This design comes from an exercise in tuning for small area, a short achievable clock period and few clock cycles on the open sky130 flow, not from production work. The RTL was checked by simulation tests, not by an equivalence proof against the original design. No activity file was given, so power comes from the tool's default toggle rates.

==> flow/design.v <==
module ALU(
    input  [31:0]   InA,
    input  [31:0]   InB,
    input           Cin,
    input  [2:0]    Oper,
    input           invA,
    input           invB,
    input           Sign,
    output [31:0]   Out,
    output          Ofl,
    output          Zero
);
wire [31:0] shift_out; 
wire [31:0] invertA, invertB, A, B;
wire signA, signB, sign_result;
wire sign_ofl, unsign_ofl;
reg [31:0] result;
reg Ofl_result, Zero_result;
ALU_barrel_shifter shifter(
    .In(A),
    .ShAmt(B[4:0]),
    .Oper(Oper[1:0]),
    .Out(shift_out)
);
assign signA = A[31];
assign signB = B[31];
assign sign_result = result[31];
assign invertA = ~InA + 1;
assign invertB = ~InB + 1;
assign A = (invA)?invertA:InA;
assign B = (invB)?invertB:InB;
assign sign_ofl = (~signA & ~signB & sign_result) | (signA & signB & ~sign_result);
assign unsign_ofl = (signA & signB) | (signA & ~sign_result) | (signB & ~sign_result); 
assign Out = result;
assign Ofl = Ofl_result; 
assign Zero = Zero_result;
always @(*) begin
    case(Oper)
        3'b100: result = A + B + {31'h0, Cin};
        3'b101: result = A & B;
        3'b110: result = A | B;
        3'b111: result = A ^ B;
        default: result = shift_out;
    endcase
    case (Oper)
        3'b100:  Ofl_result = (Sign)?sign_ofl:unsign_ofl;
        default: Ofl_result = 1'b0;
    endcase
    Zero_result = (Out == 32'b0);
end
endmodule
module ALU_barrel_shifter(
    input  [31:0]   In,
    input  [4:0]    ShAmt,
    input  [1:0]    Oper,
    output [31:0]   Out
);
reg [31:0] left_rotate_1, left_rotate_2, left_rotate_4, left_rotate_8, left_rotate_16;
reg [31:0] shift_left_1, shift_left_2, shift_left_4, shift_left_8, shift_left_16;
reg [31:0] ari_right_1, ari_right_2, ari_right_4, ari_right_8, ari_right_16;
reg [31:0] shift_right_1, shift_right_2, shift_right_4, shift_right_8, shift_right_16;
reg [31:0] result;
always @(In or ShAmt or Oper)begin
    left_rotate_1  = 32'h0;
    left_rotate_2  = 32'h0;
    left_rotate_4  = 32'h0;
    left_rotate_8  = 32'h0;
    left_rotate_16 = 32'h0;
    shift_left_1   = 32'h0;
    shift_left_2   = 32'h0;
    shift_left_4   = 32'h0;
    shift_left_8   = 32'h0;
    shift_left_16  = 32'h0;
    ari_right_1    = 32'h0;
    ari_right_2    = 32'h0;
    ari_right_4    = 32'h0;
    ari_right_8    = 32'h0;
    ari_right_16   = 32'h0;
    shift_right_1  = 32'h0;
    shift_right_2  = 32'h0;
    shift_right_4  = 32'h0;
    shift_right_8  = 32'h0;
    shift_right_16 = 32'h0;
    result = 32'h0;
    case(Oper)
        2'b00: begin  
            if (ShAmt[0]) left_rotate_1 = {In[30:0],In[31]};
            else          left_rotate_1 = In;
            if (ShAmt[1]) left_rotate_2 = {left_rotate_1[29:0],left_rotate_1[31:30]};
            else          left_rotate_2 = left_rotate_1;
            if (ShAmt[2]) left_rotate_4 = {left_rotate_2[27:0],left_rotate_2[31:28]};
            else          left_rotate_4 = left_rotate_2;
            if (ShAmt[3]) left_rotate_8 = {left_rotate_4[23:0],left_rotate_4[31:24]};
            else          left_rotate_8 = left_rotate_4;
            if (ShAmt[4]) left_rotate_16 = {left_rotate_8[15:0], left_rotate_8[31:16]};
            else          left_rotate_16 = left_rotate_8;
            result = left_rotate_16;
        end
        2'b01: begin  
            if (ShAmt[0]) shift_left_1 = {In[30:0], 1'b0};
            else          shift_left_1 = In;
            if (ShAmt[1]) shift_left_2 = {shift_left_1[29:0], 2'h0};
            else          shift_left_2 = shift_left_1;
            if (ShAmt[2]) shift_left_4 = {shift_left_2[27:0], 4'h0};
            else          shift_left_4 = shift_left_2;
            if (ShAmt[3]) shift_left_8 = {shift_left_4[23:0], 8'h00};
            else          shift_left_8 = shift_left_4;
            if (ShAmt[4]) shift_left_16 = {shift_left_8[15:0], 16'h0};
            else          shift_left_16 = shift_left_8;
            result = shift_left_16;
        end
        2'b10: begin  
            if (ShAmt[0]) ari_right_1 = {In[31], In[31:1]};
            else          ari_right_1 = In;
            if (ShAmt[1]) ari_right_2 = {{2{ari_right_1[31]}}, ari_right_1[31:2]};
            else          ari_right_2 = ari_right_1;
            if (ShAmt[2]) ari_right_4 = {{4{ari_right_2[31]}}, ari_right_2[31:4]};
            else          ari_right_4 = ari_right_2;
            if (ShAmt[3]) ari_right_8 = {{8{ari_right_4[31]}}, ari_right_4[31:8]};
            else          ari_right_8 = ari_right_4;
            if (ShAmt[4]) ari_right_16 = {{16{ari_right_8[31]}}, ari_right_8[31:16]};
            else          ari_right_16 = ari_right_8;
            result = ari_right_16;
        end
        2'b11: begin  
            if (ShAmt[0]) shift_right_1 = {1'b0, In[31:1]};
            else          shift_right_1 = In;
            if (ShAmt[1]) shift_right_2 = {2'h0, shift_right_1[31:2]};
            else          shift_right_2 = shift_right_1;
            if (ShAmt[2]) shift_right_4 = {4'h0, shift_right_2[31:4]};
            else          shift_right_4 = shift_right_2;
            if (ShAmt[3]) shift_right_8 = {8'h00, shift_right_4[31:8]};
            else          shift_right_8 = shift_right_4;
            if (ShAmt[4]) shift_right_16 = {16'h0, shift_right_8[31:16]};
            else          shift_right_16 = shift_right_8;
            result = shift_right_16;
        end
        default: result = In;
    endcase
end
assign Out = result;
endmodule
module ALU_top(
    input  [3:0]        ALU_ctrl,
    input  [31:0]       a,
    input  [31:0]       b,
    output reg [31:0]   out
);
reg [2:0]  Oper;
reg        invB;
wire [31:0] ALU_out;
wire        Overflow;
wire        Zero;
reg         Sign;
ALU m_ALU(
    .InA(a),
    .InB(b),
    .Cin(0),
    .Oper(Oper),
    .invA(0),
    .invB(invB),
    .Sign(1),
    .Out(ALU_out),
    .Ofl(Overflow),
    .Zero(Zero)
);
always @(*) begin
    Oper = 3'b100;
    invB = 0;
    out = 32'h0;
    Sign = 0;
    case (ALU_ctrl)
        4'b0100: begin
            Oper = 3'b100;  
            out = ALU_out;
        end
        4'b0110: begin
            Oper = 3'b100;  
            invB = 1;  
            out = ALU_out;
        end
        4'b0111: begin
            Oper = 3'b101;  
            out = ALU_out;
        end
        4'b1000: begin
            Oper = 3'b110;  
            out = ALU_out;
        end
        4'b1001: begin
            Oper = 3'b111;  
            out = ALU_out;
        end
        4'b0001: begin
            Oper = 3'b001;  
            out = ALU_out;
        end
        4'b0010: begin
            Oper = 3'b011;  
            out = ALU_out;
        end
        4'b0011: begin
            Oper = 3'b010;  
            out = ALU_out;
        end
        4'b1010: begin
            out = {31'b0, a < b};
        end
        4'b1011: begin
            Oper = 3'b100;  
            invB=1;  
            out = {31'b0, $signed(a) < $signed(b)};  
        end
        4'b0000: begin
            out = 32'b0;
        end
        default:;
    endcase
end
endmodule
module BP_top
#(
    parameter INDEX_BITS = 5,
    parameter GHR_BITS = 4,
    parameter TAG_BITS = 12
)
(
    input           clk,
    input           rst_n,
    input  [31:0]   pc_f_i,
    input  [31:0]   pc_ex_i,
    input           is_branch_i,
    input           branch_taken_ex_i,
    input  [31:0]   branch_target_ex_i,
    output          predict_taken_o,
    output [31:0]   predict_target_o  
);
wire        hit_w;
wire [31:0] target_w;
wire        predict_taken_w;
gshare_bht
#(
    .INDEX_BITS(INDEX_BITS),
    .GHR_BITS(GHR_BITS) 
) u_gshare_bht (
    .clk(clk),
    .rst_n(rst_n),
    .pc_f_i(pc_f_i),
    .update_en_i(is_branch_i),
    .update_pc_i(pc_ex_i),
    .update_taken_i(branch_taken_ex_i),
    .predict_taken_o(predict_taken_w)
);
btb 
#(
    .INDEX_BITS(INDEX_BITS),
    .TAG_BITS(TAG_BITS)
) u_btb (
    .clk(clk),
    .rst_n(rst_n),
    .pc_f_i(pc_f_i),
    .update_en_i(is_branch_i),
    .update_pc_i(pc_ex_i),
    .update_taken_i(branch_taken_ex_i),
    .update_target_i(branch_target_ex_i),
    .hit_o(hit_w),
    .target_o(target_w)
);
assign predict_taken_o = predict_taken_w && hit_w;
assign predict_target_o = target_w;
endmodule
module Booth4Decode (
    input  [2:0]        code,
    input  [31:0]       multiplicand,
    input               unsign,
    output reg [33:0]   booth_out  
);
wire [32:0] pos_multiplicand;
wire [32:0] neg_multiplicand;
assign pos_multiplicand = {(unsign ? 1'b0 : multiplicand[31]), multiplicand};    
assign neg_multiplicand = -pos_multiplicand;                                     
always @(*) begin
    case(code)
        3'b000: booth_out = 34'b0;
        3'b001: booth_out = {pos_multiplicand[32], pos_multiplicand};  
        3'b010: booth_out = {pos_multiplicand[32], pos_multiplicand};
        3'b011: booth_out = {pos_multiplicand, 1'b0};  
        3'b100: booth_out = {neg_multiplicand, 1'b0};  
        3'b101: booth_out = {neg_multiplicand[32], neg_multiplicand};  
        3'b110: booth_out = {neg_multiplicand[32], neg_multiplicand};
        3'b111: booth_out = 34'b0;
        default: booth_out = 34'bx;
    endcase
end
endmodule
module BranchUnit (
    input                   is_br,
    input                   is_j,
    input  [2:0]            cmp_op,
    input  signed [31:0]    reg_rd_data1,
    input  signed [31:0]    reg_rd_data2,
    output                  br_taken  
);
reg inst_br_taken;
always @(*)begin
    case(cmp_op)
        3'b000: inst_br_taken = (is_br & (reg_rd_data1 == reg_rd_data2)) | is_j;  
        3'b001: inst_br_taken = (is_br & (reg_rd_data1 != reg_rd_data2)) | is_j;  
        3'b010: inst_br_taken = (is_br & (reg_rd_data1 < reg_rd_data2)) | is_j;  
        3'b011: inst_br_taken = (is_br & (reg_rd_data1 >= reg_rd_data2)) | is_j;  
        3'b100: inst_br_taken = (is_br & ($unsigned(reg_rd_data1) < $unsigned(reg_rd_data2))) | is_j;  
        3'b101: inst_br_taken = (is_br & ($unsigned(reg_rd_data1) >= $unsigned(reg_rd_data2))) | is_j;  
        default: inst_br_taken = 0;  
    endcase
end
assign br_taken = inst_br_taken;
endmodule
module BypassUnit (
    input  [31:0]   freg_data1,
    input  [31:0]   reg_data1,
    input  [31:0]   imm,
    input  [1:0]    bypass_sel,
    output [31:0]   result_o
);
reg [31:0] result_r;
always @(*) begin
    case (bypass_sel)
        2'b00:   result_r = 32'b0;        
        2'b01:   result_r = imm;          
        2'b10:   result_r = reg_data1;    
        2'b11:   result_r = freg_data1;   
    endcase
end
assign result_o = result_r;
endmodule
module CSR (
    input                       clk,
    input                       rst_n,
    input  [31:0]               inst,
    input                       inst_valid,
    input  [2:0]                csr_op_i,
    input                       is_csr_i,
    input                       is_csr_imm_i,
    input  [4:0]                rs1_i,               
    input  [31:0]               imm_i,
    input  [31:0]               reg_rd_data1_i,      
    input                       is_fpu_done_i,
    input  [4:0]                fpu_flags_i,
    input                       is_f_ext_i,
    input  [11:0]               csr_wr_addr_i,
    input  [31:0]               exception_pc_i,
    input  [11:0]               csr_rd_addr_i,
    output                      csr_branch_o,
    output [31:0]               csr_target_o,
    output [31:0]               interrupt_o,
    output [6-1:0]   csr_exception_o,
    output [31:0]               csr_rd_data_o,       
    output [31:0]               csr_satp_o
);
wire serial_out_valid_w;
wire [31:0] serial_out_data_w;
wire serial_flag_clr_w;
wire [31:0] csr_mstatus;
wire [31:0] csr_rd_data_old;           
wire [1:0]  csr_priv;
CSRFile m_CSRFile(
    .clk(clk),
    .rst_n(rst_n),
    .cpu_id_i(0),
    .misa_i(32'h40000000 | 32'h00100000 | 32'h00000100 | 32'h00001000 | 32'h00000020),
    .exception_i(csr_exception_r),
    .exception_pc_i(exception_pc_i),
    .exception_addr_i(0),
    .csr_rd_addr_i(csr_rd_addr_i),
    .csr_rd_data_o(csr_rd_data_old),
    .csr_wr_en_i(csr_wr_valid_r),
    .csr_wr_addr_i(csr_wr_addr_i),
    .csr_wr_data_i(csr_wr_data_r),
    .csr_branch_o(csr_branch_o),
    .csr_target_o(csr_target_o),
    .priv_o(csr_priv),
    .mstatus_o(csr_mstatus),
    .interrupt_o(interrupt_o),
    .satp_o(csr_satp_o)
);
reg                     csr_wr_valid_r;
reg [31:0]              csr_rd_data_r;
reg [31:0]              csr_wr_data_r;
reg [6-1:0]  csr_exception_r;
reg [31:0]              wdata;
wire csr_fault_w = is_csr_i && inst_valid && (  
    ((inst[31:30] == 2'd3) && 
    ((csr_op_i == 3'b01) || ((csr_op_i == 3'b11) && ((is_csr_imm_i && (imm_i !=0)) || !is_csr_imm_i && (rs1_i != 0))))) ||  
    ((csr_wr_addr_i == 12'h001 || csr_wr_addr_i == 12'h002 || csr_wr_addr_i == 12'h003) && csr_mstatus[14:13] == 0) ||  
    (csr_priv < inst[29:28])  
);
always @(*) begin
    wdata = csr_rd_data_old;
    if(is_fpu_done_i) begin 
        wdata = {27'b0, fpu_flags_i};  
    end
    else begin
        case (csr_op_i[1:0])
            2'b01: begin           
                wdata = (is_csr_imm_i ? imm_i : reg_rd_data1_i);
            end
            2'b10: begin           
                wdata = csr_rd_data_old | (is_csr_imm_i ? imm_i : reg_rd_data1_i);
            end
            2'b11: begin           
                wdata = csr_rd_data_old & ~(is_csr_imm_i ? imm_i : reg_rd_data1_i);
            end
            default: begin
                wdata = csr_rd_data_old;
            end
        endcase
    end
end
always @(*) begin
    csr_wr_valid_r = !csr_fault_w && (inst[19:15] != 5'b0);  
    if(!inst_valid || csr_fault_w) begin
        csr_rd_data_r = inst;  
    end
    else begin
        csr_rd_data_r = csr_rd_data_old;  
    end
    if ((inst & 32'hffffffff) == 32'h73)
        csr_exception_r = 6'h18 + {4'b0, csr_priv};
    else if ((inst & 32'hcfffffff) == 32'h200073)
        csr_exception_r = 6'h30 + {4'b0, csr_priv};
    else if ((inst & 32'hffffffff) == 32'h100073)
        csr_exception_r = 6'h13;
    else if (csr_mstatus[14:13] == 0 && is_f_ext_i)
        csr_exception_r = 6'h12;
    else if (is_fpu_done_i && csr_mstatus[14:13] != 0)
        csr_exception_r = 6'h35;
    else if ((inst & 32'h707f) == 32'h100f)
        csr_exception_r = 6'h34;
    else if (!inst_valid || csr_fault_w)
        csr_exception_r = 6'h12;
    else
        csr_exception_r = 6'b0;  
    if(is_csr_i || is_fpu_done_i) begin
        csr_wr_data_r = wdata;
    end
    else begin
        csr_wr_data_r = 32'h0;  
    end
end
assign csr_rd_data_o    = csr_rd_data_r;
assign csr_exception_o  = csr_exception_r;
endmodule
module CSRFile (
    input           clk,
    input           rst_n,
    input  [31:0]   cpu_id_i,
    input  [31:0]   misa_i,
    input  [5:0]    exception_i,
    input  [31:0]   exception_pc_i,
    input  [31:0]   exception_addr_i,
    input  [11:0]   csr_rd_addr_i,
    output [31:0]   csr_rd_data_o,
    input           csr_wr_en_i,
    input  [11:0]   csr_wr_addr_i,
    input  [31:0]   csr_wr_data_i,
    output          csr_branch_o,
    output [31:0]   csr_target_o,
    output [1:0]    priv_o,
    output [31:0]   mstatus_o,
    output [31:0]   satp_o,
    output [31:0]   interrupt_o
);
reg [1:0]   csr_priv_r;
reg [1:0]   csr_priv_q;
reg [31:0] csr_mvendorid_q;
reg [31:0] csr_marchid_q;
reg [31:0] csr_mimpid_q;
reg [31:0] csr_mhartid_q;
reg [31:0] csr_mconfigptr_q;
reg [31:0] csr_mstatus_q;
reg [31:0] csr_medeleg_q;
reg [31:0] csr_mideleg_q;
reg [31:0] csr_mie_q;
reg [31:0] csr_mtvec_q;
reg [31:0] csr_mcounteren_q;
reg [31:0] csr_mstatush_q;
reg [31:0] csr_medelegh_q;
reg [31:0] csr_mscratch_q;
reg [31:0] csr_mepc_q;
reg [31:0] csr_mcause_q;
reg [31:0] csr_mtval_q;
reg [31:0] csr_mip_q;
reg [31:0] csr_mip_next_q;
reg [31:0] csr_mtinst_q;
reg [31:0] csr_mtval2_q;
reg [31:0] csr_menvcfg_q;
reg [31:0] csr_menvcfgh_q;
reg [31:0] csr_mseccfg_q;
reg [31:0] csr_mseccfgh_q;
reg [31:0] csr_pmpcfg_q     [0:15];
reg [31:0] csr_pmpaddr_q    [0:63];
reg [31:0] csr_mstateen_q     [0:3];
reg [31:0] csr_mstateenh_q    [0:3];
reg [31:0] csr_mnscratch_q;
reg [31:0] csr_mnepc_q;
reg [31:0] csr_mncause_q;
reg [31:0] csr_mnstatus_q;
reg [31:0] csr_mcycle_q;
reg [31:0] csr_minstret_q;
reg [31:0] csr_mhpmcounter_q  [3:31];
reg [31:0] csr_mcycleh_q;
reg [31:0] csr_minstreth_q;
reg [31:0] csr_mhpmcounterh_q [3:31];
reg [31:0] csr_mcountinhibit_q;
reg [31:0] csr_mhpmevent_q    [3:31];
reg [31:0] csr_mhpmeventh_q   [3:31];
reg [31:0] csr_fflags_q;
reg [31:0] csr_frm_q;
reg [31:0] csr_mtimecmp_q;
reg        csr_mtime_ie_q;
reg [31:0] csr_serial_flags_q;
reg [31:0] csr_serial_io_in_q;
reg [31:0] csr_serial_io_out_q;
reg [31:0]  csr_satp_q;
reg [31:0] irq_pending_r;
reg [31:0] irq_masked_r;
reg [1:0]  irq_priv_r;
reg        m_enabled_r;
reg [31:0] m_interrupts_r;
always @(*) begin
    irq_pending_r = (csr_mip_q & csr_mie_q);
    irq_masked_r  = csr_mstatus_q[3] ? irq_pending_r : 32'b0;
    irq_priv_r    = 2'd3;
end
reg [1:0] irq_priv_q;
always @(posedge clk or negedge rst_n) begin
    if(!rst_n) begin
        irq_priv_q <= 2'd3;
    end
    else if(| irq_masked_r)begin
        irq_priv_q <= irq_priv_r;
    end
end
assign interrupt_o = irq_masked_r;
reg csr_mip_upd_q;
always @ (posedge clk or negedge rst_n) begin
    if (!rst_n) csr_mip_upd_q <= 1'b0;
    else if (csr_rd_addr_i == 12'h344) csr_mip_upd_q <= 1'b1;
    else if (csr_wr_addr_i == 12'h344 || (|exception_i)) csr_mip_upd_q <= 1'b0;
end
wire buffer_mip_w = (csr_rd_addr_i == 12'h344) | csr_mip_upd_q;
reg [31:0] csr_rd_data_r;
always @(*) begin
    case (csr_rd_addr_i)
        12'hF14:   csr_rd_data_r = cpu_id_i;
        12'h300:   csr_rd_data_r = {csr_mstatus_q[31:13], (csr_mstatus_q[12:11] == 2'b11) ? 2'b11 : 2'b00, csr_mstatus_q[10:0]} & 32'hFFFFFFFF;
        12'h301:      csr_rd_data_r = misa_i;
        12'h302:   csr_rd_data_r = csr_medeleg_q & 32'h0000FFFF;
        12'h303:   csr_rd_data_r = csr_mideleg_q & 32'h0000FFFF;
        12'h304:       csr_rd_data_r = csr_mie_q & ((1 << 11)   | (1 << 9)   |                       (1 << 7) | (1 << 5) |                       (1 << 3)  | (1 << 1));
        12'h305:     csr_rd_data_r = csr_mtvec_q & 32'hFFFFFFFC;
        12'h340:  csr_rd_data_r = csr_mscratch_q & 32'hFFFFFFFF;
        12'h341:      csr_rd_data_r = csr_mepc_q & 32'hFFFFFFFF;
        12'h342:    csr_rd_data_r = csr_mcause_q & 32'h8000000F;
        12'h343:     csr_rd_data_r = csr_mtval_q & 32'hFFFFFFFF;
        12'h344:       csr_rd_data_r = csr_mip_q & ((1 << 11)   | (1 << 9)   |                       (1 << 7) | (1 << 5) |                       (1 << 3)  | (1 << 1));
        12'hb00,    
        12'hb01:     csr_rd_data_r = csr_mcycle_q;
        12'hb80,  
        12'hc81:    csr_rd_data_r = csr_mcycleh_q;
        12'h001:    csr_rd_data_r = csr_fflags_q & 32'b11111;
        12'h002:       csr_rd_data_r = csr_frm_q & 32'b111;
        12'h003:      csr_rd_data_r = {24'b0, csr_frm_q[2:0], csr_fflags_q[4:0]} & 32'hFF;
        12'h7c0:  csr_rd_data_r = csr_mtimecmp_q;
        12'h200:  csr_rd_data_r = csr_serial_flags_q;
        12'h201:  csr_rd_data_r = csr_serial_io_in_q;
        12'h202: csr_rd_data_r = csr_serial_io_out_q;
        12'h180:      csr_rd_data_r = csr_satp_q & 32'hFFFFFFFF;
        default:        csr_rd_data_r = 32'b0;
    endcase
end
assign csr_rd_data_o = csr_rd_data_r;
assign priv_o        = csr_priv_q;
assign mstatus_o     = csr_mstatus_q;
assign satp_o        = csr_satp_q;
reg [31:0] csr_mvendorid_r;
reg [31:0] csr_marchid_r;
reg [31:0] csr_mimpid_r;
reg [31:0] csr_mhartid_r;
reg [31:0] csr_mconfigptr_r;
reg [31:0] csr_mstatus_r;
reg [31:0] csr_medeleg_r;
reg [31:0] csr_mideleg_r;
reg [31:0] csr_mie_r;
reg [31:0] csr_mtvec_r;
reg [31:0] csr_mcounteren_r;
reg [31:0] csr_mstatush_r;
reg [31:0] csr_medelegh_r;
reg [31:0] csr_mscratch_r;
reg [31:0] csr_mepc_r;
reg [31:0] csr_mcause_r;
reg [31:0] csr_mtval_r;
reg [31:0] csr_mip_r;
reg [31:0] csr_mip_next_r;
reg [31:0] csr_mtinst_r;
reg [31:0] csr_mtval2_r;
reg [31:0] csr_menvcfg_r;
reg [31:0] csr_menvcfgh_r;
reg [31:0] csr_mseccfg_r;
reg [31:0] csr_mseccfgh_r;
reg [31:0] csr_pmpcfg_r     [0:15];
reg [31:0] csr_pmpaddr_r    [0:63];
reg [31:0] csr_mstateen_r     [0:3];
reg [31:0] csr_mstateenh_r    [0:3];
reg [31:0] csr_mnscratch_r;
reg [31:0] csr_mnepc_r;
reg [31:0] csr_mncause_r;
reg [31:0] csr_mnstatus_r;
reg [31:0] csr_mcycle_r;
reg [31:0] csr_minstret_r;
reg [31:0] csr_mhpmcounter_r  [3:31];
reg [31:0] csr_mcycleh_r;
reg [31:0] csr_minstreth_r;
reg [31:0] csr_mhpmcounterh_r [3:31];
reg [31:0] csr_mcountinhibit_r;
reg [31:0] csr_mhpmevent_r    [3:31];
reg [31:0] csr_mhpmeventh_r   [3:31];
reg [31:0] csr_fflags_r;
reg [31:0] csr_frm_r;
reg [31:0] csr_mtimecmp_r;
reg        csr_mtime_ie_r;
reg [31:0] csr_serial_flags_r;
reg [31:0] csr_serial_io_in_r;
reg [31:0] csr_serial_io_out_r;
reg [31:0] csr_satp_r;
always @(*) begin
    csr_priv_r = csr_priv_q;
    csr_mstatus_r   = csr_mstatus_q;
    csr_medeleg_r   = csr_medeleg_q;
    csr_mideleg_r   = csr_mideleg_q;
    csr_mie_r       = csr_mie_q;
    csr_mtvec_r     = csr_mtvec_q;
    csr_medelegh_r  = csr_medelegh_q;
    csr_mscratch_r  = csr_mscratch_q;
    csr_mepc_r      = csr_mepc_q;
    csr_mcause_r    = csr_mcause_q;
    csr_mtval_r     = csr_mtval_q;
    csr_mip_r       = csr_mip_q;
    csr_mip_next_r  = csr_mip_next_q;
    csr_mcycle_r    = csr_mcycle_q + 32'd1;
    csr_fflags_r    = csr_fflags_q;
    csr_frm_r       = csr_frm_q;
    csr_mtimecmp_r  = csr_mtimecmp_q;
    csr_mtime_ie_r  = csr_mtime_ie_q;
    csr_serial_flags_r  = csr_serial_flags_q;
    csr_serial_io_in_r  = csr_serial_io_in_q;
    csr_serial_io_out_r = csr_serial_io_out_q;
    csr_satp_r      = csr_satp_q;
    if((exception_i & 6'h30) == 6'h20) begin
        if(irq_priv_q == 2'd3) begin
            csr_mstatus_r[7] = csr_mstatus_r[3];
            csr_mstatus_r[12:11]  = csr_priv_q;
            csr_mstatus_r[3]  = 1'b0;
            csr_priv_r          = 2'd3;
            csr_mepc_r           = exception_pc_i;
            csr_mtval_r          = 32'b0;
            if (interrupt_o[3])
                csr_mcause_r = (1 << 31) + 32'd3;
            else if (interrupt_o[7])
                csr_mcause_r = (1 << 31) + 32'd7;
            else if (interrupt_o[11])
                csr_mcause_r = (1 << 31) + 32'd11;
        end
        else begin
        end
    end
    else if (exception_i >= 6'h30 && exception_i <= 6'h33) begin
        if(exception_i[1:0] == 2'd3) begin
            csr_priv_r = csr_mstatus_q[12:11];
            csr_mstatus_r[3] = csr_mstatus_q[7];
            csr_mstatus_r[7] = 1'b1;  
            csr_mstatus_r[12:11] = 2'd3;
        end
        else begin
        end
    end
    else if((exception_i & 6'h30) == 6'h10) begin
        csr_mstatus_r[7] = csr_mstatus_r[3];
        csr_mstatus_r[12:11]  = csr_priv_q;
        csr_mstatus_r[3]  = 1'b0;
        csr_mstatus_r[31]   = (csr_mstatus_r[14:13] == 3) || (csr_mstatus_r[16:15] == 3);
        csr_priv_r                = 2'd3;
        csr_mepc_r                = exception_pc_i;
        csr_mcause_r              = {28'b0, exception_i[3:0]};  
        case (exception_i)
            6'h10,
            6'h11,
            6'h1c:     csr_mtval_r = exception_pc_i;
            6'h12,
            6'h14,
            6'h15,
            6'h16,
            6'h17,
            6'h1d,
            6'h1f:    csr_mtval_r = exception_addr_i;
            default:                        csr_mtval_r = 32'b0;
        endcase
    end
    else if(exception_i == 6'h35) begin
        csr_fflags_r = csr_wr_data_i & 32'b11111;
    end
    else if(csr_wr_en_i) begin
        case(csr_wr_addr_i)
            12'h300: csr_mstatus_r   = {csr_wr_data_i[31:13], (csr_wr_data_i[12:11] == 2'b11) ? 2'b11 : 2'b00, csr_wr_data_i[10:0]} & 32'hFFFFFFFF;
            12'h302: csr_medeleg_r   = csr_wr_data_i & 32'h0000FFFF;
            12'h303: csr_mideleg_r   = csr_wr_data_i & 32'h0000FFFF;
            12'h304:     csr_mie_r       = csr_wr_data_i & ((1 << 11)   | (1 << 9)   |                       (1 << 7) | (1 << 5) |                       (1 << 3)  | (1 << 1));
            12'h305:   csr_mtvec_r     = csr_wr_data_i & 32'hFFFFFFFC;
            12'h340:csr_mscratch_r  = csr_wr_data_i & 32'hFFFFFFFF;
            12'h341:    csr_mepc_r      = csr_wr_data_i & 32'hFFFFFFFF;
            12'h342:  csr_mcause_r    = csr_wr_data_i & 32'h8000000F;
            12'h343:   csr_mtval_r     = csr_wr_data_i & 32'hFFFFFFFF;
            12'h344:     csr_mip_r       = csr_wr_data_i & ((1 << 11)   | (1 << 9)   |                       (1 << 7) | (1 << 5) |                       (1 << 3)  | (1 << 1));
            12'h001:  csr_fflags_r    = csr_wr_data_i & 32'b11111;
            12'h002:     csr_frm_r       = csr_wr_data_i & 32'b111;
            12'h003: begin
                csr_fflags_r = csr_wr_data_i & 32'b11111;
                csr_frm_r    = (csr_wr_data_i >> 5) & 32'b111;
            end
            12'h200: csr_serial_flags_r = csr_wr_data_i; 
            12'h202: csr_serial_io_out_r = csr_wr_data_i;
            12'h201: csr_serial_io_in_r = csr_wr_data_i;
            12'h7c0: begin
                csr_mtimecmp_r = csr_wr_data_i & 32'hFFFFFFFF;
                csr_mtime_ie_r = 1'b1;
            end
            12'h180:     csr_satp_r     = csr_wr_data_i & 32'hFFFFFFFF;
            default:;
        endcase
    end
    if(csr_mcycle_q == csr_mtimecmp_q) begin
        if(!csr_mtime_ie_q)
            csr_mip_next_r[7] = 1'b0;
        else
            csr_mip_next_r[7] = 1'b1;
        csr_mtime_ie_r  = 1'b0;
    end
    csr_mip_r = csr_mip_r | csr_mip_next_r;
end
always @(posedge clk or negedge rst_n) begin
    if(!rst_n) begin
        csr_priv_q     <= 2'd3;
        csr_mstatus_q  <= 32'h0000_1800;
        csr_medeleg_q  <= 32'b0;
        csr_mideleg_q  <= 32'b0;
        csr_mie_q      <= 32'b0;
        csr_mtvec_q    <= 32'b0;
        csr_medelegh_q <= 32'b0;
        csr_mscratch_q <= 32'b0;
        csr_mepc_q     <= 32'b0;
        csr_mcause_q   <= 32'b0;
        csr_mtval_q    <= 32'b0;
        csr_mip_q      <= 32'b0;
        csr_mip_next_q <= 32'b0;
        csr_mcycle_q   <= 32'b0;
        csr_mcycleh_q  <= 32'b0;
        csr_fflags_q   <= 32'b0;
        csr_frm_q      <= 32'b0;
        csr_mtimecmp_q <= 32'b0;
        csr_mtime_ie_q <= 1'b0;
        csr_serial_flags_q  <= 32'b0;
        csr_serial_io_in_q  <= 32'b0;
        csr_serial_io_out_q <= 32'b0;
        csr_satp_q     <= 32'b0;
    end
    else begin
        csr_priv_q     <= csr_priv_r;
        csr_mstatus_q  <= csr_mstatus_r;
        csr_medeleg_q  <= (csr_medeleg_r  & 32'h0000FFFF);
        csr_mideleg_q  <= (csr_mideleg_r  & 32'h0000FFFF);
        csr_mie_q      <= csr_mie_r;
        csr_mtvec_q    <= csr_mtvec_r;
        csr_medelegh_q <= csr_medelegh_r;
        csr_mscratch_q <= csr_mscratch_r;
        csr_mepc_q     <= csr_mepc_r;
        csr_mcause_q   <= csr_mcause_r;
        csr_mtval_q    <= csr_mtval_r;
        csr_mip_q      <= csr_mip_r;
        csr_mcycle_q   <= csr_mcycle_r;
        if (csr_mcycle_q == 32'hFFFFFFFF)
            csr_mcycleh_q <= csr_mcycleh_q + 32'd1;
        csr_fflags_q   <= csr_fflags_r;
        csr_frm_q      <= csr_frm_r;
        csr_mtimecmp_q <= csr_mtimecmp_r;
        csr_mtime_ie_q <= csr_mtime_ie_r;
        csr_mip_next_q <= buffer_mip_w ? csr_mip_next_r : 32'b0;
        csr_serial_flags_q <= csr_serial_flags_r;
        csr_serial_io_out_q <= (csr_serial_io_out_q != 32'b0) ? 32'b0 : csr_serial_io_out_r;
        if (csr_serial_flags_q == 32'h00000001) begin
            csr_serial_io_in_q <= csr_serial_io_in_r;
        end
        csr_satp_q     <= csr_satp_r & 32'hFFFFFFFF;
    end
end
reg        csr_branch_r;
reg [31:0] csr_target_r;
always @(*) begin
    csr_branch_r = 1'b0;
    csr_target_r = 32'b0;
    if(exception_i == 6'h20) begin
        csr_branch_r = 1'b1;
        csr_target_r = csr_mtvec_q;
    end
    else if(exception_i >= 6'h30 && exception_i <= 6'h33) begin
        if(exception_i[1:0] == 2'd3) begin
            csr_branch_r = 1'b1;
            csr_target_r = csr_mepc_q;
        end
    end
    else if((exception_i & 6'h30) == 6'h10) begin
        csr_branch_r = 1'b1;
        csr_target_r = csr_mtvec_q;
    end
    else if (exception_i == 6'h34) begin
        csr_branch_r = 1'b1;
        csr_target_r = exception_pc_i + 32'd4;
    end
end
assign csr_branch_o = csr_branch_r;
assign csr_target_o = csr_target_r;
endmodule
module Compressor32 #(
    parameter WIDTH = 64
)  
(
    input  [(WIDTH-1):0]    in1, in2, in3,
    output [(WIDTH-1):0]    out1, out2
);
assign out1 = in1 ^ in2 ^ in3;
assign out2 = ((in1 & in2) | (in1 & in3) | (in2 & in3)) << 1;
endmodule  
module Compressor42 #(
    parameter WIDTH = 64
) 
(
    input  [(WIDTH-1):0]    in1, in2, in3, in4,
    output [(WIDTH-1):0]    out1, out2
);
wire [(WIDTH-1):0] w1, w2, w3;
assign w1 = in1 ^ in2 ^ in3 ^ in4;
assign w2 = (in1 & in2) | (in3 & in4);
assign w3 = (in1 | in2) & (in3 | in4);
assign out1 = {w1} ^ {w3[(WIDTH-2):0], 1'b0};
assign out2 = ((w1 & {w3[(WIDTH-2):0], 1'b0}) | ((~w1) & w2)) << 1;
endmodule  
module Control (
    input  [31:0]   inst,
    output          reg_wr_en_o,
    output          freg_wr_en_o,
    output [2:0]    reg_w_sel_o,  
    output          mem_wr_en_o,
    output          mem_rd_en_o,
    output [3:0]    mem_ctrl_o,
    output          is_j_o,
    output          is_br_o,
    output [2:0]    cmp_op_o,
    output [3:0]    ALU_ctrl_o,
    output          ALU_sel1_o,  
    output          ALU_sel2_o,  
    output          is_MUL_DIV_o,
    output [2:0]    MUL_DIV_ctrl_o,
    output          is_csr_o,
    output [2:0]    csr_op_o,
    output          is_csr_imm_o,  
    output          is_fpu_o,
    output          FPU_sel1_o,  
    output          is_f_ext_o,
    output [1:0]    bypass_sel_o,
    output          fetch_invalid_o,
    output          is_impl_o
);
wire [2:0] funct3 = inst[14:12];
reg  [3:0] alu_ctrl_r;
reg  [3:0] mem_ctrl_r;
reg  [2:0] cmp_op_r;
reg  [2:0] reg_w_sel_r;
reg  [1:0] bypass_sel_r;
wire alu_sel1_w = ((inst&32'h707f) == 32'h13)   ||
                  ((inst&32'h707f) == 32'h2013)   ||
                  ((inst&32'h707f) == 32'h3013) ||
                  ((inst&32'h707f) == 32'h7013)   ||
                  ((inst&32'h707f) == 32'h6013)     ||
                  ((inst&32'h707f) == 32'h4013)   ||
                  ((inst&32'hfc00707f) == 32'h1013)   ||
                  ((inst&32'hfc00707f) == 32'h5013)   ||
                  ((inst&32'hfc00707f) == 32'h40005013)   ||
                  ((inst&32'hfe00707f) == 32'h33)     ||
                  ((inst&32'hfe00707f) == 32'h2033)     ||
                  ((inst&32'hfe00707f) == 32'h3033)   ||
                  ((inst&32'hfe00707f) == 32'h7033)     ||
                  ((inst&32'hfe00707f) == 32'h6033)       ||
                  ((inst&32'hfe00707f) == 32'h4033)     ||
                  ((inst&32'hfe00707f) == 32'h1033)     ||
                  ((inst&32'hfe00707f) == 32'h5033)     ||
                  ((inst&32'hfe00707f) == 32'h40000033)     ||
                  ((inst&32'hfe00707f) == 32'h40005033)     ||
                  ((inst&32'h707f) == 32'h67);
wire alu_sel2_w = ((inst&32'h707f) == 32'h13)   ||
                  ((inst&32'h707f) == 32'h2013)   ||
                  ((inst&32'h707f) == 32'h3013) ||
                  ((inst&32'h707f) == 32'h7013)   ||
                  ((inst&32'h707f) == 32'h6013)     ||
                  ((inst&32'h707f) == 32'h4013)   ||
                  ((inst&32'hfc00707f) == 32'h1013)   ||
                  ((inst&32'hfc00707f) == 32'h5013)   ||
                  ((inst&32'hfc00707f) == 32'h40005013)   ||
                  ((inst&32'h7f) == 32'h37)     ||
                  ((inst&32'h7f) == 32'h17) ||
                  ((inst&32'h7f) == 32'h6f)     ||
                  ((inst&32'h707f) == 32'h67)   ||
                  ((inst&32'h707f) == 32'h63)     ||
                  ((inst&32'h707f) == 32'h1063)     ||
                  ((inst&32'h707f) == 32'h4063)     ||
                  ((inst&32'h707f) == 32'h5063)     ||
                  ((inst&32'h707f) == 32'h6063)   ||
                  ((inst&32'h707f) == 32'h7063)   ;
wire is_impl_w =((inst&32'h707f) == 32'h13)   ||
                ((inst&32'h707f) == 32'h2013)   ||
                ((inst&32'h707f) == 32'h3013) ||
                ((inst&32'h707f) == 32'h7013)   ||
                ((inst&32'h707f) == 32'h6013)     ||
                ((inst&32'h707f) == 32'h4013)   ||
                ((inst&32'hfc00707f) == 32'h1013)   ||
                ((inst&32'hfc00707f) == 32'h5013)   ||
                ((inst&32'hfc00707f) == 32'h40005013)   ||
                ((inst&32'h7f) == 32'h37)     ||
                ((inst&32'h7f) == 32'h17) ||
                ((inst&32'hfe00707f) == 32'h33)     ||
                ((inst&32'hfe00707f) == 32'h2033)     ||
                ((inst&32'hfe00707f) == 32'h3033)   ||
                ((inst&32'hfe00707f) == 32'h7033)     ||
                ((inst&32'hfe00707f) == 32'h6033)       ||
                ((inst&32'hfe00707f) == 32'h4033)     ||
                ((inst&32'hfe00707f) == 32'h1033)     ||
                ((inst&32'hfe00707f) == 32'h5033)     ||
                ((inst&32'hfe00707f) == 32'h40000033)     ||
                ((inst&32'hfe00707f) == 32'h40005033)     ||
                ((inst&32'h7f) == 32'h6f)   ||
                ((inst&32'h707f) == 32'h67) ||
                ((inst&32'h707f) == 32'h63)   ||
                ((inst&32'h707f) == 32'h1063)   ||
                ((inst&32'h707f) == 32'h4063)   ||
                ((inst&32'h707f) == 32'h5063)   ||
                ((inst&32'h707f) == 32'h6063) ||
                ((inst&32'h707f) == 32'h7063) ||
                ((inst&32'h707f) == 32'h3)     ||
                ((inst&32'h707f) == 32'h4003)   ||
                ((inst&32'h707f) == 32'h1003)     ||
                ((inst&32'h707f) == 32'h5003)   ||
                ((inst&32'h707f) == 32'h2003)     ||
                ((inst&32'h707f) == 32'h23)     ||
                ((inst&32'h707f) == 32'h1023)     ||
                ((inst&32'h707f) == 32'h2023)     ||
                ((inst&32'hfe00707f) == 32'h2000033)       ||
                ((inst&32'hfe00707f) == 32'h2001033)     ||
                ((inst&32'hfe00707f) == 32'h2002033) ||
                ((inst&32'hfe00707f) == 32'h2003033)   ||
                ((inst&32'hfe00707f) == 32'h2004033)       ||
                ((inst&32'hfe00707f) == 32'h2005033)     ||
                ((inst&32'hfe00707f) == 32'h2006033)       ||
                ((inst&32'hfe00707f) == 32'h2007033)     ||
                ((inst&32'h707f) == 32'h1073)   ||
                ((inst&32'h707f) == 32'h2073)   ||
                ((inst&32'h707f) == 32'h3073)   ||
                ((inst&32'h707f) == 32'h5073) ||
                ((inst&32'h707f) == 32'h6073) ||
                ((inst&32'h707f) == 32'h7073) ||
                ((inst&32'hffffffff) == 32'h73)   ||
                ((inst&32'hffffffff) == 32'h30200073)     ||
                ((inst&32'h707f) == 32'h100f) ||
                ((inst&32'h707f) == 32'hf) ||
                ((inst&32'hffff8fff) == 32'h10500073) ||
                ((inst&32'b00000_00_00000_00000_000_00000_1111111) == 32'b00000_00_00000_00000_000_00000_1000011)         ||
                ((inst&32'b00000_00_00000_00000_000_00000_1111111) == 32'b00000_00_00000_00000_000_00000_1000111)         ||
                ((inst&32'b00000_00_00000_00000_000_00000_1111111) == 32'b00000_00_00000_00000_000_00000_1001011)       ||
                ((inst&32'b00000_00_00000_00000_000_00000_1111111) == 32'b00000_00_00000_00000_000_00000_1001111)       ||
                ((inst&32'b1111111_00000_00000_000_00000_1111111) == 32'b0000000_00000_00000_000_00000_1010011)           ||
                ((inst&32'b1111111_00000_00000_000_00000_1111111) == 32'b0000100_00000_00000_000_00000_1010011)           ||
                ((inst&32'b1111111_00000_00000_000_00000_1111111) == 32'b0001000_00000_00000_000_00000_1010011)           ||
                ((inst&32'b1111111_00000_00000_000_00000_1111111) == 32'b0001100_00000_00000_000_00000_1010011)           ||
                ((inst&32'b1111111_00000_00000_000_00000_1111111) == 32'b0101100_00000_00000_000_00000_1010011)         ||
                ((inst&32'b1111111_00000_00000_111_00000_1111111) == 32'b0010000_00000_00000_000_00000_1010011)         ||
                ((inst&32'b1111111_00000_00000_111_00000_1111111) == 32'b0010000_00000_00000_001_00000_1010011)       ||
                ((inst&32'b1111111_00000_00000_111_00000_1111111) == 32'b0010000_00000_00000_010_00000_1010011)       ||
                ((inst&32'b1111111_00000_00000_111_00000_1111111) == 32'b0010100_00000_00000_000_00000_1010011)           ||
                ((inst&32'b1111111_00000_00000_111_00000_1111111) == 32'b0010100_00000_00000_001_00000_1010011)           ||
                ((inst&32'b1111111_00000_00000_111_00000_1111111) == 32'b1010000_00000_00000_010_00000_1010011)             ||
                ((inst&32'b1111111_00000_00000_111_00000_1111111) == 32'b1010000_00000_00000_001_00000_1010011)             ||
                ((inst&32'b1111111_00000_00000_111_00000_1111111) == 32'b1010000_00000_00000_000_00000_1010011)             ||
                ((inst&32'b1111111_11111_00000_111_00000_1111111) == 32'b1110000_00000_00000_001_00000_1010011)       ||
                ((inst&32'b0000000_00000_00000_111_00000_1111111) == 32'b0000000_00000_00000_010_00000_0000111)             ||
                ((inst&32'b0000000_00000_00000_111_00000_1111111) == 32'b0000000_00000_00000_010_00000_0100111)             ||
                ((inst&32'b1111111_11111_00000_000_00000_1111111) == 32'b1100000_00000_00000_000_00000_1010011)   ||
                ((inst&32'b1111111_11111_00000_000_00000_1111111) == 32'b1100000_00001_00000_000_00000_1010011) ||
                ((inst&32'b1111111_11111_00000_000_00000_1111111) == 32'b1101000_00000_00000_000_00000_1010011)   ||
                ((inst&32'b1111111_11111_00000_000_00000_1111111) == 32'b1101000_00001_00000_000_00000_1010011) ||
                ((inst&32'b1111111_11111_00000_111_00000_1111111) == 32'b1111000_00000_00000_000_00000_1010011)     ||
                ((inst&32'b1111111_11111_00000_111_00000_1111111) == 32'b1110000_00000_00000_000_00000_1010011)     ;
wire reg_wr_en_w = ((inst&32'h707f) == 32'h13)    ||
                    ((inst&32'h707f) == 32'h2013)   ||
                    ((inst&32'h707f) == 32'h3013) ||
                    ((inst&32'h707f) == 32'h7013)   ||
                    ((inst&32'h707f) == 32'h6013)     ||
                    ((inst&32'h707f) == 32'h4013)   ||
                    ((inst&32'hfc00707f) == 32'h1013)   ||
                    ((inst&32'hfc00707f) == 32'h5013)   ||
                    ((inst&32'hfc00707f) == 32'h40005013)   ||
                    ((inst&32'h7f) == 32'h37)     ||
                    ((inst&32'h7f) == 32'h17) ||
                    ((inst&32'hfe00707f) == 32'h33)     ||
                    ((inst&32'hfe00707f) == 32'h2033)     ||
                    ((inst&32'hfe00707f) == 32'h3033)   ||
                    ((inst&32'hfe00707f) == 32'h7033)     ||
                    ((inst&32'hfe00707f) == 32'h6033)       ||
                    ((inst&32'hfe00707f) == 32'h4033)     ||
                    ((inst&32'hfe00707f) == 32'h1033)     ||
                    ((inst&32'hfe00707f) == 32'h5033)     ||
                    ((inst&32'hfe00707f) == 32'h40000033)     ||
                    ((inst&32'hfe00707f) == 32'h40005033)     ||
                    ((inst&32'h7f) == 32'h6f)   ||
                    ((inst&32'h707f) == 32'h67) ||
                    ((inst&32'h707f) == 32'h3)   ||
                    ((inst&32'h707f) == 32'h4003) ||
                    ((inst&32'h707f) == 32'h1003)   ||
                    ((inst&32'h707f) == 32'h5003) ||
                    ((inst&32'h707f) == 32'h2003)   ||
                    ((inst&32'hfe00707f) == 32'h2000033)       ||
                    ((inst&32'hfe00707f) == 32'h2001033)     ||
                    ((inst&32'hfe00707f) == 32'h2002033) ||
                    ((inst&32'hfe00707f) == 32'h2003033)   ||
                    ((inst&32'hfe00707f) == 32'h2004033)       ||
                    ((inst&32'hfe00707f) == 32'h2005033)     ||
                    ((inst&32'hfe00707f) == 32'h2006033)       ||
                    ((inst&32'hfe00707f) == 32'h2007033)     ||
                    ((inst&32'h707f) == 32'h1073)   ||
                    ((inst&32'h707f) == 32'h2073)   ||
                    ((inst&32'h707f) == 32'h3073)   ||
                    ((inst&32'h707f) == 32'h5073) ||
                    ((inst&32'h707f) == 32'h6073) ||
                    ((inst&32'h707f) == 32'h7073) ||
                    ((inst&32'b1111111_00000_00000_111_00000_1111111) == 32'b1010000_00000_00000_010_00000_1010011)             ||
                    ((inst&32'b1111111_00000_00000_111_00000_1111111) == 32'b1010000_00000_00000_001_00000_1010011)             ||
                    ((inst&32'b1111111_00000_00000_111_00000_1111111) == 32'b1010000_00000_00000_000_00000_1010011)             ||
                    ((inst&32'b1111111_11111_00000_111_00000_1111111) == 32'b1110000_00000_00000_001_00000_1010011)       ||
                    ((inst&32'b1111111_11111_00000_000_00000_1111111) == 32'b1100000_00000_00000_000_00000_1010011)   ||
                    ((inst&32'b1111111_11111_00000_000_00000_1111111) == 32'b1100000_00001_00000_000_00000_1010011) ||
                    ((inst&32'b1111111_11111_00000_111_00000_1111111) == 32'b1110000_00000_00000_000_00000_1010011)     ;
wire mem_rd_en_w = ((inst&32'h707f) == 32'h3)    ||
                    ((inst&32'h707f) == 32'h4003) ||
                    ((inst&32'h707f) == 32'h1003)   ||
                    ((inst&32'h707f) == 32'h5003) ||
                    ((inst&32'h707f) == 32'h2003)   ||
                    ((inst&32'b0000000_00000_00000_111_00000_1111111) == 32'b0000000_00000_00000_010_00000_0000111) ||
                    ((inst&32'b0000000_00000_00000_111_00000_1111111) == 32'b0000000_00000_00000_011_00000_0000111) ;
wire mem_wr_en_w = ((inst&32'h707f) == 32'h23)   ||
                   ((inst&32'h707f) == 32'h1023)   ||
                   ((inst&32'h707f) == 32'h2023)   ||
                   ((inst&32'b0000000_00000_00000_111_00000_1111111) == 32'b0000000_00000_00000_010_00000_0100111) ||
                   ((inst&32'b0000000_00000_00000_111_00000_1111111) == 32'b0000000_00000_00000_011_00000_0100111) ;
wire is_j_w = ((inst&32'h7f) == 32'h6f)   ||
              ((inst&32'h707f) == 32'h67) ;
wire is_br_w = ((inst&32'h707f) == 32'h63)   ||
               ((inst&32'h707f) == 32'h1063)   ||
               ((inst&32'h707f) == 32'h4063)   ||
               ((inst&32'h707f) == 32'h5063)   ||
               ((inst&32'h707f) == 32'h6063) ||
               ((inst&32'h707f) == 32'h7063) ;
wire is_MUL_DIV_w = ((inst&32'hfe00707f) == 32'h2000033)       ||
                    ((inst&32'hfe00707f) == 32'h2001033)     ||
                    ((inst&32'hfe00707f) == 32'h2002033) ||
                    ((inst&32'hfe00707f) == 32'h2003033)   ||
                    ((inst&32'hfe00707f) == 32'h2004033)       ||
                    ((inst&32'hfe00707f) == 32'h2005033)     ||
                    ((inst&32'hfe00707f) == 32'h2006033)       ||
                    ((inst&32'hfe00707f) == 32'h2007033)     ;
wire is_csr_w = ((inst&32'h707f) == 32'h1073)     ||
                ((inst&32'h707f) == 32'h2073)     ||
                ((inst&32'h707f) == 32'h3073)     ||
                ((inst&32'h707f) == 32'h5073)   ||
                ((inst&32'h707f) == 32'h6073)   ||
                ((inst&32'h707f) == 32'h7073)   ||
                ((inst & 32'hffffffff) == 32'h73)   ||
                ((inst & 32'hffffffff) == 32'h100073) ||
                ((inst & 32'hcfffffff) == 32'h200073)     ;
wire is_csr_imm_w = ((inst&32'h707f) == 32'h5073) ||
                    ((inst&32'h707f) == 32'h6073) ||
                    ((inst&32'h707f) == 32'h7073) ;
wire is_alu_w = ((inst&32'h707f) == 32'h13)   ||
                ((inst&32'h707f) == 32'h2013)   ||
                ((inst&32'h707f) == 32'h3013) ||
                ((inst&32'h707f) == 32'h7013)   ||
                ((inst&32'h707f) == 32'h6013)     ||
                ((inst&32'h707f) == 32'h4013)   ||
                ((inst&32'hfc00707f) == 32'h1013)   ||
                ((inst&32'hfc00707f) == 32'h5013)   ||
                ((inst&32'hfc00707f) == 32'h40005013)   ||
                ((inst&32'h7f) == 32'h17) ||
                ((inst&32'hfe00707f) == 32'h33)     ||
                ((inst&32'hfe00707f) == 32'h2033)     ||
                ((inst&32'hfe00707f) == 32'h3033)   ||
                ((inst&32'hfe00707f) == 32'h7033)     ||
                ((inst&32'hfe00707f) == 32'h6033)       ||
                ((inst&32'hfe00707f) == 32'h4033)     ||
                ((inst&32'hfe00707f) == 32'h1033)     ||
                ((inst&32'hfe00707f) == 32'h5033)     ||
                ((inst&32'hfe00707f) == 32'h40000033)     ||
                ((inst&32'hfe00707f) == 32'h40005033)     ||
                ((inst&32'h7f) == 32'h6f)   ||
                ((inst&32'h707f) == 32'h67) ;
wire is_lsu_w = ((inst&32'h707f) == 32'h3)   ||
                ((inst&32'h707f) == 32'h4003) ||
                ((inst&32'h707f) == 32'h1003)   ||
                ((inst&32'h707f) == 32'h5003) ||
                ((inst&32'h707f) == 32'h2003)   ||
                ((inst&32'h707f) == 32'h23)   ||
                ((inst&32'h707f) == 32'h1023)   ||
                ((inst&32'h707f) == 32'h2023)   ||
                ((inst&32'b0000000_00000_00000_111_00000_1111111) == 32'b0000000_00000_00000_010_00000_0000111) ||
                ((inst&32'b0000000_00000_00000_111_00000_1111111) == 32'b0000000_00000_00000_010_00000_0100111) ;
wire freg_wr_en_w = ((inst&32'b00000_00_00000_00000_000_00000_1111111) == 32'b00000_00_00000_00000_000_00000_1000011)         ||
                    ((inst&32'b00000_00_00000_00000_000_00000_1111111) == 32'b00000_00_00000_00000_000_00000_1000111)         ||
                    ((inst&32'b00000_00_00000_00000_000_00000_1111111) == 32'b00000_00_00000_00000_000_00000_1001011)       ||
                    ((inst&32'b00000_00_00000_00000_000_00000_1111111) == 32'b00000_00_00000_00000_000_00000_1001111)       ||
                    ((inst&32'b1111111_00000_00000_000_00000_1111111) == 32'b0000000_00000_00000_000_00000_1010011)           ||
                    ((inst&32'b1111111_00000_00000_000_00000_1111111) == 32'b0000100_00000_00000_000_00000_1010011)           ||
                    ((inst&32'b1111111_00000_00000_000_00000_1111111) == 32'b0001000_00000_00000_000_00000_1010011)           ||
                    ((inst&32'b1111111_00000_00000_000_00000_1111111) == 32'b0001100_00000_00000_000_00000_1010011)           ||
                    ((inst&32'b1111111_00000_00000_000_00000_1111111) == 32'b0101100_00000_00000_000_00000_1010011)         ||
                    ((inst&32'b1111111_00000_00000_111_00000_1111111) == 32'b0010000_00000_00000_000_00000_1010011)         ||
                    ((inst&32'b1111111_00000_00000_111_00000_1111111) == 32'b0010000_00000_00000_001_00000_1010011)       ||
                    ((inst&32'b1111111_00000_00000_111_00000_1111111) == 32'b0010000_00000_00000_010_00000_1010011)       ||
                    ((inst&32'b1111111_00000_00000_111_00000_1111111) == 32'b0010100_00000_00000_000_00000_1010011)           ||
                    ((inst&32'b1111111_00000_00000_111_00000_1111111) == 32'b0010100_00000_00000_001_00000_1010011)           ||
                    ((inst&32'b0000000_00000_00000_111_00000_1111111) == 32'b0000000_00000_00000_010_00000_0000111)             ||
                    ((inst&32'b1111111_11111_00000_000_00000_1111111) == 32'b1101000_00000_00000_000_00000_1010011)   ||
                    ((inst&32'b1111111_11111_00000_000_00000_1111111) == 32'b1101000_00001_00000_000_00000_1010011) ||
                    ((inst&32'b1111111_11111_00000_111_00000_1111111) == 32'b1111000_00000_00000_000_00000_1010011)     ||
                    ((inst&32'b0000000_00000_00000_111_00000_1111111) == 32'b0000000_00000_00000_011_00000_0000111)             ||
                    ((inst&32'b1111111_11111_00000_000_00000_1111111) == 32'b1101001_00000_00000_000_00000_1010011)   ||
                    ((inst&32'b1111111_11111_00000_000_00000_1111111) == 32'b1101001_00001_00000_000_00000_1010011) ||
                    ((inst&32'b1111111_11111_00000_000_00000_1111111) == 32'b0100000_00001_00000_000_00000_1010011)   ||
                    ((inst&32'b1111111_11111_00000_000_00000_1111111) == 32'b0100001_00000_00000_000_00000_1010011)   ;
wire is_fpu_w = ((inst&32'b00000_00_00000_00000_000_00000_1111111) == 32'b00000_00_00000_00000_000_00000_1000011)         ||
                ((inst&32'b00000_00_00000_00000_000_00000_1111111) == 32'b00000_00_00000_00000_000_00000_1000111)         ||
                ((inst&32'b00000_00_00000_00000_000_00000_1111111) == 32'b00000_00_00000_00000_000_00000_1001011)       ||
                ((inst&32'b00000_00_00000_00000_000_00000_1111111) == 32'b00000_00_00000_00000_000_00000_1001111)       ||
                ((inst&32'b1111111_00000_00000_000_00000_1111111) == 32'b0000000_00000_00000_000_00000_1010011)           ||
                ((inst&32'b1111111_00000_00000_000_00000_1111111) == 32'b0000100_00000_00000_000_00000_1010011)           ||
                ((inst&32'b1111111_00000_00000_000_00000_1111111) == 32'b0001000_00000_00000_000_00000_1010011)           ||
                ((inst&32'b1111111_00000_00000_000_00000_1111111) == 32'b0001100_00000_00000_000_00000_1010011)           ||
                ((inst&32'b1111111_00000_00000_000_00000_1111111) == 32'b0101100_00000_00000_000_00000_1010011)         ||
                ((inst&32'b1111111_00000_00000_111_00000_1111111) == 32'b0010000_00000_00000_000_00000_1010011)         ||
                ((inst&32'b1111111_00000_00000_111_00000_1111111) == 32'b0010000_00000_00000_001_00000_1010011)       ||
                ((inst&32'b1111111_00000_00000_111_00000_1111111) == 32'b0010000_00000_00000_010_00000_1010011)       ||
                ((inst&32'b1111111_00000_00000_111_00000_1111111) == 32'b0010100_00000_00000_000_00000_1010011)           ||
                ((inst&32'b1111111_00000_00000_111_00000_1111111) == 32'b0010100_00000_00000_001_00000_1010011)           ||
                ((inst&32'b1111111_00000_00000_111_00000_1111111) == 32'b1010000_00000_00000_010_00000_1010011)             ||
                ((inst&32'b1111111_00000_00000_111_00000_1111111) == 32'b1010000_00000_00000_001_00000_1010011)             ||
                ((inst&32'b1111111_00000_00000_111_00000_1111111) == 32'b1010000_00000_00000_000_00000_1010011)             ||
                ((inst&32'b1111111_11111_00000_111_00000_1111111) == 32'b1110000_00000_00000_001_00000_1010011)       ||
                ((inst&32'b1111111_11111_00000_000_00000_1111111) == 32'b1100000_00000_00000_000_00000_1010011)   ||
                ((inst&32'b1111111_11111_00000_000_00000_1111111) == 32'b1100000_00001_00000_000_00000_1010011) ||
                ((inst&32'b1111111_11111_00000_000_00000_1111111) == 32'b1101000_00000_00000_000_00000_1010011)   ||
                ((inst&32'b1111111_11111_00000_000_00000_1111111) == 32'b1101000_00001_00000_000_00000_1010011) ||
                ((inst&32'b1111111_11111_00000_000_00000_1111111) == 32'b1100001_00000_00000_000_00000_1010011)   ||
                ((inst&32'b1111111_11111_00000_000_00000_1111111) == 32'b1100001_00001_00000_000_00000_1010011) ||
                ((inst&32'b1111111_11111_00000_000_00000_1111111) == 32'b1101001_00000_00000_000_00000_1010011)   ||
                ((inst&32'b1111111_11111_00000_000_00000_1111111) == 32'b1101001_00001_00000_000_00000_1010011) ||
                ((inst&32'b1111111_11111_00000_000_00000_1111111) == 32'b0100000_00001_00000_000_00000_1010011)   ||
                ((inst&32'b1111111_11111_00000_000_00000_1111111) == 32'b0100001_00000_00000_000_00000_1010011)   ;
wire FPU_sel1_w = ((inst&32'b1111111_11111_00000_000_00000_1111111) == 32'b1101000_00000_00000_000_00000_1010011)   ||
                  ((inst&32'b1111111_11111_00000_000_00000_1111111) == 32'b1101000_00001_00000_000_00000_1010011) ;
wire fetch_invalid_w = ((inst&32'h707f) == 32'hf)   ||
                       ((inst&32'h707f) == 32'h100f) ||
                       ((inst&32'hfe007fff) == 32'h12000073) ;
wire is_f_ext_w = ((inst&32'b00000_00_00000_00000_000_00000_1111111) == 32'b00000_00_00000_00000_000_00000_1000011)         ||
                  ((inst&32'b00000_00_00000_00000_000_00000_1111111) == 32'b00000_00_00000_00000_000_00000_1000111)         ||
                  ((inst&32'b00000_00_00000_00000_000_00000_1111111) == 32'b00000_00_00000_00000_000_00000_1001011)       ||
                  ((inst&32'b00000_00_00000_00000_000_00000_1111111) == 32'b00000_00_00000_00000_000_00000_1001111)       ||
                  ((inst&32'b1111111_00000_00000_000_00000_1111111) == 32'b0000000_00000_00000_000_00000_1010011)           ||
                  ((inst&32'b1111111_00000_00000_000_00000_1111111) == 32'b0000100_00000_00000_000_00000_1010011)           ||
                  ((inst&32'b1111111_00000_00000_000_00000_1111111) == 32'b0001000_00000_00000_000_00000_1010011)           ||
                  ((inst&32'b1111111_00000_00000_000_00000_1111111) == 32'b0001100_00000_00000_000_00000_1010011)           ||
                  ((inst&32'b1111111_00000_00000_000_00000_1111111) == 32'b0101100_00000_00000_000_00000_1010011)         ||
                  ((inst&32'b1111111_00000_00000_111_00000_1111111) == 32'b0010000_00000_00000_000_00000_1010011)         ||
                  ((inst&32'b1111111_00000_00000_111_00000_1111111) == 32'b0010000_00000_00000_001_00000_1010011)       ||
                  ((inst&32'b1111111_00000_00000_111_00000_1111111) == 32'b0010000_00000_00000_010_00000_1010011)       ||
                  ((inst&32'b1111111_00000_00000_111_00000_1111111) == 32'b0010100_00000_00000_000_00000_1010011)           ||
                  ((inst&32'b1111111_00000_00000_111_00000_1111111) == 32'b0010100_00000_00000_001_00000_1010011)           ||
                  ((inst&32'b1111111_00000_00000_111_00000_1111111) == 32'b1010000_00000_00000_010_00000_1010011)             ||
                  ((inst&32'b1111111_00000_00000_111_00000_1111111) == 32'b1010000_00000_00000_001_00000_1010011)             ||
                  ((inst&32'b1111111_00000_00000_111_00000_1111111) == 32'b1010000_00000_00000_000_00000_1010011)             ||
                  ((inst&32'b1111111_11111_00000_111_00000_1111111) == 32'b1110000_00000_00000_001_00000_1010011)       ||
                  ((inst&32'b0000000_00000_00000_111_00000_1111111) == 32'b0000000_00000_00000_010_00000_0000111)             ||
                  ((inst&32'b0000000_00000_00000_111_00000_1111111) == 32'b0000000_00000_00000_010_00000_0100111)             ||
                  ((inst&32'b1111111_11111_00000_000_00000_1111111) == 32'b1100000_00000_00000_000_00000_1010011)   ||
                  ((inst&32'b1111111_11111_00000_000_00000_1111111) == 32'b1100000_00001_00000_000_00000_1010011) ||
                  ((inst&32'b1111111_11111_00000_000_00000_1111111) == 32'b1101000_00000_00000_000_00000_1010011)   ||
                  ((inst&32'b1111111_11111_00000_000_00000_1111111) == 32'b1101000_00001_00000_000_00000_1010011) ||
                  ((inst&32'b1111111_11111_00000_111_00000_1111111) == 32'b1110000_00000_00000_000_00000_1010011)     ||
                  ((inst&32'b1111111_11111_00000_111_00000_1111111) == 32'b1111000_00000_00000_000_00000_1010011)     ||
                  ((inst&32'b1111111_11111_00000_000_00000_1111111) == 32'b1100001_00000_00000_000_00000_1010011)   ||
                  ((inst&32'b1111111_11111_00000_000_00000_1111111) == 32'b1100001_00001_00000_000_00000_1010011) ||
                  ((inst&32'b1111111_11111_00000_000_00000_1111111) == 32'b1101001_00000_00000_000_00000_1010011)   ||
                  ((inst&32'b1111111_11111_00000_000_00000_1111111) == 32'b1101001_00001_00000_000_00000_1010011) ||
                  ((inst&32'b1111111_11111_00000_000_00000_1111111) == 32'b0100000_00001_00000_000_00000_1010011)   ||
                  ((inst&32'b1111111_11111_00000_000_00000_1111111) == 32'b0100001_00000_00000_000_00000_1010011)   ;
wire [2:0] MUL_DIV_ctrl_w = {3{is_MUL_DIV_w}} & funct3;
wire [2:0] csr_op_w = {3{is_csr_w}} & funct3;
assign is_impl_o = is_impl_w;
assign reg_wr_en_o = reg_wr_en_w;
assign mem_wr_en_o = mem_wr_en_w;
assign mem_rd_en_o = mem_rd_en_w;
assign mem_ctrl_o = mem_ctrl_r;
assign is_j_o = is_j_w;
assign is_br_o = is_br_w;
assign ALU_ctrl_o = alu_ctrl_r;
assign is_MUL_DIV_o = is_MUL_DIV_w;
assign MUL_DIV_ctrl_o = MUL_DIV_ctrl_w;
assign cmp_op_o = cmp_op_r;
assign is_csr_o = is_csr_w;
assign csr_op_o = csr_op_w;
assign is_csr_imm_o = is_csr_imm_w;
assign ALU_sel1_o = alu_sel1_w;
assign ALU_sel2_o = alu_sel2_w;
assign reg_w_sel_o = reg_w_sel_r;
assign is_fpu_o = is_fpu_w;
assign FPU_sel1_o = FPU_sel1_w;
assign freg_wr_en_o = freg_wr_en_w;
assign is_f_ext_o = is_f_ext_w;
assign bypass_sel_o = bypass_sel_r;
assign fetch_invalid_o = fetch_invalid_w;
always @(*) begin
    alu_ctrl_r   = 4'b0000;
    mem_ctrl_r   = 4'b0000;
    cmp_op_r     = 3'b000;
    bypass_sel_r = 2'b00;
    if (is_alu_w | is_j_w | is_br_w) begin
        if      ((inst&32'hfe00707f) == 32'h33)     alu_ctrl_r = 4'b0100;               
        else if ((inst&32'hfe00707f) == 32'h40000033)     alu_ctrl_r = 4'b0110;               
        else if ((inst&32'hfe00707f) == 32'h7033)     alu_ctrl_r = 4'b0111;               
        else if ((inst&32'hfe00707f) == 32'h6033)       alu_ctrl_r = 4'b1000;                
        else if ((inst&32'hfe00707f) == 32'h4033)     alu_ctrl_r = 4'b1001;               
        else if ((inst&32'hfe00707f) == 32'h1033)     alu_ctrl_r = 4'b0001;            
        else if ((inst&32'hfe00707f) == 32'h5033)     alu_ctrl_r = 4'b0010;            
        else if ((inst&32'hfe00707f) == 32'h40005033)     alu_ctrl_r = 4'b0011;      
        else if ((inst&32'hfe00707f) == 32'h2033)     alu_ctrl_r = 4'b1011;  
        else if ((inst&32'hfe00707f) == 32'h3033)   alu_ctrl_r = 4'b1010;         
        else if ((inst&32'h707f) == 32'h2013)   alu_ctrl_r = 4'b1011;  
        else if ((inst&32'h707f) == 32'h3013) alu_ctrl_r = 4'b1010;         
        else if ((inst&32'hfc00707f) == 32'h1013)   alu_ctrl_r = 4'b0001;            
        else if ((inst&32'hfc00707f) == 32'h5013)   alu_ctrl_r = 4'b0010;            
        else if ((inst&32'hfc00707f) == 32'h40005013)   alu_ctrl_r = 4'b0011;      
        else if ((inst&32'h707f) == 32'h7013)   alu_ctrl_r = 4'b0111;               
        else if ((inst&32'h707f) == 32'h6013)     alu_ctrl_r = 4'b1000;                
        else if ((inst&32'h707f) == 32'h4013)   alu_ctrl_r = 4'b1001;               
        else if ((inst&32'h707f) == 32'h13)   alu_ctrl_r = 4'b0100;               
        else if ((inst&32'h7f) == 32'h17) alu_ctrl_r = 4'b0100;               
        else if ((inst&32'h7f) == 32'h37)     alu_ctrl_r = 4'b0000;              
        else if(is_j_w | is_br_w)                        alu_ctrl_r = 4'b0100;               
        else                                             alu_ctrl_r = 4'b0000;              
    end
    if (is_lsu_w) begin
        if      ((inst&32'h707f) == 32'h3)   mem_ctrl_r = 4'b1001;  
        else if ((inst&32'h707f) == 32'h4003) mem_ctrl_r = 4'b0001;  
        else if ((inst&32'h707f) == 32'h1003)   mem_ctrl_r = 4'b1010;  
        else if ((inst&32'h707f) == 32'h5003) mem_ctrl_r = 4'b0010;  
        else if ((inst&32'h707f) == 32'h2003)   mem_ctrl_r = 4'b0100;  
        else if ((inst&32'h707f) == 32'h23)   mem_ctrl_r = 4'b0001;  
        else if ((inst&32'h707f) == 32'h1023)   mem_ctrl_r = 4'b0010;  
        else if ((inst&32'h707f) == 32'h2023)   mem_ctrl_r = 4'b0100;  
        else if ((inst&32'b0000000_00000_00000_111_00000_1111111) == 32'b0000000_00000_00000_010_00000_0000111) mem_ctrl_r = 4'b0100;  
        else if ((inst&32'b0000000_00000_00000_111_00000_1111111) == 32'b0000000_00000_00000_010_00000_0100111) mem_ctrl_r = 4'b1100;  
        else mem_ctrl_r = 4'b0000;                                          
    end
    if (is_br_w) begin
        if      ((inst&32'h707f) == 32'h63)   cmp_op_r = 3'b000;  
        else if ((inst&32'h707f) == 32'h1063)   cmp_op_r = 3'b001;  
        else if ((inst&32'h707f) == 32'h4063)   cmp_op_r = 3'b010;  
        else if ((inst&32'h707f) == 32'h5063)   cmp_op_r = 3'b011;  
        else if ((inst&32'h707f) == 32'h6063) cmp_op_r = 3'b100;  
        else if ((inst&32'h707f) == 32'h7063) cmp_op_r = 3'b101;  
        else                                           cmp_op_r = 3'b111;  
    end
    if      ((inst&32'h7f) == 32'h37)         bypass_sel_r = 1;
    else if ((inst&32'b1111111_11111_00000_111_00000_1111111) == 32'b1111000_00000_00000_000_00000_1010011) bypass_sel_r = 2;
    else if ((inst&32'b1111111_11111_00000_111_00000_1111111) == 32'b1110000_00000_00000_000_00000_1010011) bypass_sel_r = 3;
    else if ((inst&32'h707f) == 32'hf)     bypass_sel_r = 1;
    else                                                 bypass_sel_r = 0;
    if      (is_j_w)        reg_w_sel_r = 0;
    else if (|bypass_sel_r) reg_w_sel_r = 5;  
    else if (is_alu_w)      reg_w_sel_r = 1;  
    else if (is_lsu_w)      reg_w_sel_r = 2;  
    else if (is_csr_w)      reg_w_sel_r = 3;  
    else if (is_fpu_w)      reg_w_sel_r = 4;  
    else if (is_MUL_DIV_w)  reg_w_sel_r = 6;
    else                    reg_w_sel_r = 0;  
end
endmodule
module Decode (
    input               clk,
    input               rst_n,
    input               en,
    input               clear,
    input  [31:0]       pc_i,
    input  [31:0]       pc_p4_i,
    input  [31:0]       inst_i,
    input               bp_pred_taken_i,
    input  [31:0]       bp_pred_target_i,
    output              pc_valid_o,
    output [31:0]       pc_o,
    output [31:0]       pc_p4_o,
    output [31:0]       inst_o,
    output              bp_pred_taken_o,
    output [31:0]       bp_pred_target_o,
    output [4:0]        rs1_o,
    output [4:0]        rs2_o,
    output [4:0]        rs3_o,
    output [4:0]        rd_o,
    output reg [11:0]   csr_addr_o,
    output reg [31:0]   imm_o,
    output              reg_wr_en_o,
    output              freg_wr_en_o,
    output [2:0]        reg_w_sel_o,  
    output              mem_wr_en_o,
    output              mem_rd_en_o,
    output [3:0]        mem_ctrl_o,
    output              is_j_o,
    output              is_br_o,
    output [2:0]        cmp_op_o,
    output [3:0]        ALU_ctrl_o,
    output              ALU_sel1_o,  
    output              ALU_sel2_o,  
    output              is_MUL_DIV_o,
    output [2:0]        MUL_DIV_ctrl_o,
    output              is_csr_o,
    output [2:0]        csr_op_o,
    output              is_csr_imm_o,  
    output              is_f_ext_o,
    output              is_fpu_o,
    output              FPU_sel1_o,  
    output [1:0]        bypass_sel_o,
    output              fetch_invalid_o,
    output              is_impl_o
);
parameter CSR_FRM = 12'h002;
always @(*)begin
    case(opcode)
        7'b0010011,  
        7'b0000011,  
        7'b0000111,  
        7'b1100111:  
            imm_o = {{20{ID_inst_out[31]}}, ID_inst_out[31:20]}; 
        7'b1110011:  
            imm_o = {27'b0, ID_inst_out[19:15]}; 
        7'b0100011,  
        7'b0100111:  
            imm_o = {{20{ID_inst_out[31]}}, ID_inst_out[31:25], ID_inst_out[11:7]};
        7'b1100011:  
            imm_o = {{19{ID_inst_out[31]}}, ID_inst_out[31], ID_inst_out[7], ID_inst_out[30:25], ID_inst_out[11:8], 1'b0};
        7'b1101111:  
            imm_o = {{11{ID_inst_out[31]}}, ID_inst_out[31], ID_inst_out[19:12], ID_inst_out[20], ID_inst_out[30:21], 1'b0};
        7'b0110111,  
        7'b0010111:  
            imm_o={ID_inst_out[31:12], 12'b0};
        default:
            imm_o = 32'b0;
    endcase
end
wire        ID_pc_valid_out;
wire [31:0] ID_pc_out;
wire [31:0] ID_pc_p4_out;
wire [31:0] ID_inst_out;
wire        is_impl;
wire        reg_wr_en;
wire        freg_wr_en;
wire [2:0]  reg_w_sel;
wire        mem_wr_en;
wire        mem_rd_en;
wire [3:0]  mem_ctrl;
wire        is_j;
wire        is_br;
wire [2:0]  cmp_op;
wire        ALU_sel1;
wire        ALU_sel2;
wire [3:0]  ALU_ctrl;
wire        is_MUL_DIV;
wire [2:0]  MUL_DIV_ctrl;
wire        is_csr;
wire [2:0]  csr_op;
wire        is_csr_imm;
wire        is_fpu;
wire        FPU_sel1;
wire [1:0]  bypass_sel;
wire        fetch_invalid;
ID_Reg m_ID_Reg(
    .clk(clk),
    .rst_n(rst_n),
    .en(en),
    .clear(clear),
    .pc_valid_i(1),
    .pc_p4_i(pc_p4_i),
    .inst_i(inst_i),
    .pc_i(pc_i),
    .bp_pred_taken_i(bp_pred_taken_i),
    .bp_pred_target_i(bp_pred_target_i),
    .pc_valid_o(ID_pc_valid_out),
    .pc_o(ID_pc_out),
    .pc_p4_o(ID_pc_p4_out),
    .inst_o(ID_inst_out),
    .bp_pred_taken_o(bp_pred_taken_o),
    .bp_pred_target_o(bp_pred_target_o)
);
wire [6:0] opcode = ID_inst_out[6:0];
Control m_Control(
    .inst(ID_inst_out),
    .is_impl_o(is_impl),
    .reg_wr_en_o(reg_wr_en),
    .freg_wr_en_o(freg_wr_en),
    .reg_w_sel_o(reg_w_sel),
    .mem_wr_en_o(mem_wr_en),
    .mem_rd_en_o(mem_rd_en),
    .mem_ctrl_o(mem_ctrl),
    .is_j_o(is_j),
    .is_br_o(is_br),
    .cmp_op_o(cmp_op),
    .ALU_sel1_o(ALU_sel1),
    .ALU_sel2_o(ALU_sel2),
    .ALU_ctrl_o(ALU_ctrl),
    .is_MUL_DIV_o(is_MUL_DIV),
    .MUL_DIV_ctrl_o(MUL_DIV_ctrl),
    .is_csr_o(is_csr),
    .csr_op_o(csr_op),
    .is_csr_imm_o(is_csr_imm),
    .is_f_ext_o(is_f_ext_o),
    .is_fpu_o(is_fpu),
    .FPU_sel1_o(FPU_sel1),  
    .bypass_sel_o(bypass_sel),
    .fetch_invalid_o(fetch_invalid)
);
assign is_impl_o = is_impl;
assign reg_wr_en_o = reg_wr_en;
assign freg_wr_en_o = freg_wr_en;
assign reg_w_sel_o = reg_w_sel;
assign mem_wr_en_o = mem_wr_en;
assign mem_rd_en_o = mem_rd_en;
assign mem_ctrl_o = mem_ctrl;
assign is_j_o = is_j;
assign is_br_o = is_br;
assign cmp_op_o = cmp_op;
assign ALU_sel1_o = ALU_sel1;
assign ALU_sel2_o = ALU_sel2;
assign ALU_ctrl_o = ALU_ctrl;
assign is_MUL_DIV_o = is_MUL_DIV;
assign MUL_DIV_ctrl_o = MUL_DIV_ctrl;
assign is_csr_o = is_csr;
assign csr_op_o = csr_op;
assign is_csr_imm_o = is_csr_imm;
assign is_fpu_o = is_fpu;
assign FPU_sel1_o = FPU_sel1;
assign bypass_sel_o = bypass_sel;
assign fetch_invalid_o = fetch_invalid;
assign pc_valid_o = ID_pc_valid_out;
assign pc_o = ID_pc_out;
assign pc_p4_o = ID_pc_p4_out;
assign inst_o = ID_inst_out;
assign rs1_o = ID_inst_out[19:15];
assign rs2_o = ID_inst_out[24:20];
assign rs3_o = ID_inst_out[31:27];
assign rd_o  = ID_inst_out[11:07];
always@(*)begin
    csr_addr_o = ID_inst_out[31:20];
    if(is_fpu_o) csr_addr_o = CSR_FRM;
end
endmodule
module Exec(
    input           clk,
    input           rst_n,
    input           en,
    input           clear,
    input           is_impl_i,
    input           pc_valid_i,
    input  [31:0]   pc_i,
    input  [31:0]   pc_p4_i,
    input  [31:0]   inst_i,
    input           bp_pred_taken_i,
    input  [31:0]   bp_pred_target_i,
    input  [31:0]   reg_rd_data1_i,
    input  [31:0]   reg_rd_data2_i,
    input  [31:0]   freg_rd_data1_i,
    input  [31:0]   freg_rd_data2_i,
    input  [31:0]   freg_rd_data3_i,
    input  [31:0]   imm_i,
    input  [4:0]    rd_i,
    input  [4:0]    rs1_i,
    input  [4:0]    rs2_i,
    input  [4:0]    rs3_i,
    input           reg_wr_en_i,
    input           freg_wr_en_i,
    input [2:0]     reg_w_sel_i,
    input           mem_wr_en_i,
    input           mem_rd_en_i,
    input [3:0]     mem_ctrl_i,
    input           is_j_i,
    input           is_br_i,
    input           ALU_sel1_i,
    input           ALU_sel2_i,
    input [3:0]     ALU_ctrl_i,
    input [2:0]     cmp_op_i,
    input           is_MUL_DIV_i,
    input [2:0]     MUL_DIV_ctrl_i,
    input [11:0]    csr_addr_i,
    input           is_csr_i,
    input [2:0]     csr_op_i,
    input           is_csr_imm_i,  
    input           is_f_ext_i,
    input           is_fpu_i,
    input           FPU_sel1_i,
    input [1:0]     bypass_sel_i,
    input           fetch_invalid_i,
    input [4:0]     WB_rd_i,
    input           WB_reg_wr_en_i,
    input           WB_freg_wr_en_i,
    input [31:0]    wb_data_i,
    output          is_impl_o,
    output          pc_valid_o,
    output [31:0]   pc_o,
    output [31:0]   pc_p4_o,
    output [31:0]   inst_o,
    output          bp_pred_taken_o,
    output [31:0]   bp_pred_target_o,
    output [31:0]   reg_fwd_data1_o,
    output [31:0]   reg_fwd_data2_o,
    output [31:0]   freg_fwd_data1_o,
    output [31:0]   freg_fwd_data2_o,
    output [31:0]   freg_fwd_data3_o,
    output [31:0]   imm_o,
    output [4:0]    rd_o,
    output [4:0]    rs1_o,
    output [4:0]    rs2_o,
    output [4:0]    rs3_o,
    output          reg_wr_en_o,
    output          freg_wr_en_o,
    output [2:0]    reg_w_sel_o,
    output          mem_wr_en_o,
    output          mem_rd_en_o,
    output [3:0]    mem_ctrl_o,
    output          is_j_o,
    output          is_br_o,
    output [3:0]    ALU_ctrl_o,
    output [31:0]   ALU_o,
    output          br_taken_o,
    output          is_MUL_DIV_o,
    output [2:0]    MUL_DIV_ctrl_o,
    output [11:0]   csr_addr_o,
    output          is_csr_o,
    output [2:0]    csr_op_o,
    output          is_csr_imm_o,  
    output          is_f_ext_o,
    output [31:0]   FPU_src1_o,
    output          is_fpu_o,
    output          FPU_sel1_o,
    output [1:0]    bypass_sel_o,
    output [31:0]   bypass_o,
    output          fetch_invalid_o,
    input  [5:0]    csr_exception_i,
    output          EX_start_o,
    output          MUL_DIV_start_o,
    output          FPU_start_o,
    output          LSU_start_o,
    input           MUL_DIV_done_i,
    input           FPU_done_i,
    input           LSU_done_i,
    input           SYS_done_i,
    output          EX_done_o
);
wire [31:0] reg_rd_data1_o;
wire [31:0] reg_rd_data2_o;
wire [31:0] freg_rd_data1_o;
wire [31:0] freg_rd_data2_o;
wire [31:0] freg_rd_data3_o;
wire ALU_sel1_o;
wire ALU_sel2_o;
wire [2:0] cmp_op_o;
PipelineRegister #(.WIDTH( 1)) reg_is_impl        (.clk(clk), .rst_n(rst_n), .clear(clear), .en(en), .data_i(is_impl_i),        .data_o(is_impl_o));
PipelineRegister #(.WIDTH( 1)) reg_pc_valid       (.clk(clk), .rst_n(rst_n), .clear(clear), .en(en), .data_i(pc_valid_i),       .data_o(pc_valid_o));
PipelineRegister #(.WIDTH(32)) reg_inst           (.clk(clk), .rst_n(rst_n), .clear(clear), .en(en),  .data_i(inst_i),          .data_o(inst_o));
PipelineRegister #(.WIDTH(32)) reg_pc             (.clk(clk), .rst_n(rst_n), .clear(clear), .en(en),  .data_i(pc_i),            .data_o(pc_o));
PipelineRegister #(.WIDTH(32)) reg_pc_p4          (.clk(clk), .rst_n(rst_n), .clear(clear), .en(en),  .data_i(pc_p4_i),         .data_o(pc_p4_o));
PipelineRegister #(.WIDTH( 1)) reg_bp_pred_taken  (.clk(clk), .rst_n(rst_n), .clear(clear), .en(en), .data_i(bp_pred_taken_i),  .data_o(bp_pred_taken_o));
PipelineRegister #(.WIDTH(32)) reg_bp_pred_target (.clk(clk), .rst_n(rst_n), .clear(clear), .en(en), .data_i(bp_pred_target_i), .data_o(bp_pred_target_o));
PipelineRegister #(.WIDTH(32)) reg_rd_data1       (.clk(clk), .rst_n(rst_n), .clear(clear), .en(en),  .data_i(reg_rd_data1_i),  .data_o(reg_rd_data1_o));
PipelineRegister #(.WIDTH(32)) reg_rd_data2       (.clk(clk), .rst_n(rst_n), .clear(clear), .en(en),  .data_i(reg_rd_data2_i),  .data_o(reg_rd_data2_o));
PipelineRegister #(.WIDTH(32)) reg_frd_data1      (.clk(clk), .rst_n(rst_n), .clear(clear), .en(en),  .data_i(freg_rd_data1_i), .data_o(freg_rd_data1_o));
PipelineRegister #(.WIDTH(32)) reg_frd_data2      (.clk(clk), .rst_n(rst_n), .clear(clear), .en(en),  .data_i(freg_rd_data2_i), .data_o(freg_rd_data2_o));
PipelineRegister #(.WIDTH(32)) reg_frd_data3      (.clk(clk), .rst_n(rst_n), .clear(clear), .en(en),  .data_i(freg_rd_data3_i), .data_o(freg_rd_data3_o));
PipelineRegister #(.WIDTH(32)) reg_imm            (.clk(clk), .rst_n(rst_n), .clear(clear), .en(en),  .data_i(imm_i),           .data_o(imm_o));
PipelineRegister #(.WIDTH(5))  reg_rd             (.clk(clk), .rst_n(rst_n), .clear(clear), .en(en),  .data_i(rd_i),            .data_o(rd_o));
PipelineRegister #(.WIDTH(5))  reg_rs1            (.clk(clk), .rst_n(rst_n), .clear(clear), .en(en),  .data_i(rs1_i),           .data_o(rs1_o));
PipelineRegister #(.WIDTH(5))  reg_rs2            (.clk(clk), .rst_n(rst_n), .clear(clear), .en(en),  .data_i(rs2_i),           .data_o(rs2_o));
PipelineRegister #(.WIDTH(5))  reg_rs3            (.clk(clk), .rst_n(rst_n), .clear(clear), .en(en),  .data_i(rs3_i),           .data_o(rs3_o));
PipelineRegister #(.WIDTH(1))  reg_reg_wr_en      (.clk(clk), .rst_n(rst_n), .clear(clear), .en(en),  .data_i(reg_wr_en_i),     .data_o(reg_wr_en_o));
PipelineRegister #(.WIDTH(1))  reg_freg_wr_en     (.clk(clk), .rst_n(rst_n), .clear(clear), .en(en),  .data_i(freg_wr_en_i),    .data_o(freg_wr_en_o));
PipelineRegister #(.WIDTH(3))  reg_reg_w_sel      (.clk(clk), .rst_n(rst_n), .clear(clear), .en(en),  .data_i(reg_w_sel_i),     .data_o(reg_w_sel_o));
PipelineRegister #(.WIDTH(1))  reg_mem_rd_en      (.clk(clk), .rst_n(rst_n), .clear(clear), .en(en),  .data_i(mem_rd_en_i),     .data_o(mem_rd_en_o));
PipelineRegister #(.WIDTH(1))  reg_mem_wr_en      (.clk(clk), .rst_n(rst_n), .clear(clear), .en(en),  .data_i(mem_wr_en_i),     .data_o(mem_wr_en_o));
PipelineRegister #(.WIDTH(4))  reg_mem_ctrl       (.clk(clk), .rst_n(rst_n), .clear(clear), .en(en),  .data_i(mem_ctrl_i),      .data_o(mem_ctrl_o));
PipelineRegister #(.WIDTH(1))  reg_is_j           (.clk(clk), .rst_n(rst_n), .clear(clear), .en(en),  .data_i(is_j_i),          .data_o(is_j_o));
PipelineRegister #(.WIDTH(1))  reg_is_br          (.clk(clk), .rst_n(rst_n), .clear(clear), .en(en),  .data_i(is_br_i),         .data_o(is_br_o));
PipelineRegister #(.WIDTH(1))  reg_ALU_sel1       (.clk(clk), .rst_n(rst_n), .clear(clear), .en(en),  .data_i(ALU_sel1_i),      .data_o(ALU_sel1_o));
PipelineRegister #(.WIDTH(1))  reg_ALU_sel2       (.clk(clk), .rst_n(rst_n), .clear(clear), .en(en),  .data_i(ALU_sel2_i),      .data_o(ALU_sel2_o));
PipelineRegister #(.WIDTH(4))  reg_ALU_ctrl       (.clk(clk), .rst_n(rst_n), .clear(clear), .en(en),  .data_i(ALU_ctrl_i),      .data_o(ALU_ctrl_o));
PipelineRegister #(.WIDTH(3))  reg_cmp_op         (.clk(clk), .rst_n(rst_n), .clear(clear), .en(en),  .data_i(cmp_op_i),        .data_o(cmp_op_o));
PipelineRegister #(.WIDTH(1))  reg_is_MUL_DIV     (.clk(clk), .rst_n(rst_n), .clear(clear), .en(en),  .data_i(is_MUL_DIV_i),    .data_o(is_MUL_DIV_o));
PipelineRegister #(.WIDTH(3))  reg_MUL_DIV_ctrl   (.clk(clk), .rst_n(rst_n), .clear(clear), .en(en),  .data_i(MUL_DIV_ctrl_i),  .data_o(MUL_DIV_ctrl_o));
PipelineRegister #(.WIDTH(12)) reg_csr_addr       (.clk(clk), .rst_n(rst_n), .clear(clear), .en(en),  .data_i(csr_addr_i),      .data_o(csr_addr_o));
PipelineRegister #(.WIDTH(1))  reg_is_csr         (.clk(clk), .rst_n(rst_n), .clear(clear), .en(en),  .data_i(is_csr_i),        .data_o(is_csr_o));
PipelineRegister #(.WIDTH(3))  reg_csr_op         (.clk(clk), .rst_n(rst_n), .clear(clear), .en(en),  .data_i(csr_op_i),        .data_o(csr_op_o));
PipelineRegister #(.WIDTH(1))  reg_is_csr_imm     (.clk(clk), .rst_n(rst_n), .clear(clear), .en(en),  .data_i(is_csr_imm_i),    .data_o(is_csr_imm_o));
PipelineRegister #(.WIDTH(1))  reg_is_f_ext       (.clk(clk), .rst_n(rst_n), .clear(clear), .en(en),  .data_i(is_f_ext_i),      .data_o(is_f_ext_o));
PipelineRegister #(.WIDTH(1))  reg_is_fpu         (.clk(clk), .rst_n(rst_n), .clear(clear), .en(en),  .data_i(is_fpu_i),        .data_o(is_fpu_o));
PipelineRegister #(.WIDTH(1))  reg_FPU_sel1       (.clk(clk), .rst_n(rst_n), .clear(clear), .en(en),  .data_i(FPU_sel1_i),      .data_o(FPU_sel1_o));
PipelineRegister #(.WIDTH(2))  reg_bypass_sel     (.clk(clk), .rst_n(rst_n), .clear(clear), .en(en),  .data_i(bypass_sel_i),    .data_o(bypass_sel_o));
PipelineRegister #(.WIDTH(1))  reg_fetch_invalid  (.clk(clk), .rst_n(rst_n), .clear(clear), .en(en),  .data_i(fetch_invalid_i), .data_o(fetch_invalid_o));
wire EX_fwd1_sel;
wire EX_fwd2_sel;
wire EX_freg_fwd_sel1;
wire EX_freg_fwd_sel2;
wire EX_freg_fwd_sel3;
ForwardUnit m_Forward(
    .EX_rs1(rs1_o),
    .EX_rs2(rs2_o),
    .EX_rs3(rs3_o),
    .WB_rd(WB_rd_i),
    .WB_reg_wr_en(WB_reg_wr_en_i),
    .WB_freg_wr_en(WB_freg_wr_en_i),
    .EX_fwd_sel1(EX_fwd1_sel),
    .EX_fwd_sel2(EX_fwd2_sel),
    .EX_freg_fwd_sel1(EX_freg_fwd_sel1),
    .EX_freg_fwd_sel2(EX_freg_fwd_sel2),
    .EX_freg_fwd_sel3(EX_freg_fwd_sel3)
);
Mux2to1 #(.size(32)) m_EX_fwd1_MUX(
    .sel(EX_fwd1_sel),
    .s0(wb_data_i),
    .s1(reg_rd_data1_o),
    .out(reg_fwd_data1_o)
);
Mux2to1 #(.size(32)) m_EX_fwd2_MUX(
    .sel(EX_fwd2_sel),
    .s0(wb_data_i),
    .s1(reg_rd_data2_o),
    .out(reg_fwd_data2_o)
);
Mux2to1 #(.size(32)) m_EX_freg_fwd1_MUX(
    .sel(EX_freg_fwd_sel1),
    .s0(wb_data_i),
    .s1(freg_rd_data1_o),
    .out(freg_fwd_data1_o)
);
Mux2to1 #(.size(32)) m_EX_freg_fwd2_MUX(
    .sel(EX_freg_fwd_sel2),
    .s0(wb_data_i),
    .s1(freg_rd_data2_o),
    .out(freg_fwd_data2_o)
);
Mux2to1 #(.size(32)) m_EX_freg_fwd3_MUX(
    .sel(EX_freg_fwd_sel3),
    .s0(wb_data_i),
    .s1(freg_rd_data3_o),
    .out(freg_fwd_data3_o)
);
wire [31:0] ALU_src1;
wire [31:0] ALU_src2;
Mux2to1 #(.size(32)) m_ALU_SRC1_MUX(
    .sel(ALU_sel1_o),
    .s0(pc_o),
    .s1(reg_fwd_data1_o),
    .out(ALU_src1)
);
Mux2to1 #(.size(32)) m_ALU_SRC2_MUX(
    .sel(ALU_sel2_o),
    .s0(reg_fwd_data2_o),
    .s1(imm_o),
    .out(ALU_src2)
);
Mux2to1 #(.size(32)) m_FPU_SRC1_MUX(
    .sel(FPU_sel1_o),
    .s0(freg_fwd_data1_o),
    .s1(reg_fwd_data1_o),
    .out(FPU_src1_o)
);
wire bypass_start;
wire ALU_start;
wire Br_start;
reg started;
always @(posedge clk or negedge rst_n) begin
    if(!rst_n) started <= 0;
    else begin     
        if(EX_done_o || !(pc_valid_o && is_impl_o)) started <= 0;
        else if((pc_valid_o && is_impl_o) && !started)
            started <= 1;
    end
end
assign EX_start_o = (!started) && (pc_valid_o && is_impl_o);
assign bypass_start = EX_start_o && (|bypass_sel_o);
assign ALU_start = EX_start_o && (|ALU_ctrl_o);
assign Br_start  = EX_start_o && (is_br_o || is_j_o);
assign MUL_DIV_start_o = EX_start_o && is_MUL_DIV_o;
assign FPU_start_o = EX_start_o && is_fpu_o;
assign LSU_start_o = EX_start_o && 
    (csr_exception_i&6'h30)!=6'h10 &&
    (mem_wr_en_o || mem_rd_en_o);
wire ALU_done;
ALU_top m_ALU(
    .ALU_ctrl(ALU_ctrl_o),
    .a(ALU_src1),
    .b(ALU_src2),
    .out(ALU_o)
);
assign ALU_done = ALU_start;
wire bypass_done;
BypassUnit m_BypassUnit(
    .bypass_sel(bypass_sel_o),
    .imm(imm_o),
    .reg_data1(reg_fwd_data1_o),
    .freg_data1(freg_fwd_data1_o),
    .result_o(bypass_o)
);
assign bypass_done = bypass_start;
wire Br_done;
BranchUnit m_Branch(
    .is_br(is_br_o),
    .is_j(is_j_o),
    .cmp_op(cmp_op_o),
    .reg_rd_data1(reg_fwd_data1_o),
    .reg_rd_data2(reg_fwd_data2_o),
    .br_taken(br_taken_o)
);
assign Br_done = Br_start;
assign EX_done_o = (!pc_valid_o) | (!is_impl_o) |
    ALU_done | Br_done | LSU_done_i | FPU_done_i |
    SYS_done_i | bypass_done | MUL_DIV_done_i;
endmodule
module Fetch (
    input           clk,
    input           rst_n,
    input           en,
    input  [31:0]   EX_pc_i,
    input           EX_bp_pred_taken_i,
    input  [31:0]   EX_bp_pred_pc_i,
    input           EX_is_br_i,
    input           EX_br_taken_i,
    input  [31:0]   EX_br_target_i,
    input  [31:0]   EX_pc_p4_i,
    input           EX_csr_br_taken_i,
    input  [31:0]   EX_csr_br_target_i,
    output          br_flush_o,
    output          bp_pred_taken_o,
    output [31:0]   bp_pred_target_o,
    output [31:0]   pc_o,
    output [31:0]   pc_p4_o
);
reg [31:0] pc_in;
BP_top m_bp(
    .clk(clk),
    .rst_n(rst_n),
    .pc_f_i(pc_o),
    .pc_ex_i(EX_pc_i),
    .is_branch_i(EX_is_br_i),
    .branch_taken_ex_i(EX_br_taken_i),
    .branch_target_ex_i(EX_br_target_i),
    .predict_taken_o(bp_pred_taken_o),
    .predict_target_o(bp_pred_target_o)  
);
PC m_PC(
    .clk(clk),
    .rst_n(rst_n),
    .en(en),
    .pc_i(pc_in),
    .pc_o(pc_o)
);
reg [31:0] EX_pc_nx_r;
always @(*) begin
    if(EX_csr_br_taken_i) EX_pc_nx_r = EX_csr_br_target_i;
    else if(EX_br_taken_i) EX_pc_nx_r = EX_br_target_i;
    else EX_pc_nx_r = EX_pc_p4_i;
end
reg br_flush_r;
always @(*) begin
    if(EX_bp_pred_taken_i) br_flush_r = EX_pc_nx_r != EX_bp_pred_pc_i;
    else br_flush_r = EX_pc_nx_r != EX_pc_p4_i;
end
always @(*) begin
    if(br_flush_r) pc_in = EX_pc_nx_r;
    else if(bp_pred_taken_o) pc_in = bp_pred_target_o;
    else pc_in = pc_p4_o;
end
assign br_flush_o = br_flush_r;
assign pc_p4_o = pc_o + 4;
endmodule
module ForwardUnit (
    input  [4:0]    EX_rs1,
    input  [4:0]    EX_rs2,
    input  [4:0]    EX_rs3,
    input  [4:0]    WB_rd,
    input           WB_reg_wr_en,
    input           WB_freg_wr_en,
    output reg      EX_fwd_sel1,
    output reg      EX_fwd_sel2,
    output reg      EX_freg_fwd_sel1,
    output reg      EX_freg_fwd_sel2,
    output reg      EX_freg_fwd_sel3
);
always @(*) begin
    EX_fwd_sel1 = 1;
    if (WB_reg_wr_en && (WB_rd != 5'd0) && (WB_rd == EX_rs1))
        EX_fwd_sel1 = 0;
    EX_fwd_sel2 = 1;
    if (WB_reg_wr_en && (WB_rd != 5'd0) && (WB_rd == EX_rs2))
        EX_fwd_sel2 = 0;
    EX_freg_fwd_sel1 = 1;
    if (WB_freg_wr_en && (WB_rd == EX_rs1))
        EX_freg_fwd_sel1 = 0;
    EX_freg_fwd_sel2 = 1;
    if (WB_freg_wr_en && (WB_rd == EX_rs2))
        EX_freg_fwd_sel2 = 0;
    EX_freg_fwd_sel3 = 1;
    if (WB_freg_wr_en && (WB_rd == EX_rs3))
        EX_freg_fwd_sel3 = 0;
end
endmodule
module ID_Reg (
    input           clk,
    input           rst_n,
    input           en,
    input           clear,
    input           pc_valid_i,
    input  [31:0]   pc_i,
    input  [31:0]   pc_p4_i,
    input           bp_pred_taken_i,
    input  [31:0]   bp_pred_target_i,
    output          bp_pred_taken_o,
    output [31:0]   bp_pred_target_o,
    output          pc_valid_o,
    output [31:0]   pc_o,
    output [31:0]   pc_p4_o,
    input  [31:0]   inst_i,
    output [31:0]   inst_o
);
PipelineRegister #(.WIDTH( 1)) reg_pc_valid (.clk(clk), .rst_n(rst_n), .clear(clear), .en(en), .data_i(pc_valid_i),   .data_o(pc_valid_o));
PipelineRegister #(.WIDTH(32)) reg_pc       (.clk(clk), .rst_n(rst_n), .clear(clear), .en(en), .data_i(pc_i),   .data_o(pc_o));
PipelineRegister #(.WIDTH(32)) reg_pc4      (.clk(clk), .rst_n(rst_n), .clear(clear), .en(en), .data_i(pc_p4_i), .data_o(pc_p4_o));
PipelineRegister #(.WIDTH(32)) reg_inst     (.clk(clk), .rst_n(rst_n), .clear(clear), .en(en), .data_i(inst_i), .data_o(inst_o));
PipelineRegister #(.WIDTH( 1)) reg_bp_pred_taken (.clk(clk), .rst_n(rst_n), .clear(clear), .en(en), .data_i(bp_pred_taken_i), .data_o(bp_pred_taken_o));
PipelineRegister #(.WIDTH(32)) reg_bp_pred_target (.clk(clk), .rst_n(rst_n), .clear(clear), .en(en), .data_i(bp_pred_target_i), .data_o(bp_pred_target_o));
endmodule
module MUL_DIV_top (
    input           clk,
    input           rst_n,
    input  [31:0]   data1,
    input  [31:0]   data2,
    input           MUL_DIV_start,
    input  [2:0]    MUL_DIV_ctrl,
    output [31:0]   MUL_DIV_out,
    output          MUL_DIV_done 
);
wire is_MUL = ~MUL_DIV_ctrl[2];
wire is_DIV =  MUL_DIV_ctrl[2];
wire MUL_done, DIV_done;
wire [31:0] MUL_out, DIV_out;
assign MUL_DIV_out = MUL_done ? MUL_out : DIV_done ? DIV_out : 0;
assign MUL_DIV_done = MUL_done | DIV_done;
WallaceMultiplier m_WallaceMultiplier(
    .clk(clk),
    .rst_n(rst_n),
    .start(MUL_DIV_start & is_MUL),
    .multiplicand(data1), 
    .multiplier(data2),
    .MUL_DIV_ctrl(MUL_DIV_ctrl),
    .MUL_out(MUL_out),
    .MUL_done(MUL_done)
);
SRTDivider m_SRTDivider(
    .clk(clk),
    .rst_n(rst_n),
    .start(MUL_DIV_start & is_DIV),
    .remainder(data1), 
    .divisor(data2),
    .MUL_DIV_ctrl(MUL_DIV_ctrl),
    .DIV_out(DIV_out),
    .DIV_done(DIV_done)
);
endmodule
module MUL_Reg #(
    parameter SIZE = 16
)
(
    input                           clk,
    input                           rst_n,
    input                           start_i,
    input  [((64 * SIZE) - 1):0]    partial_i,
    input  [1:0]                    sign_i,
    input                           higher_i,
    output                          start_o,
    output [((64 * SIZE) - 1):0]    partial_o,
    output [1:0]                    sign_o,
    output                          higher_o
);
genvar g_i;
generate
    for (g_i = 0; g_i < SIZE; g_i = g_i + 1) begin: reg_partial_products
        PipelineRegister #(.WIDTH(64)) reg_partial (.clk(clk), .rst_n(rst_n), .clear(1'b0), .en(1'b1), .data_i(partial_i[(64 * (g_i + 1) - 1):(64 * g_i)]), .data_o(partial_o[(64 * (g_i + 1) - 1):(64 * g_i)]));
    end
endgenerate
PipelineRegister #(.WIDTH( 1)) reg_start    (.clk(clk), .rst_n(rst_n), .clear(1'b0), .en(1'b1), .data_i(start_i),    .data_o(start_o));
PipelineRegister #(.WIDTH( 2)) reg_sign     (.clk(clk), .rst_n(rst_n), .clear(1'b0), .en(1'b1), .data_i(sign_i),     .data_o(sign_o));
PipelineRegister #(.WIDTH( 1)) reg_higher   (.clk(clk), .rst_n(rst_n), .clear(1'b0), .en(1'b1), .data_i(higher_i),   .data_o(higher_o));
endmodule
module Mux2to1 #(
    parameter size = 32
)
(
    input                       sel,
    input  signed [size-1:0]    s0,
    input  signed [size-1:0]    s1,
    output signed [size-1:0]    out
);
assign out = (sel) ? s1 : s0;
endmodule
module PC(
    input               clk,
    input               rst_n,
    input               en,
    input  [31:0]       pc_i,
    output reg [31:0]   pc_o
);
always @(posedge clk or negedge rst_n) begin
    if(~rst_n) pc_o <= 32'b0;
    else if(en) pc_o <= pc_i;
end
endmodule
module PipelineCPU (
    input           clk,
    input           rst_n,
    output [31:0]   i_mem_addr,
    input  [31:0]   inst,
    input           i_mem_available,
    output [3:0]    d_mem_ctrl,
    output          d_mem_wr_en,
    output          d_mem_rd_en,
    output [31:0]   d_mem_addr,
    output [31:0]   d_mem_wr_data,
    input  [31:0]   d_mem_rd_data,
    input           d_mem_available
);
wire pc_en;
wire [31:0]pc_out;
wire [31:0]pc_p4;
assign i_mem_addr = pc_out;
wire ID_clear;
wire ID_en;
wire ID_pc_valid_out;
wire [31:0] ID_pc_out;
wire [31:0] ID_pc_p4_out;
wire [31:0] ID_inst_out;
wire [31:0]   decode_imm;
wire [4:0]    decode_rs1;
wire [4:0]    decode_rs2;
wire [4:0]    decode_rs3;
wire [4:0]    decode_rd;
wire [11:0]   decode_csr_addr;
wire is_impl;
wire reg_wr_en;
wire freg_wr_en;
wire [2:0] reg_w_sel;  
wire mem_wr_en;
wire mem_rd_en;
wire [3:0] mem_ctrl;
wire is_j;
wire is_br;
wire [2:0] cmp_op;
wire ALU_sel1;  
wire ALU_sel2;  
wire [3:0] ALU_ctrl;
wire is_MUL_DIV;
wire [2:0] MUL_DIV_ctrl;
wire is_csr;
wire [2:0] csr_op;
wire is_csr_imm;  
wire is_f_ext;
wire is_fpu;
wire FPU_sel1;  
wire [1:0] bypass_sel;
wire fetch_invalid;
wire [31:0] wb_data_in;
wire [31:0] reg_data1_out;
wire [31:0] reg_data2_out;
wire [31:0] freg_data1_out;
wire [31:0] freg_data2_out;
wire [31:0] freg_data3_out;
wire EX_en;
wire EX_clear;
wire EX_is_impl_out;
wire EX_pc_valid_out;
wire [31:0] EX_inst_out;
wire [31:0] EX_pc_out;
wire [31:0] EX_pc_p4_out;
wire [31:0] EX_imm_out;
wire [4:0]  EX_rd_out;
wire [4:0]  EX_rs1_out;
wire [4:0]  EX_rs2_out;
wire [4:0]  EX_rs3_out;
wire EX_reg_wr_en_out;
wire EX_freg_wr_en_out;
wire [2:0] EX_reg_w_sel_out;
wire EX_mem_rd_en_out;
wire EX_mem_wr_en_out;
wire [3:0] EX_mem_ctrl_out;
wire EX_is_j_out;
wire EX_is_br_out;
wire [2:0] EX_cmp_op_out;
wire [3:0] EX_ALU_ctrl_out;
wire EX_is_MUL_DIV_out;
wire [2:0] EX_MUL_DIV_ctrl_out;
wire EX_is_csr_out;
wire [2:0] EX_csr_op_out;
wire EX_is_csr_imm_out;
wire [11:0] EX_csr_addr_out;
wire [31:0] csr_satp_out;
wire EX_is_f_ext;
wire EX_is_fpu_out;
wire EX_FPU_sel1_out;
wire [1:0] EX_bypass_sel_out;
wire EX_fetch_invalid_out;
wire EX_start, EX_done;
wire [31:0] ALU_out;
wire br_taken;  
wire MUL_DIV_start, MUL_DIV_done;
wire [31:0] MUL_DIV_out;
wire LSU_start, LSU_done;
wire [31:0] lsu_mmu_addr;
wire [31:0] lsu_mmu_data;
wire        lsu_mmu_rd;
wire        lsu_mmu_wr;
wire [ 3:0] lsu_mmu_mask;
wire        lsu_mmu_dflush;
wire        lsu_mmu_dinvalidafte;
wire        lsu_mmu_dwriteback;
wire [31:0] lsu_writeback_value_o;
wire        lsu_writeback_valid_o;
wire [ 5:0] lsu_exception_o;
wire [31:0] mmu_sapt;
wire [31:0] mmu_fetch_value;
wire        mmu_fetch_valid;
wire        mmu_inst_fault;
wire [31:0] mmu_lsu_data;
wire        mmu_lsu_valid;
wire        mmu_lsu_load_fault;
wire        mmu_lsu_store_fault;
wire [31:0] mmu_dcache_addr;    
wire [31:0] mmu_dcache_data;
wire        mmu_dcache_rd;
wire        mmu_dcache_wr;
wire [ 3:0] mmu_dcache_mask;
wire        mmu_dcache_flush;
wire        mmu_dcache_writeback;
wire        mmu_dcache_invalidate;
wire [31:0] mmu_icache_addr;
wire        mmu_icache_rd;
wire        icache_mmu_valid_in;
wire SYS_start, SYS_done;
wire [31:0] csr_pc_target;
wire [31:0] csr_rd_data;  
wire [6-1:0] csr_exception;
wire        csr_br_taken;
wire [31:0] csr_interrupt;
wire FPU_start, FPU_done;
wire [31:0] FPU_out;  
wire [31:0] bypass_out;
wire WB_en;
wire WB_clear;
wire WB_is_impl_out;
wire WB_pc_valid_out;
wire [31:0] WB_pc_out;
wire [4:0]  WB_rd_out;
wire        WB_reg_wr_en_out;
wire        WB_freg_wr_en_out;
wire [31:0] EX_fwd_data1;
wire [31:0] EX_fwd_data2;
wire br_flush;
PipelineCtrl m_PipelineCtrl(
    .br_flush(br_flush),
    .EX_stall(!EX_done),
    .pc_en(pc_en),
    .ID_en(ID_en),
    .ID_clear(ID_clear),
    .EX_en(EX_en),
    .EX_clear(EX_clear),
    .WB_en(WB_en),
    .WB_clear(WB_clear)
);
wire [31:0] bp_nx_pc_out;
wire [31:0] bp_pred_target_out;
wire [31:0] ID_bp_pred_target_out;
wire [31:0] EX_bp_pred_target_out;
wire bp_pred_taken_out;
wire ID_bp_pred_taken_out;
wire EX_bp_pred_taken_out;
Fetch m_Fetch(
     .clk(clk)
    ,.rst_n(rst_n) 
    ,.en(pc_en)
    ,.EX_pc_i(EX_pc_out)
    ,.EX_bp_pred_taken_i(EX_bp_pred_taken_out)
    ,.EX_bp_pred_pc_i(EX_bp_pred_target_out)
    ,.EX_is_br_i(EX_is_br_out)
    ,.EX_br_taken_i(br_taken)  
    ,.EX_br_target_i(ALU_out)
    ,.EX_pc_p4_i(EX_pc_p4_out)
    ,.EX_csr_br_taken_i(csr_br_taken)
    ,.EX_csr_br_target_i(csr_pc_target)
    ,.br_flush_o(br_flush)
    ,.bp_pred_taken_o(bp_pred_taken_out)
    ,.bp_pred_target_o(bp_pred_target_out)
    ,.pc_o(pc_out)
    ,.pc_p4_o(pc_p4)
);
Decode m_ID(
    .clk(clk),
    .rst_n(rst_n),
    .en(ID_en),
    .clear(ID_clear),
    .pc_i(pc_out),
    .pc_p4_i(pc_p4),
    .inst_i(inst),
    .bp_pred_taken_i(bp_pred_taken_out),
    .bp_pred_target_i(bp_pred_target_out),
    .pc_valid_o(ID_pc_valid_out),
    .pc_o(ID_pc_out),
    .pc_p4_o(ID_pc_p4_out),
    .inst_o(ID_inst_out),
    .bp_pred_taken_o(ID_bp_pred_taken_out),
    .bp_pred_target_o(ID_bp_pred_target_out),
    .rs1_o(decode_rs1),
    .rs2_o(decode_rs2),
    .rs3_o(decode_rs3),
    .rd_o(decode_rd),
    .csr_addr_o(decode_csr_addr),
    .imm_o(decode_imm),
    .reg_wr_en_o(reg_wr_en),
    .freg_wr_en_o(freg_wr_en),
    .reg_w_sel_o(reg_w_sel),
    .mem_wr_en_o(mem_wr_en),
    .mem_rd_en_o(mem_rd_en),
    .mem_ctrl_o(mem_ctrl),
    .is_j_o(is_j),
    .is_br_o(is_br),
    .cmp_op_o(cmp_op),
    .ALU_ctrl_o(ALU_ctrl),
    .ALU_sel1_o(ALU_sel1),
    .ALU_sel2_o(ALU_sel2),
    .is_MUL_DIV_o(is_MUL_DIV),
    .MUL_DIV_ctrl_o(MUL_DIV_ctrl),
    .is_csr_o(is_csr),
    .csr_op_o(csr_op),
    .is_csr_imm_o(is_csr_imm),
    .is_f_ext_o(is_f_ext),
    .is_fpu_o(is_fpu),
    .FPU_sel1_o(FPU_sel1),
    .bypass_sel_o(bypass_sel),
    .fetch_invalid_o(fetch_invalid),
    .is_impl_o(is_impl)
);
reg [31:0] dec_pc;
always @(posedge clk) begin
    dec_pc <= pc_out;
end
Register m_Register(
    .clk(clk),
    .rst_n(rst_n),
    .wr_en(WB_reg_wr_en_out), 
    .rs1(decode_rs1), 
    .rs2(decode_rs2), 
    .rd(WB_rd_out), 
    .data_i(wb_data_in),
    .rd_data1_o(reg_data1_out),
    .rd_data2_o(reg_data2_out)
);
assign freg_data1_out = 32'b0;
assign freg_data2_out = 32'b0;
assign freg_data3_out = 32'b0;
wire [31:0] EX_freg_fwd_data1;
wire [31:0] EX_freg_fwd_data2;
wire [31:0] EX_freg_fwd_data3;
wire [31:0] FPU_in1;
Exec m_EX(
    .clk(clk),
    .rst_n(rst_n),
    .en(EX_en),
    .clear(EX_clear),
    .is_impl_i(is_impl),
    .pc_valid_i(ID_pc_valid_out),
    .inst_i(ID_inst_out),
    .pc_i(ID_pc_out),
    .pc_p4_i(ID_pc_p4_out),
    .bp_pred_taken_i(ID_bp_pred_taken_out),
    .bp_pred_target_i(ID_bp_pred_target_out),
    .reg_rd_data1_i(reg_data1_out),
    .reg_rd_data2_i(reg_data2_out),
    .freg_rd_data1_i(freg_data1_out),
    .freg_rd_data2_i(freg_data2_out),
    .freg_rd_data3_i(freg_data3_out),
    .imm_i(decode_imm),
    .rd_i(decode_rd),
    .rs1_i(decode_rs1),
    .rs2_i(decode_rs2),
    .rs3_i(decode_rs3),
    .reg_wr_en_i(reg_wr_en),
    .freg_wr_en_i(freg_wr_en),
    .reg_w_sel_i(reg_w_sel),
    .mem_rd_en_i(mem_rd_en),
    .mem_wr_en_i(mem_wr_en),
    .mem_ctrl_i(mem_ctrl),
    .is_j_i(is_j),
    .is_br_i(is_br),
    .cmp_op_i(cmp_op),
    .ALU_sel1_i(ALU_sel1),
    .ALU_sel2_i(ALU_sel2),
    .ALU_ctrl_i(ALU_ctrl),
    .is_MUL_DIV_i(is_MUL_DIV),
    .MUL_DIV_ctrl_i(MUL_DIV_ctrl),
    .csr_addr_i(decode_csr_addr),
    .is_csr_i(is_csr),
    .csr_op_i(csr_op),
    .is_csr_imm_i(is_csr_imm),
    .is_f_ext_i(is_f_ext),
    .is_fpu_i(is_fpu),
    .FPU_sel1_i(FPU_sel1),  
    .bypass_sel_i(bypass_sel),
    .fetch_invalid_i(fetch_invalid),
    .WB_rd_i(WB_rd_out),
    .WB_reg_wr_en_i(WB_reg_wr_en_out),
    .WB_freg_wr_en_i(WB_freg_wr_en_out),
    .wb_data_i(wb_data_in),
    .is_impl_o(EX_is_impl_out),
    .pc_valid_o(EX_pc_valid_out),
    .inst_o(EX_inst_out),
    .pc_o(EX_pc_out),
    .pc_p4_o(EX_pc_p4_out),
    .bp_pred_taken_o(EX_bp_pred_taken_out),
    .bp_pred_target_o(EX_bp_pred_target_out),
    .reg_fwd_data1_o(EX_fwd_data1),
    .reg_fwd_data2_o(EX_fwd_data2),
    .freg_fwd_data1_o(EX_freg_fwd_data1),
    .freg_fwd_data2_o(EX_freg_fwd_data2),
    .freg_fwd_data3_o(EX_freg_fwd_data3),
    .imm_o(EX_imm_out),
    .rd_o(EX_rd_out),
    .rs1_o(EX_rs1_out),
    .rs2_o(EX_rs2_out),
    .rs3_o(EX_rs3_out),
    .reg_wr_en_o(EX_reg_wr_en_out),
    .freg_wr_en_o(EX_freg_wr_en_out),
    .reg_w_sel_o(EX_reg_w_sel_out),
    .mem_rd_en_o(EX_mem_rd_en_out),
    .mem_wr_en_o(EX_mem_wr_en_out),
    .mem_ctrl_o(EX_mem_ctrl_out),
    .is_j_o(EX_is_j_out),
    .is_br_o(EX_is_br_out),
    .br_taken_o(br_taken),
    .ALU_ctrl_o(EX_ALU_ctrl_out),
    .ALU_o(ALU_out),
    .is_MUL_DIV_o(EX_is_MUL_DIV_out),
    .MUL_DIV_ctrl_o(EX_MUL_DIV_ctrl_out),
    .csr_addr_o(EX_csr_addr_out),
    .is_csr_o(EX_is_csr_out),
    .csr_op_o(EX_csr_op_out),
    .is_csr_imm_o(EX_is_csr_imm_out),
    .is_f_ext_o(EX_is_f_ext),
    .FPU_src1_o(FPU_in1),
    .is_fpu_o(EX_is_fpu_out),
    .FPU_sel1_o(EX_FPU_sel1_out),
    .bypass_sel_o(EX_bypass_sel_out),
    .bypass_o(bypass_out),
    .fetch_invalid_o(EX_fetch_invalid_out)
    ,.csr_exception_i(csr_exception)
    ,.EX_start_o(EX_start)
    ,.MUL_DIV_start_o(MUL_DIV_start)
    ,.FPU_start_o(FPU_start)
    ,.LSU_start_o(LSU_start)
    ,.MUL_DIV_done_i(MUL_DIV_done)
    ,.FPU_done_i(FPU_done)
    ,.LSU_done_i(LSU_done)
    ,.SYS_done_i(SYS_done)
    ,.EX_done_o(EX_done)
);
MUL_DIV_top m_MUL_DIV_top(
    .clk(clk),
    .rst_n(rst_n),
    .data1(EX_fwd_data1),
    .data2(EX_fwd_data2),
    .MUL_DIV_start(MUL_DIV_start),
    .MUL_DIV_ctrl(EX_MUL_DIV_ctrl_out),
    .MUL_DIV_out(MUL_DIV_out),
    .MUL_DIV_done(MUL_DIV_done)
);
wire [4:0] FPU_flags = 5'b0;
assign FPU_out = 32'b0;
assign FPU_done = FPU_start;
assign LSU_done = lsu_writeback_valid_o;
lsu #( .DEPTH(2) ) 
u_lsu (
    .clk_i(clk),
    .rst_i(rst_n),
    .opcode_opcode_i(EX_inst_out),
    .opcode_ra_data_i(EX_fwd_data1),
    .opcode_rb_data_i(EX_fwd_data2),
    .opcode_fp_data_i(EX_freg_fwd_data2),
    .opcode_valid_i(LSU_start),
    .ex_mem_imm_i(EX_imm_out),
    .ex_mem_rd_i(EX_mem_rd_en_out),
    .ex_mem_wr_i(EX_mem_wr_en_out),
    .ex_mem_ctrl_i(EX_mem_ctrl_out),
    .mmu_value_i(mmu_lsu_data),
    .mmu_valid_i(mmu_lsu_valid),
    .mmu_load_fault(mmu_lsu_load_fault),
    .mmu_store_fault(mmu_lsu_store_fault),
    .mmu_addr_o(lsu_mmu_addr),
    .mmu_data_o(lsu_mmu_data),
    .mmu_rd_o(lsu_mmu_rd),
    .mmu_wr_o(lsu_mmu_wr),
    .mmu_mask_o(lsu_mmu_mask),
    .mmu_dflush_o(lsu_mmu_dflush),
    .mmu_dinvalidate_o(lsu_mmu_dinvalidafte),
    .mmu_dwriteback_o(lsu_mmu_dwriteback),
    .writeback_value_o(lsu_writeback_value_o),
    .writeback_valid_o(lsu_writeback_valid_o),
    .exception_o(lsu_exception_o)
);
wire fetch_rd_f = 1;
assign d_mem_ctrl = mmu_dcache_mask;
assign d_mem_wr_en = mmu_dcache_wr;
assign d_mem_rd_en = mmu_dcache_rd;
assign d_mem_addr = mmu_dcache_addr;
assign d_mem_wr_data = mmu_dcache_data;
mmu #(.MMU_SUPPORT(1))
u_mmu(
    .clk_i(clk),
    .rst_i(rst_n),
    .satp_i(csr_satp_out),
    .fetch_pc_i(pc_out),
    .fetch_rd_i(fetch_rd_f), 
    .lsu_in_addr_i(lsu_mmu_addr),
    .lsu_in_data_i(lsu_mmu_data),
    .lsu_in_rd_i(lsu_mmu_rd),
    .lsu_in_wr_i(lsu_mmu_wr),
    .lsu_in_mask_i(lsu_mmu_mask),
    .lsu_in_flush_i(lsu_mmu_dflush),
    .lsu_in_invalidate_i(lsu_mmu_dinvalidafte),
    .lsu_in_writeback_i(lsu_mmu_dwriteback),
    .dcache_in_value_i(d_mem_rd_data),
    .dcache_in_valid_i(d_mem_available),
    .icache_in_value_i(inst),
    .icache_in_valid_i(i_mem_available),
    .fetch_out_value_o(mmu_fetch_value),
    .fetch_out_valid_o(mmu_fetch_valid),
    .lsu_out_value_o(mmu_lsu_data),
    .lsu_out_valid_o(mmu_lsu_valid),
    .dcache_addr_o(mmu_dcache_addr),
    .dcache_value_o(mmu_dcache_data),
    .dcache_rd_o(mmu_dcache_rd),
    .dcache_wr_o(mmu_dcache_wr),
    .dcache_mask_o(mmu_dcache_mask),
    .dcache_flush_o(mmu_dcache_flush),
    .dcache_invalidate_o(mmu_dcache_invalidate),
    .dcache_writeback_o(mmu_dcache_writeback),
    .icache_addr_o(mmu_icache_addr),
    .icache_rd_o(mmu_icache_rd),
    .load_fault_o(mmu_lsu_load_fault),
    .store_fault_o(mmu_lsu_store_fault),
    .inst_fault_o(mmu_inst_fault)
);
assign SYS_start = EX_start && (
    EX_is_csr_out ||
    ((csr_exception&6'h30)==6'h10) ||
    csr_br_taken
);
CSR m_CSR(
    .clk(clk),
    .rst_n(rst_n),
    .inst(EX_inst_out),
    .inst_valid(!EX_pc_valid_out || EX_is_impl_out),
    .csr_op_i(EX_csr_op_out),
    .is_csr_i(EX_is_csr_out),
    .is_csr_imm_i(EX_is_csr_imm_out),
    .rs1_i(EX_rs1_out),
    .imm_i(EX_imm_out),
    .reg_rd_data1_i(EX_fwd_data1),
    .is_fpu_done_i(FPU_done),
    .fpu_flags_i(FPU_flags),
    .is_f_ext_i(EX_is_f_ext),
    .csr_wr_addr_i(EX_csr_addr_out),
    .exception_pc_i(EX_pc_out),
    .csr_rd_addr_i(EX_csr_addr_out),
    .csr_branch_o(csr_br_taken),
    .csr_target_o(csr_pc_target),
    .interrupt_o(csr_interrupt),
    .csr_exception_o(csr_exception),
    .csr_rd_data_o(csr_rd_data),
    .csr_satp_o(csr_satp_out)
);
assign SYS_done = SYS_start;
Writeback m_WB(
    .clk(clk),
    .rst_n(rst_n),
    .en(WB_en),
    .clear(WB_clear),
    .is_impl_i(EX_is_impl_out),
    .pc_valid_i(EX_pc_valid_out),
    .pc_i(EX_pc_out),
    .pc_p4_i(EX_pc_p4_out),
    .rd_i(EX_rd_out),
    .exception_i(csr_exception),
    .bypass_i(bypass_out),
    .ALU_i(ALU_out),
    .MUL_DIV_i(MUL_DIV_out),
    .FPU_i(FPU_out),
    .mem_data_i(lsu_writeback_value_o),
    .csr_rd_data_i(csr_rd_data),
    .reg_wr_en_i(EX_reg_wr_en_out),
    .freg_wr_en_i(EX_freg_wr_en_out),
    .reg_w_sel_i(EX_reg_w_sel_out),
    .is_impl_o(WB_is_impl_out),
    .pc_valid_o(WB_pc_valid_out),
    .pc_o(WB_pc_out),
    .rd_o(WB_rd_out),
    .wb_data_o(wb_data_in),
    .reg_wr_en_o(WB_reg_wr_en_out),
    .freg_wr_en_o(WB_freg_wr_en_out)
);
endmodule
module PipelineCtrl(
    input       br_flush,
    input       EX_stall,
    output reg  pc_en,
    output reg  ID_en,
    output reg  ID_clear,
    output reg  EX_en,
    output reg  EX_clear,
    output reg  WB_en,
    output reg  WB_clear
);
always @(*) begin
    pc_en = 1;
    ID_en = 1;
    ID_clear = 0;
    EX_en = 1;
    EX_clear = 0;
    WB_en = 1;
    WB_clear = 0;
    if (EX_stall) begin
        pc_en = 0;
        ID_en = 0;
        EX_en = 0;
        WB_clear = 1;
    end
    else if (br_flush) begin
        ID_clear = 1;
        EX_clear = 1;
    end
end
endmodule
module PipelineRegister #(
    parameter WIDTH = 32
)
(
    input                   clk,
    input                   rst_n,
    input                   clear,
    input                   en,
    input  [WIDTH-1:0]      data_i,
    output reg [WIDTH-1:0]  data_o
);
always @(posedge clk or negedge rst_n) begin
    if (~rst_n) data_o <= {WIDTH{1'b0}};
    else if (en) begin
        if (clear) data_o <= {WIDTH{1'b0}};
        else data_o <= data_i;
    end
end
endmodule
module Register #(
    parameter sp_init = 65536
)
(
    input           clk,
    input           rst_n,
    input  [4:0]    rs1,
    input  [4:0]    rs2,
    input           wr_en,
    input  [4:0]    rd,
    input  [31:0]   data_i,
    output [31:0]   rd_data1_o,
    output [31:0]   rd_data2_o
);
reg [31:0] regs [0:31];
assign rd_data1_o = regs[rs1];
assign rd_data2_o = regs[rs2];
always @(negedge clk, negedge rst_n) begin
    if (~rst_n) begin
        regs[0] <= 0;   regs[1] <= 0;   regs[2] <= sp_init; regs[3] <= 0;
        regs[4] <= 0;   regs[5] <= 0;   regs[6] <= 0;       regs[7] <= 0;
        regs[8] <= 0;   regs[9] <= 0;   regs[10] <= 0;      regs[11] <= 0;
        regs[12] <= 0;  regs[13] <= 0;  regs[14] <= 0;      regs[15] <= 0;
        regs[16] <= 0;  regs[17] <= 0;  regs[18] <= 0;      regs[19] <= 0;
        regs[20] <= 0;  regs[21] <= 0;  regs[22] <= 0;      regs[23] <= 0;
        regs[24] <= 0;  regs[25] <= 0;  regs[26] <= 0;      regs[27] <= 0;
        regs[28] <= 0;  regs[29] <= 0;  regs[30] <= 0;      regs[31] <= 0;
    end
    else if (wr_en)
        regs[rd] <= (rd == 0) ? 0 : data_i;
end
endmodule
module SRTDivider (
    input           clk,
    input           rst_n,
    input           start,
    input  [31:0]   remainder,
    input  [31:0]   divisor,
    input  [2:0]    MUL_DIV_ctrl,
    output [31:0]   DIV_out,
    output          DIV_done
);
wire unsign;
wire rem;
assign unsign = MUL_DIV_ctrl[0];
assign rem = MUL_DIV_ctrl[1];
wire remainder_sign;
wire divisor_sign;
assign remainder_sign = remainder[31];
assign divisor_sign = divisor[31];
wire [31:0] abs_remainder;
wire [31:0] abs_divisor;
assign abs_remainder = remainder_sign & (~unsign) ? -remainder : remainder;
assign abs_divisor = divisor_sign & (~unsign) ? -divisor : divisor;
reg         s_start  [17:0];
reg  [31:0] s_r      [17:0];  
reg  [31:0] s_d      [17:0];  
reg  [31:0] s_a      [17:0];  
reg  [33:0] s_p      [17:0];  
reg  [31:0] s_q      [17:0];  
reg         s_r_sign [17:0];
reg         s_d_sign [17:0];
reg         s_unsign [17:0];
reg         s_rem    [17:0];
wire [33:0] t    [15:0];
wire [33:0] d1   [15:0];
wire [33:0] d2   [15:0];
wire [33:0] d3   [15:0];
wire [34:0] t_d1 [15:0];
wire [34:0] t_d2 [15:0];
wire [34:0] t_d3 [15:0];
wire [33:0] p_n  [15:0];
wire [1:0]  q_n  [15:0];
genvar g_i;
generate
    for (g_i = 0; g_i < 16; g_i = g_i + 1) begin: m_div_steps
        assign t[g_i]    = {s_p[g_i][31:0], s_a[g_i][31:30]};
        assign d1[g_i]   = {2'b0, s_d[g_i]};
        assign d2[g_i]   = {1'b0, s_d[g_i], 1'b0};
        assign d3[g_i]   = d1[g_i] + d2[g_i];
        assign t_d1[g_i] = {1'b0, t[g_i]} - {1'b0, d1[g_i]};
        assign t_d2[g_i] = {1'b0, t[g_i]} - {1'b0, d2[g_i]};
        assign t_d3[g_i] = {1'b0, t[g_i]} - {1'b0, d3[g_i]};
        assign q_n[g_i]  = !t_d3[g_i][34] ? 2'd3 : !t_d2[g_i][34] ? 2'd2 : !t_d1[g_i][34] ? 2'd1 : 2'd0;
        assign p_n[g_i]  = !t_d3[g_i][34] ? t_d3[g_i][33:0] : !t_d2[g_i][34] ? t_d2[g_i][33:0] :
                           !t_d1[g_i][34] ? t_d1[g_i][33:0] : t[g_i];
    end
endgenerate
integer i;
always @(posedge clk or negedge rst_n) begin
    if (!rst_n) begin
        for (i = 0; i < 18; i = i + 1) begin
            s_start[i]  <= 1'b0;
            s_r[i]      <= 32'b0;
            s_d[i]      <= 32'b0;
            s_a[i]      <= 32'b0;
            s_p[i]      <= 34'b0;
            s_q[i]      <= 32'b0;
            s_r_sign[i] <= 1'b0;
            s_d_sign[i] <= 1'b0;
            s_unsign[i] <= 1'b0;
            s_rem[i]    <= 1'b0;
        end
    end
    else begin
        s_start[0]  <= start;
        s_r[0]      <= remainder;
        s_d[0]      <= abs_divisor;
        s_a[0]      <= abs_remainder;
        s_p[0]      <= 34'b0;
        s_q[0]      <= 32'b0;
        s_r_sign[0] <= remainder_sign;
        s_d_sign[0] <= divisor_sign;
        s_unsign[0] <= unsign;
        s_rem[0]    <= rem;
        for (i = 1; i < 18; i = i + 1) begin
            s_start[i]  <= s_start[i-1];
            s_r[i]      <= s_r[i-1];
            s_d[i]      <= s_d[i-1];
            s_r_sign[i] <= s_r_sign[i-1];
            s_d_sign[i] <= s_d_sign[i-1];
            s_unsign[i] <= s_unsign[i-1];
            s_rem[i]    <= s_rem[i-1];
        end
        for (i = 1; i < 17; i = i + 1) begin
            s_a[i] <= {s_a[i-1][29:0], 2'b00};
            s_p[i] <= p_n[i-1];
            s_q[i] <= {s_q[i-1][29:0], q_n[i-1]};
        end
        s_a[17] <= s_a[16];
        s_p[17] <= s_p[16];
        s_q[17] <= s_q[16];
    end
end
wire d_zero = ~(|s_d[17]);
wire [31:0] quotient;
wire [31:0] remain;
assign quotient = d_zero ? 32'hffffffff : (s_r_sign[17] ^ s_d_sign[17]) & (~s_unsign[17]) ? -s_q[17] : s_q[17];  
assign remain = d_zero ? s_r[17] : s_r_sign[17] & (~s_unsign[17]) ? -s_p[17][31:0] : s_p[17][31:0];  
assign DIV_out = s_rem[17] ? remain : quotient;
assign DIV_done = s_start[17];
endmodule
module WB_Reg (
    input           clk,
    input           rst_n,
    input           en,
    input           clear,
    input           is_impl_i,
    input           pc_valid_i,
    input  [31:0]   pc_i,
    input  [31:0]   pc_p4_i,
    input  [4:0]    rd_i,
    input  [5:0]    exception_i,
    input  [31:0]   bypass_i,
    input  [31:0]   ALU_i,
    input  [31:0]   MUL_DIV_i,
    input  [31:0]   FPU_i,
    input  [31:0]   mem_data_i,
    input  [31:0]   csr_rd_data_i,
    input           reg_wr_en_i,
    input           freg_wr_en_i,
    input  [2:0]    reg_w_sel_i,
    output          is_impl_o,
    output          pc_valid_o,
    output [31:0]   pc_o,
    output [31:0]   pc_p4_o,
    output [4:0]    rd_o,
    output [5:0]    exception_o,
    output [31:0]   bypass_o,
    output [31:0]   ALU_o,
    output [31:0]   MUL_DIV_o,
    output [31:0]   FPU_o,
    output [31:0]   mem_data_o,
    output [31:0]   csr_rd_data_o,
    output          reg_wr_en_o,
    output          freg_wr_en_o,
    output [2:0]    reg_w_sel_o
);
PipelineRegister #(.WIDTH( 1)) reg_is_impl    (.clk(clk), .rst_n(rst_n), .clear(clear), .en(en), .data_i(is_impl_i),     .data_o(is_impl_o));
PipelineRegister #(.WIDTH( 1)) reg_pc_valid   (.clk(clk), .rst_n(rst_n), .clear(clear), .en(en), .data_i(pc_valid_i),    .data_o(pc_valid_o));
PipelineRegister #(.WIDTH(32)) reg_pc         (.clk(clk), .rst_n(rst_n), .clear(clear), .en(en),  .data_i(pc_i),         .data_o(pc_o));
PipelineRegister #(.WIDTH(32)) reg_pc_p4      (.clk(clk), .rst_n(rst_n), .clear(clear), .en(en), .data_i(pc_p4_i),       .data_o(pc_p4_o));
PipelineRegister #(.WIDTH( 5)) reg_rd         (.clk(clk), .rst_n(rst_n), .clear(clear), .en(en), .data_i(rd_i),          .data_o(rd_o));
PipelineRegister #(.WIDTH( 6)) reg_exception  (.clk(clk), .rst_n(rst_n), .clear(clear), .en(en), .data_i(exception_i),   .data_o(exception_o));
PipelineRegister #(.WIDTH(32)) reg_bypass     (.clk(clk), .rst_n(rst_n), .clear(clear), .en(en), .data_i(bypass_i),      .data_o(bypass_o));
PipelineRegister #(.WIDTH(32)) reg_alu        (.clk(clk), .rst_n(rst_n), .clear(clear), .en(en), .data_i(ALU_i),         .data_o(ALU_o));
PipelineRegister #(.WIDTH(32)) reg_mul_div    (.clk(clk), .rst_n(rst_n), .clear(clear), .en(en), .data_i(MUL_DIV_i),     .data_o(MUL_DIV_o));
PipelineRegister #(.WIDTH(32)) reg_fpu        (.clk(clk), .rst_n(rst_n), .clear(clear), .en(en), .data_i(FPU_i),         .data_o(FPU_o));
PipelineRegister #(.WIDTH(32)) reg_mem_data   (.clk(clk), .rst_n(rst_n), .clear(clear), .en(en), .data_i(mem_data_i),    .data_o(mem_data_o));
PipelineRegister #(.WIDTH(32)) csr_rd_data    (.clk(clk), .rst_n(rst_n), .clear(clear), .en(en), .data_i(csr_rd_data_i), .data_o(csr_rd_data_o));
PipelineRegister #(.WIDTH( 1)) reg_reg_wr_en  (.clk(clk), .rst_n(rst_n), .clear(clear), .en(en), .data_i(reg_wr_en_i),   .data_o(reg_wr_en_o));
PipelineRegister #(.WIDTH( 1)) reg_freg_wr_en (.clk(clk), .rst_n(rst_n), .clear(clear), .en(en), .data_i(freg_wr_en_i),  .data_o(freg_wr_en_o));
PipelineRegister #(.WIDTH( 3)) reg_reg_w_sel  (.clk(clk), .rst_n(rst_n), .clear(clear), .en(en), .data_i(reg_w_sel_i),   .data_o(reg_w_sel_o));
endmodule
module WallaceMultiplier (
    input           clk,
    input           rst_n,
    input           start,
    input  [31:0]   multiplicand, 
    input  [31:0]   multiplier,
    input  [2:0]    MUL_DIV_ctrl,
    output [31:0]   MUL_out,
    output          MUL_done
);
wire higher;
wire [1:0] sign;
assign higher = ~(MUL_DIV_ctrl == 3'b000);
assign sign = MUL_DIV_ctrl[1:0];
wire [63:0] partial_0_temp [2:0];
wire [63:0] partial_0 [15:0];
wire [33:0] booth [16:0];
wire [63:0] partial_1 [7:0];
wire [63:0] partial_2 [3:0];
wire [63:0] partial_3 [1:0];
wire [((64 * 8) - 1):0] partial_1_flat;
wire [((64 * 2) - 1):0] partial_3_flat;
wire [((64 * 8) - 1):0] partial_1_flat_o;
wire [((64 * 2) - 1):0] partial_3_flat_o;
wire [63:0] partial_1_o [7:0];
wire [63:0] partial_3_o [1:0];
wire [1:0] r_sign_o [1:0];
wire r_higher_o [1:0];
wire r_start_o [1:0];
wire [63:0] partial_sum;
assign partial_sum = partial_3_o[0] + partial_3_o[1];
assign MUL_out = r_higher_o[1] ? partial_sum[63:32] : partial_sum[31:0];
assign MUL_done = r_start_o[1];
Booth4Decode m_booth_decoder_0 (
    .multiplicand(multiplicand),  
    .code({multiplier[1:0], 1'b0}),  
    .unsign(&sign[1:0]),
    .booth_out(booth[0])
);
assign partial_0[0] = {{30{booth[0][33]}}, booth[0]};  
genvar g_i;
generate
    for (g_i = 1; g_i < 14; g_i = g_i + 1) begin: m_booth_decoders_1_13
        Booth4Decode m_booth_decoder (
            .multiplicand(multiplicand),  
            .code(multiplier[(2 * g_i) + 1: (2 * g_i) - 1]),  
            .unsign(&sign[1:0]),
            .booth_out(booth[g_i])
        );
        assign partial_0[g_i] = {{(30 - (g_i * 2)){booth[g_i][33]}}, {booth[g_i]}, {(g_i * 2){1'b0}}};
    end
    for (g_i = 14; g_i < 16; g_i = g_i + 1) begin: m_booth_decoders_14_15
        Booth4Decode m_booth_decoder (
            .multiplicand(multiplicand),  
            .code(multiplier[(2 * g_i) + 1: (2 * g_i) - 1]),  
            .unsign(&sign[1:0]),
            .booth_out(booth[g_i])
        );
        assign partial_0_temp[g_i - 14] = {{(30 - (g_i * 2)){booth[g_i][33]}}, {booth[g_i]}, {(g_i * 2){1'b0}}};
    end
endgenerate
Booth4Decode m_booth_decoder_16 (
    .multiplicand(multiplicand),  
    .code({{2{~sign[1] & multiplier[31]}}, multiplier[31]}),  
    .unsign(&sign[1:0]),
    .booth_out(booth[16])
);
assign partial_0_temp[2] = {{booth[16][31:0]}, {32{1'b0}}};  
Compressor32 m_compressor_l0(
    .in1(partial_0_temp[0]),
    .in2(partial_0_temp[1]),
    .in3(partial_0_temp[2]),
    .out1(partial_0[14]),
    .out2(partial_0[15])
);
generate
    for (g_i = 0; g_i < 4; g_i = g_i + 1) begin: m_compressors_l1
        Compressor42 m_compressor (
            .in1(partial_0[((g_i * 4) + 0)]),
            .in2(partial_0[((g_i * 4) + 1)]),
            .in3(partial_0[((g_i * 4) + 2)]),
            .in4(partial_0[((g_i * 4) + 3)]),
            .out1(partial_1[((g_i * 2) + 0)]),
            .out2(partial_1[((g_i * 2) + 1)])
        );
    end
endgenerate
generate
    for (g_i = 0; g_i < 8; g_i = g_i + 1) begin: partial_1_flatten
        assign partial_1_flat[(64 * (g_i + 1) - 1):(64 * g_i)] = partial_1[g_i];
    end
endgenerate
MUL_Reg #(.SIZE(8)) m_MUL_0_Reg(
    .clk(clk),
    .rst_n(rst_n),
    .partial_i(partial_1_flat),
    .sign_i(sign),
    .higher_i(higher),
    .start_i(start),
    .partial_o(partial_1_flat_o),
    .sign_o(r_sign_o[0]),
    .higher_o(r_higher_o[0]),
    .start_o(r_start_o[0])
);
generate
    for (g_i = 0; g_i < 8; g_i = g_i + 1) begin: partial_1_o_unflatten
        assign partial_1_o[g_i] = partial_1_flat_o[(64 * (g_i + 1) - 1):(64 * g_i)];
    end
endgenerate
generate
    for (g_i = 0; g_i < 2; g_i = g_i + 1) begin: m_compressors_l2
        Compressor42 m_compressor (
            .in1(partial_1_o[((g_i * 4) + 0)]),
            .in2(partial_1_o[((g_i * 4) + 1)]),
            .in3(partial_1_o[((g_i * 4) + 2)]),
            .in4(partial_1_o[((g_i * 4) + 3)]),
            .out1(partial_2[((g_i * 2) + 0)]),
            .out2(partial_2[((g_i * 2) + 1)])
        );
    end
endgenerate
generate
    for (g_i = 0; g_i < 1; g_i = g_i + 1) begin: m_compressors_l3
        Compressor42 m_compressor (
            .in1(partial_2[((g_i * 4) + 0)]),
            .in2(partial_2[((g_i * 4) + 1)]),
            .in3(partial_2[((g_i * 4) + 2)]),
            .in4(partial_2[((g_i * 4) + 3)]),
            .out1(partial_3[((g_i * 2) + 0)]),
            .out2(partial_3[((g_i * 2) + 1)])
        );
    end
endgenerate
generate
    for (g_i = 0; g_i < 2; g_i = g_i + 1) begin: partial_3_flatten
        assign partial_3_flat[(64 * (g_i + 1) - 1):(64 * g_i)] = partial_3[g_i];
    end
endgenerate
MUL_Reg #(.SIZE(2)) m_MUL_3_Reg(
    .clk(clk),
    .rst_n(rst_n),
    .partial_i(partial_3_flat),
    .sign_i(r_sign_o[0]),
    .higher_i(r_higher_o[0]),
    .start_i(r_start_o[0]),
    .partial_o(partial_3_flat_o),
    .sign_o(r_sign_o[1]),
    .higher_o(r_higher_o[1]),
    .start_o(r_start_o[1])
);
generate
    for (g_i = 0; g_i < 2; g_i = g_i + 1) begin: partial_3_o_unflatten
        assign partial_3_o[g_i] = partial_3_flat_o[(64 * (g_i + 1) - 1):(64 * g_i)];
    end
endgenerate
endmodule
module Writeback (
    input           clk,
    input           rst_n,
    input           en,
    input           clear,
    input           is_impl_i,
    input           pc_valid_i,
    input  [31:0]   pc_i,
    input  [31:0]   pc_p4_i,
    input  [4:0]    rd_i,
    input  [5:0]    exception_i,
    input  [31:0]   bypass_i,
    input  [31:0]   ALU_i,
    input  [31:0]   MUL_DIV_i,
    input  [31:0]   FPU_i,
    input  [31:0]   mem_data_i,
    input  [31:0]   csr_rd_data_i,
    input           reg_wr_en_i,
    input           freg_wr_en_i,
    input  [2:0]    reg_w_sel_i,
    output          is_impl_o,
    output          pc_valid_o,
    output [31:0]   pc_o,
    output [4:0]    rd_o,
    output [31:0]   wb_data_o,
    output          reg_wr_en_o,
    output          freg_wr_en_o
);
wire WB_is_impl_out;
wire WB_pc_valid_out;
wire [31:0] WB_pc_out;
wire [31:0] WB_pc_p4_out;
wire [4:0]  WB_rd_out;
wire [5:0]  WB_exception_out;
wire [31:0] WB_ALU_out;
wire [31:0] WB_MUL_DIV_out;
wire [31:0] WB_mem_data_out;
wire [31:0] WB_csr_rd_data_out;
wire [31:0] WB_FPU_out;
wire [31:0] WB_bypass_out;
wire        WB_reg_wr_en_out;
wire        WB_freg_wr_en_out;
wire [2:0]  WB_reg_w_sel_out;
WB_Reg m_WB_Reg(
    .clk(clk),
    .rst_n(rst_n),
    .en(en),
    .clear(clear),
    .is_impl_i(is_impl_i),
    .pc_valid_i(pc_valid_i),
    .pc_i(pc_i),
    .pc_p4_i(pc_p4_i),
    .rd_i(rd_i),
    .exception_i(exception_i),
    .bypass_i(bypass_i),
    .ALU_i(ALU_i),
    .MUL_DIV_i(MUL_DIV_i),
    .FPU_i(FPU_i[31:0]),
    .mem_data_i(mem_data_i),
    .csr_rd_data_i(csr_rd_data_i),
    .reg_wr_en_i(reg_wr_en_i),
    .freg_wr_en_i(freg_wr_en_i),
    .reg_w_sel_i(reg_w_sel_i),
    .is_impl_o(WB_is_impl_out),
    .pc_valid_o(WB_pc_valid_out),
    .pc_o(WB_pc_out),
    .pc_p4_o(WB_pc_p4_out),
    .rd_o(WB_rd_out),
    .exception_o(WB_exception_out),
    .bypass_o(WB_bypass_out),
    .ALU_o(WB_ALU_out),
    .MUL_DIV_o(WB_MUL_DIV_out),
    .FPU_o(WB_FPU_out),
    .mem_data_o(WB_mem_data_out),
    .csr_rd_data_o(WB_csr_rd_data_out),
    .reg_wr_en_o(WB_reg_wr_en_out),
    .freg_wr_en_o(WB_freg_wr_en_out),
    .reg_w_sel_o(WB_reg_w_sel_out)
);
assign is_impl_o = WB_is_impl_out;
assign pc_valid_o = WB_pc_valid_out;
assign pc_o = WB_pc_out;
assign reg_wr_en_o = (
    WB_reg_wr_en_out &
    WB_pc_valid_out &
    WB_is_impl_out &
    !((WB_exception_out&6'h30) == 6'h10)
);
assign freg_wr_en_o = (
    WB_freg_wr_en_out &
    WB_pc_valid_out &
    WB_is_impl_out &
    !((WB_exception_out&6'h30) == 6'h10)
);
assign rd_o = WB_rd_out;
reg [31:0] wb_data_r;
always @(*) begin
    wb_data_r = 32'b0;
    case (WB_reg_w_sel_out)
        3'b000:  wb_data_r = WB_pc_p4_out;
        3'b001:  wb_data_r = WB_ALU_out;
        3'b010:  wb_data_r = WB_mem_data_out;
        3'b011:  wb_data_r = WB_csr_rd_data_out;
        3'b100:  wb_data_r = WB_FPU_out;
        3'b101:  wb_data_r = WB_bypass_out;
        3'b110:  wb_data_r = WB_MUL_DIV_out;
        default: wb_data_r = 32'b0;
    endcase
end
assign wb_data_o = wb_data_r;
endmodule
/*verilator lint_off BLKLOOPINIT*/
module btb
#(
    parameter INDEX_BITS = 5,
    parameter TAG_BITS = 12,
    parameter BTB_SIZE = 1 << INDEX_BITS
)
(
    input           clk,
    input           rst_n,
    input  [31:0]   pc_f_i,
    input           update_en_i,
    input  [31:0]   update_pc_i,
    input           update_taken_i,
    input  [31:0]   update_target_i,
    output          hit_o,
    output [31:0]   target_o
);
reg valid_ram [0:BTB_SIZE-1];
reg [31:0] target_ram [0:BTB_SIZE-1];
reg [TAG_BITS-1:0] tag_ram [0:BTB_SIZE-1];
wire [INDEX_BITS-1:0] fetch_index = pc_f_i[INDEX_BITS+1:2];
wire [TAG_BITS-1:0]   fetch_tag   = pc_f_i[31 -: TAG_BITS];
wire [INDEX_BITS-1:0] update_index = update_pc_i[INDEX_BITS+1:2];
wire [TAG_BITS-1:0]   update_tag   = update_pc_i[31 -: TAG_BITS];
assign hit_o = valid_ram[fetch_index] && (tag_ram[fetch_index] == fetch_tag);
assign target_o = hit_o ? target_ram[fetch_index] : 32'b0;
integer i;
always @(posedge clk or negedge rst_n) begin
    if (~rst_n) begin
        for (i = 0; i < BTB_SIZE; i = i + 1) begin
            valid_ram[i] <= 1'b0;
            target_ram[i] <= 32'b0;
            tag_ram[i] <= {TAG_BITS{1'b0}};
        end
    end
    else if (update_en_i && update_taken_i) begin
        tag_ram[update_index]   <= update_tag;
        target_ram[update_index] <= update_target_i;
        valid_ram[update_index] <= 1'b1;
    end
end
endmodule
/*verilator lint_off BLKLOOPINIT*/
module gshare_bht
#(
    parameter INDEX_BITS = 5,
    parameter GHR_BITS = 4,
    parameter BHT_SIZE = 1 << INDEX_BITS
)
(
    input           clk,
    input           rst_n,
    input  [31:0]   pc_f_i,
    input           update_en_i,
    input  [31:0]   update_pc_i,
    input           update_taken_i,
    output          predict_taken_o
);
reg [1:0] bht [0:BHT_SIZE-1];
reg [GHR_BITS-1:0] ghr;
wire [INDEX_BITS-1:0] fetch_index  = pc_f_i[INDEX_BITS+1:2] ^ {{(INDEX_BITS-GHR_BITS){1'b0}}, ghr};
wire [INDEX_BITS-1:0] update_index = update_pc_i[INDEX_BITS+1:2] ^ {{(INDEX_BITS-GHR_BITS){1'b0}}, ghr};
assign predict_taken_o = bht[fetch_index][1];
integer i;
always @(posedge clk or negedge rst_n) begin
    if (~rst_n) begin
        ghr <= 0;
        for (i = 0; i < BHT_SIZE; i = i + 1) begin
            bht[i] <= 2'b00;
        end
    end
    else if (update_en_i) begin
        case(bht[update_index])
            2'b11: bht[update_index] <= update_taken_i ? 2'b11 : 2'b10;
            2'b10: bht[update_index] <= update_taken_i ? 2'b11 : 2'b01;
            2'b01: bht[update_index] <= update_taken_i ? 2'b10 : 2'b00;
            2'b00: bht[update_index] <= update_taken_i ? 2'b01 : 2'b00;
        endcase
        ghr <= {ghr[GHR_BITS-2:0], update_taken_i};
    end
end
endmodule
module lsu
#(
    parameter LENGTH = 32,
    parameter DEPTH = 8
)
(   
    input               clk_i,
    input               rst_i,
    input  [31:0]       opcode_opcode_i,
    input  [31:0]       opcode_ra_data_i,
    input  [31:0]       opcode_rb_data_i,
    input  [31:0]       opcode_fp_data_i,
    input               opcode_valid_i,
    input  [31:0]       ex_mem_imm_i,
    input               ex_mem_rd_i,
    input               ex_mem_wr_i,
    input  [3:0]        ex_mem_ctrl_i,
    input  [31:0]       mmu_value_i,
    input               mmu_valid_i,
    input               mmu_load_fault,
    input               mmu_store_fault,
    output [31:0]       mmu_addr_o,
    output [31:0]       mmu_data_o,
    output              mmu_rd_o,
    output              mmu_wr_o,
    output [3:0]        mmu_mask_o,
    output              mmu_dflush_o,
    output              mmu_dinvalidate_o,
    output              mmu_dwriteback_o,
    output reg [31:0]   writeback_value_o,
    output              writeback_valid_o,
    output [5:0]        exception_o
);
localparam DATASIZE = 77;
wire is_fp_inst = ex_mem_ctrl_i[3] && ex_mem_wr_i;
wire [31:0] ra_data = opcode_ra_data_i;
wire [31:0] rb_data = (is_fp_inst)?opcode_fp_data_i:opcode_rb_data_i;
reg [31:0] mem_addr_r;
reg [31:0] mem_data_wr_r;
reg        mem_rd_r;
reg        mem_wr_r;
reg [ 3:0] mem_mask_r;
reg [DATASIZE-1:0] data_q_i;
wire [DATASIZE-1:0] resp_data_o;
wire                resp_accept_o;
wire                resp_valid_o;
wire         [31:0] resp_addr;
wire         [31:0] resp_data;
wire                resp_lb;
wire                resp_lh;
wire                resp_lw;
wire                resp_signed;
wire                resp_rd;
wire                resp_wr;
wire         [ 3:0] resp_mask;
wire         [ 2:0] resp_u_type;
wire lb_inst = ex_mem_ctrl_i[0] && ex_mem_rd_i && opcode_valid_i;
wire lh_inst = ex_mem_ctrl_i[1] && ex_mem_rd_i && opcode_valid_i;
wire lw_inst = ex_mem_ctrl_i[2] && ex_mem_rd_i && opcode_valid_i;
wire sb_inst = ex_mem_ctrl_i[0] && ex_mem_wr_i && opcode_valid_i;
wire sh_inst = ex_mem_ctrl_i[1] && ex_mem_wr_i && opcode_valid_i;
wire sw_inst = ex_mem_ctrl_i[2] && ex_mem_wr_i && opcode_valid_i;
wire sign_inst = ex_mem_ctrl_i[3] && ex_mem_rd_i;
wire ld_inst = (lb_inst || lh_inst || lw_inst);
wire st_inst = (sb_inst || sh_inst || sw_inst);
wire csrrw_inst = ((opcode_opcode_i & 32'h707f) == 32'h1073);
wire dflush, dwriteback, dinvalidate;
assign dflush       = opcode_valid_i && (opcode_opcode_i[31:20] == 12'h3a0);
assign dwriteback   = opcode_valid_i && (opcode_opcode_i[31:20] == 12'h3a1);
assign dinvalidate  = opcode_valid_i && (opcode_opcode_i[31:20] == 12'h3a2);
assign mmu_dflush_o = dflush && csrrw_inst;
assign mmu_dwriteback_o = dwriteback && csrrw_inst;
assign mmu_dinvalidate_o = dinvalidate && csrrw_inst;
reg unaligned_1_r;
reg unaligned_2_r; 
wire addr_unaligned = unaligned_1_r || unaligned_2_r;
always @(*) begin
    unaligned_1_r = 0;
    unaligned_2_r = 0;
    if(lw_inst || sw_inst)
        unaligned_2_r = (mem_addr_r[1:0] != 2'b0);
    else if (lh_inst || sh_inst)
        unaligned_1_r = (mem_addr_r[1:0] == 2'b11);
end
assign exception_o = (resp_rd && mmu_load_fault)?6'h1d:
                     (resp_wr && mmu_store_fault)?6'h1f:
                     6'h0;
reg u_state;
reg u_rd;
reg u_wr;
reg u_sign;
reg u_lh;
reg [31:0] u_addr;
reg [31:0] u_data;
reg [2:0] u_type;
always @(posedge clk_i or negedge rst_i)begin
    if(!rst_i) begin
        u_state <= 0;
        u_rd <= 0;
        u_wr <= 0;
        u_type <= 3'h0;
        u_sign <= 0;
        u_lh <= 0;
    end
    else begin
        if(unaligned_1_r && (mem_addr_r[1:0] == 2'b11)) begin
            u_state <= 1;
            u_rd <= ld_inst;
            u_wr <= st_inst;
            u_type <= 3'h1;
            u_data <= rb_data;
            u_addr <= mem_addr_r + 4;
            u_sign <= sign_inst;
            u_lh <= 1;
        end
        else if(unaligned_2_r) begin
            u_state <= 1;
            u_rd <= ld_inst;
            u_wr <= st_inst;
            u_data <= rb_data;
            u_addr <= mem_addr_r + 4;
            u_sign <= 0;
            u_lh <= 0;
            case(mem_addr_r[1:0])
            2'b01:  u_type <= 3'h2;
            2'b10:  u_type <= 3'h3;
            2'b11:  u_type <= 3'h4;
            default:u_type <= 3'h0;
            endcase
        end
        else begin
            u_state <= 0;
            u_rd <= 0;
            u_wr <= 0;
            u_type <= 3'h0;
            u_sign <= 0;
            u_lh <= 0;
        end
    end
end
assign mmu_addr_o   = {resp_addr[31:2],2'b00};
assign mmu_data_o   = resp_data;
assign mmu_rd_o     = resp_valid_o && resp_rd && !mmu_valid_i;
assign mmu_wr_o     = resp_valid_o && resp_wr && !mmu_valid_i;
assign mmu_mask_o   = (mmu_wr_o)?resp_mask: (mmu_rd_o)?4'hf: 4'h0;
always @(*) begin
    mem_rd_r = 0;
    mem_wr_r = 0;
    mem_mask_r = 0;
    mem_addr_r = 32'b0;
    mem_data_wr_r = 32'b0;
    mem_rd_r = ld_inst || u_rd;
    mem_wr_r = st_inst || u_wr;
    mem_addr_r = ra_data + ex_mem_imm_i;
    if (sw_inst || lw_inst) begin
        case(mem_addr_r[1:0])
            2'b11:   mem_data_wr_r = {rb_data[7:0],24'h000000};
            2'b10:   mem_data_wr_r = {rb_data[15:0],16'h0000};
            2'b01:   mem_data_wr_r = {rb_data[23:0],8'h00};
            2'b00:   mem_data_wr_r = rb_data;
        endcase
        case(mem_addr_r[1:0])
            2'b11: mem_mask_r = 4'b1000;
            2'b10: mem_mask_r = 4'b1100;
            2'b01: mem_mask_r = 4'b1110;
            2'b00: mem_mask_r = 4'b1111;
        endcase
    end
    else if (sh_inst || lh_inst) begin
        case(mem_addr_r[1:0])
            2'b11:   mem_data_wr_r  = {rb_data[7:0],24'h0};
            2'b10:   mem_data_wr_r  = {rb_data[15:0],16'h0000};
            2'b01:   mem_data_wr_r  = {8'h00, rb_data[15:0], 8'h00};
            2'b00:   mem_data_wr_r  = {16'h0000,rb_data[15:0]};
        endcase
        case(mem_addr_r[1:0])
            2'b11:   mem_mask_r = 4'b1000;
            2'b10:   mem_mask_r = 4'b1100;
            2'b01:   mem_mask_r = 4'b0110;
            2'b00:   mem_mask_r = 4'b0011;
        endcase
    end
    else if (sb_inst || lb_inst) begin
        case(mem_addr_r[1:0])
            2'b11:   mem_data_wr_r = {rb_data[7:0],24'h000000};
            2'b10:   mem_data_wr_r = {{8'h00,rb_data[7:0]},16'h0000};
            2'b01:   mem_data_wr_r = {{16'h0000,rb_data[7:0]},8'h00};
            2'b00:   mem_data_wr_r = {24'h000000,rb_data[7:0]};
        endcase
        case(mem_addr_r[1:0])
            2'b11:   mem_mask_r = 4'b1000;
            2'b10:   mem_mask_r = 4'b0100;
            2'b01:   mem_mask_r = 4'b0010;
            2'b00:   mem_mask_r = 4'b0001;
        endcase
    end
    if(u_type == 3'h1) begin
        mem_mask_r = 4'b0001;
        mem_data_wr_r = {24'h000000,u_data[15:8]};
        mem_addr_r = u_addr;
    end
    else if(u_type == 3'h2) begin
        mem_mask_r = 4'b0001;
        mem_data_wr_r = {24'h000000,u_data[31:24]};
        mem_addr_r = u_addr;
    end
    else if(u_type == 3'h3) begin
        mem_mask_r = 4'b0011;
        mem_data_wr_r = {16'h0000,u_data[31:16]};
        mem_addr_r = u_addr;
    end
    else if(u_type == 3'h4) begin
        mem_mask_r = 4'b0111;
        mem_data_wr_r = {8'h00,u_data[31:8]};
        mem_addr_r = u_addr;
    end
end
wire push_q = ((mem_rd_r || mem_wr_r ) && resp_accept_o) || u_state;
wire pop_q = mmu_valid_i && resp_valid_o;
wire mem_sign = sign_inst || u_sign;
wire mem_lb = lb_inst || u_lh;
assign {resp_addr, resp_data, resp_lb, resp_lh, resp_lw, resp_signed, resp_rd, resp_wr, resp_mask, resp_u_type} = resp_data_o; 
reg pop_pre;
always @(posedge clk_i or negedge rst_i)begin
    if(!rst_i)
        pop_pre <= 0;
    else
        pop_pre <= pop_q;
end
always @(*)begin
    data_q_i = {(DATASIZE){1'b0}};
    if (ld_inst || u_rd)
        data_q_i = {mem_addr_r, 32'b0, mem_lb, lh_inst, lw_inst, mem_sign, mem_rd_r, 1'b0, mem_mask_r, u_type};
    else if (st_inst || u_wr)
        data_q_i = {mem_addr_r, mem_data_wr_r, mem_lb, lh_inst, lw_inst, mem_sign, 1'b0, mem_wr_r, mem_mask_r, u_type};
    else 
        data_q_i = {(DATASIZE){1'b0}};
end
lsu_queue #(
    .DATASIZE(DATASIZE), 
    .LENGTH(LENGTH), 
    .DEPTH(DEPTH)
) LDQ (
    .clk_i(clk_i),
    .rst_i(rst_i),
    .data_i(data_q_i),
    .push_i(push_q),
    .accept_o(resp_accept_o),
    .pop_i(pop_q),
    .data_o(resp_data_o),
    .valid_o(resp_valid_o)      
);
reg [31:0] writeback_value_r;
reg [31:0] writeback_value_pre;
reg [ 3:0] writeback_mask_pre;
reg        resp_valid_pre;
assign writeback_valid_o = {resp_valid_pre, resp_valid_o} == 2'b10;
always @(posedge clk_i or negedge rst_i) begin
    if(!rst_i) begin
        writeback_value_o <= 32'h0;
        writeback_value_pre <= 32'h0;
        resp_valid_pre <= 0;
    end
    else begin
        case(resp_u_type)
            3'h1: writeback_value_o <= {writeback_value_r[23:0], writeback_value_pre[ 7:0]};
            3'h2: writeback_value_o <= {writeback_value_r[ 7:0], writeback_value_pre[23:0]};
            3'h3: writeback_value_o <= {writeback_value_r[15:0], writeback_value_pre[15:0]};
            3'h4: writeback_value_o <= {writeback_value_r[23:0], writeback_value_pre[ 7:0]};
            default: writeback_value_o <= writeback_value_r; 
        endcase
        resp_valid_pre <= resp_valid_o;
        writeback_value_pre <= (mmu_valid_i)?writeback_value_r:writeback_value_pre; 
    end
end
always @(*) begin
    writeback_value_r = 32'b0;
    case(resp_mask)
        4'b0001: writeback_value_r = {24'b0, mmu_value_i[7:0]};
        4'b0010: writeback_value_r = {24'b0, mmu_value_i[15:8]};
        4'b0100: writeback_value_r = {24'b0, mmu_value_i[23:16]};
        4'b1000: writeback_value_r = {24'b0, mmu_value_i[31:24]};
        4'b0011: writeback_value_r = {16'b0, mmu_value_i[15:0]};
        4'b0110: writeback_value_r = {16'b0, mmu_value_i[23:8]};
        4'b1100: writeback_value_r = {16'b0, mmu_value_i[31:16]};
        4'b0111: writeback_value_r = {8'b0, mmu_value_i[23:0]};
        4'b1110: writeback_value_r = {8'b0, mmu_value_i[31:8]};
        4'b1111: writeback_value_r = mmu_value_i;
        default: writeback_value_r = 32'b0;
    endcase
    if(resp_signed && resp_lh && writeback_value_r[15])
        writeback_value_r = {16'hFFFF, writeback_value_r[15:0]};
    else if(resp_signed && resp_lb && writeback_value_r[7])
        writeback_value_r = {24'hFFFFFF, writeback_value_r[7:0]};
end
endmodule
module lsu_queue
#(
    parameter DATASIZE = 32, 
    parameter LENGTH = 32,   
    parameter DEPTH = 8      
)  
(
    input                   clk_i,
    input                   rst_i,
    input  [DATASIZE-1:0]   data_i,
    input                   push_i,
    input                   pop_i,
    output [DATASIZE-1:0]   data_o,
    output                  accept_o,                 
    output                  valid_o                   
);
localparam ADDRSIZE = 32;
reg [DATASIZE-1:0] ram_q[LENGTH-1:0];
reg [ADDRSIZE-1:0] wr_ptr;
reg [ADDRSIZE-1:0] rd_ptr;
reg [ADDRSIZE-1:0] count;
wire empty = (count == 0);
wire full  = (count == DEPTH);
wire accept = ~full;
wire valid  = ~empty;
integer i;
assign data_o   = ram_q[rd_ptr];
assign accept_o = accept;
assign valid_o  = valid;
always @(posedge clk_i or negedge rst_i) begin
    if (~rst_i) begin
        wr_ptr <= 0;
        rd_ptr <= 0;
        count  <= 0;
        for (i = 0; i < LENGTH; i = i + 1) begin
            ram_q[i] <= 0;
        end
    end
    else begin
        if (accept && push_i) begin
            ram_q[wr_ptr] <= data_i;
            wr_ptr <= (wr_ptr == LENGTH - 1) ? 0 : wr_ptr + 1;
        end
        if (valid && pop_i) begin
            rd_ptr <= (rd_ptr == LENGTH - 1) ? 0 : rd_ptr + 1;
        end
        case ({accept && push_i, valid && pop_i})
            2'b10: count <= count + 1;
            2'b01: count <= count - 1;
            default: count <= count;
        endcase
    end
end
endmodule
module mmu
#(
    parameter MMU_SUPPORT = 1,
    parameter ADDR_MIN = 32'h80000000,
    parameter ADDR_MAX = 32'hffffffff,
    parameter ICACHE_ADDR_MIN = 32'h80000000,
    parameter ICACHE_ADDR_MAX = 32'h80010000
)
(
    input           clk_i,
    input           rst_i,
    input  [31:0]   satp_i,
    input  [31:0]   fetch_pc_i,
    input           fetch_rd_i,
    input  [31:0]   lsu_in_addr_i,
    input  [31:0]   lsu_in_data_i,
    input           lsu_in_rd_i,
    input           lsu_in_wr_i,
    input  [3:0]    lsu_in_mask_i,
    input           lsu_in_flush_i,
    input           lsu_in_invalidate_i,
    input           lsu_in_writeback_i,
    input  [31:0]   dcache_in_value_i,
    input           dcache_in_valid_i,
    input  [31:0]   icache_in_value_i,
    input           icache_in_valid_i,
    output [31:0]   fetch_out_value_o,
    output          fetch_out_valid_o,
    output [31:0]   lsu_out_value_o,
    output          lsu_out_valid_o,
    output [31:0]   dcache_addr_o,
    output [31:0]   dcache_value_o,
    output          dcache_rd_o,
    output          dcache_wr_o,
    output [3:0]    dcache_mask_o,
    output          dcache_flush_o,
    output          dcache_invalidate_o,
    output          dcache_writeback_o,
    output [31:0]   icache_addr_o,
    output          icache_rd_o,
    output          load_fault_o,
    output          store_fault_o,
    output          inst_fault_o
);
generate
if(MMU_SUPPORT) begin : MMU
localparam PPN_SIZE = 20;
wire itlb_req = fetch_rd_i;
wire dtlb_req = lsu_in_rd_i || lsu_in_wr_i;
wire [31:0] itlb_entry_o;
wire [31:0] dtlb_entry_o;
wire        itlb_hit;
wire        dtlb_hit;
reg  [31:0] update_entry;
wire        is_pte;
wire        is_update;
wire        vm_enable   = satp_i[31];
wire [ 8:0] vm_asid     = satp_i[30:22];
wire [31:0] vm_ppn      = {satp_i[19:0],12'b0};
wire [31:0] ptw_pte_addr_o;
wire [31:0] ptw_pte_value_o;
wire        ptw_pte_fault_o;
reg [31:0] dcache_addr_r;
reg [31:0] icache_addr_r;
reg [ 3:0] dcache_mask_r;
wire req_d_rd = lsu_in_rd_i;
wire req_d_wr = lsu_in_wr_i;
wire req_i_rd = fetch_rd_i;
wire vm_d_rd = ((lsu_in_rd_i && (dtlb_hit)) || is_pte);
wire vm_d_wr = lsu_in_wr_i && dtlb_hit;
wire vm_i_rd = fetch_rd_i && itlb_hit;
wire dcache_rd_c = (vm_enable)? vm_d_rd : req_d_rd;
wire dcache_wr_c = (vm_enable)? vm_d_wr : req_d_wr;
wire icache_rd_c = (vm_enable)? vm_i_rd : req_i_rd;
wire icache_valid;
wire dcache_valid;
mmu_cache_ctrl u_mmu_cache_ctrl(
    .clk_i                  (clk_i),
    .rst_i                  (rst_i),
    .mmu_dcache_rd_i        (dcache_rd_c),
    .mmu_dcache_wr_i        (dcache_wr_c),
    .dcache_mmu_available_i (dcache_in_valid_i),
    .mmu_dcache_rd_o        (dcache_rd_o),
    .mmu_dcache_wr_o        (dcache_wr_o),
    .dcache_valid_o         (dcache_valid),
    .mmu_icache_rd_i        (icache_rd_c),
    .icache_mmu_available_i (icache_in_valid_i),
    .mmu_icache_rd_o        (icache_rd_o),
    .icache_valid_o         (icache_valid)
);
assign fetch_out_value_o    = icache_in_value_i;
assign fetch_out_valid_o    = (vm_enable)?(icache_valid && itlb_hit):(icache_valid);
assign lsu_out_value_o      = dcache_in_value_i;
assign lsu_out_valid_o      = (vm_enable)?(dcache_valid && dtlb_hit):(dcache_valid);
assign icache_addr_o        = icache_addr_r;
assign dcache_addr_o        = dcache_addr_r;
assign dcache_value_o       = lsu_in_data_i;
assign dcache_mask_o        = dcache_mask_r;
always @(*) begin
    dcache_addr_r = 32'h0;
    icache_addr_r = 32'h0;
    dcache_mask_r = 0;
    if(!vm_enable)
        dcache_addr_r = lsu_in_addr_i;
    if(is_pte)
        dcache_addr_r = ptw_pte_addr_o;
    else if(dtlb_hit)
        dcache_addr_r = {dtlb_entry_o[29:10],lsu_in_addr_i[11:0]};
    if(!vm_enable)
        icache_addr_r = fetch_pc_i;
    else
        icache_addr_r = {itlb_entry_o[29:10],fetch_pc_i[11:0]};
    if(dcache_rd_o)
        dcache_mask_r = 4'hf;
    else if(dcache_wr_o)
        dcache_mask_r = lsu_in_mask_i;
    else
        dcache_mask_r = 4'h0;
end
assign load_fault_o     = lsu_in_rd_i && ( ptw_pte_fault_o || (!dtlb_entry_o[1]  && dtlb_hit));
assign store_fault_o    = lsu_in_wr_i && ( ptw_pte_fault_o || (!dtlb_entry_o[2] && dtlb_hit));
assign inst_fault_o     = fetch_rd_i  && ( ptw_pte_fault_o || (!itlb_entry_o[3]  && itlb_hit));
assign dcache_invalidate_o  = lsu_in_invalidate_i;
assign dcache_flush_o       = lsu_in_flush_i;
assign dcache_writeback_o   = lsu_in_writeback_i;
reg [19:0] itlb_vpn_i;
reg [19:0] dtlb_vpn_i;
mmu_tlb #(
    .PPN_SIZE(PPN_SIZE)
)ITLB(
    .clk_i    (clk_i),
    .rst_i    (rst_i),
    .addr_i   (itlb_vpn_i),
    .entry_i  (update_entry),
    .update_i (is_update && itlb_req),
    .hit_o    (itlb_hit),
    .entry_o  (itlb_entry_o)
);
mmu_tlb #(
    .PPN_SIZE(PPN_SIZE)
)DTLB(
    .clk_i    (clk_i),
    .rst_i    (rst_i),
    .addr_i   (dtlb_vpn_i),
    .entry_i  (update_entry),
    .update_i (is_update && dtlb_req),
    .hit_o    (dtlb_hit),
    .entry_o  (dtlb_entry_o)
);
always @(*) begin
    itlb_vpn_i      = 20'b0;
    dtlb_vpn_i      = 20'b0;
    update_entry    = 32'b0;
    if(is_update) begin
        if(itlb_req) begin
            itlb_vpn_i   = ptw_pte_addr_o[19:0];   
            update_entry = ptw_pte_value_o;
        end
        else if(dtlb_req) begin
            dtlb_vpn_i   = ptw_pte_addr_o[19:0];
            update_entry = ptw_pte_value_o;
        end
    end
    else begin
        itlb_vpn_i = fetch_pc_i[31:12];
        dtlb_vpn_i = lsu_in_addr_i[31:12];
    end
end
reg  [31:0] ptw_req_addr_r;
wire itlb_miss = itlb_req && ~itlb_hit;
wire dtlb_miss = dtlb_req && ~dtlb_hit;
wire [31:0] ptw_resp_data_i  = dcache_in_value_i;
wire        ptw_resp_valid_i = dcache_valid;
wire        ptw_req_valid_i  = (itlb_miss || dtlb_miss) && vm_enable;
wire [31:0] ptw_req_addr_i   = ptw_req_addr_r;
wire        ptw_error_i = 0;
always @(*) begin
    ptw_req_addr_r = 32'h0;
    if(dtlb_req)
        ptw_req_addr_r = lsu_in_addr_i;
    else if(itlb_req)
        ptw_req_addr_r = fetch_pc_i;
end
mmu_ptw ptw(
    .clk_i        (clk_i),
    .rst_i        (rst_i),
    .satp_i       (satp_i),
    .req_addr_i   (ptw_req_addr_i),
    .req_valid_i  (ptw_req_valid_i),
    .resp_data_i  (ptw_resp_data_i),
    .resp_valid_i (ptw_resp_valid_i),
    .pte_errow_i  (ptw_error_i),
    .pte_addr_o   (ptw_pte_addr_o),
    .pte_value_o  (ptw_pte_value_o),
    .update_o     (is_update),
    .pte_fault_o  (ptw_pte_fault_o),
    .ptw_work_o   (is_pte)
);
end
else begin : SIMPLE_MMU
mmu_cache_ctrl u_mmu_cache_ctrl(
    .clk_i                  (clk_i),
    .rst_i                  (rst_i),
    .mmu_dcache_rd_i        (lsu_in_rd_i),
    .mmu_dcache_wr_i        (lsu_in_wr_i),
    .dcache_mmu_available_i (dcache_in_valid_i),
    .mmu_dcache_rd_o        (dcache_rd_o),
    .mmu_dcache_wr_o        (dcache_wr_o),
    .dcache_valid_o         (lsu_out_valid_o),
    .mmu_icache_rd_i        (fetch_rd_i),
    .icache_mmu_available_i (icache_in_valid_i),
    .mmu_icache_rd_o        (icache_rd_o),
    .icache_valid_o         (fetch_out_valid_o)
);
assign fetch_out_value_o = icache_in_value_i;
assign lsu_out_value_o = dcache_in_value_i;
assign dcache_addr_o = lsu_in_addr_i;
assign dcache_value_o = lsu_in_data_i;
assign dcache_mask_o = lsu_in_mask_i;
assign dcache_flush_o = lsu_in_flush_i;
assign dcache_writeback_o = lsu_in_writeback_i;
assign dcache_invalidate_o = lsu_in_invalidate_i;
assign icache_addr_o = fetch_pc_i;
assign load_fault_o = 0;
assign store_fault_o = 0;
assign inst_fault_o = 0;
end
endgenerate
endmodule
module mmu_cache_ctrl(
    input   clk_i,
    input   rst_i,
    input   mmu_dcache_rd_i,
    input   mmu_dcache_wr_i,
    input   dcache_mmu_available_i,
    output  mmu_dcache_rd_o,
    output  mmu_dcache_wr_o,
    output  dcache_valid_o,
    input   mmu_icache_rd_i,
    input   icache_mmu_available_i,
    output  mmu_icache_rd_o,
    output  icache_valid_o
);
reg i_available_pre;
reg i_rd_r;
reg i_valid_r;
reg d_available_pre;
reg dcache_rd_r;
reg dcache_wr_r;
reg stall_r;
wire d_available = dcache_mmu_available_i && d_available_pre;
wire i_available = icache_mmu_available_i && i_available_pre;
assign dcache_valid_o  = (dcache_rd_r || (dcache_wr_r && !stall_r) ) && d_available;
assign mmu_dcache_rd_o = mmu_dcache_rd_i && d_available_pre;
assign mmu_dcache_wr_o = mmu_dcache_wr_i && d_available_pre;
assign icache_valid_o = i_valid_r;
assign mmu_icache_rd_o = mmu_icache_rd_i && i_available_pre;
always @(posedge clk_i or negedge rst_i) begin
    if(!rst_i) begin
        d_available_pre <= 1;
        i_available_pre <= 1;
        dcache_rd_r <= 0;
        dcache_wr_r <= 0;
        i_rd_r <= 0;
        stall_r <= 0;
        i_valid_r <= 0;
    end
    else begin
        d_available_pre <= dcache_mmu_available_i;
        i_available_pre <= icache_mmu_available_i;
        dcache_rd_r <= mmu_dcache_rd_i;
        dcache_wr_r <= mmu_dcache_wr_i;
        i_rd_r <= mmu_icache_rd_i;
        i_valid_r <= i_rd_r && i_available;
        if(stall_r)
            stall_r <= !d_available;
        else
            stall_r <= mmu_dcache_wr_i;
    end
end
endmodule
module mmu_ptw(
    input           clk_i,
    input           rst_i,
    input  [31:0]   satp_i,
    input  [31:0]   req_addr_i,       
    input           req_valid_i,     
    input  [31:0]   resp_data_i,      
    input           resp_valid_i,
    input           pte_errow_i,      
    output [31:0]   pte_addr_o,       
    output [31:0]   pte_value_o,      
    output          update_o,         
    output          ptw_work_o,
    output          pte_fault_o
);
localparam STATE_W              = 2;
localparam STATE_IDLE           = 0;
localparam STATE_LEVEL_FIRST    = 1;
localparam STATE_LEVEL_SECOND   = 2;
localparam STATE_UPDATE         = 3;
reg [STATE_W-1:0] fsm_state;
reg [31:0] pte_addr_r;
reg [31:0] pte_value_r;
reg [31:0] req_addr_r;
reg        pte_fault_r;
wire        vm_enable   = satp_i[31];
wire [ 8:0] vm_asid     = satp_i[30:22];
wire [31:0] vm_ppn      = {satp_i[19:0],12'b0};
wire [31:0] ppn_data    = {resp_data_i[29:10],12'b0};
wire [ 9:0] pte_flags   = resp_data_i[9:0];
wire        pte_active  = (resp_data_i[1] || resp_data_i[2] || resp_data_i[3]);
wire        pte_invalid = (!resp_data_i[0]) && resp_valid_i;
assign update_o     = (fsm_state == STATE_UPDATE);
assign pte_addr_o   = pte_addr_r;
assign pte_value_o  = pte_value_r;
assign pte_fault_o  = pte_fault_r;
assign ptw_work_o = (fsm_state == STATE_LEVEL_FIRST) || (fsm_state == STATE_LEVEL_SECOND);
always @(posedge clk_i or negedge rst_i) begin
    if(~rst_i) begin
        fsm_state   <= STATE_IDLE;
        pte_addr_r  <= 32'b0;
        pte_value_r <= 32'b0;   
        req_addr_r  <= 32'b0;
        pte_fault_r <= 0;
    end
    else begin
        if(!vm_enable)
            fsm_state <= STATE_IDLE;
        else if(fsm_state == STATE_IDLE) begin
            if(req_valid_i) begin
                fsm_state   <= STATE_LEVEL_FIRST;
                req_addr_r  <= req_addr_i;
                pte_addr_r  <= vm_ppn + {20'b0, req_addr_i[31:22],2'b0};
            end
            else begin
                fsm_state <= STATE_IDLE;
                pte_addr_r  <= 32'b0;
                pte_value_r <= 32'b0;
                req_addr_r  <= 32'b0;  
                pte_fault_r <= 0;
            end
        end
        else if(fsm_state == STATE_LEVEL_FIRST && resp_valid_i) begin
            if(pte_errow_i || pte_invalid) begin
                pte_addr_r  <= 32'b0;
                pte_value_r <= 32'b0;
                fsm_state   <= STATE_UPDATE;
                pte_fault_r <= 1;
            end
            else if(!pte_active) begin
                pte_addr_r <= ppn_data + {20'b0, req_addr_r[21:12],2'b0};
                fsm_state  <= STATE_LEVEL_SECOND;
            end
            else begin
                pte_addr_r  <= {12'b0,req_addr_r[31:12]};
                pte_value_r <= resp_data_i;
                fsm_state   <= STATE_UPDATE;
            end
        end
        else if(fsm_state == STATE_LEVEL_SECOND && resp_valid_i) begin
            if(pte_errow_i || pte_invalid) begin
                pte_addr_r  <= 32'b0;
                pte_value_r <= 32'b0;
                fsm_state   <= STATE_UPDATE;
                pte_fault_r <= 1;
            end
            else begin
                pte_addr_r  <= {12'b0,req_addr_r[31:12]}; 
                pte_value_r <= resp_data_i;
                fsm_state   <= STATE_UPDATE;
            end
        end
        else if(fsm_state == STATE_UPDATE)
            fsm_state <= STATE_IDLE;
        else begin
            fsm_state  <= fsm_state;
        end
    end 
end
endmodule
module mmu_tlb
#(
    parameter PPN_SIZE = 20
)
(
    input                   clk_i,
    input                   rst_i,
    input  [PPN_SIZE-1:0]   addr_i,
    input  [31:0]           entry_i,
    input                   update_i,
    output                  hit_o,
    output [31:0]           entry_o
);
reg [PPN_SIZE-1:0]  vpn_q;
reg [31:0]          entry_q;
reg                 tlb_valid_r;
assign hit_o   =  (addr_i == vpn_q) && tlb_valid_r;
assign entry_o = entry_q;
always @(posedge clk_i or negedge  rst_i) begin
    if(~rst_i) begin
        vpn_q       <= 20'b0;
        entry_q     <= 32'b0; 
        tlb_valid_r <= 0;   
    end
    else begin
        if(update_i) begin
            vpn_q       <= addr_i;
            entry_q     <= entry_i;
            tlb_valid_r <= 1;
        end
    end
end
endmodule
==> flow/run.sh <==
#!/bin/bash
# synth_recipe.tcl (not shown) runs the flow's synth.tcl, then flattens the netlist and writes it again
# the make line also repeats each setting of config.mk as NAME=value (left out here)
make -C /OpenROAD-flow-scripts/flow DESIGN_CONFIG=/design/flow/config.mk WORK_HOME=/design/flow/orfs CLKGATE_MAP_FILE= SYNTH_SCRIPT=/design/flow/synth_recipe.tcl finish
==> flow/config.mk <==
export PLATFORM = sky130hd
export DESIGN_NAME = PipelineCPU
export DESIGN_NICKNAME = PipelineCPU
export VERILOG_FILES = /design/flow/design.v
export SDC_FILE = /design/flow/constraint.sdc
export NUM_CORES = 8
export LEC_CHECK = 0
export CAP_MARGIN = 30
export CORE_MARGIN = 2
export CORE_UTILIZATION = 40
export SLEW_MARGIN = 30
==> flow/constraint.sdc <==
create_clock -name core_clock -period 13.5 [get_ports {clk}]
set_input_delay 2.7000 -clock core_clock [delete_from_list [all_inputs] [get_ports {clk}]]
set_output_delay 2.7000 -clock core_clock [all_outputs]
set_load 0.01 [all_outputs]
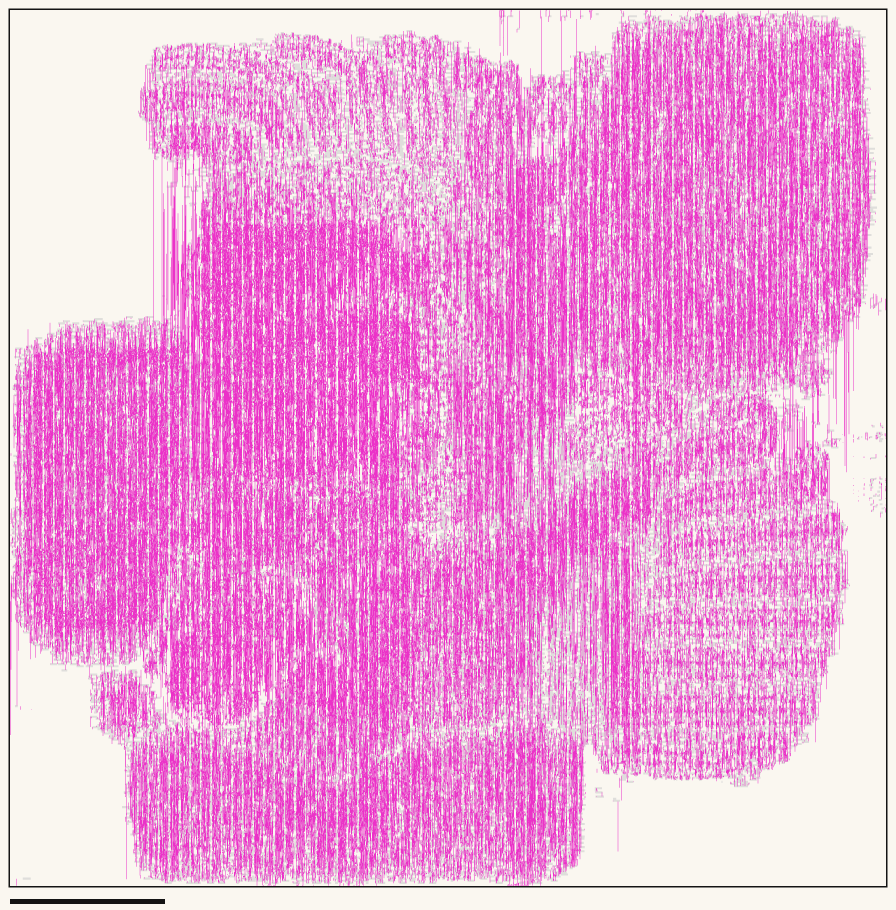
Fig. 1. M2 wires.
Scale bar: 200 um.
share of all routed wire = 40%
wire length on this layer = 933 mm
main direction = vertical

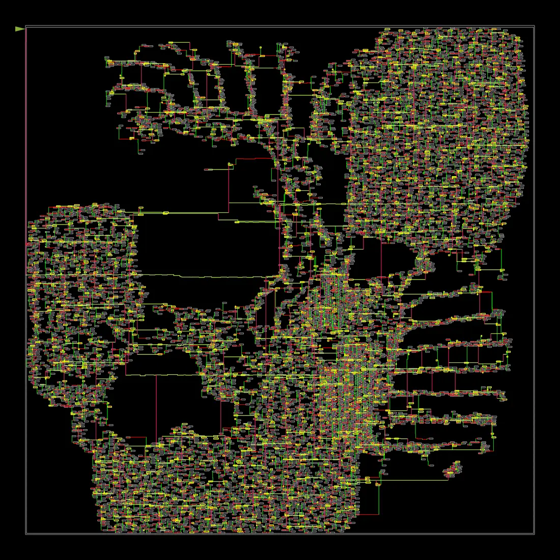
Fig. 2. Clock routing.
seq_cells: 9112
Final Skew: 0.175 ns
CTS Buf Count: 965
worst skew pair latency: 1.30 ns
clock buf count: 1352

==> results.py <==
metrics = {
    "finish": {
        "layout_common_cells": "8013 x dfrtp_1, 7732 x nand2_1, 7019 x o21ai_0, 2978 x nor2_1, 2912 x a21oi_1",
        "final_nets": 56800,
        "multi_input_area_share": 0.463,
        "utilization": 0.449,
        "regArea_sq_um": 228000,
        "num-nonclk-inverters": 1873,
        "largest_reg_flops": 2368,
        "final_common_cell": "dfrtp_1",
        "seq_area_frac": 0.400,
        "area_delta_synth_final_pct": 12.0,
        "clkCellAreaFrac": 0.0592,
        "comb.multi_input.count": 40200,
    },
    "setup_path": {
        "required_ns": 10.80,
        "regToRegStartpoint": "m_WB.m_WB_Reg.reg_rd.data_o[1]",
        "crit_arrival_ns": 8.86,
        "path_class": "flop to primary output",
        "crit_chain": "ha_1 > buf_4 > nor4bb_4 > buf_4 > a22o_1 > a221oi_1 > nand4_1 > o32a_1 > or4bb_1 > a21oi_1 > o2111ai_1 > nor4_2 > buf_4 > inv_1 > nor2_1 > a31oi_1 > o21ai_1 > clkdlybuf4s50_1",
    },
    "clock_network": {
        "cts_setup_buffers": 0,
        "cts_max_path_buffers": 5,
        "cts_root_buffer": "clkbuf_16",
    },
    "detailed_routing": {
        "post_drt_wl_per_cell_um": 32.2,
        "met3_length_mm": 285,
        "via_per_inst": 6.32,
        "antenna_left": 0,
        "wirelength_met1_mm": 925,
    },
    "global_routing": {
        "global_route.usage.met2": 0.488,
        "grt_overflow": 0,
        "busiest_layer": "met2",
        "met3_usage": 0.124,
        "grt_max_degree": 187,
    },
    "yosys": {
        "synthTopCellsByArea": "dfrtp_1 39%, o21ai_0 7.0%, ha_1 5.8%",
        "synth_compound_area_frac": 0.223,
        "async_reset_ff_frac": 0.994,
        "synthXorXnorAreaFrac": 0.0437,
        "synth-seq-cells": 9112,
        "synth.distinct_cells": 123,
        "yosysSeqAreaShare": 0.448,
    },
    "worst_hold_path": {
        "min_to": "m_MUL_DIV_top.m_SRTDivider.s_r[16][25]",
        "hold_class": "flop to flop",
        "min_from": "m_MUL_DIV_top.m_SRTDivider.s_r[15][25]",
    },
    "pwr": {
        "seqPwrFrac": 0.231,
        "switching_share": 0.475,
        "p_leak_nw": 247,
        "switchingPower_w": 0.0717,
        "top_power_group": "combinational cells",
    },
    "placed_design": {
        "dp_hpwl_mm": 1590,
        "dpl_cell_area_sq_um": 535000,
    },
    "floorplanning": {
        "initial_core_util": 0.401,
    },
    "outcome": {
        "status": "timing/DRC/antenna clean",
    },
    "sta": {
        "holdWs_ns": 0.286,
        "finalCriticalPeriod_ns": 11.56,
        "tns_ns": 0,
    },
}
Testbench counts, summed over its fixed seeds: cycles 180,207.
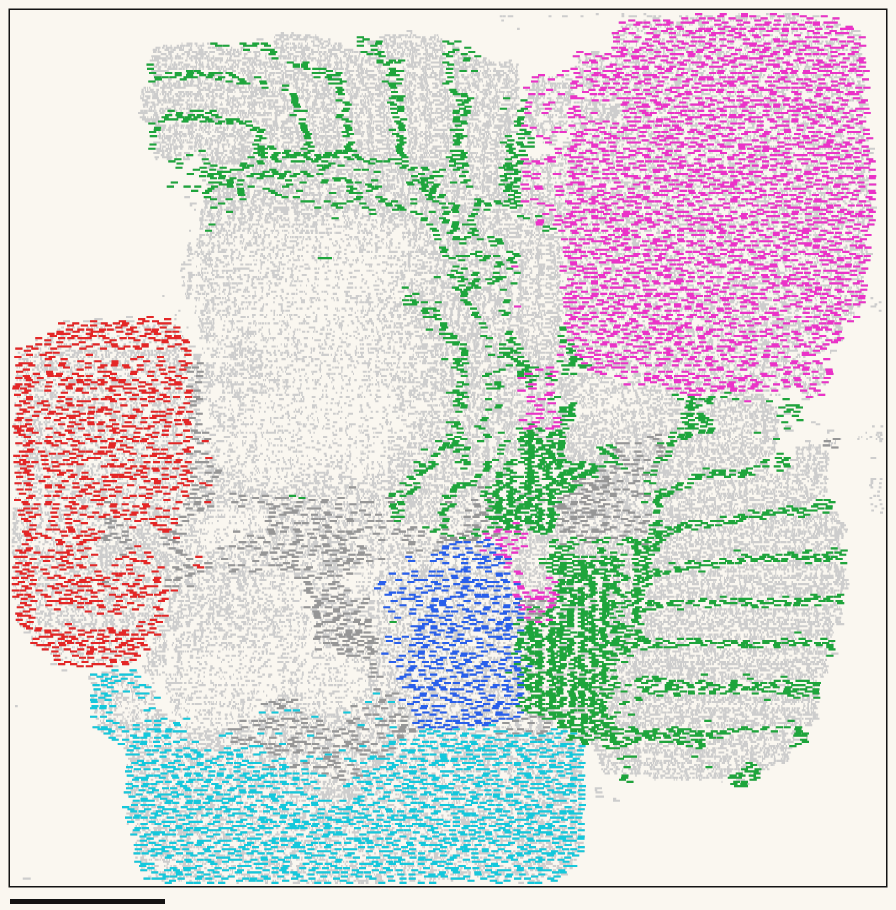
Fig. 3. Hierarchy map of the flops.
Scale bar: 200 um. Other sequential cells in the stronger gray, the rest of the logic in the fainter gray.
green -> m_MUL_DIV_top  # placed flops 2772
cyan -> m_Fetch  # placed flops 1540
blue -> m_CSR  # placed flops 444, where bottom middle
magenta -> u_lsu  # placed flops 2585, where top right
red -> m_Register  # placed flops 1024, where left middle

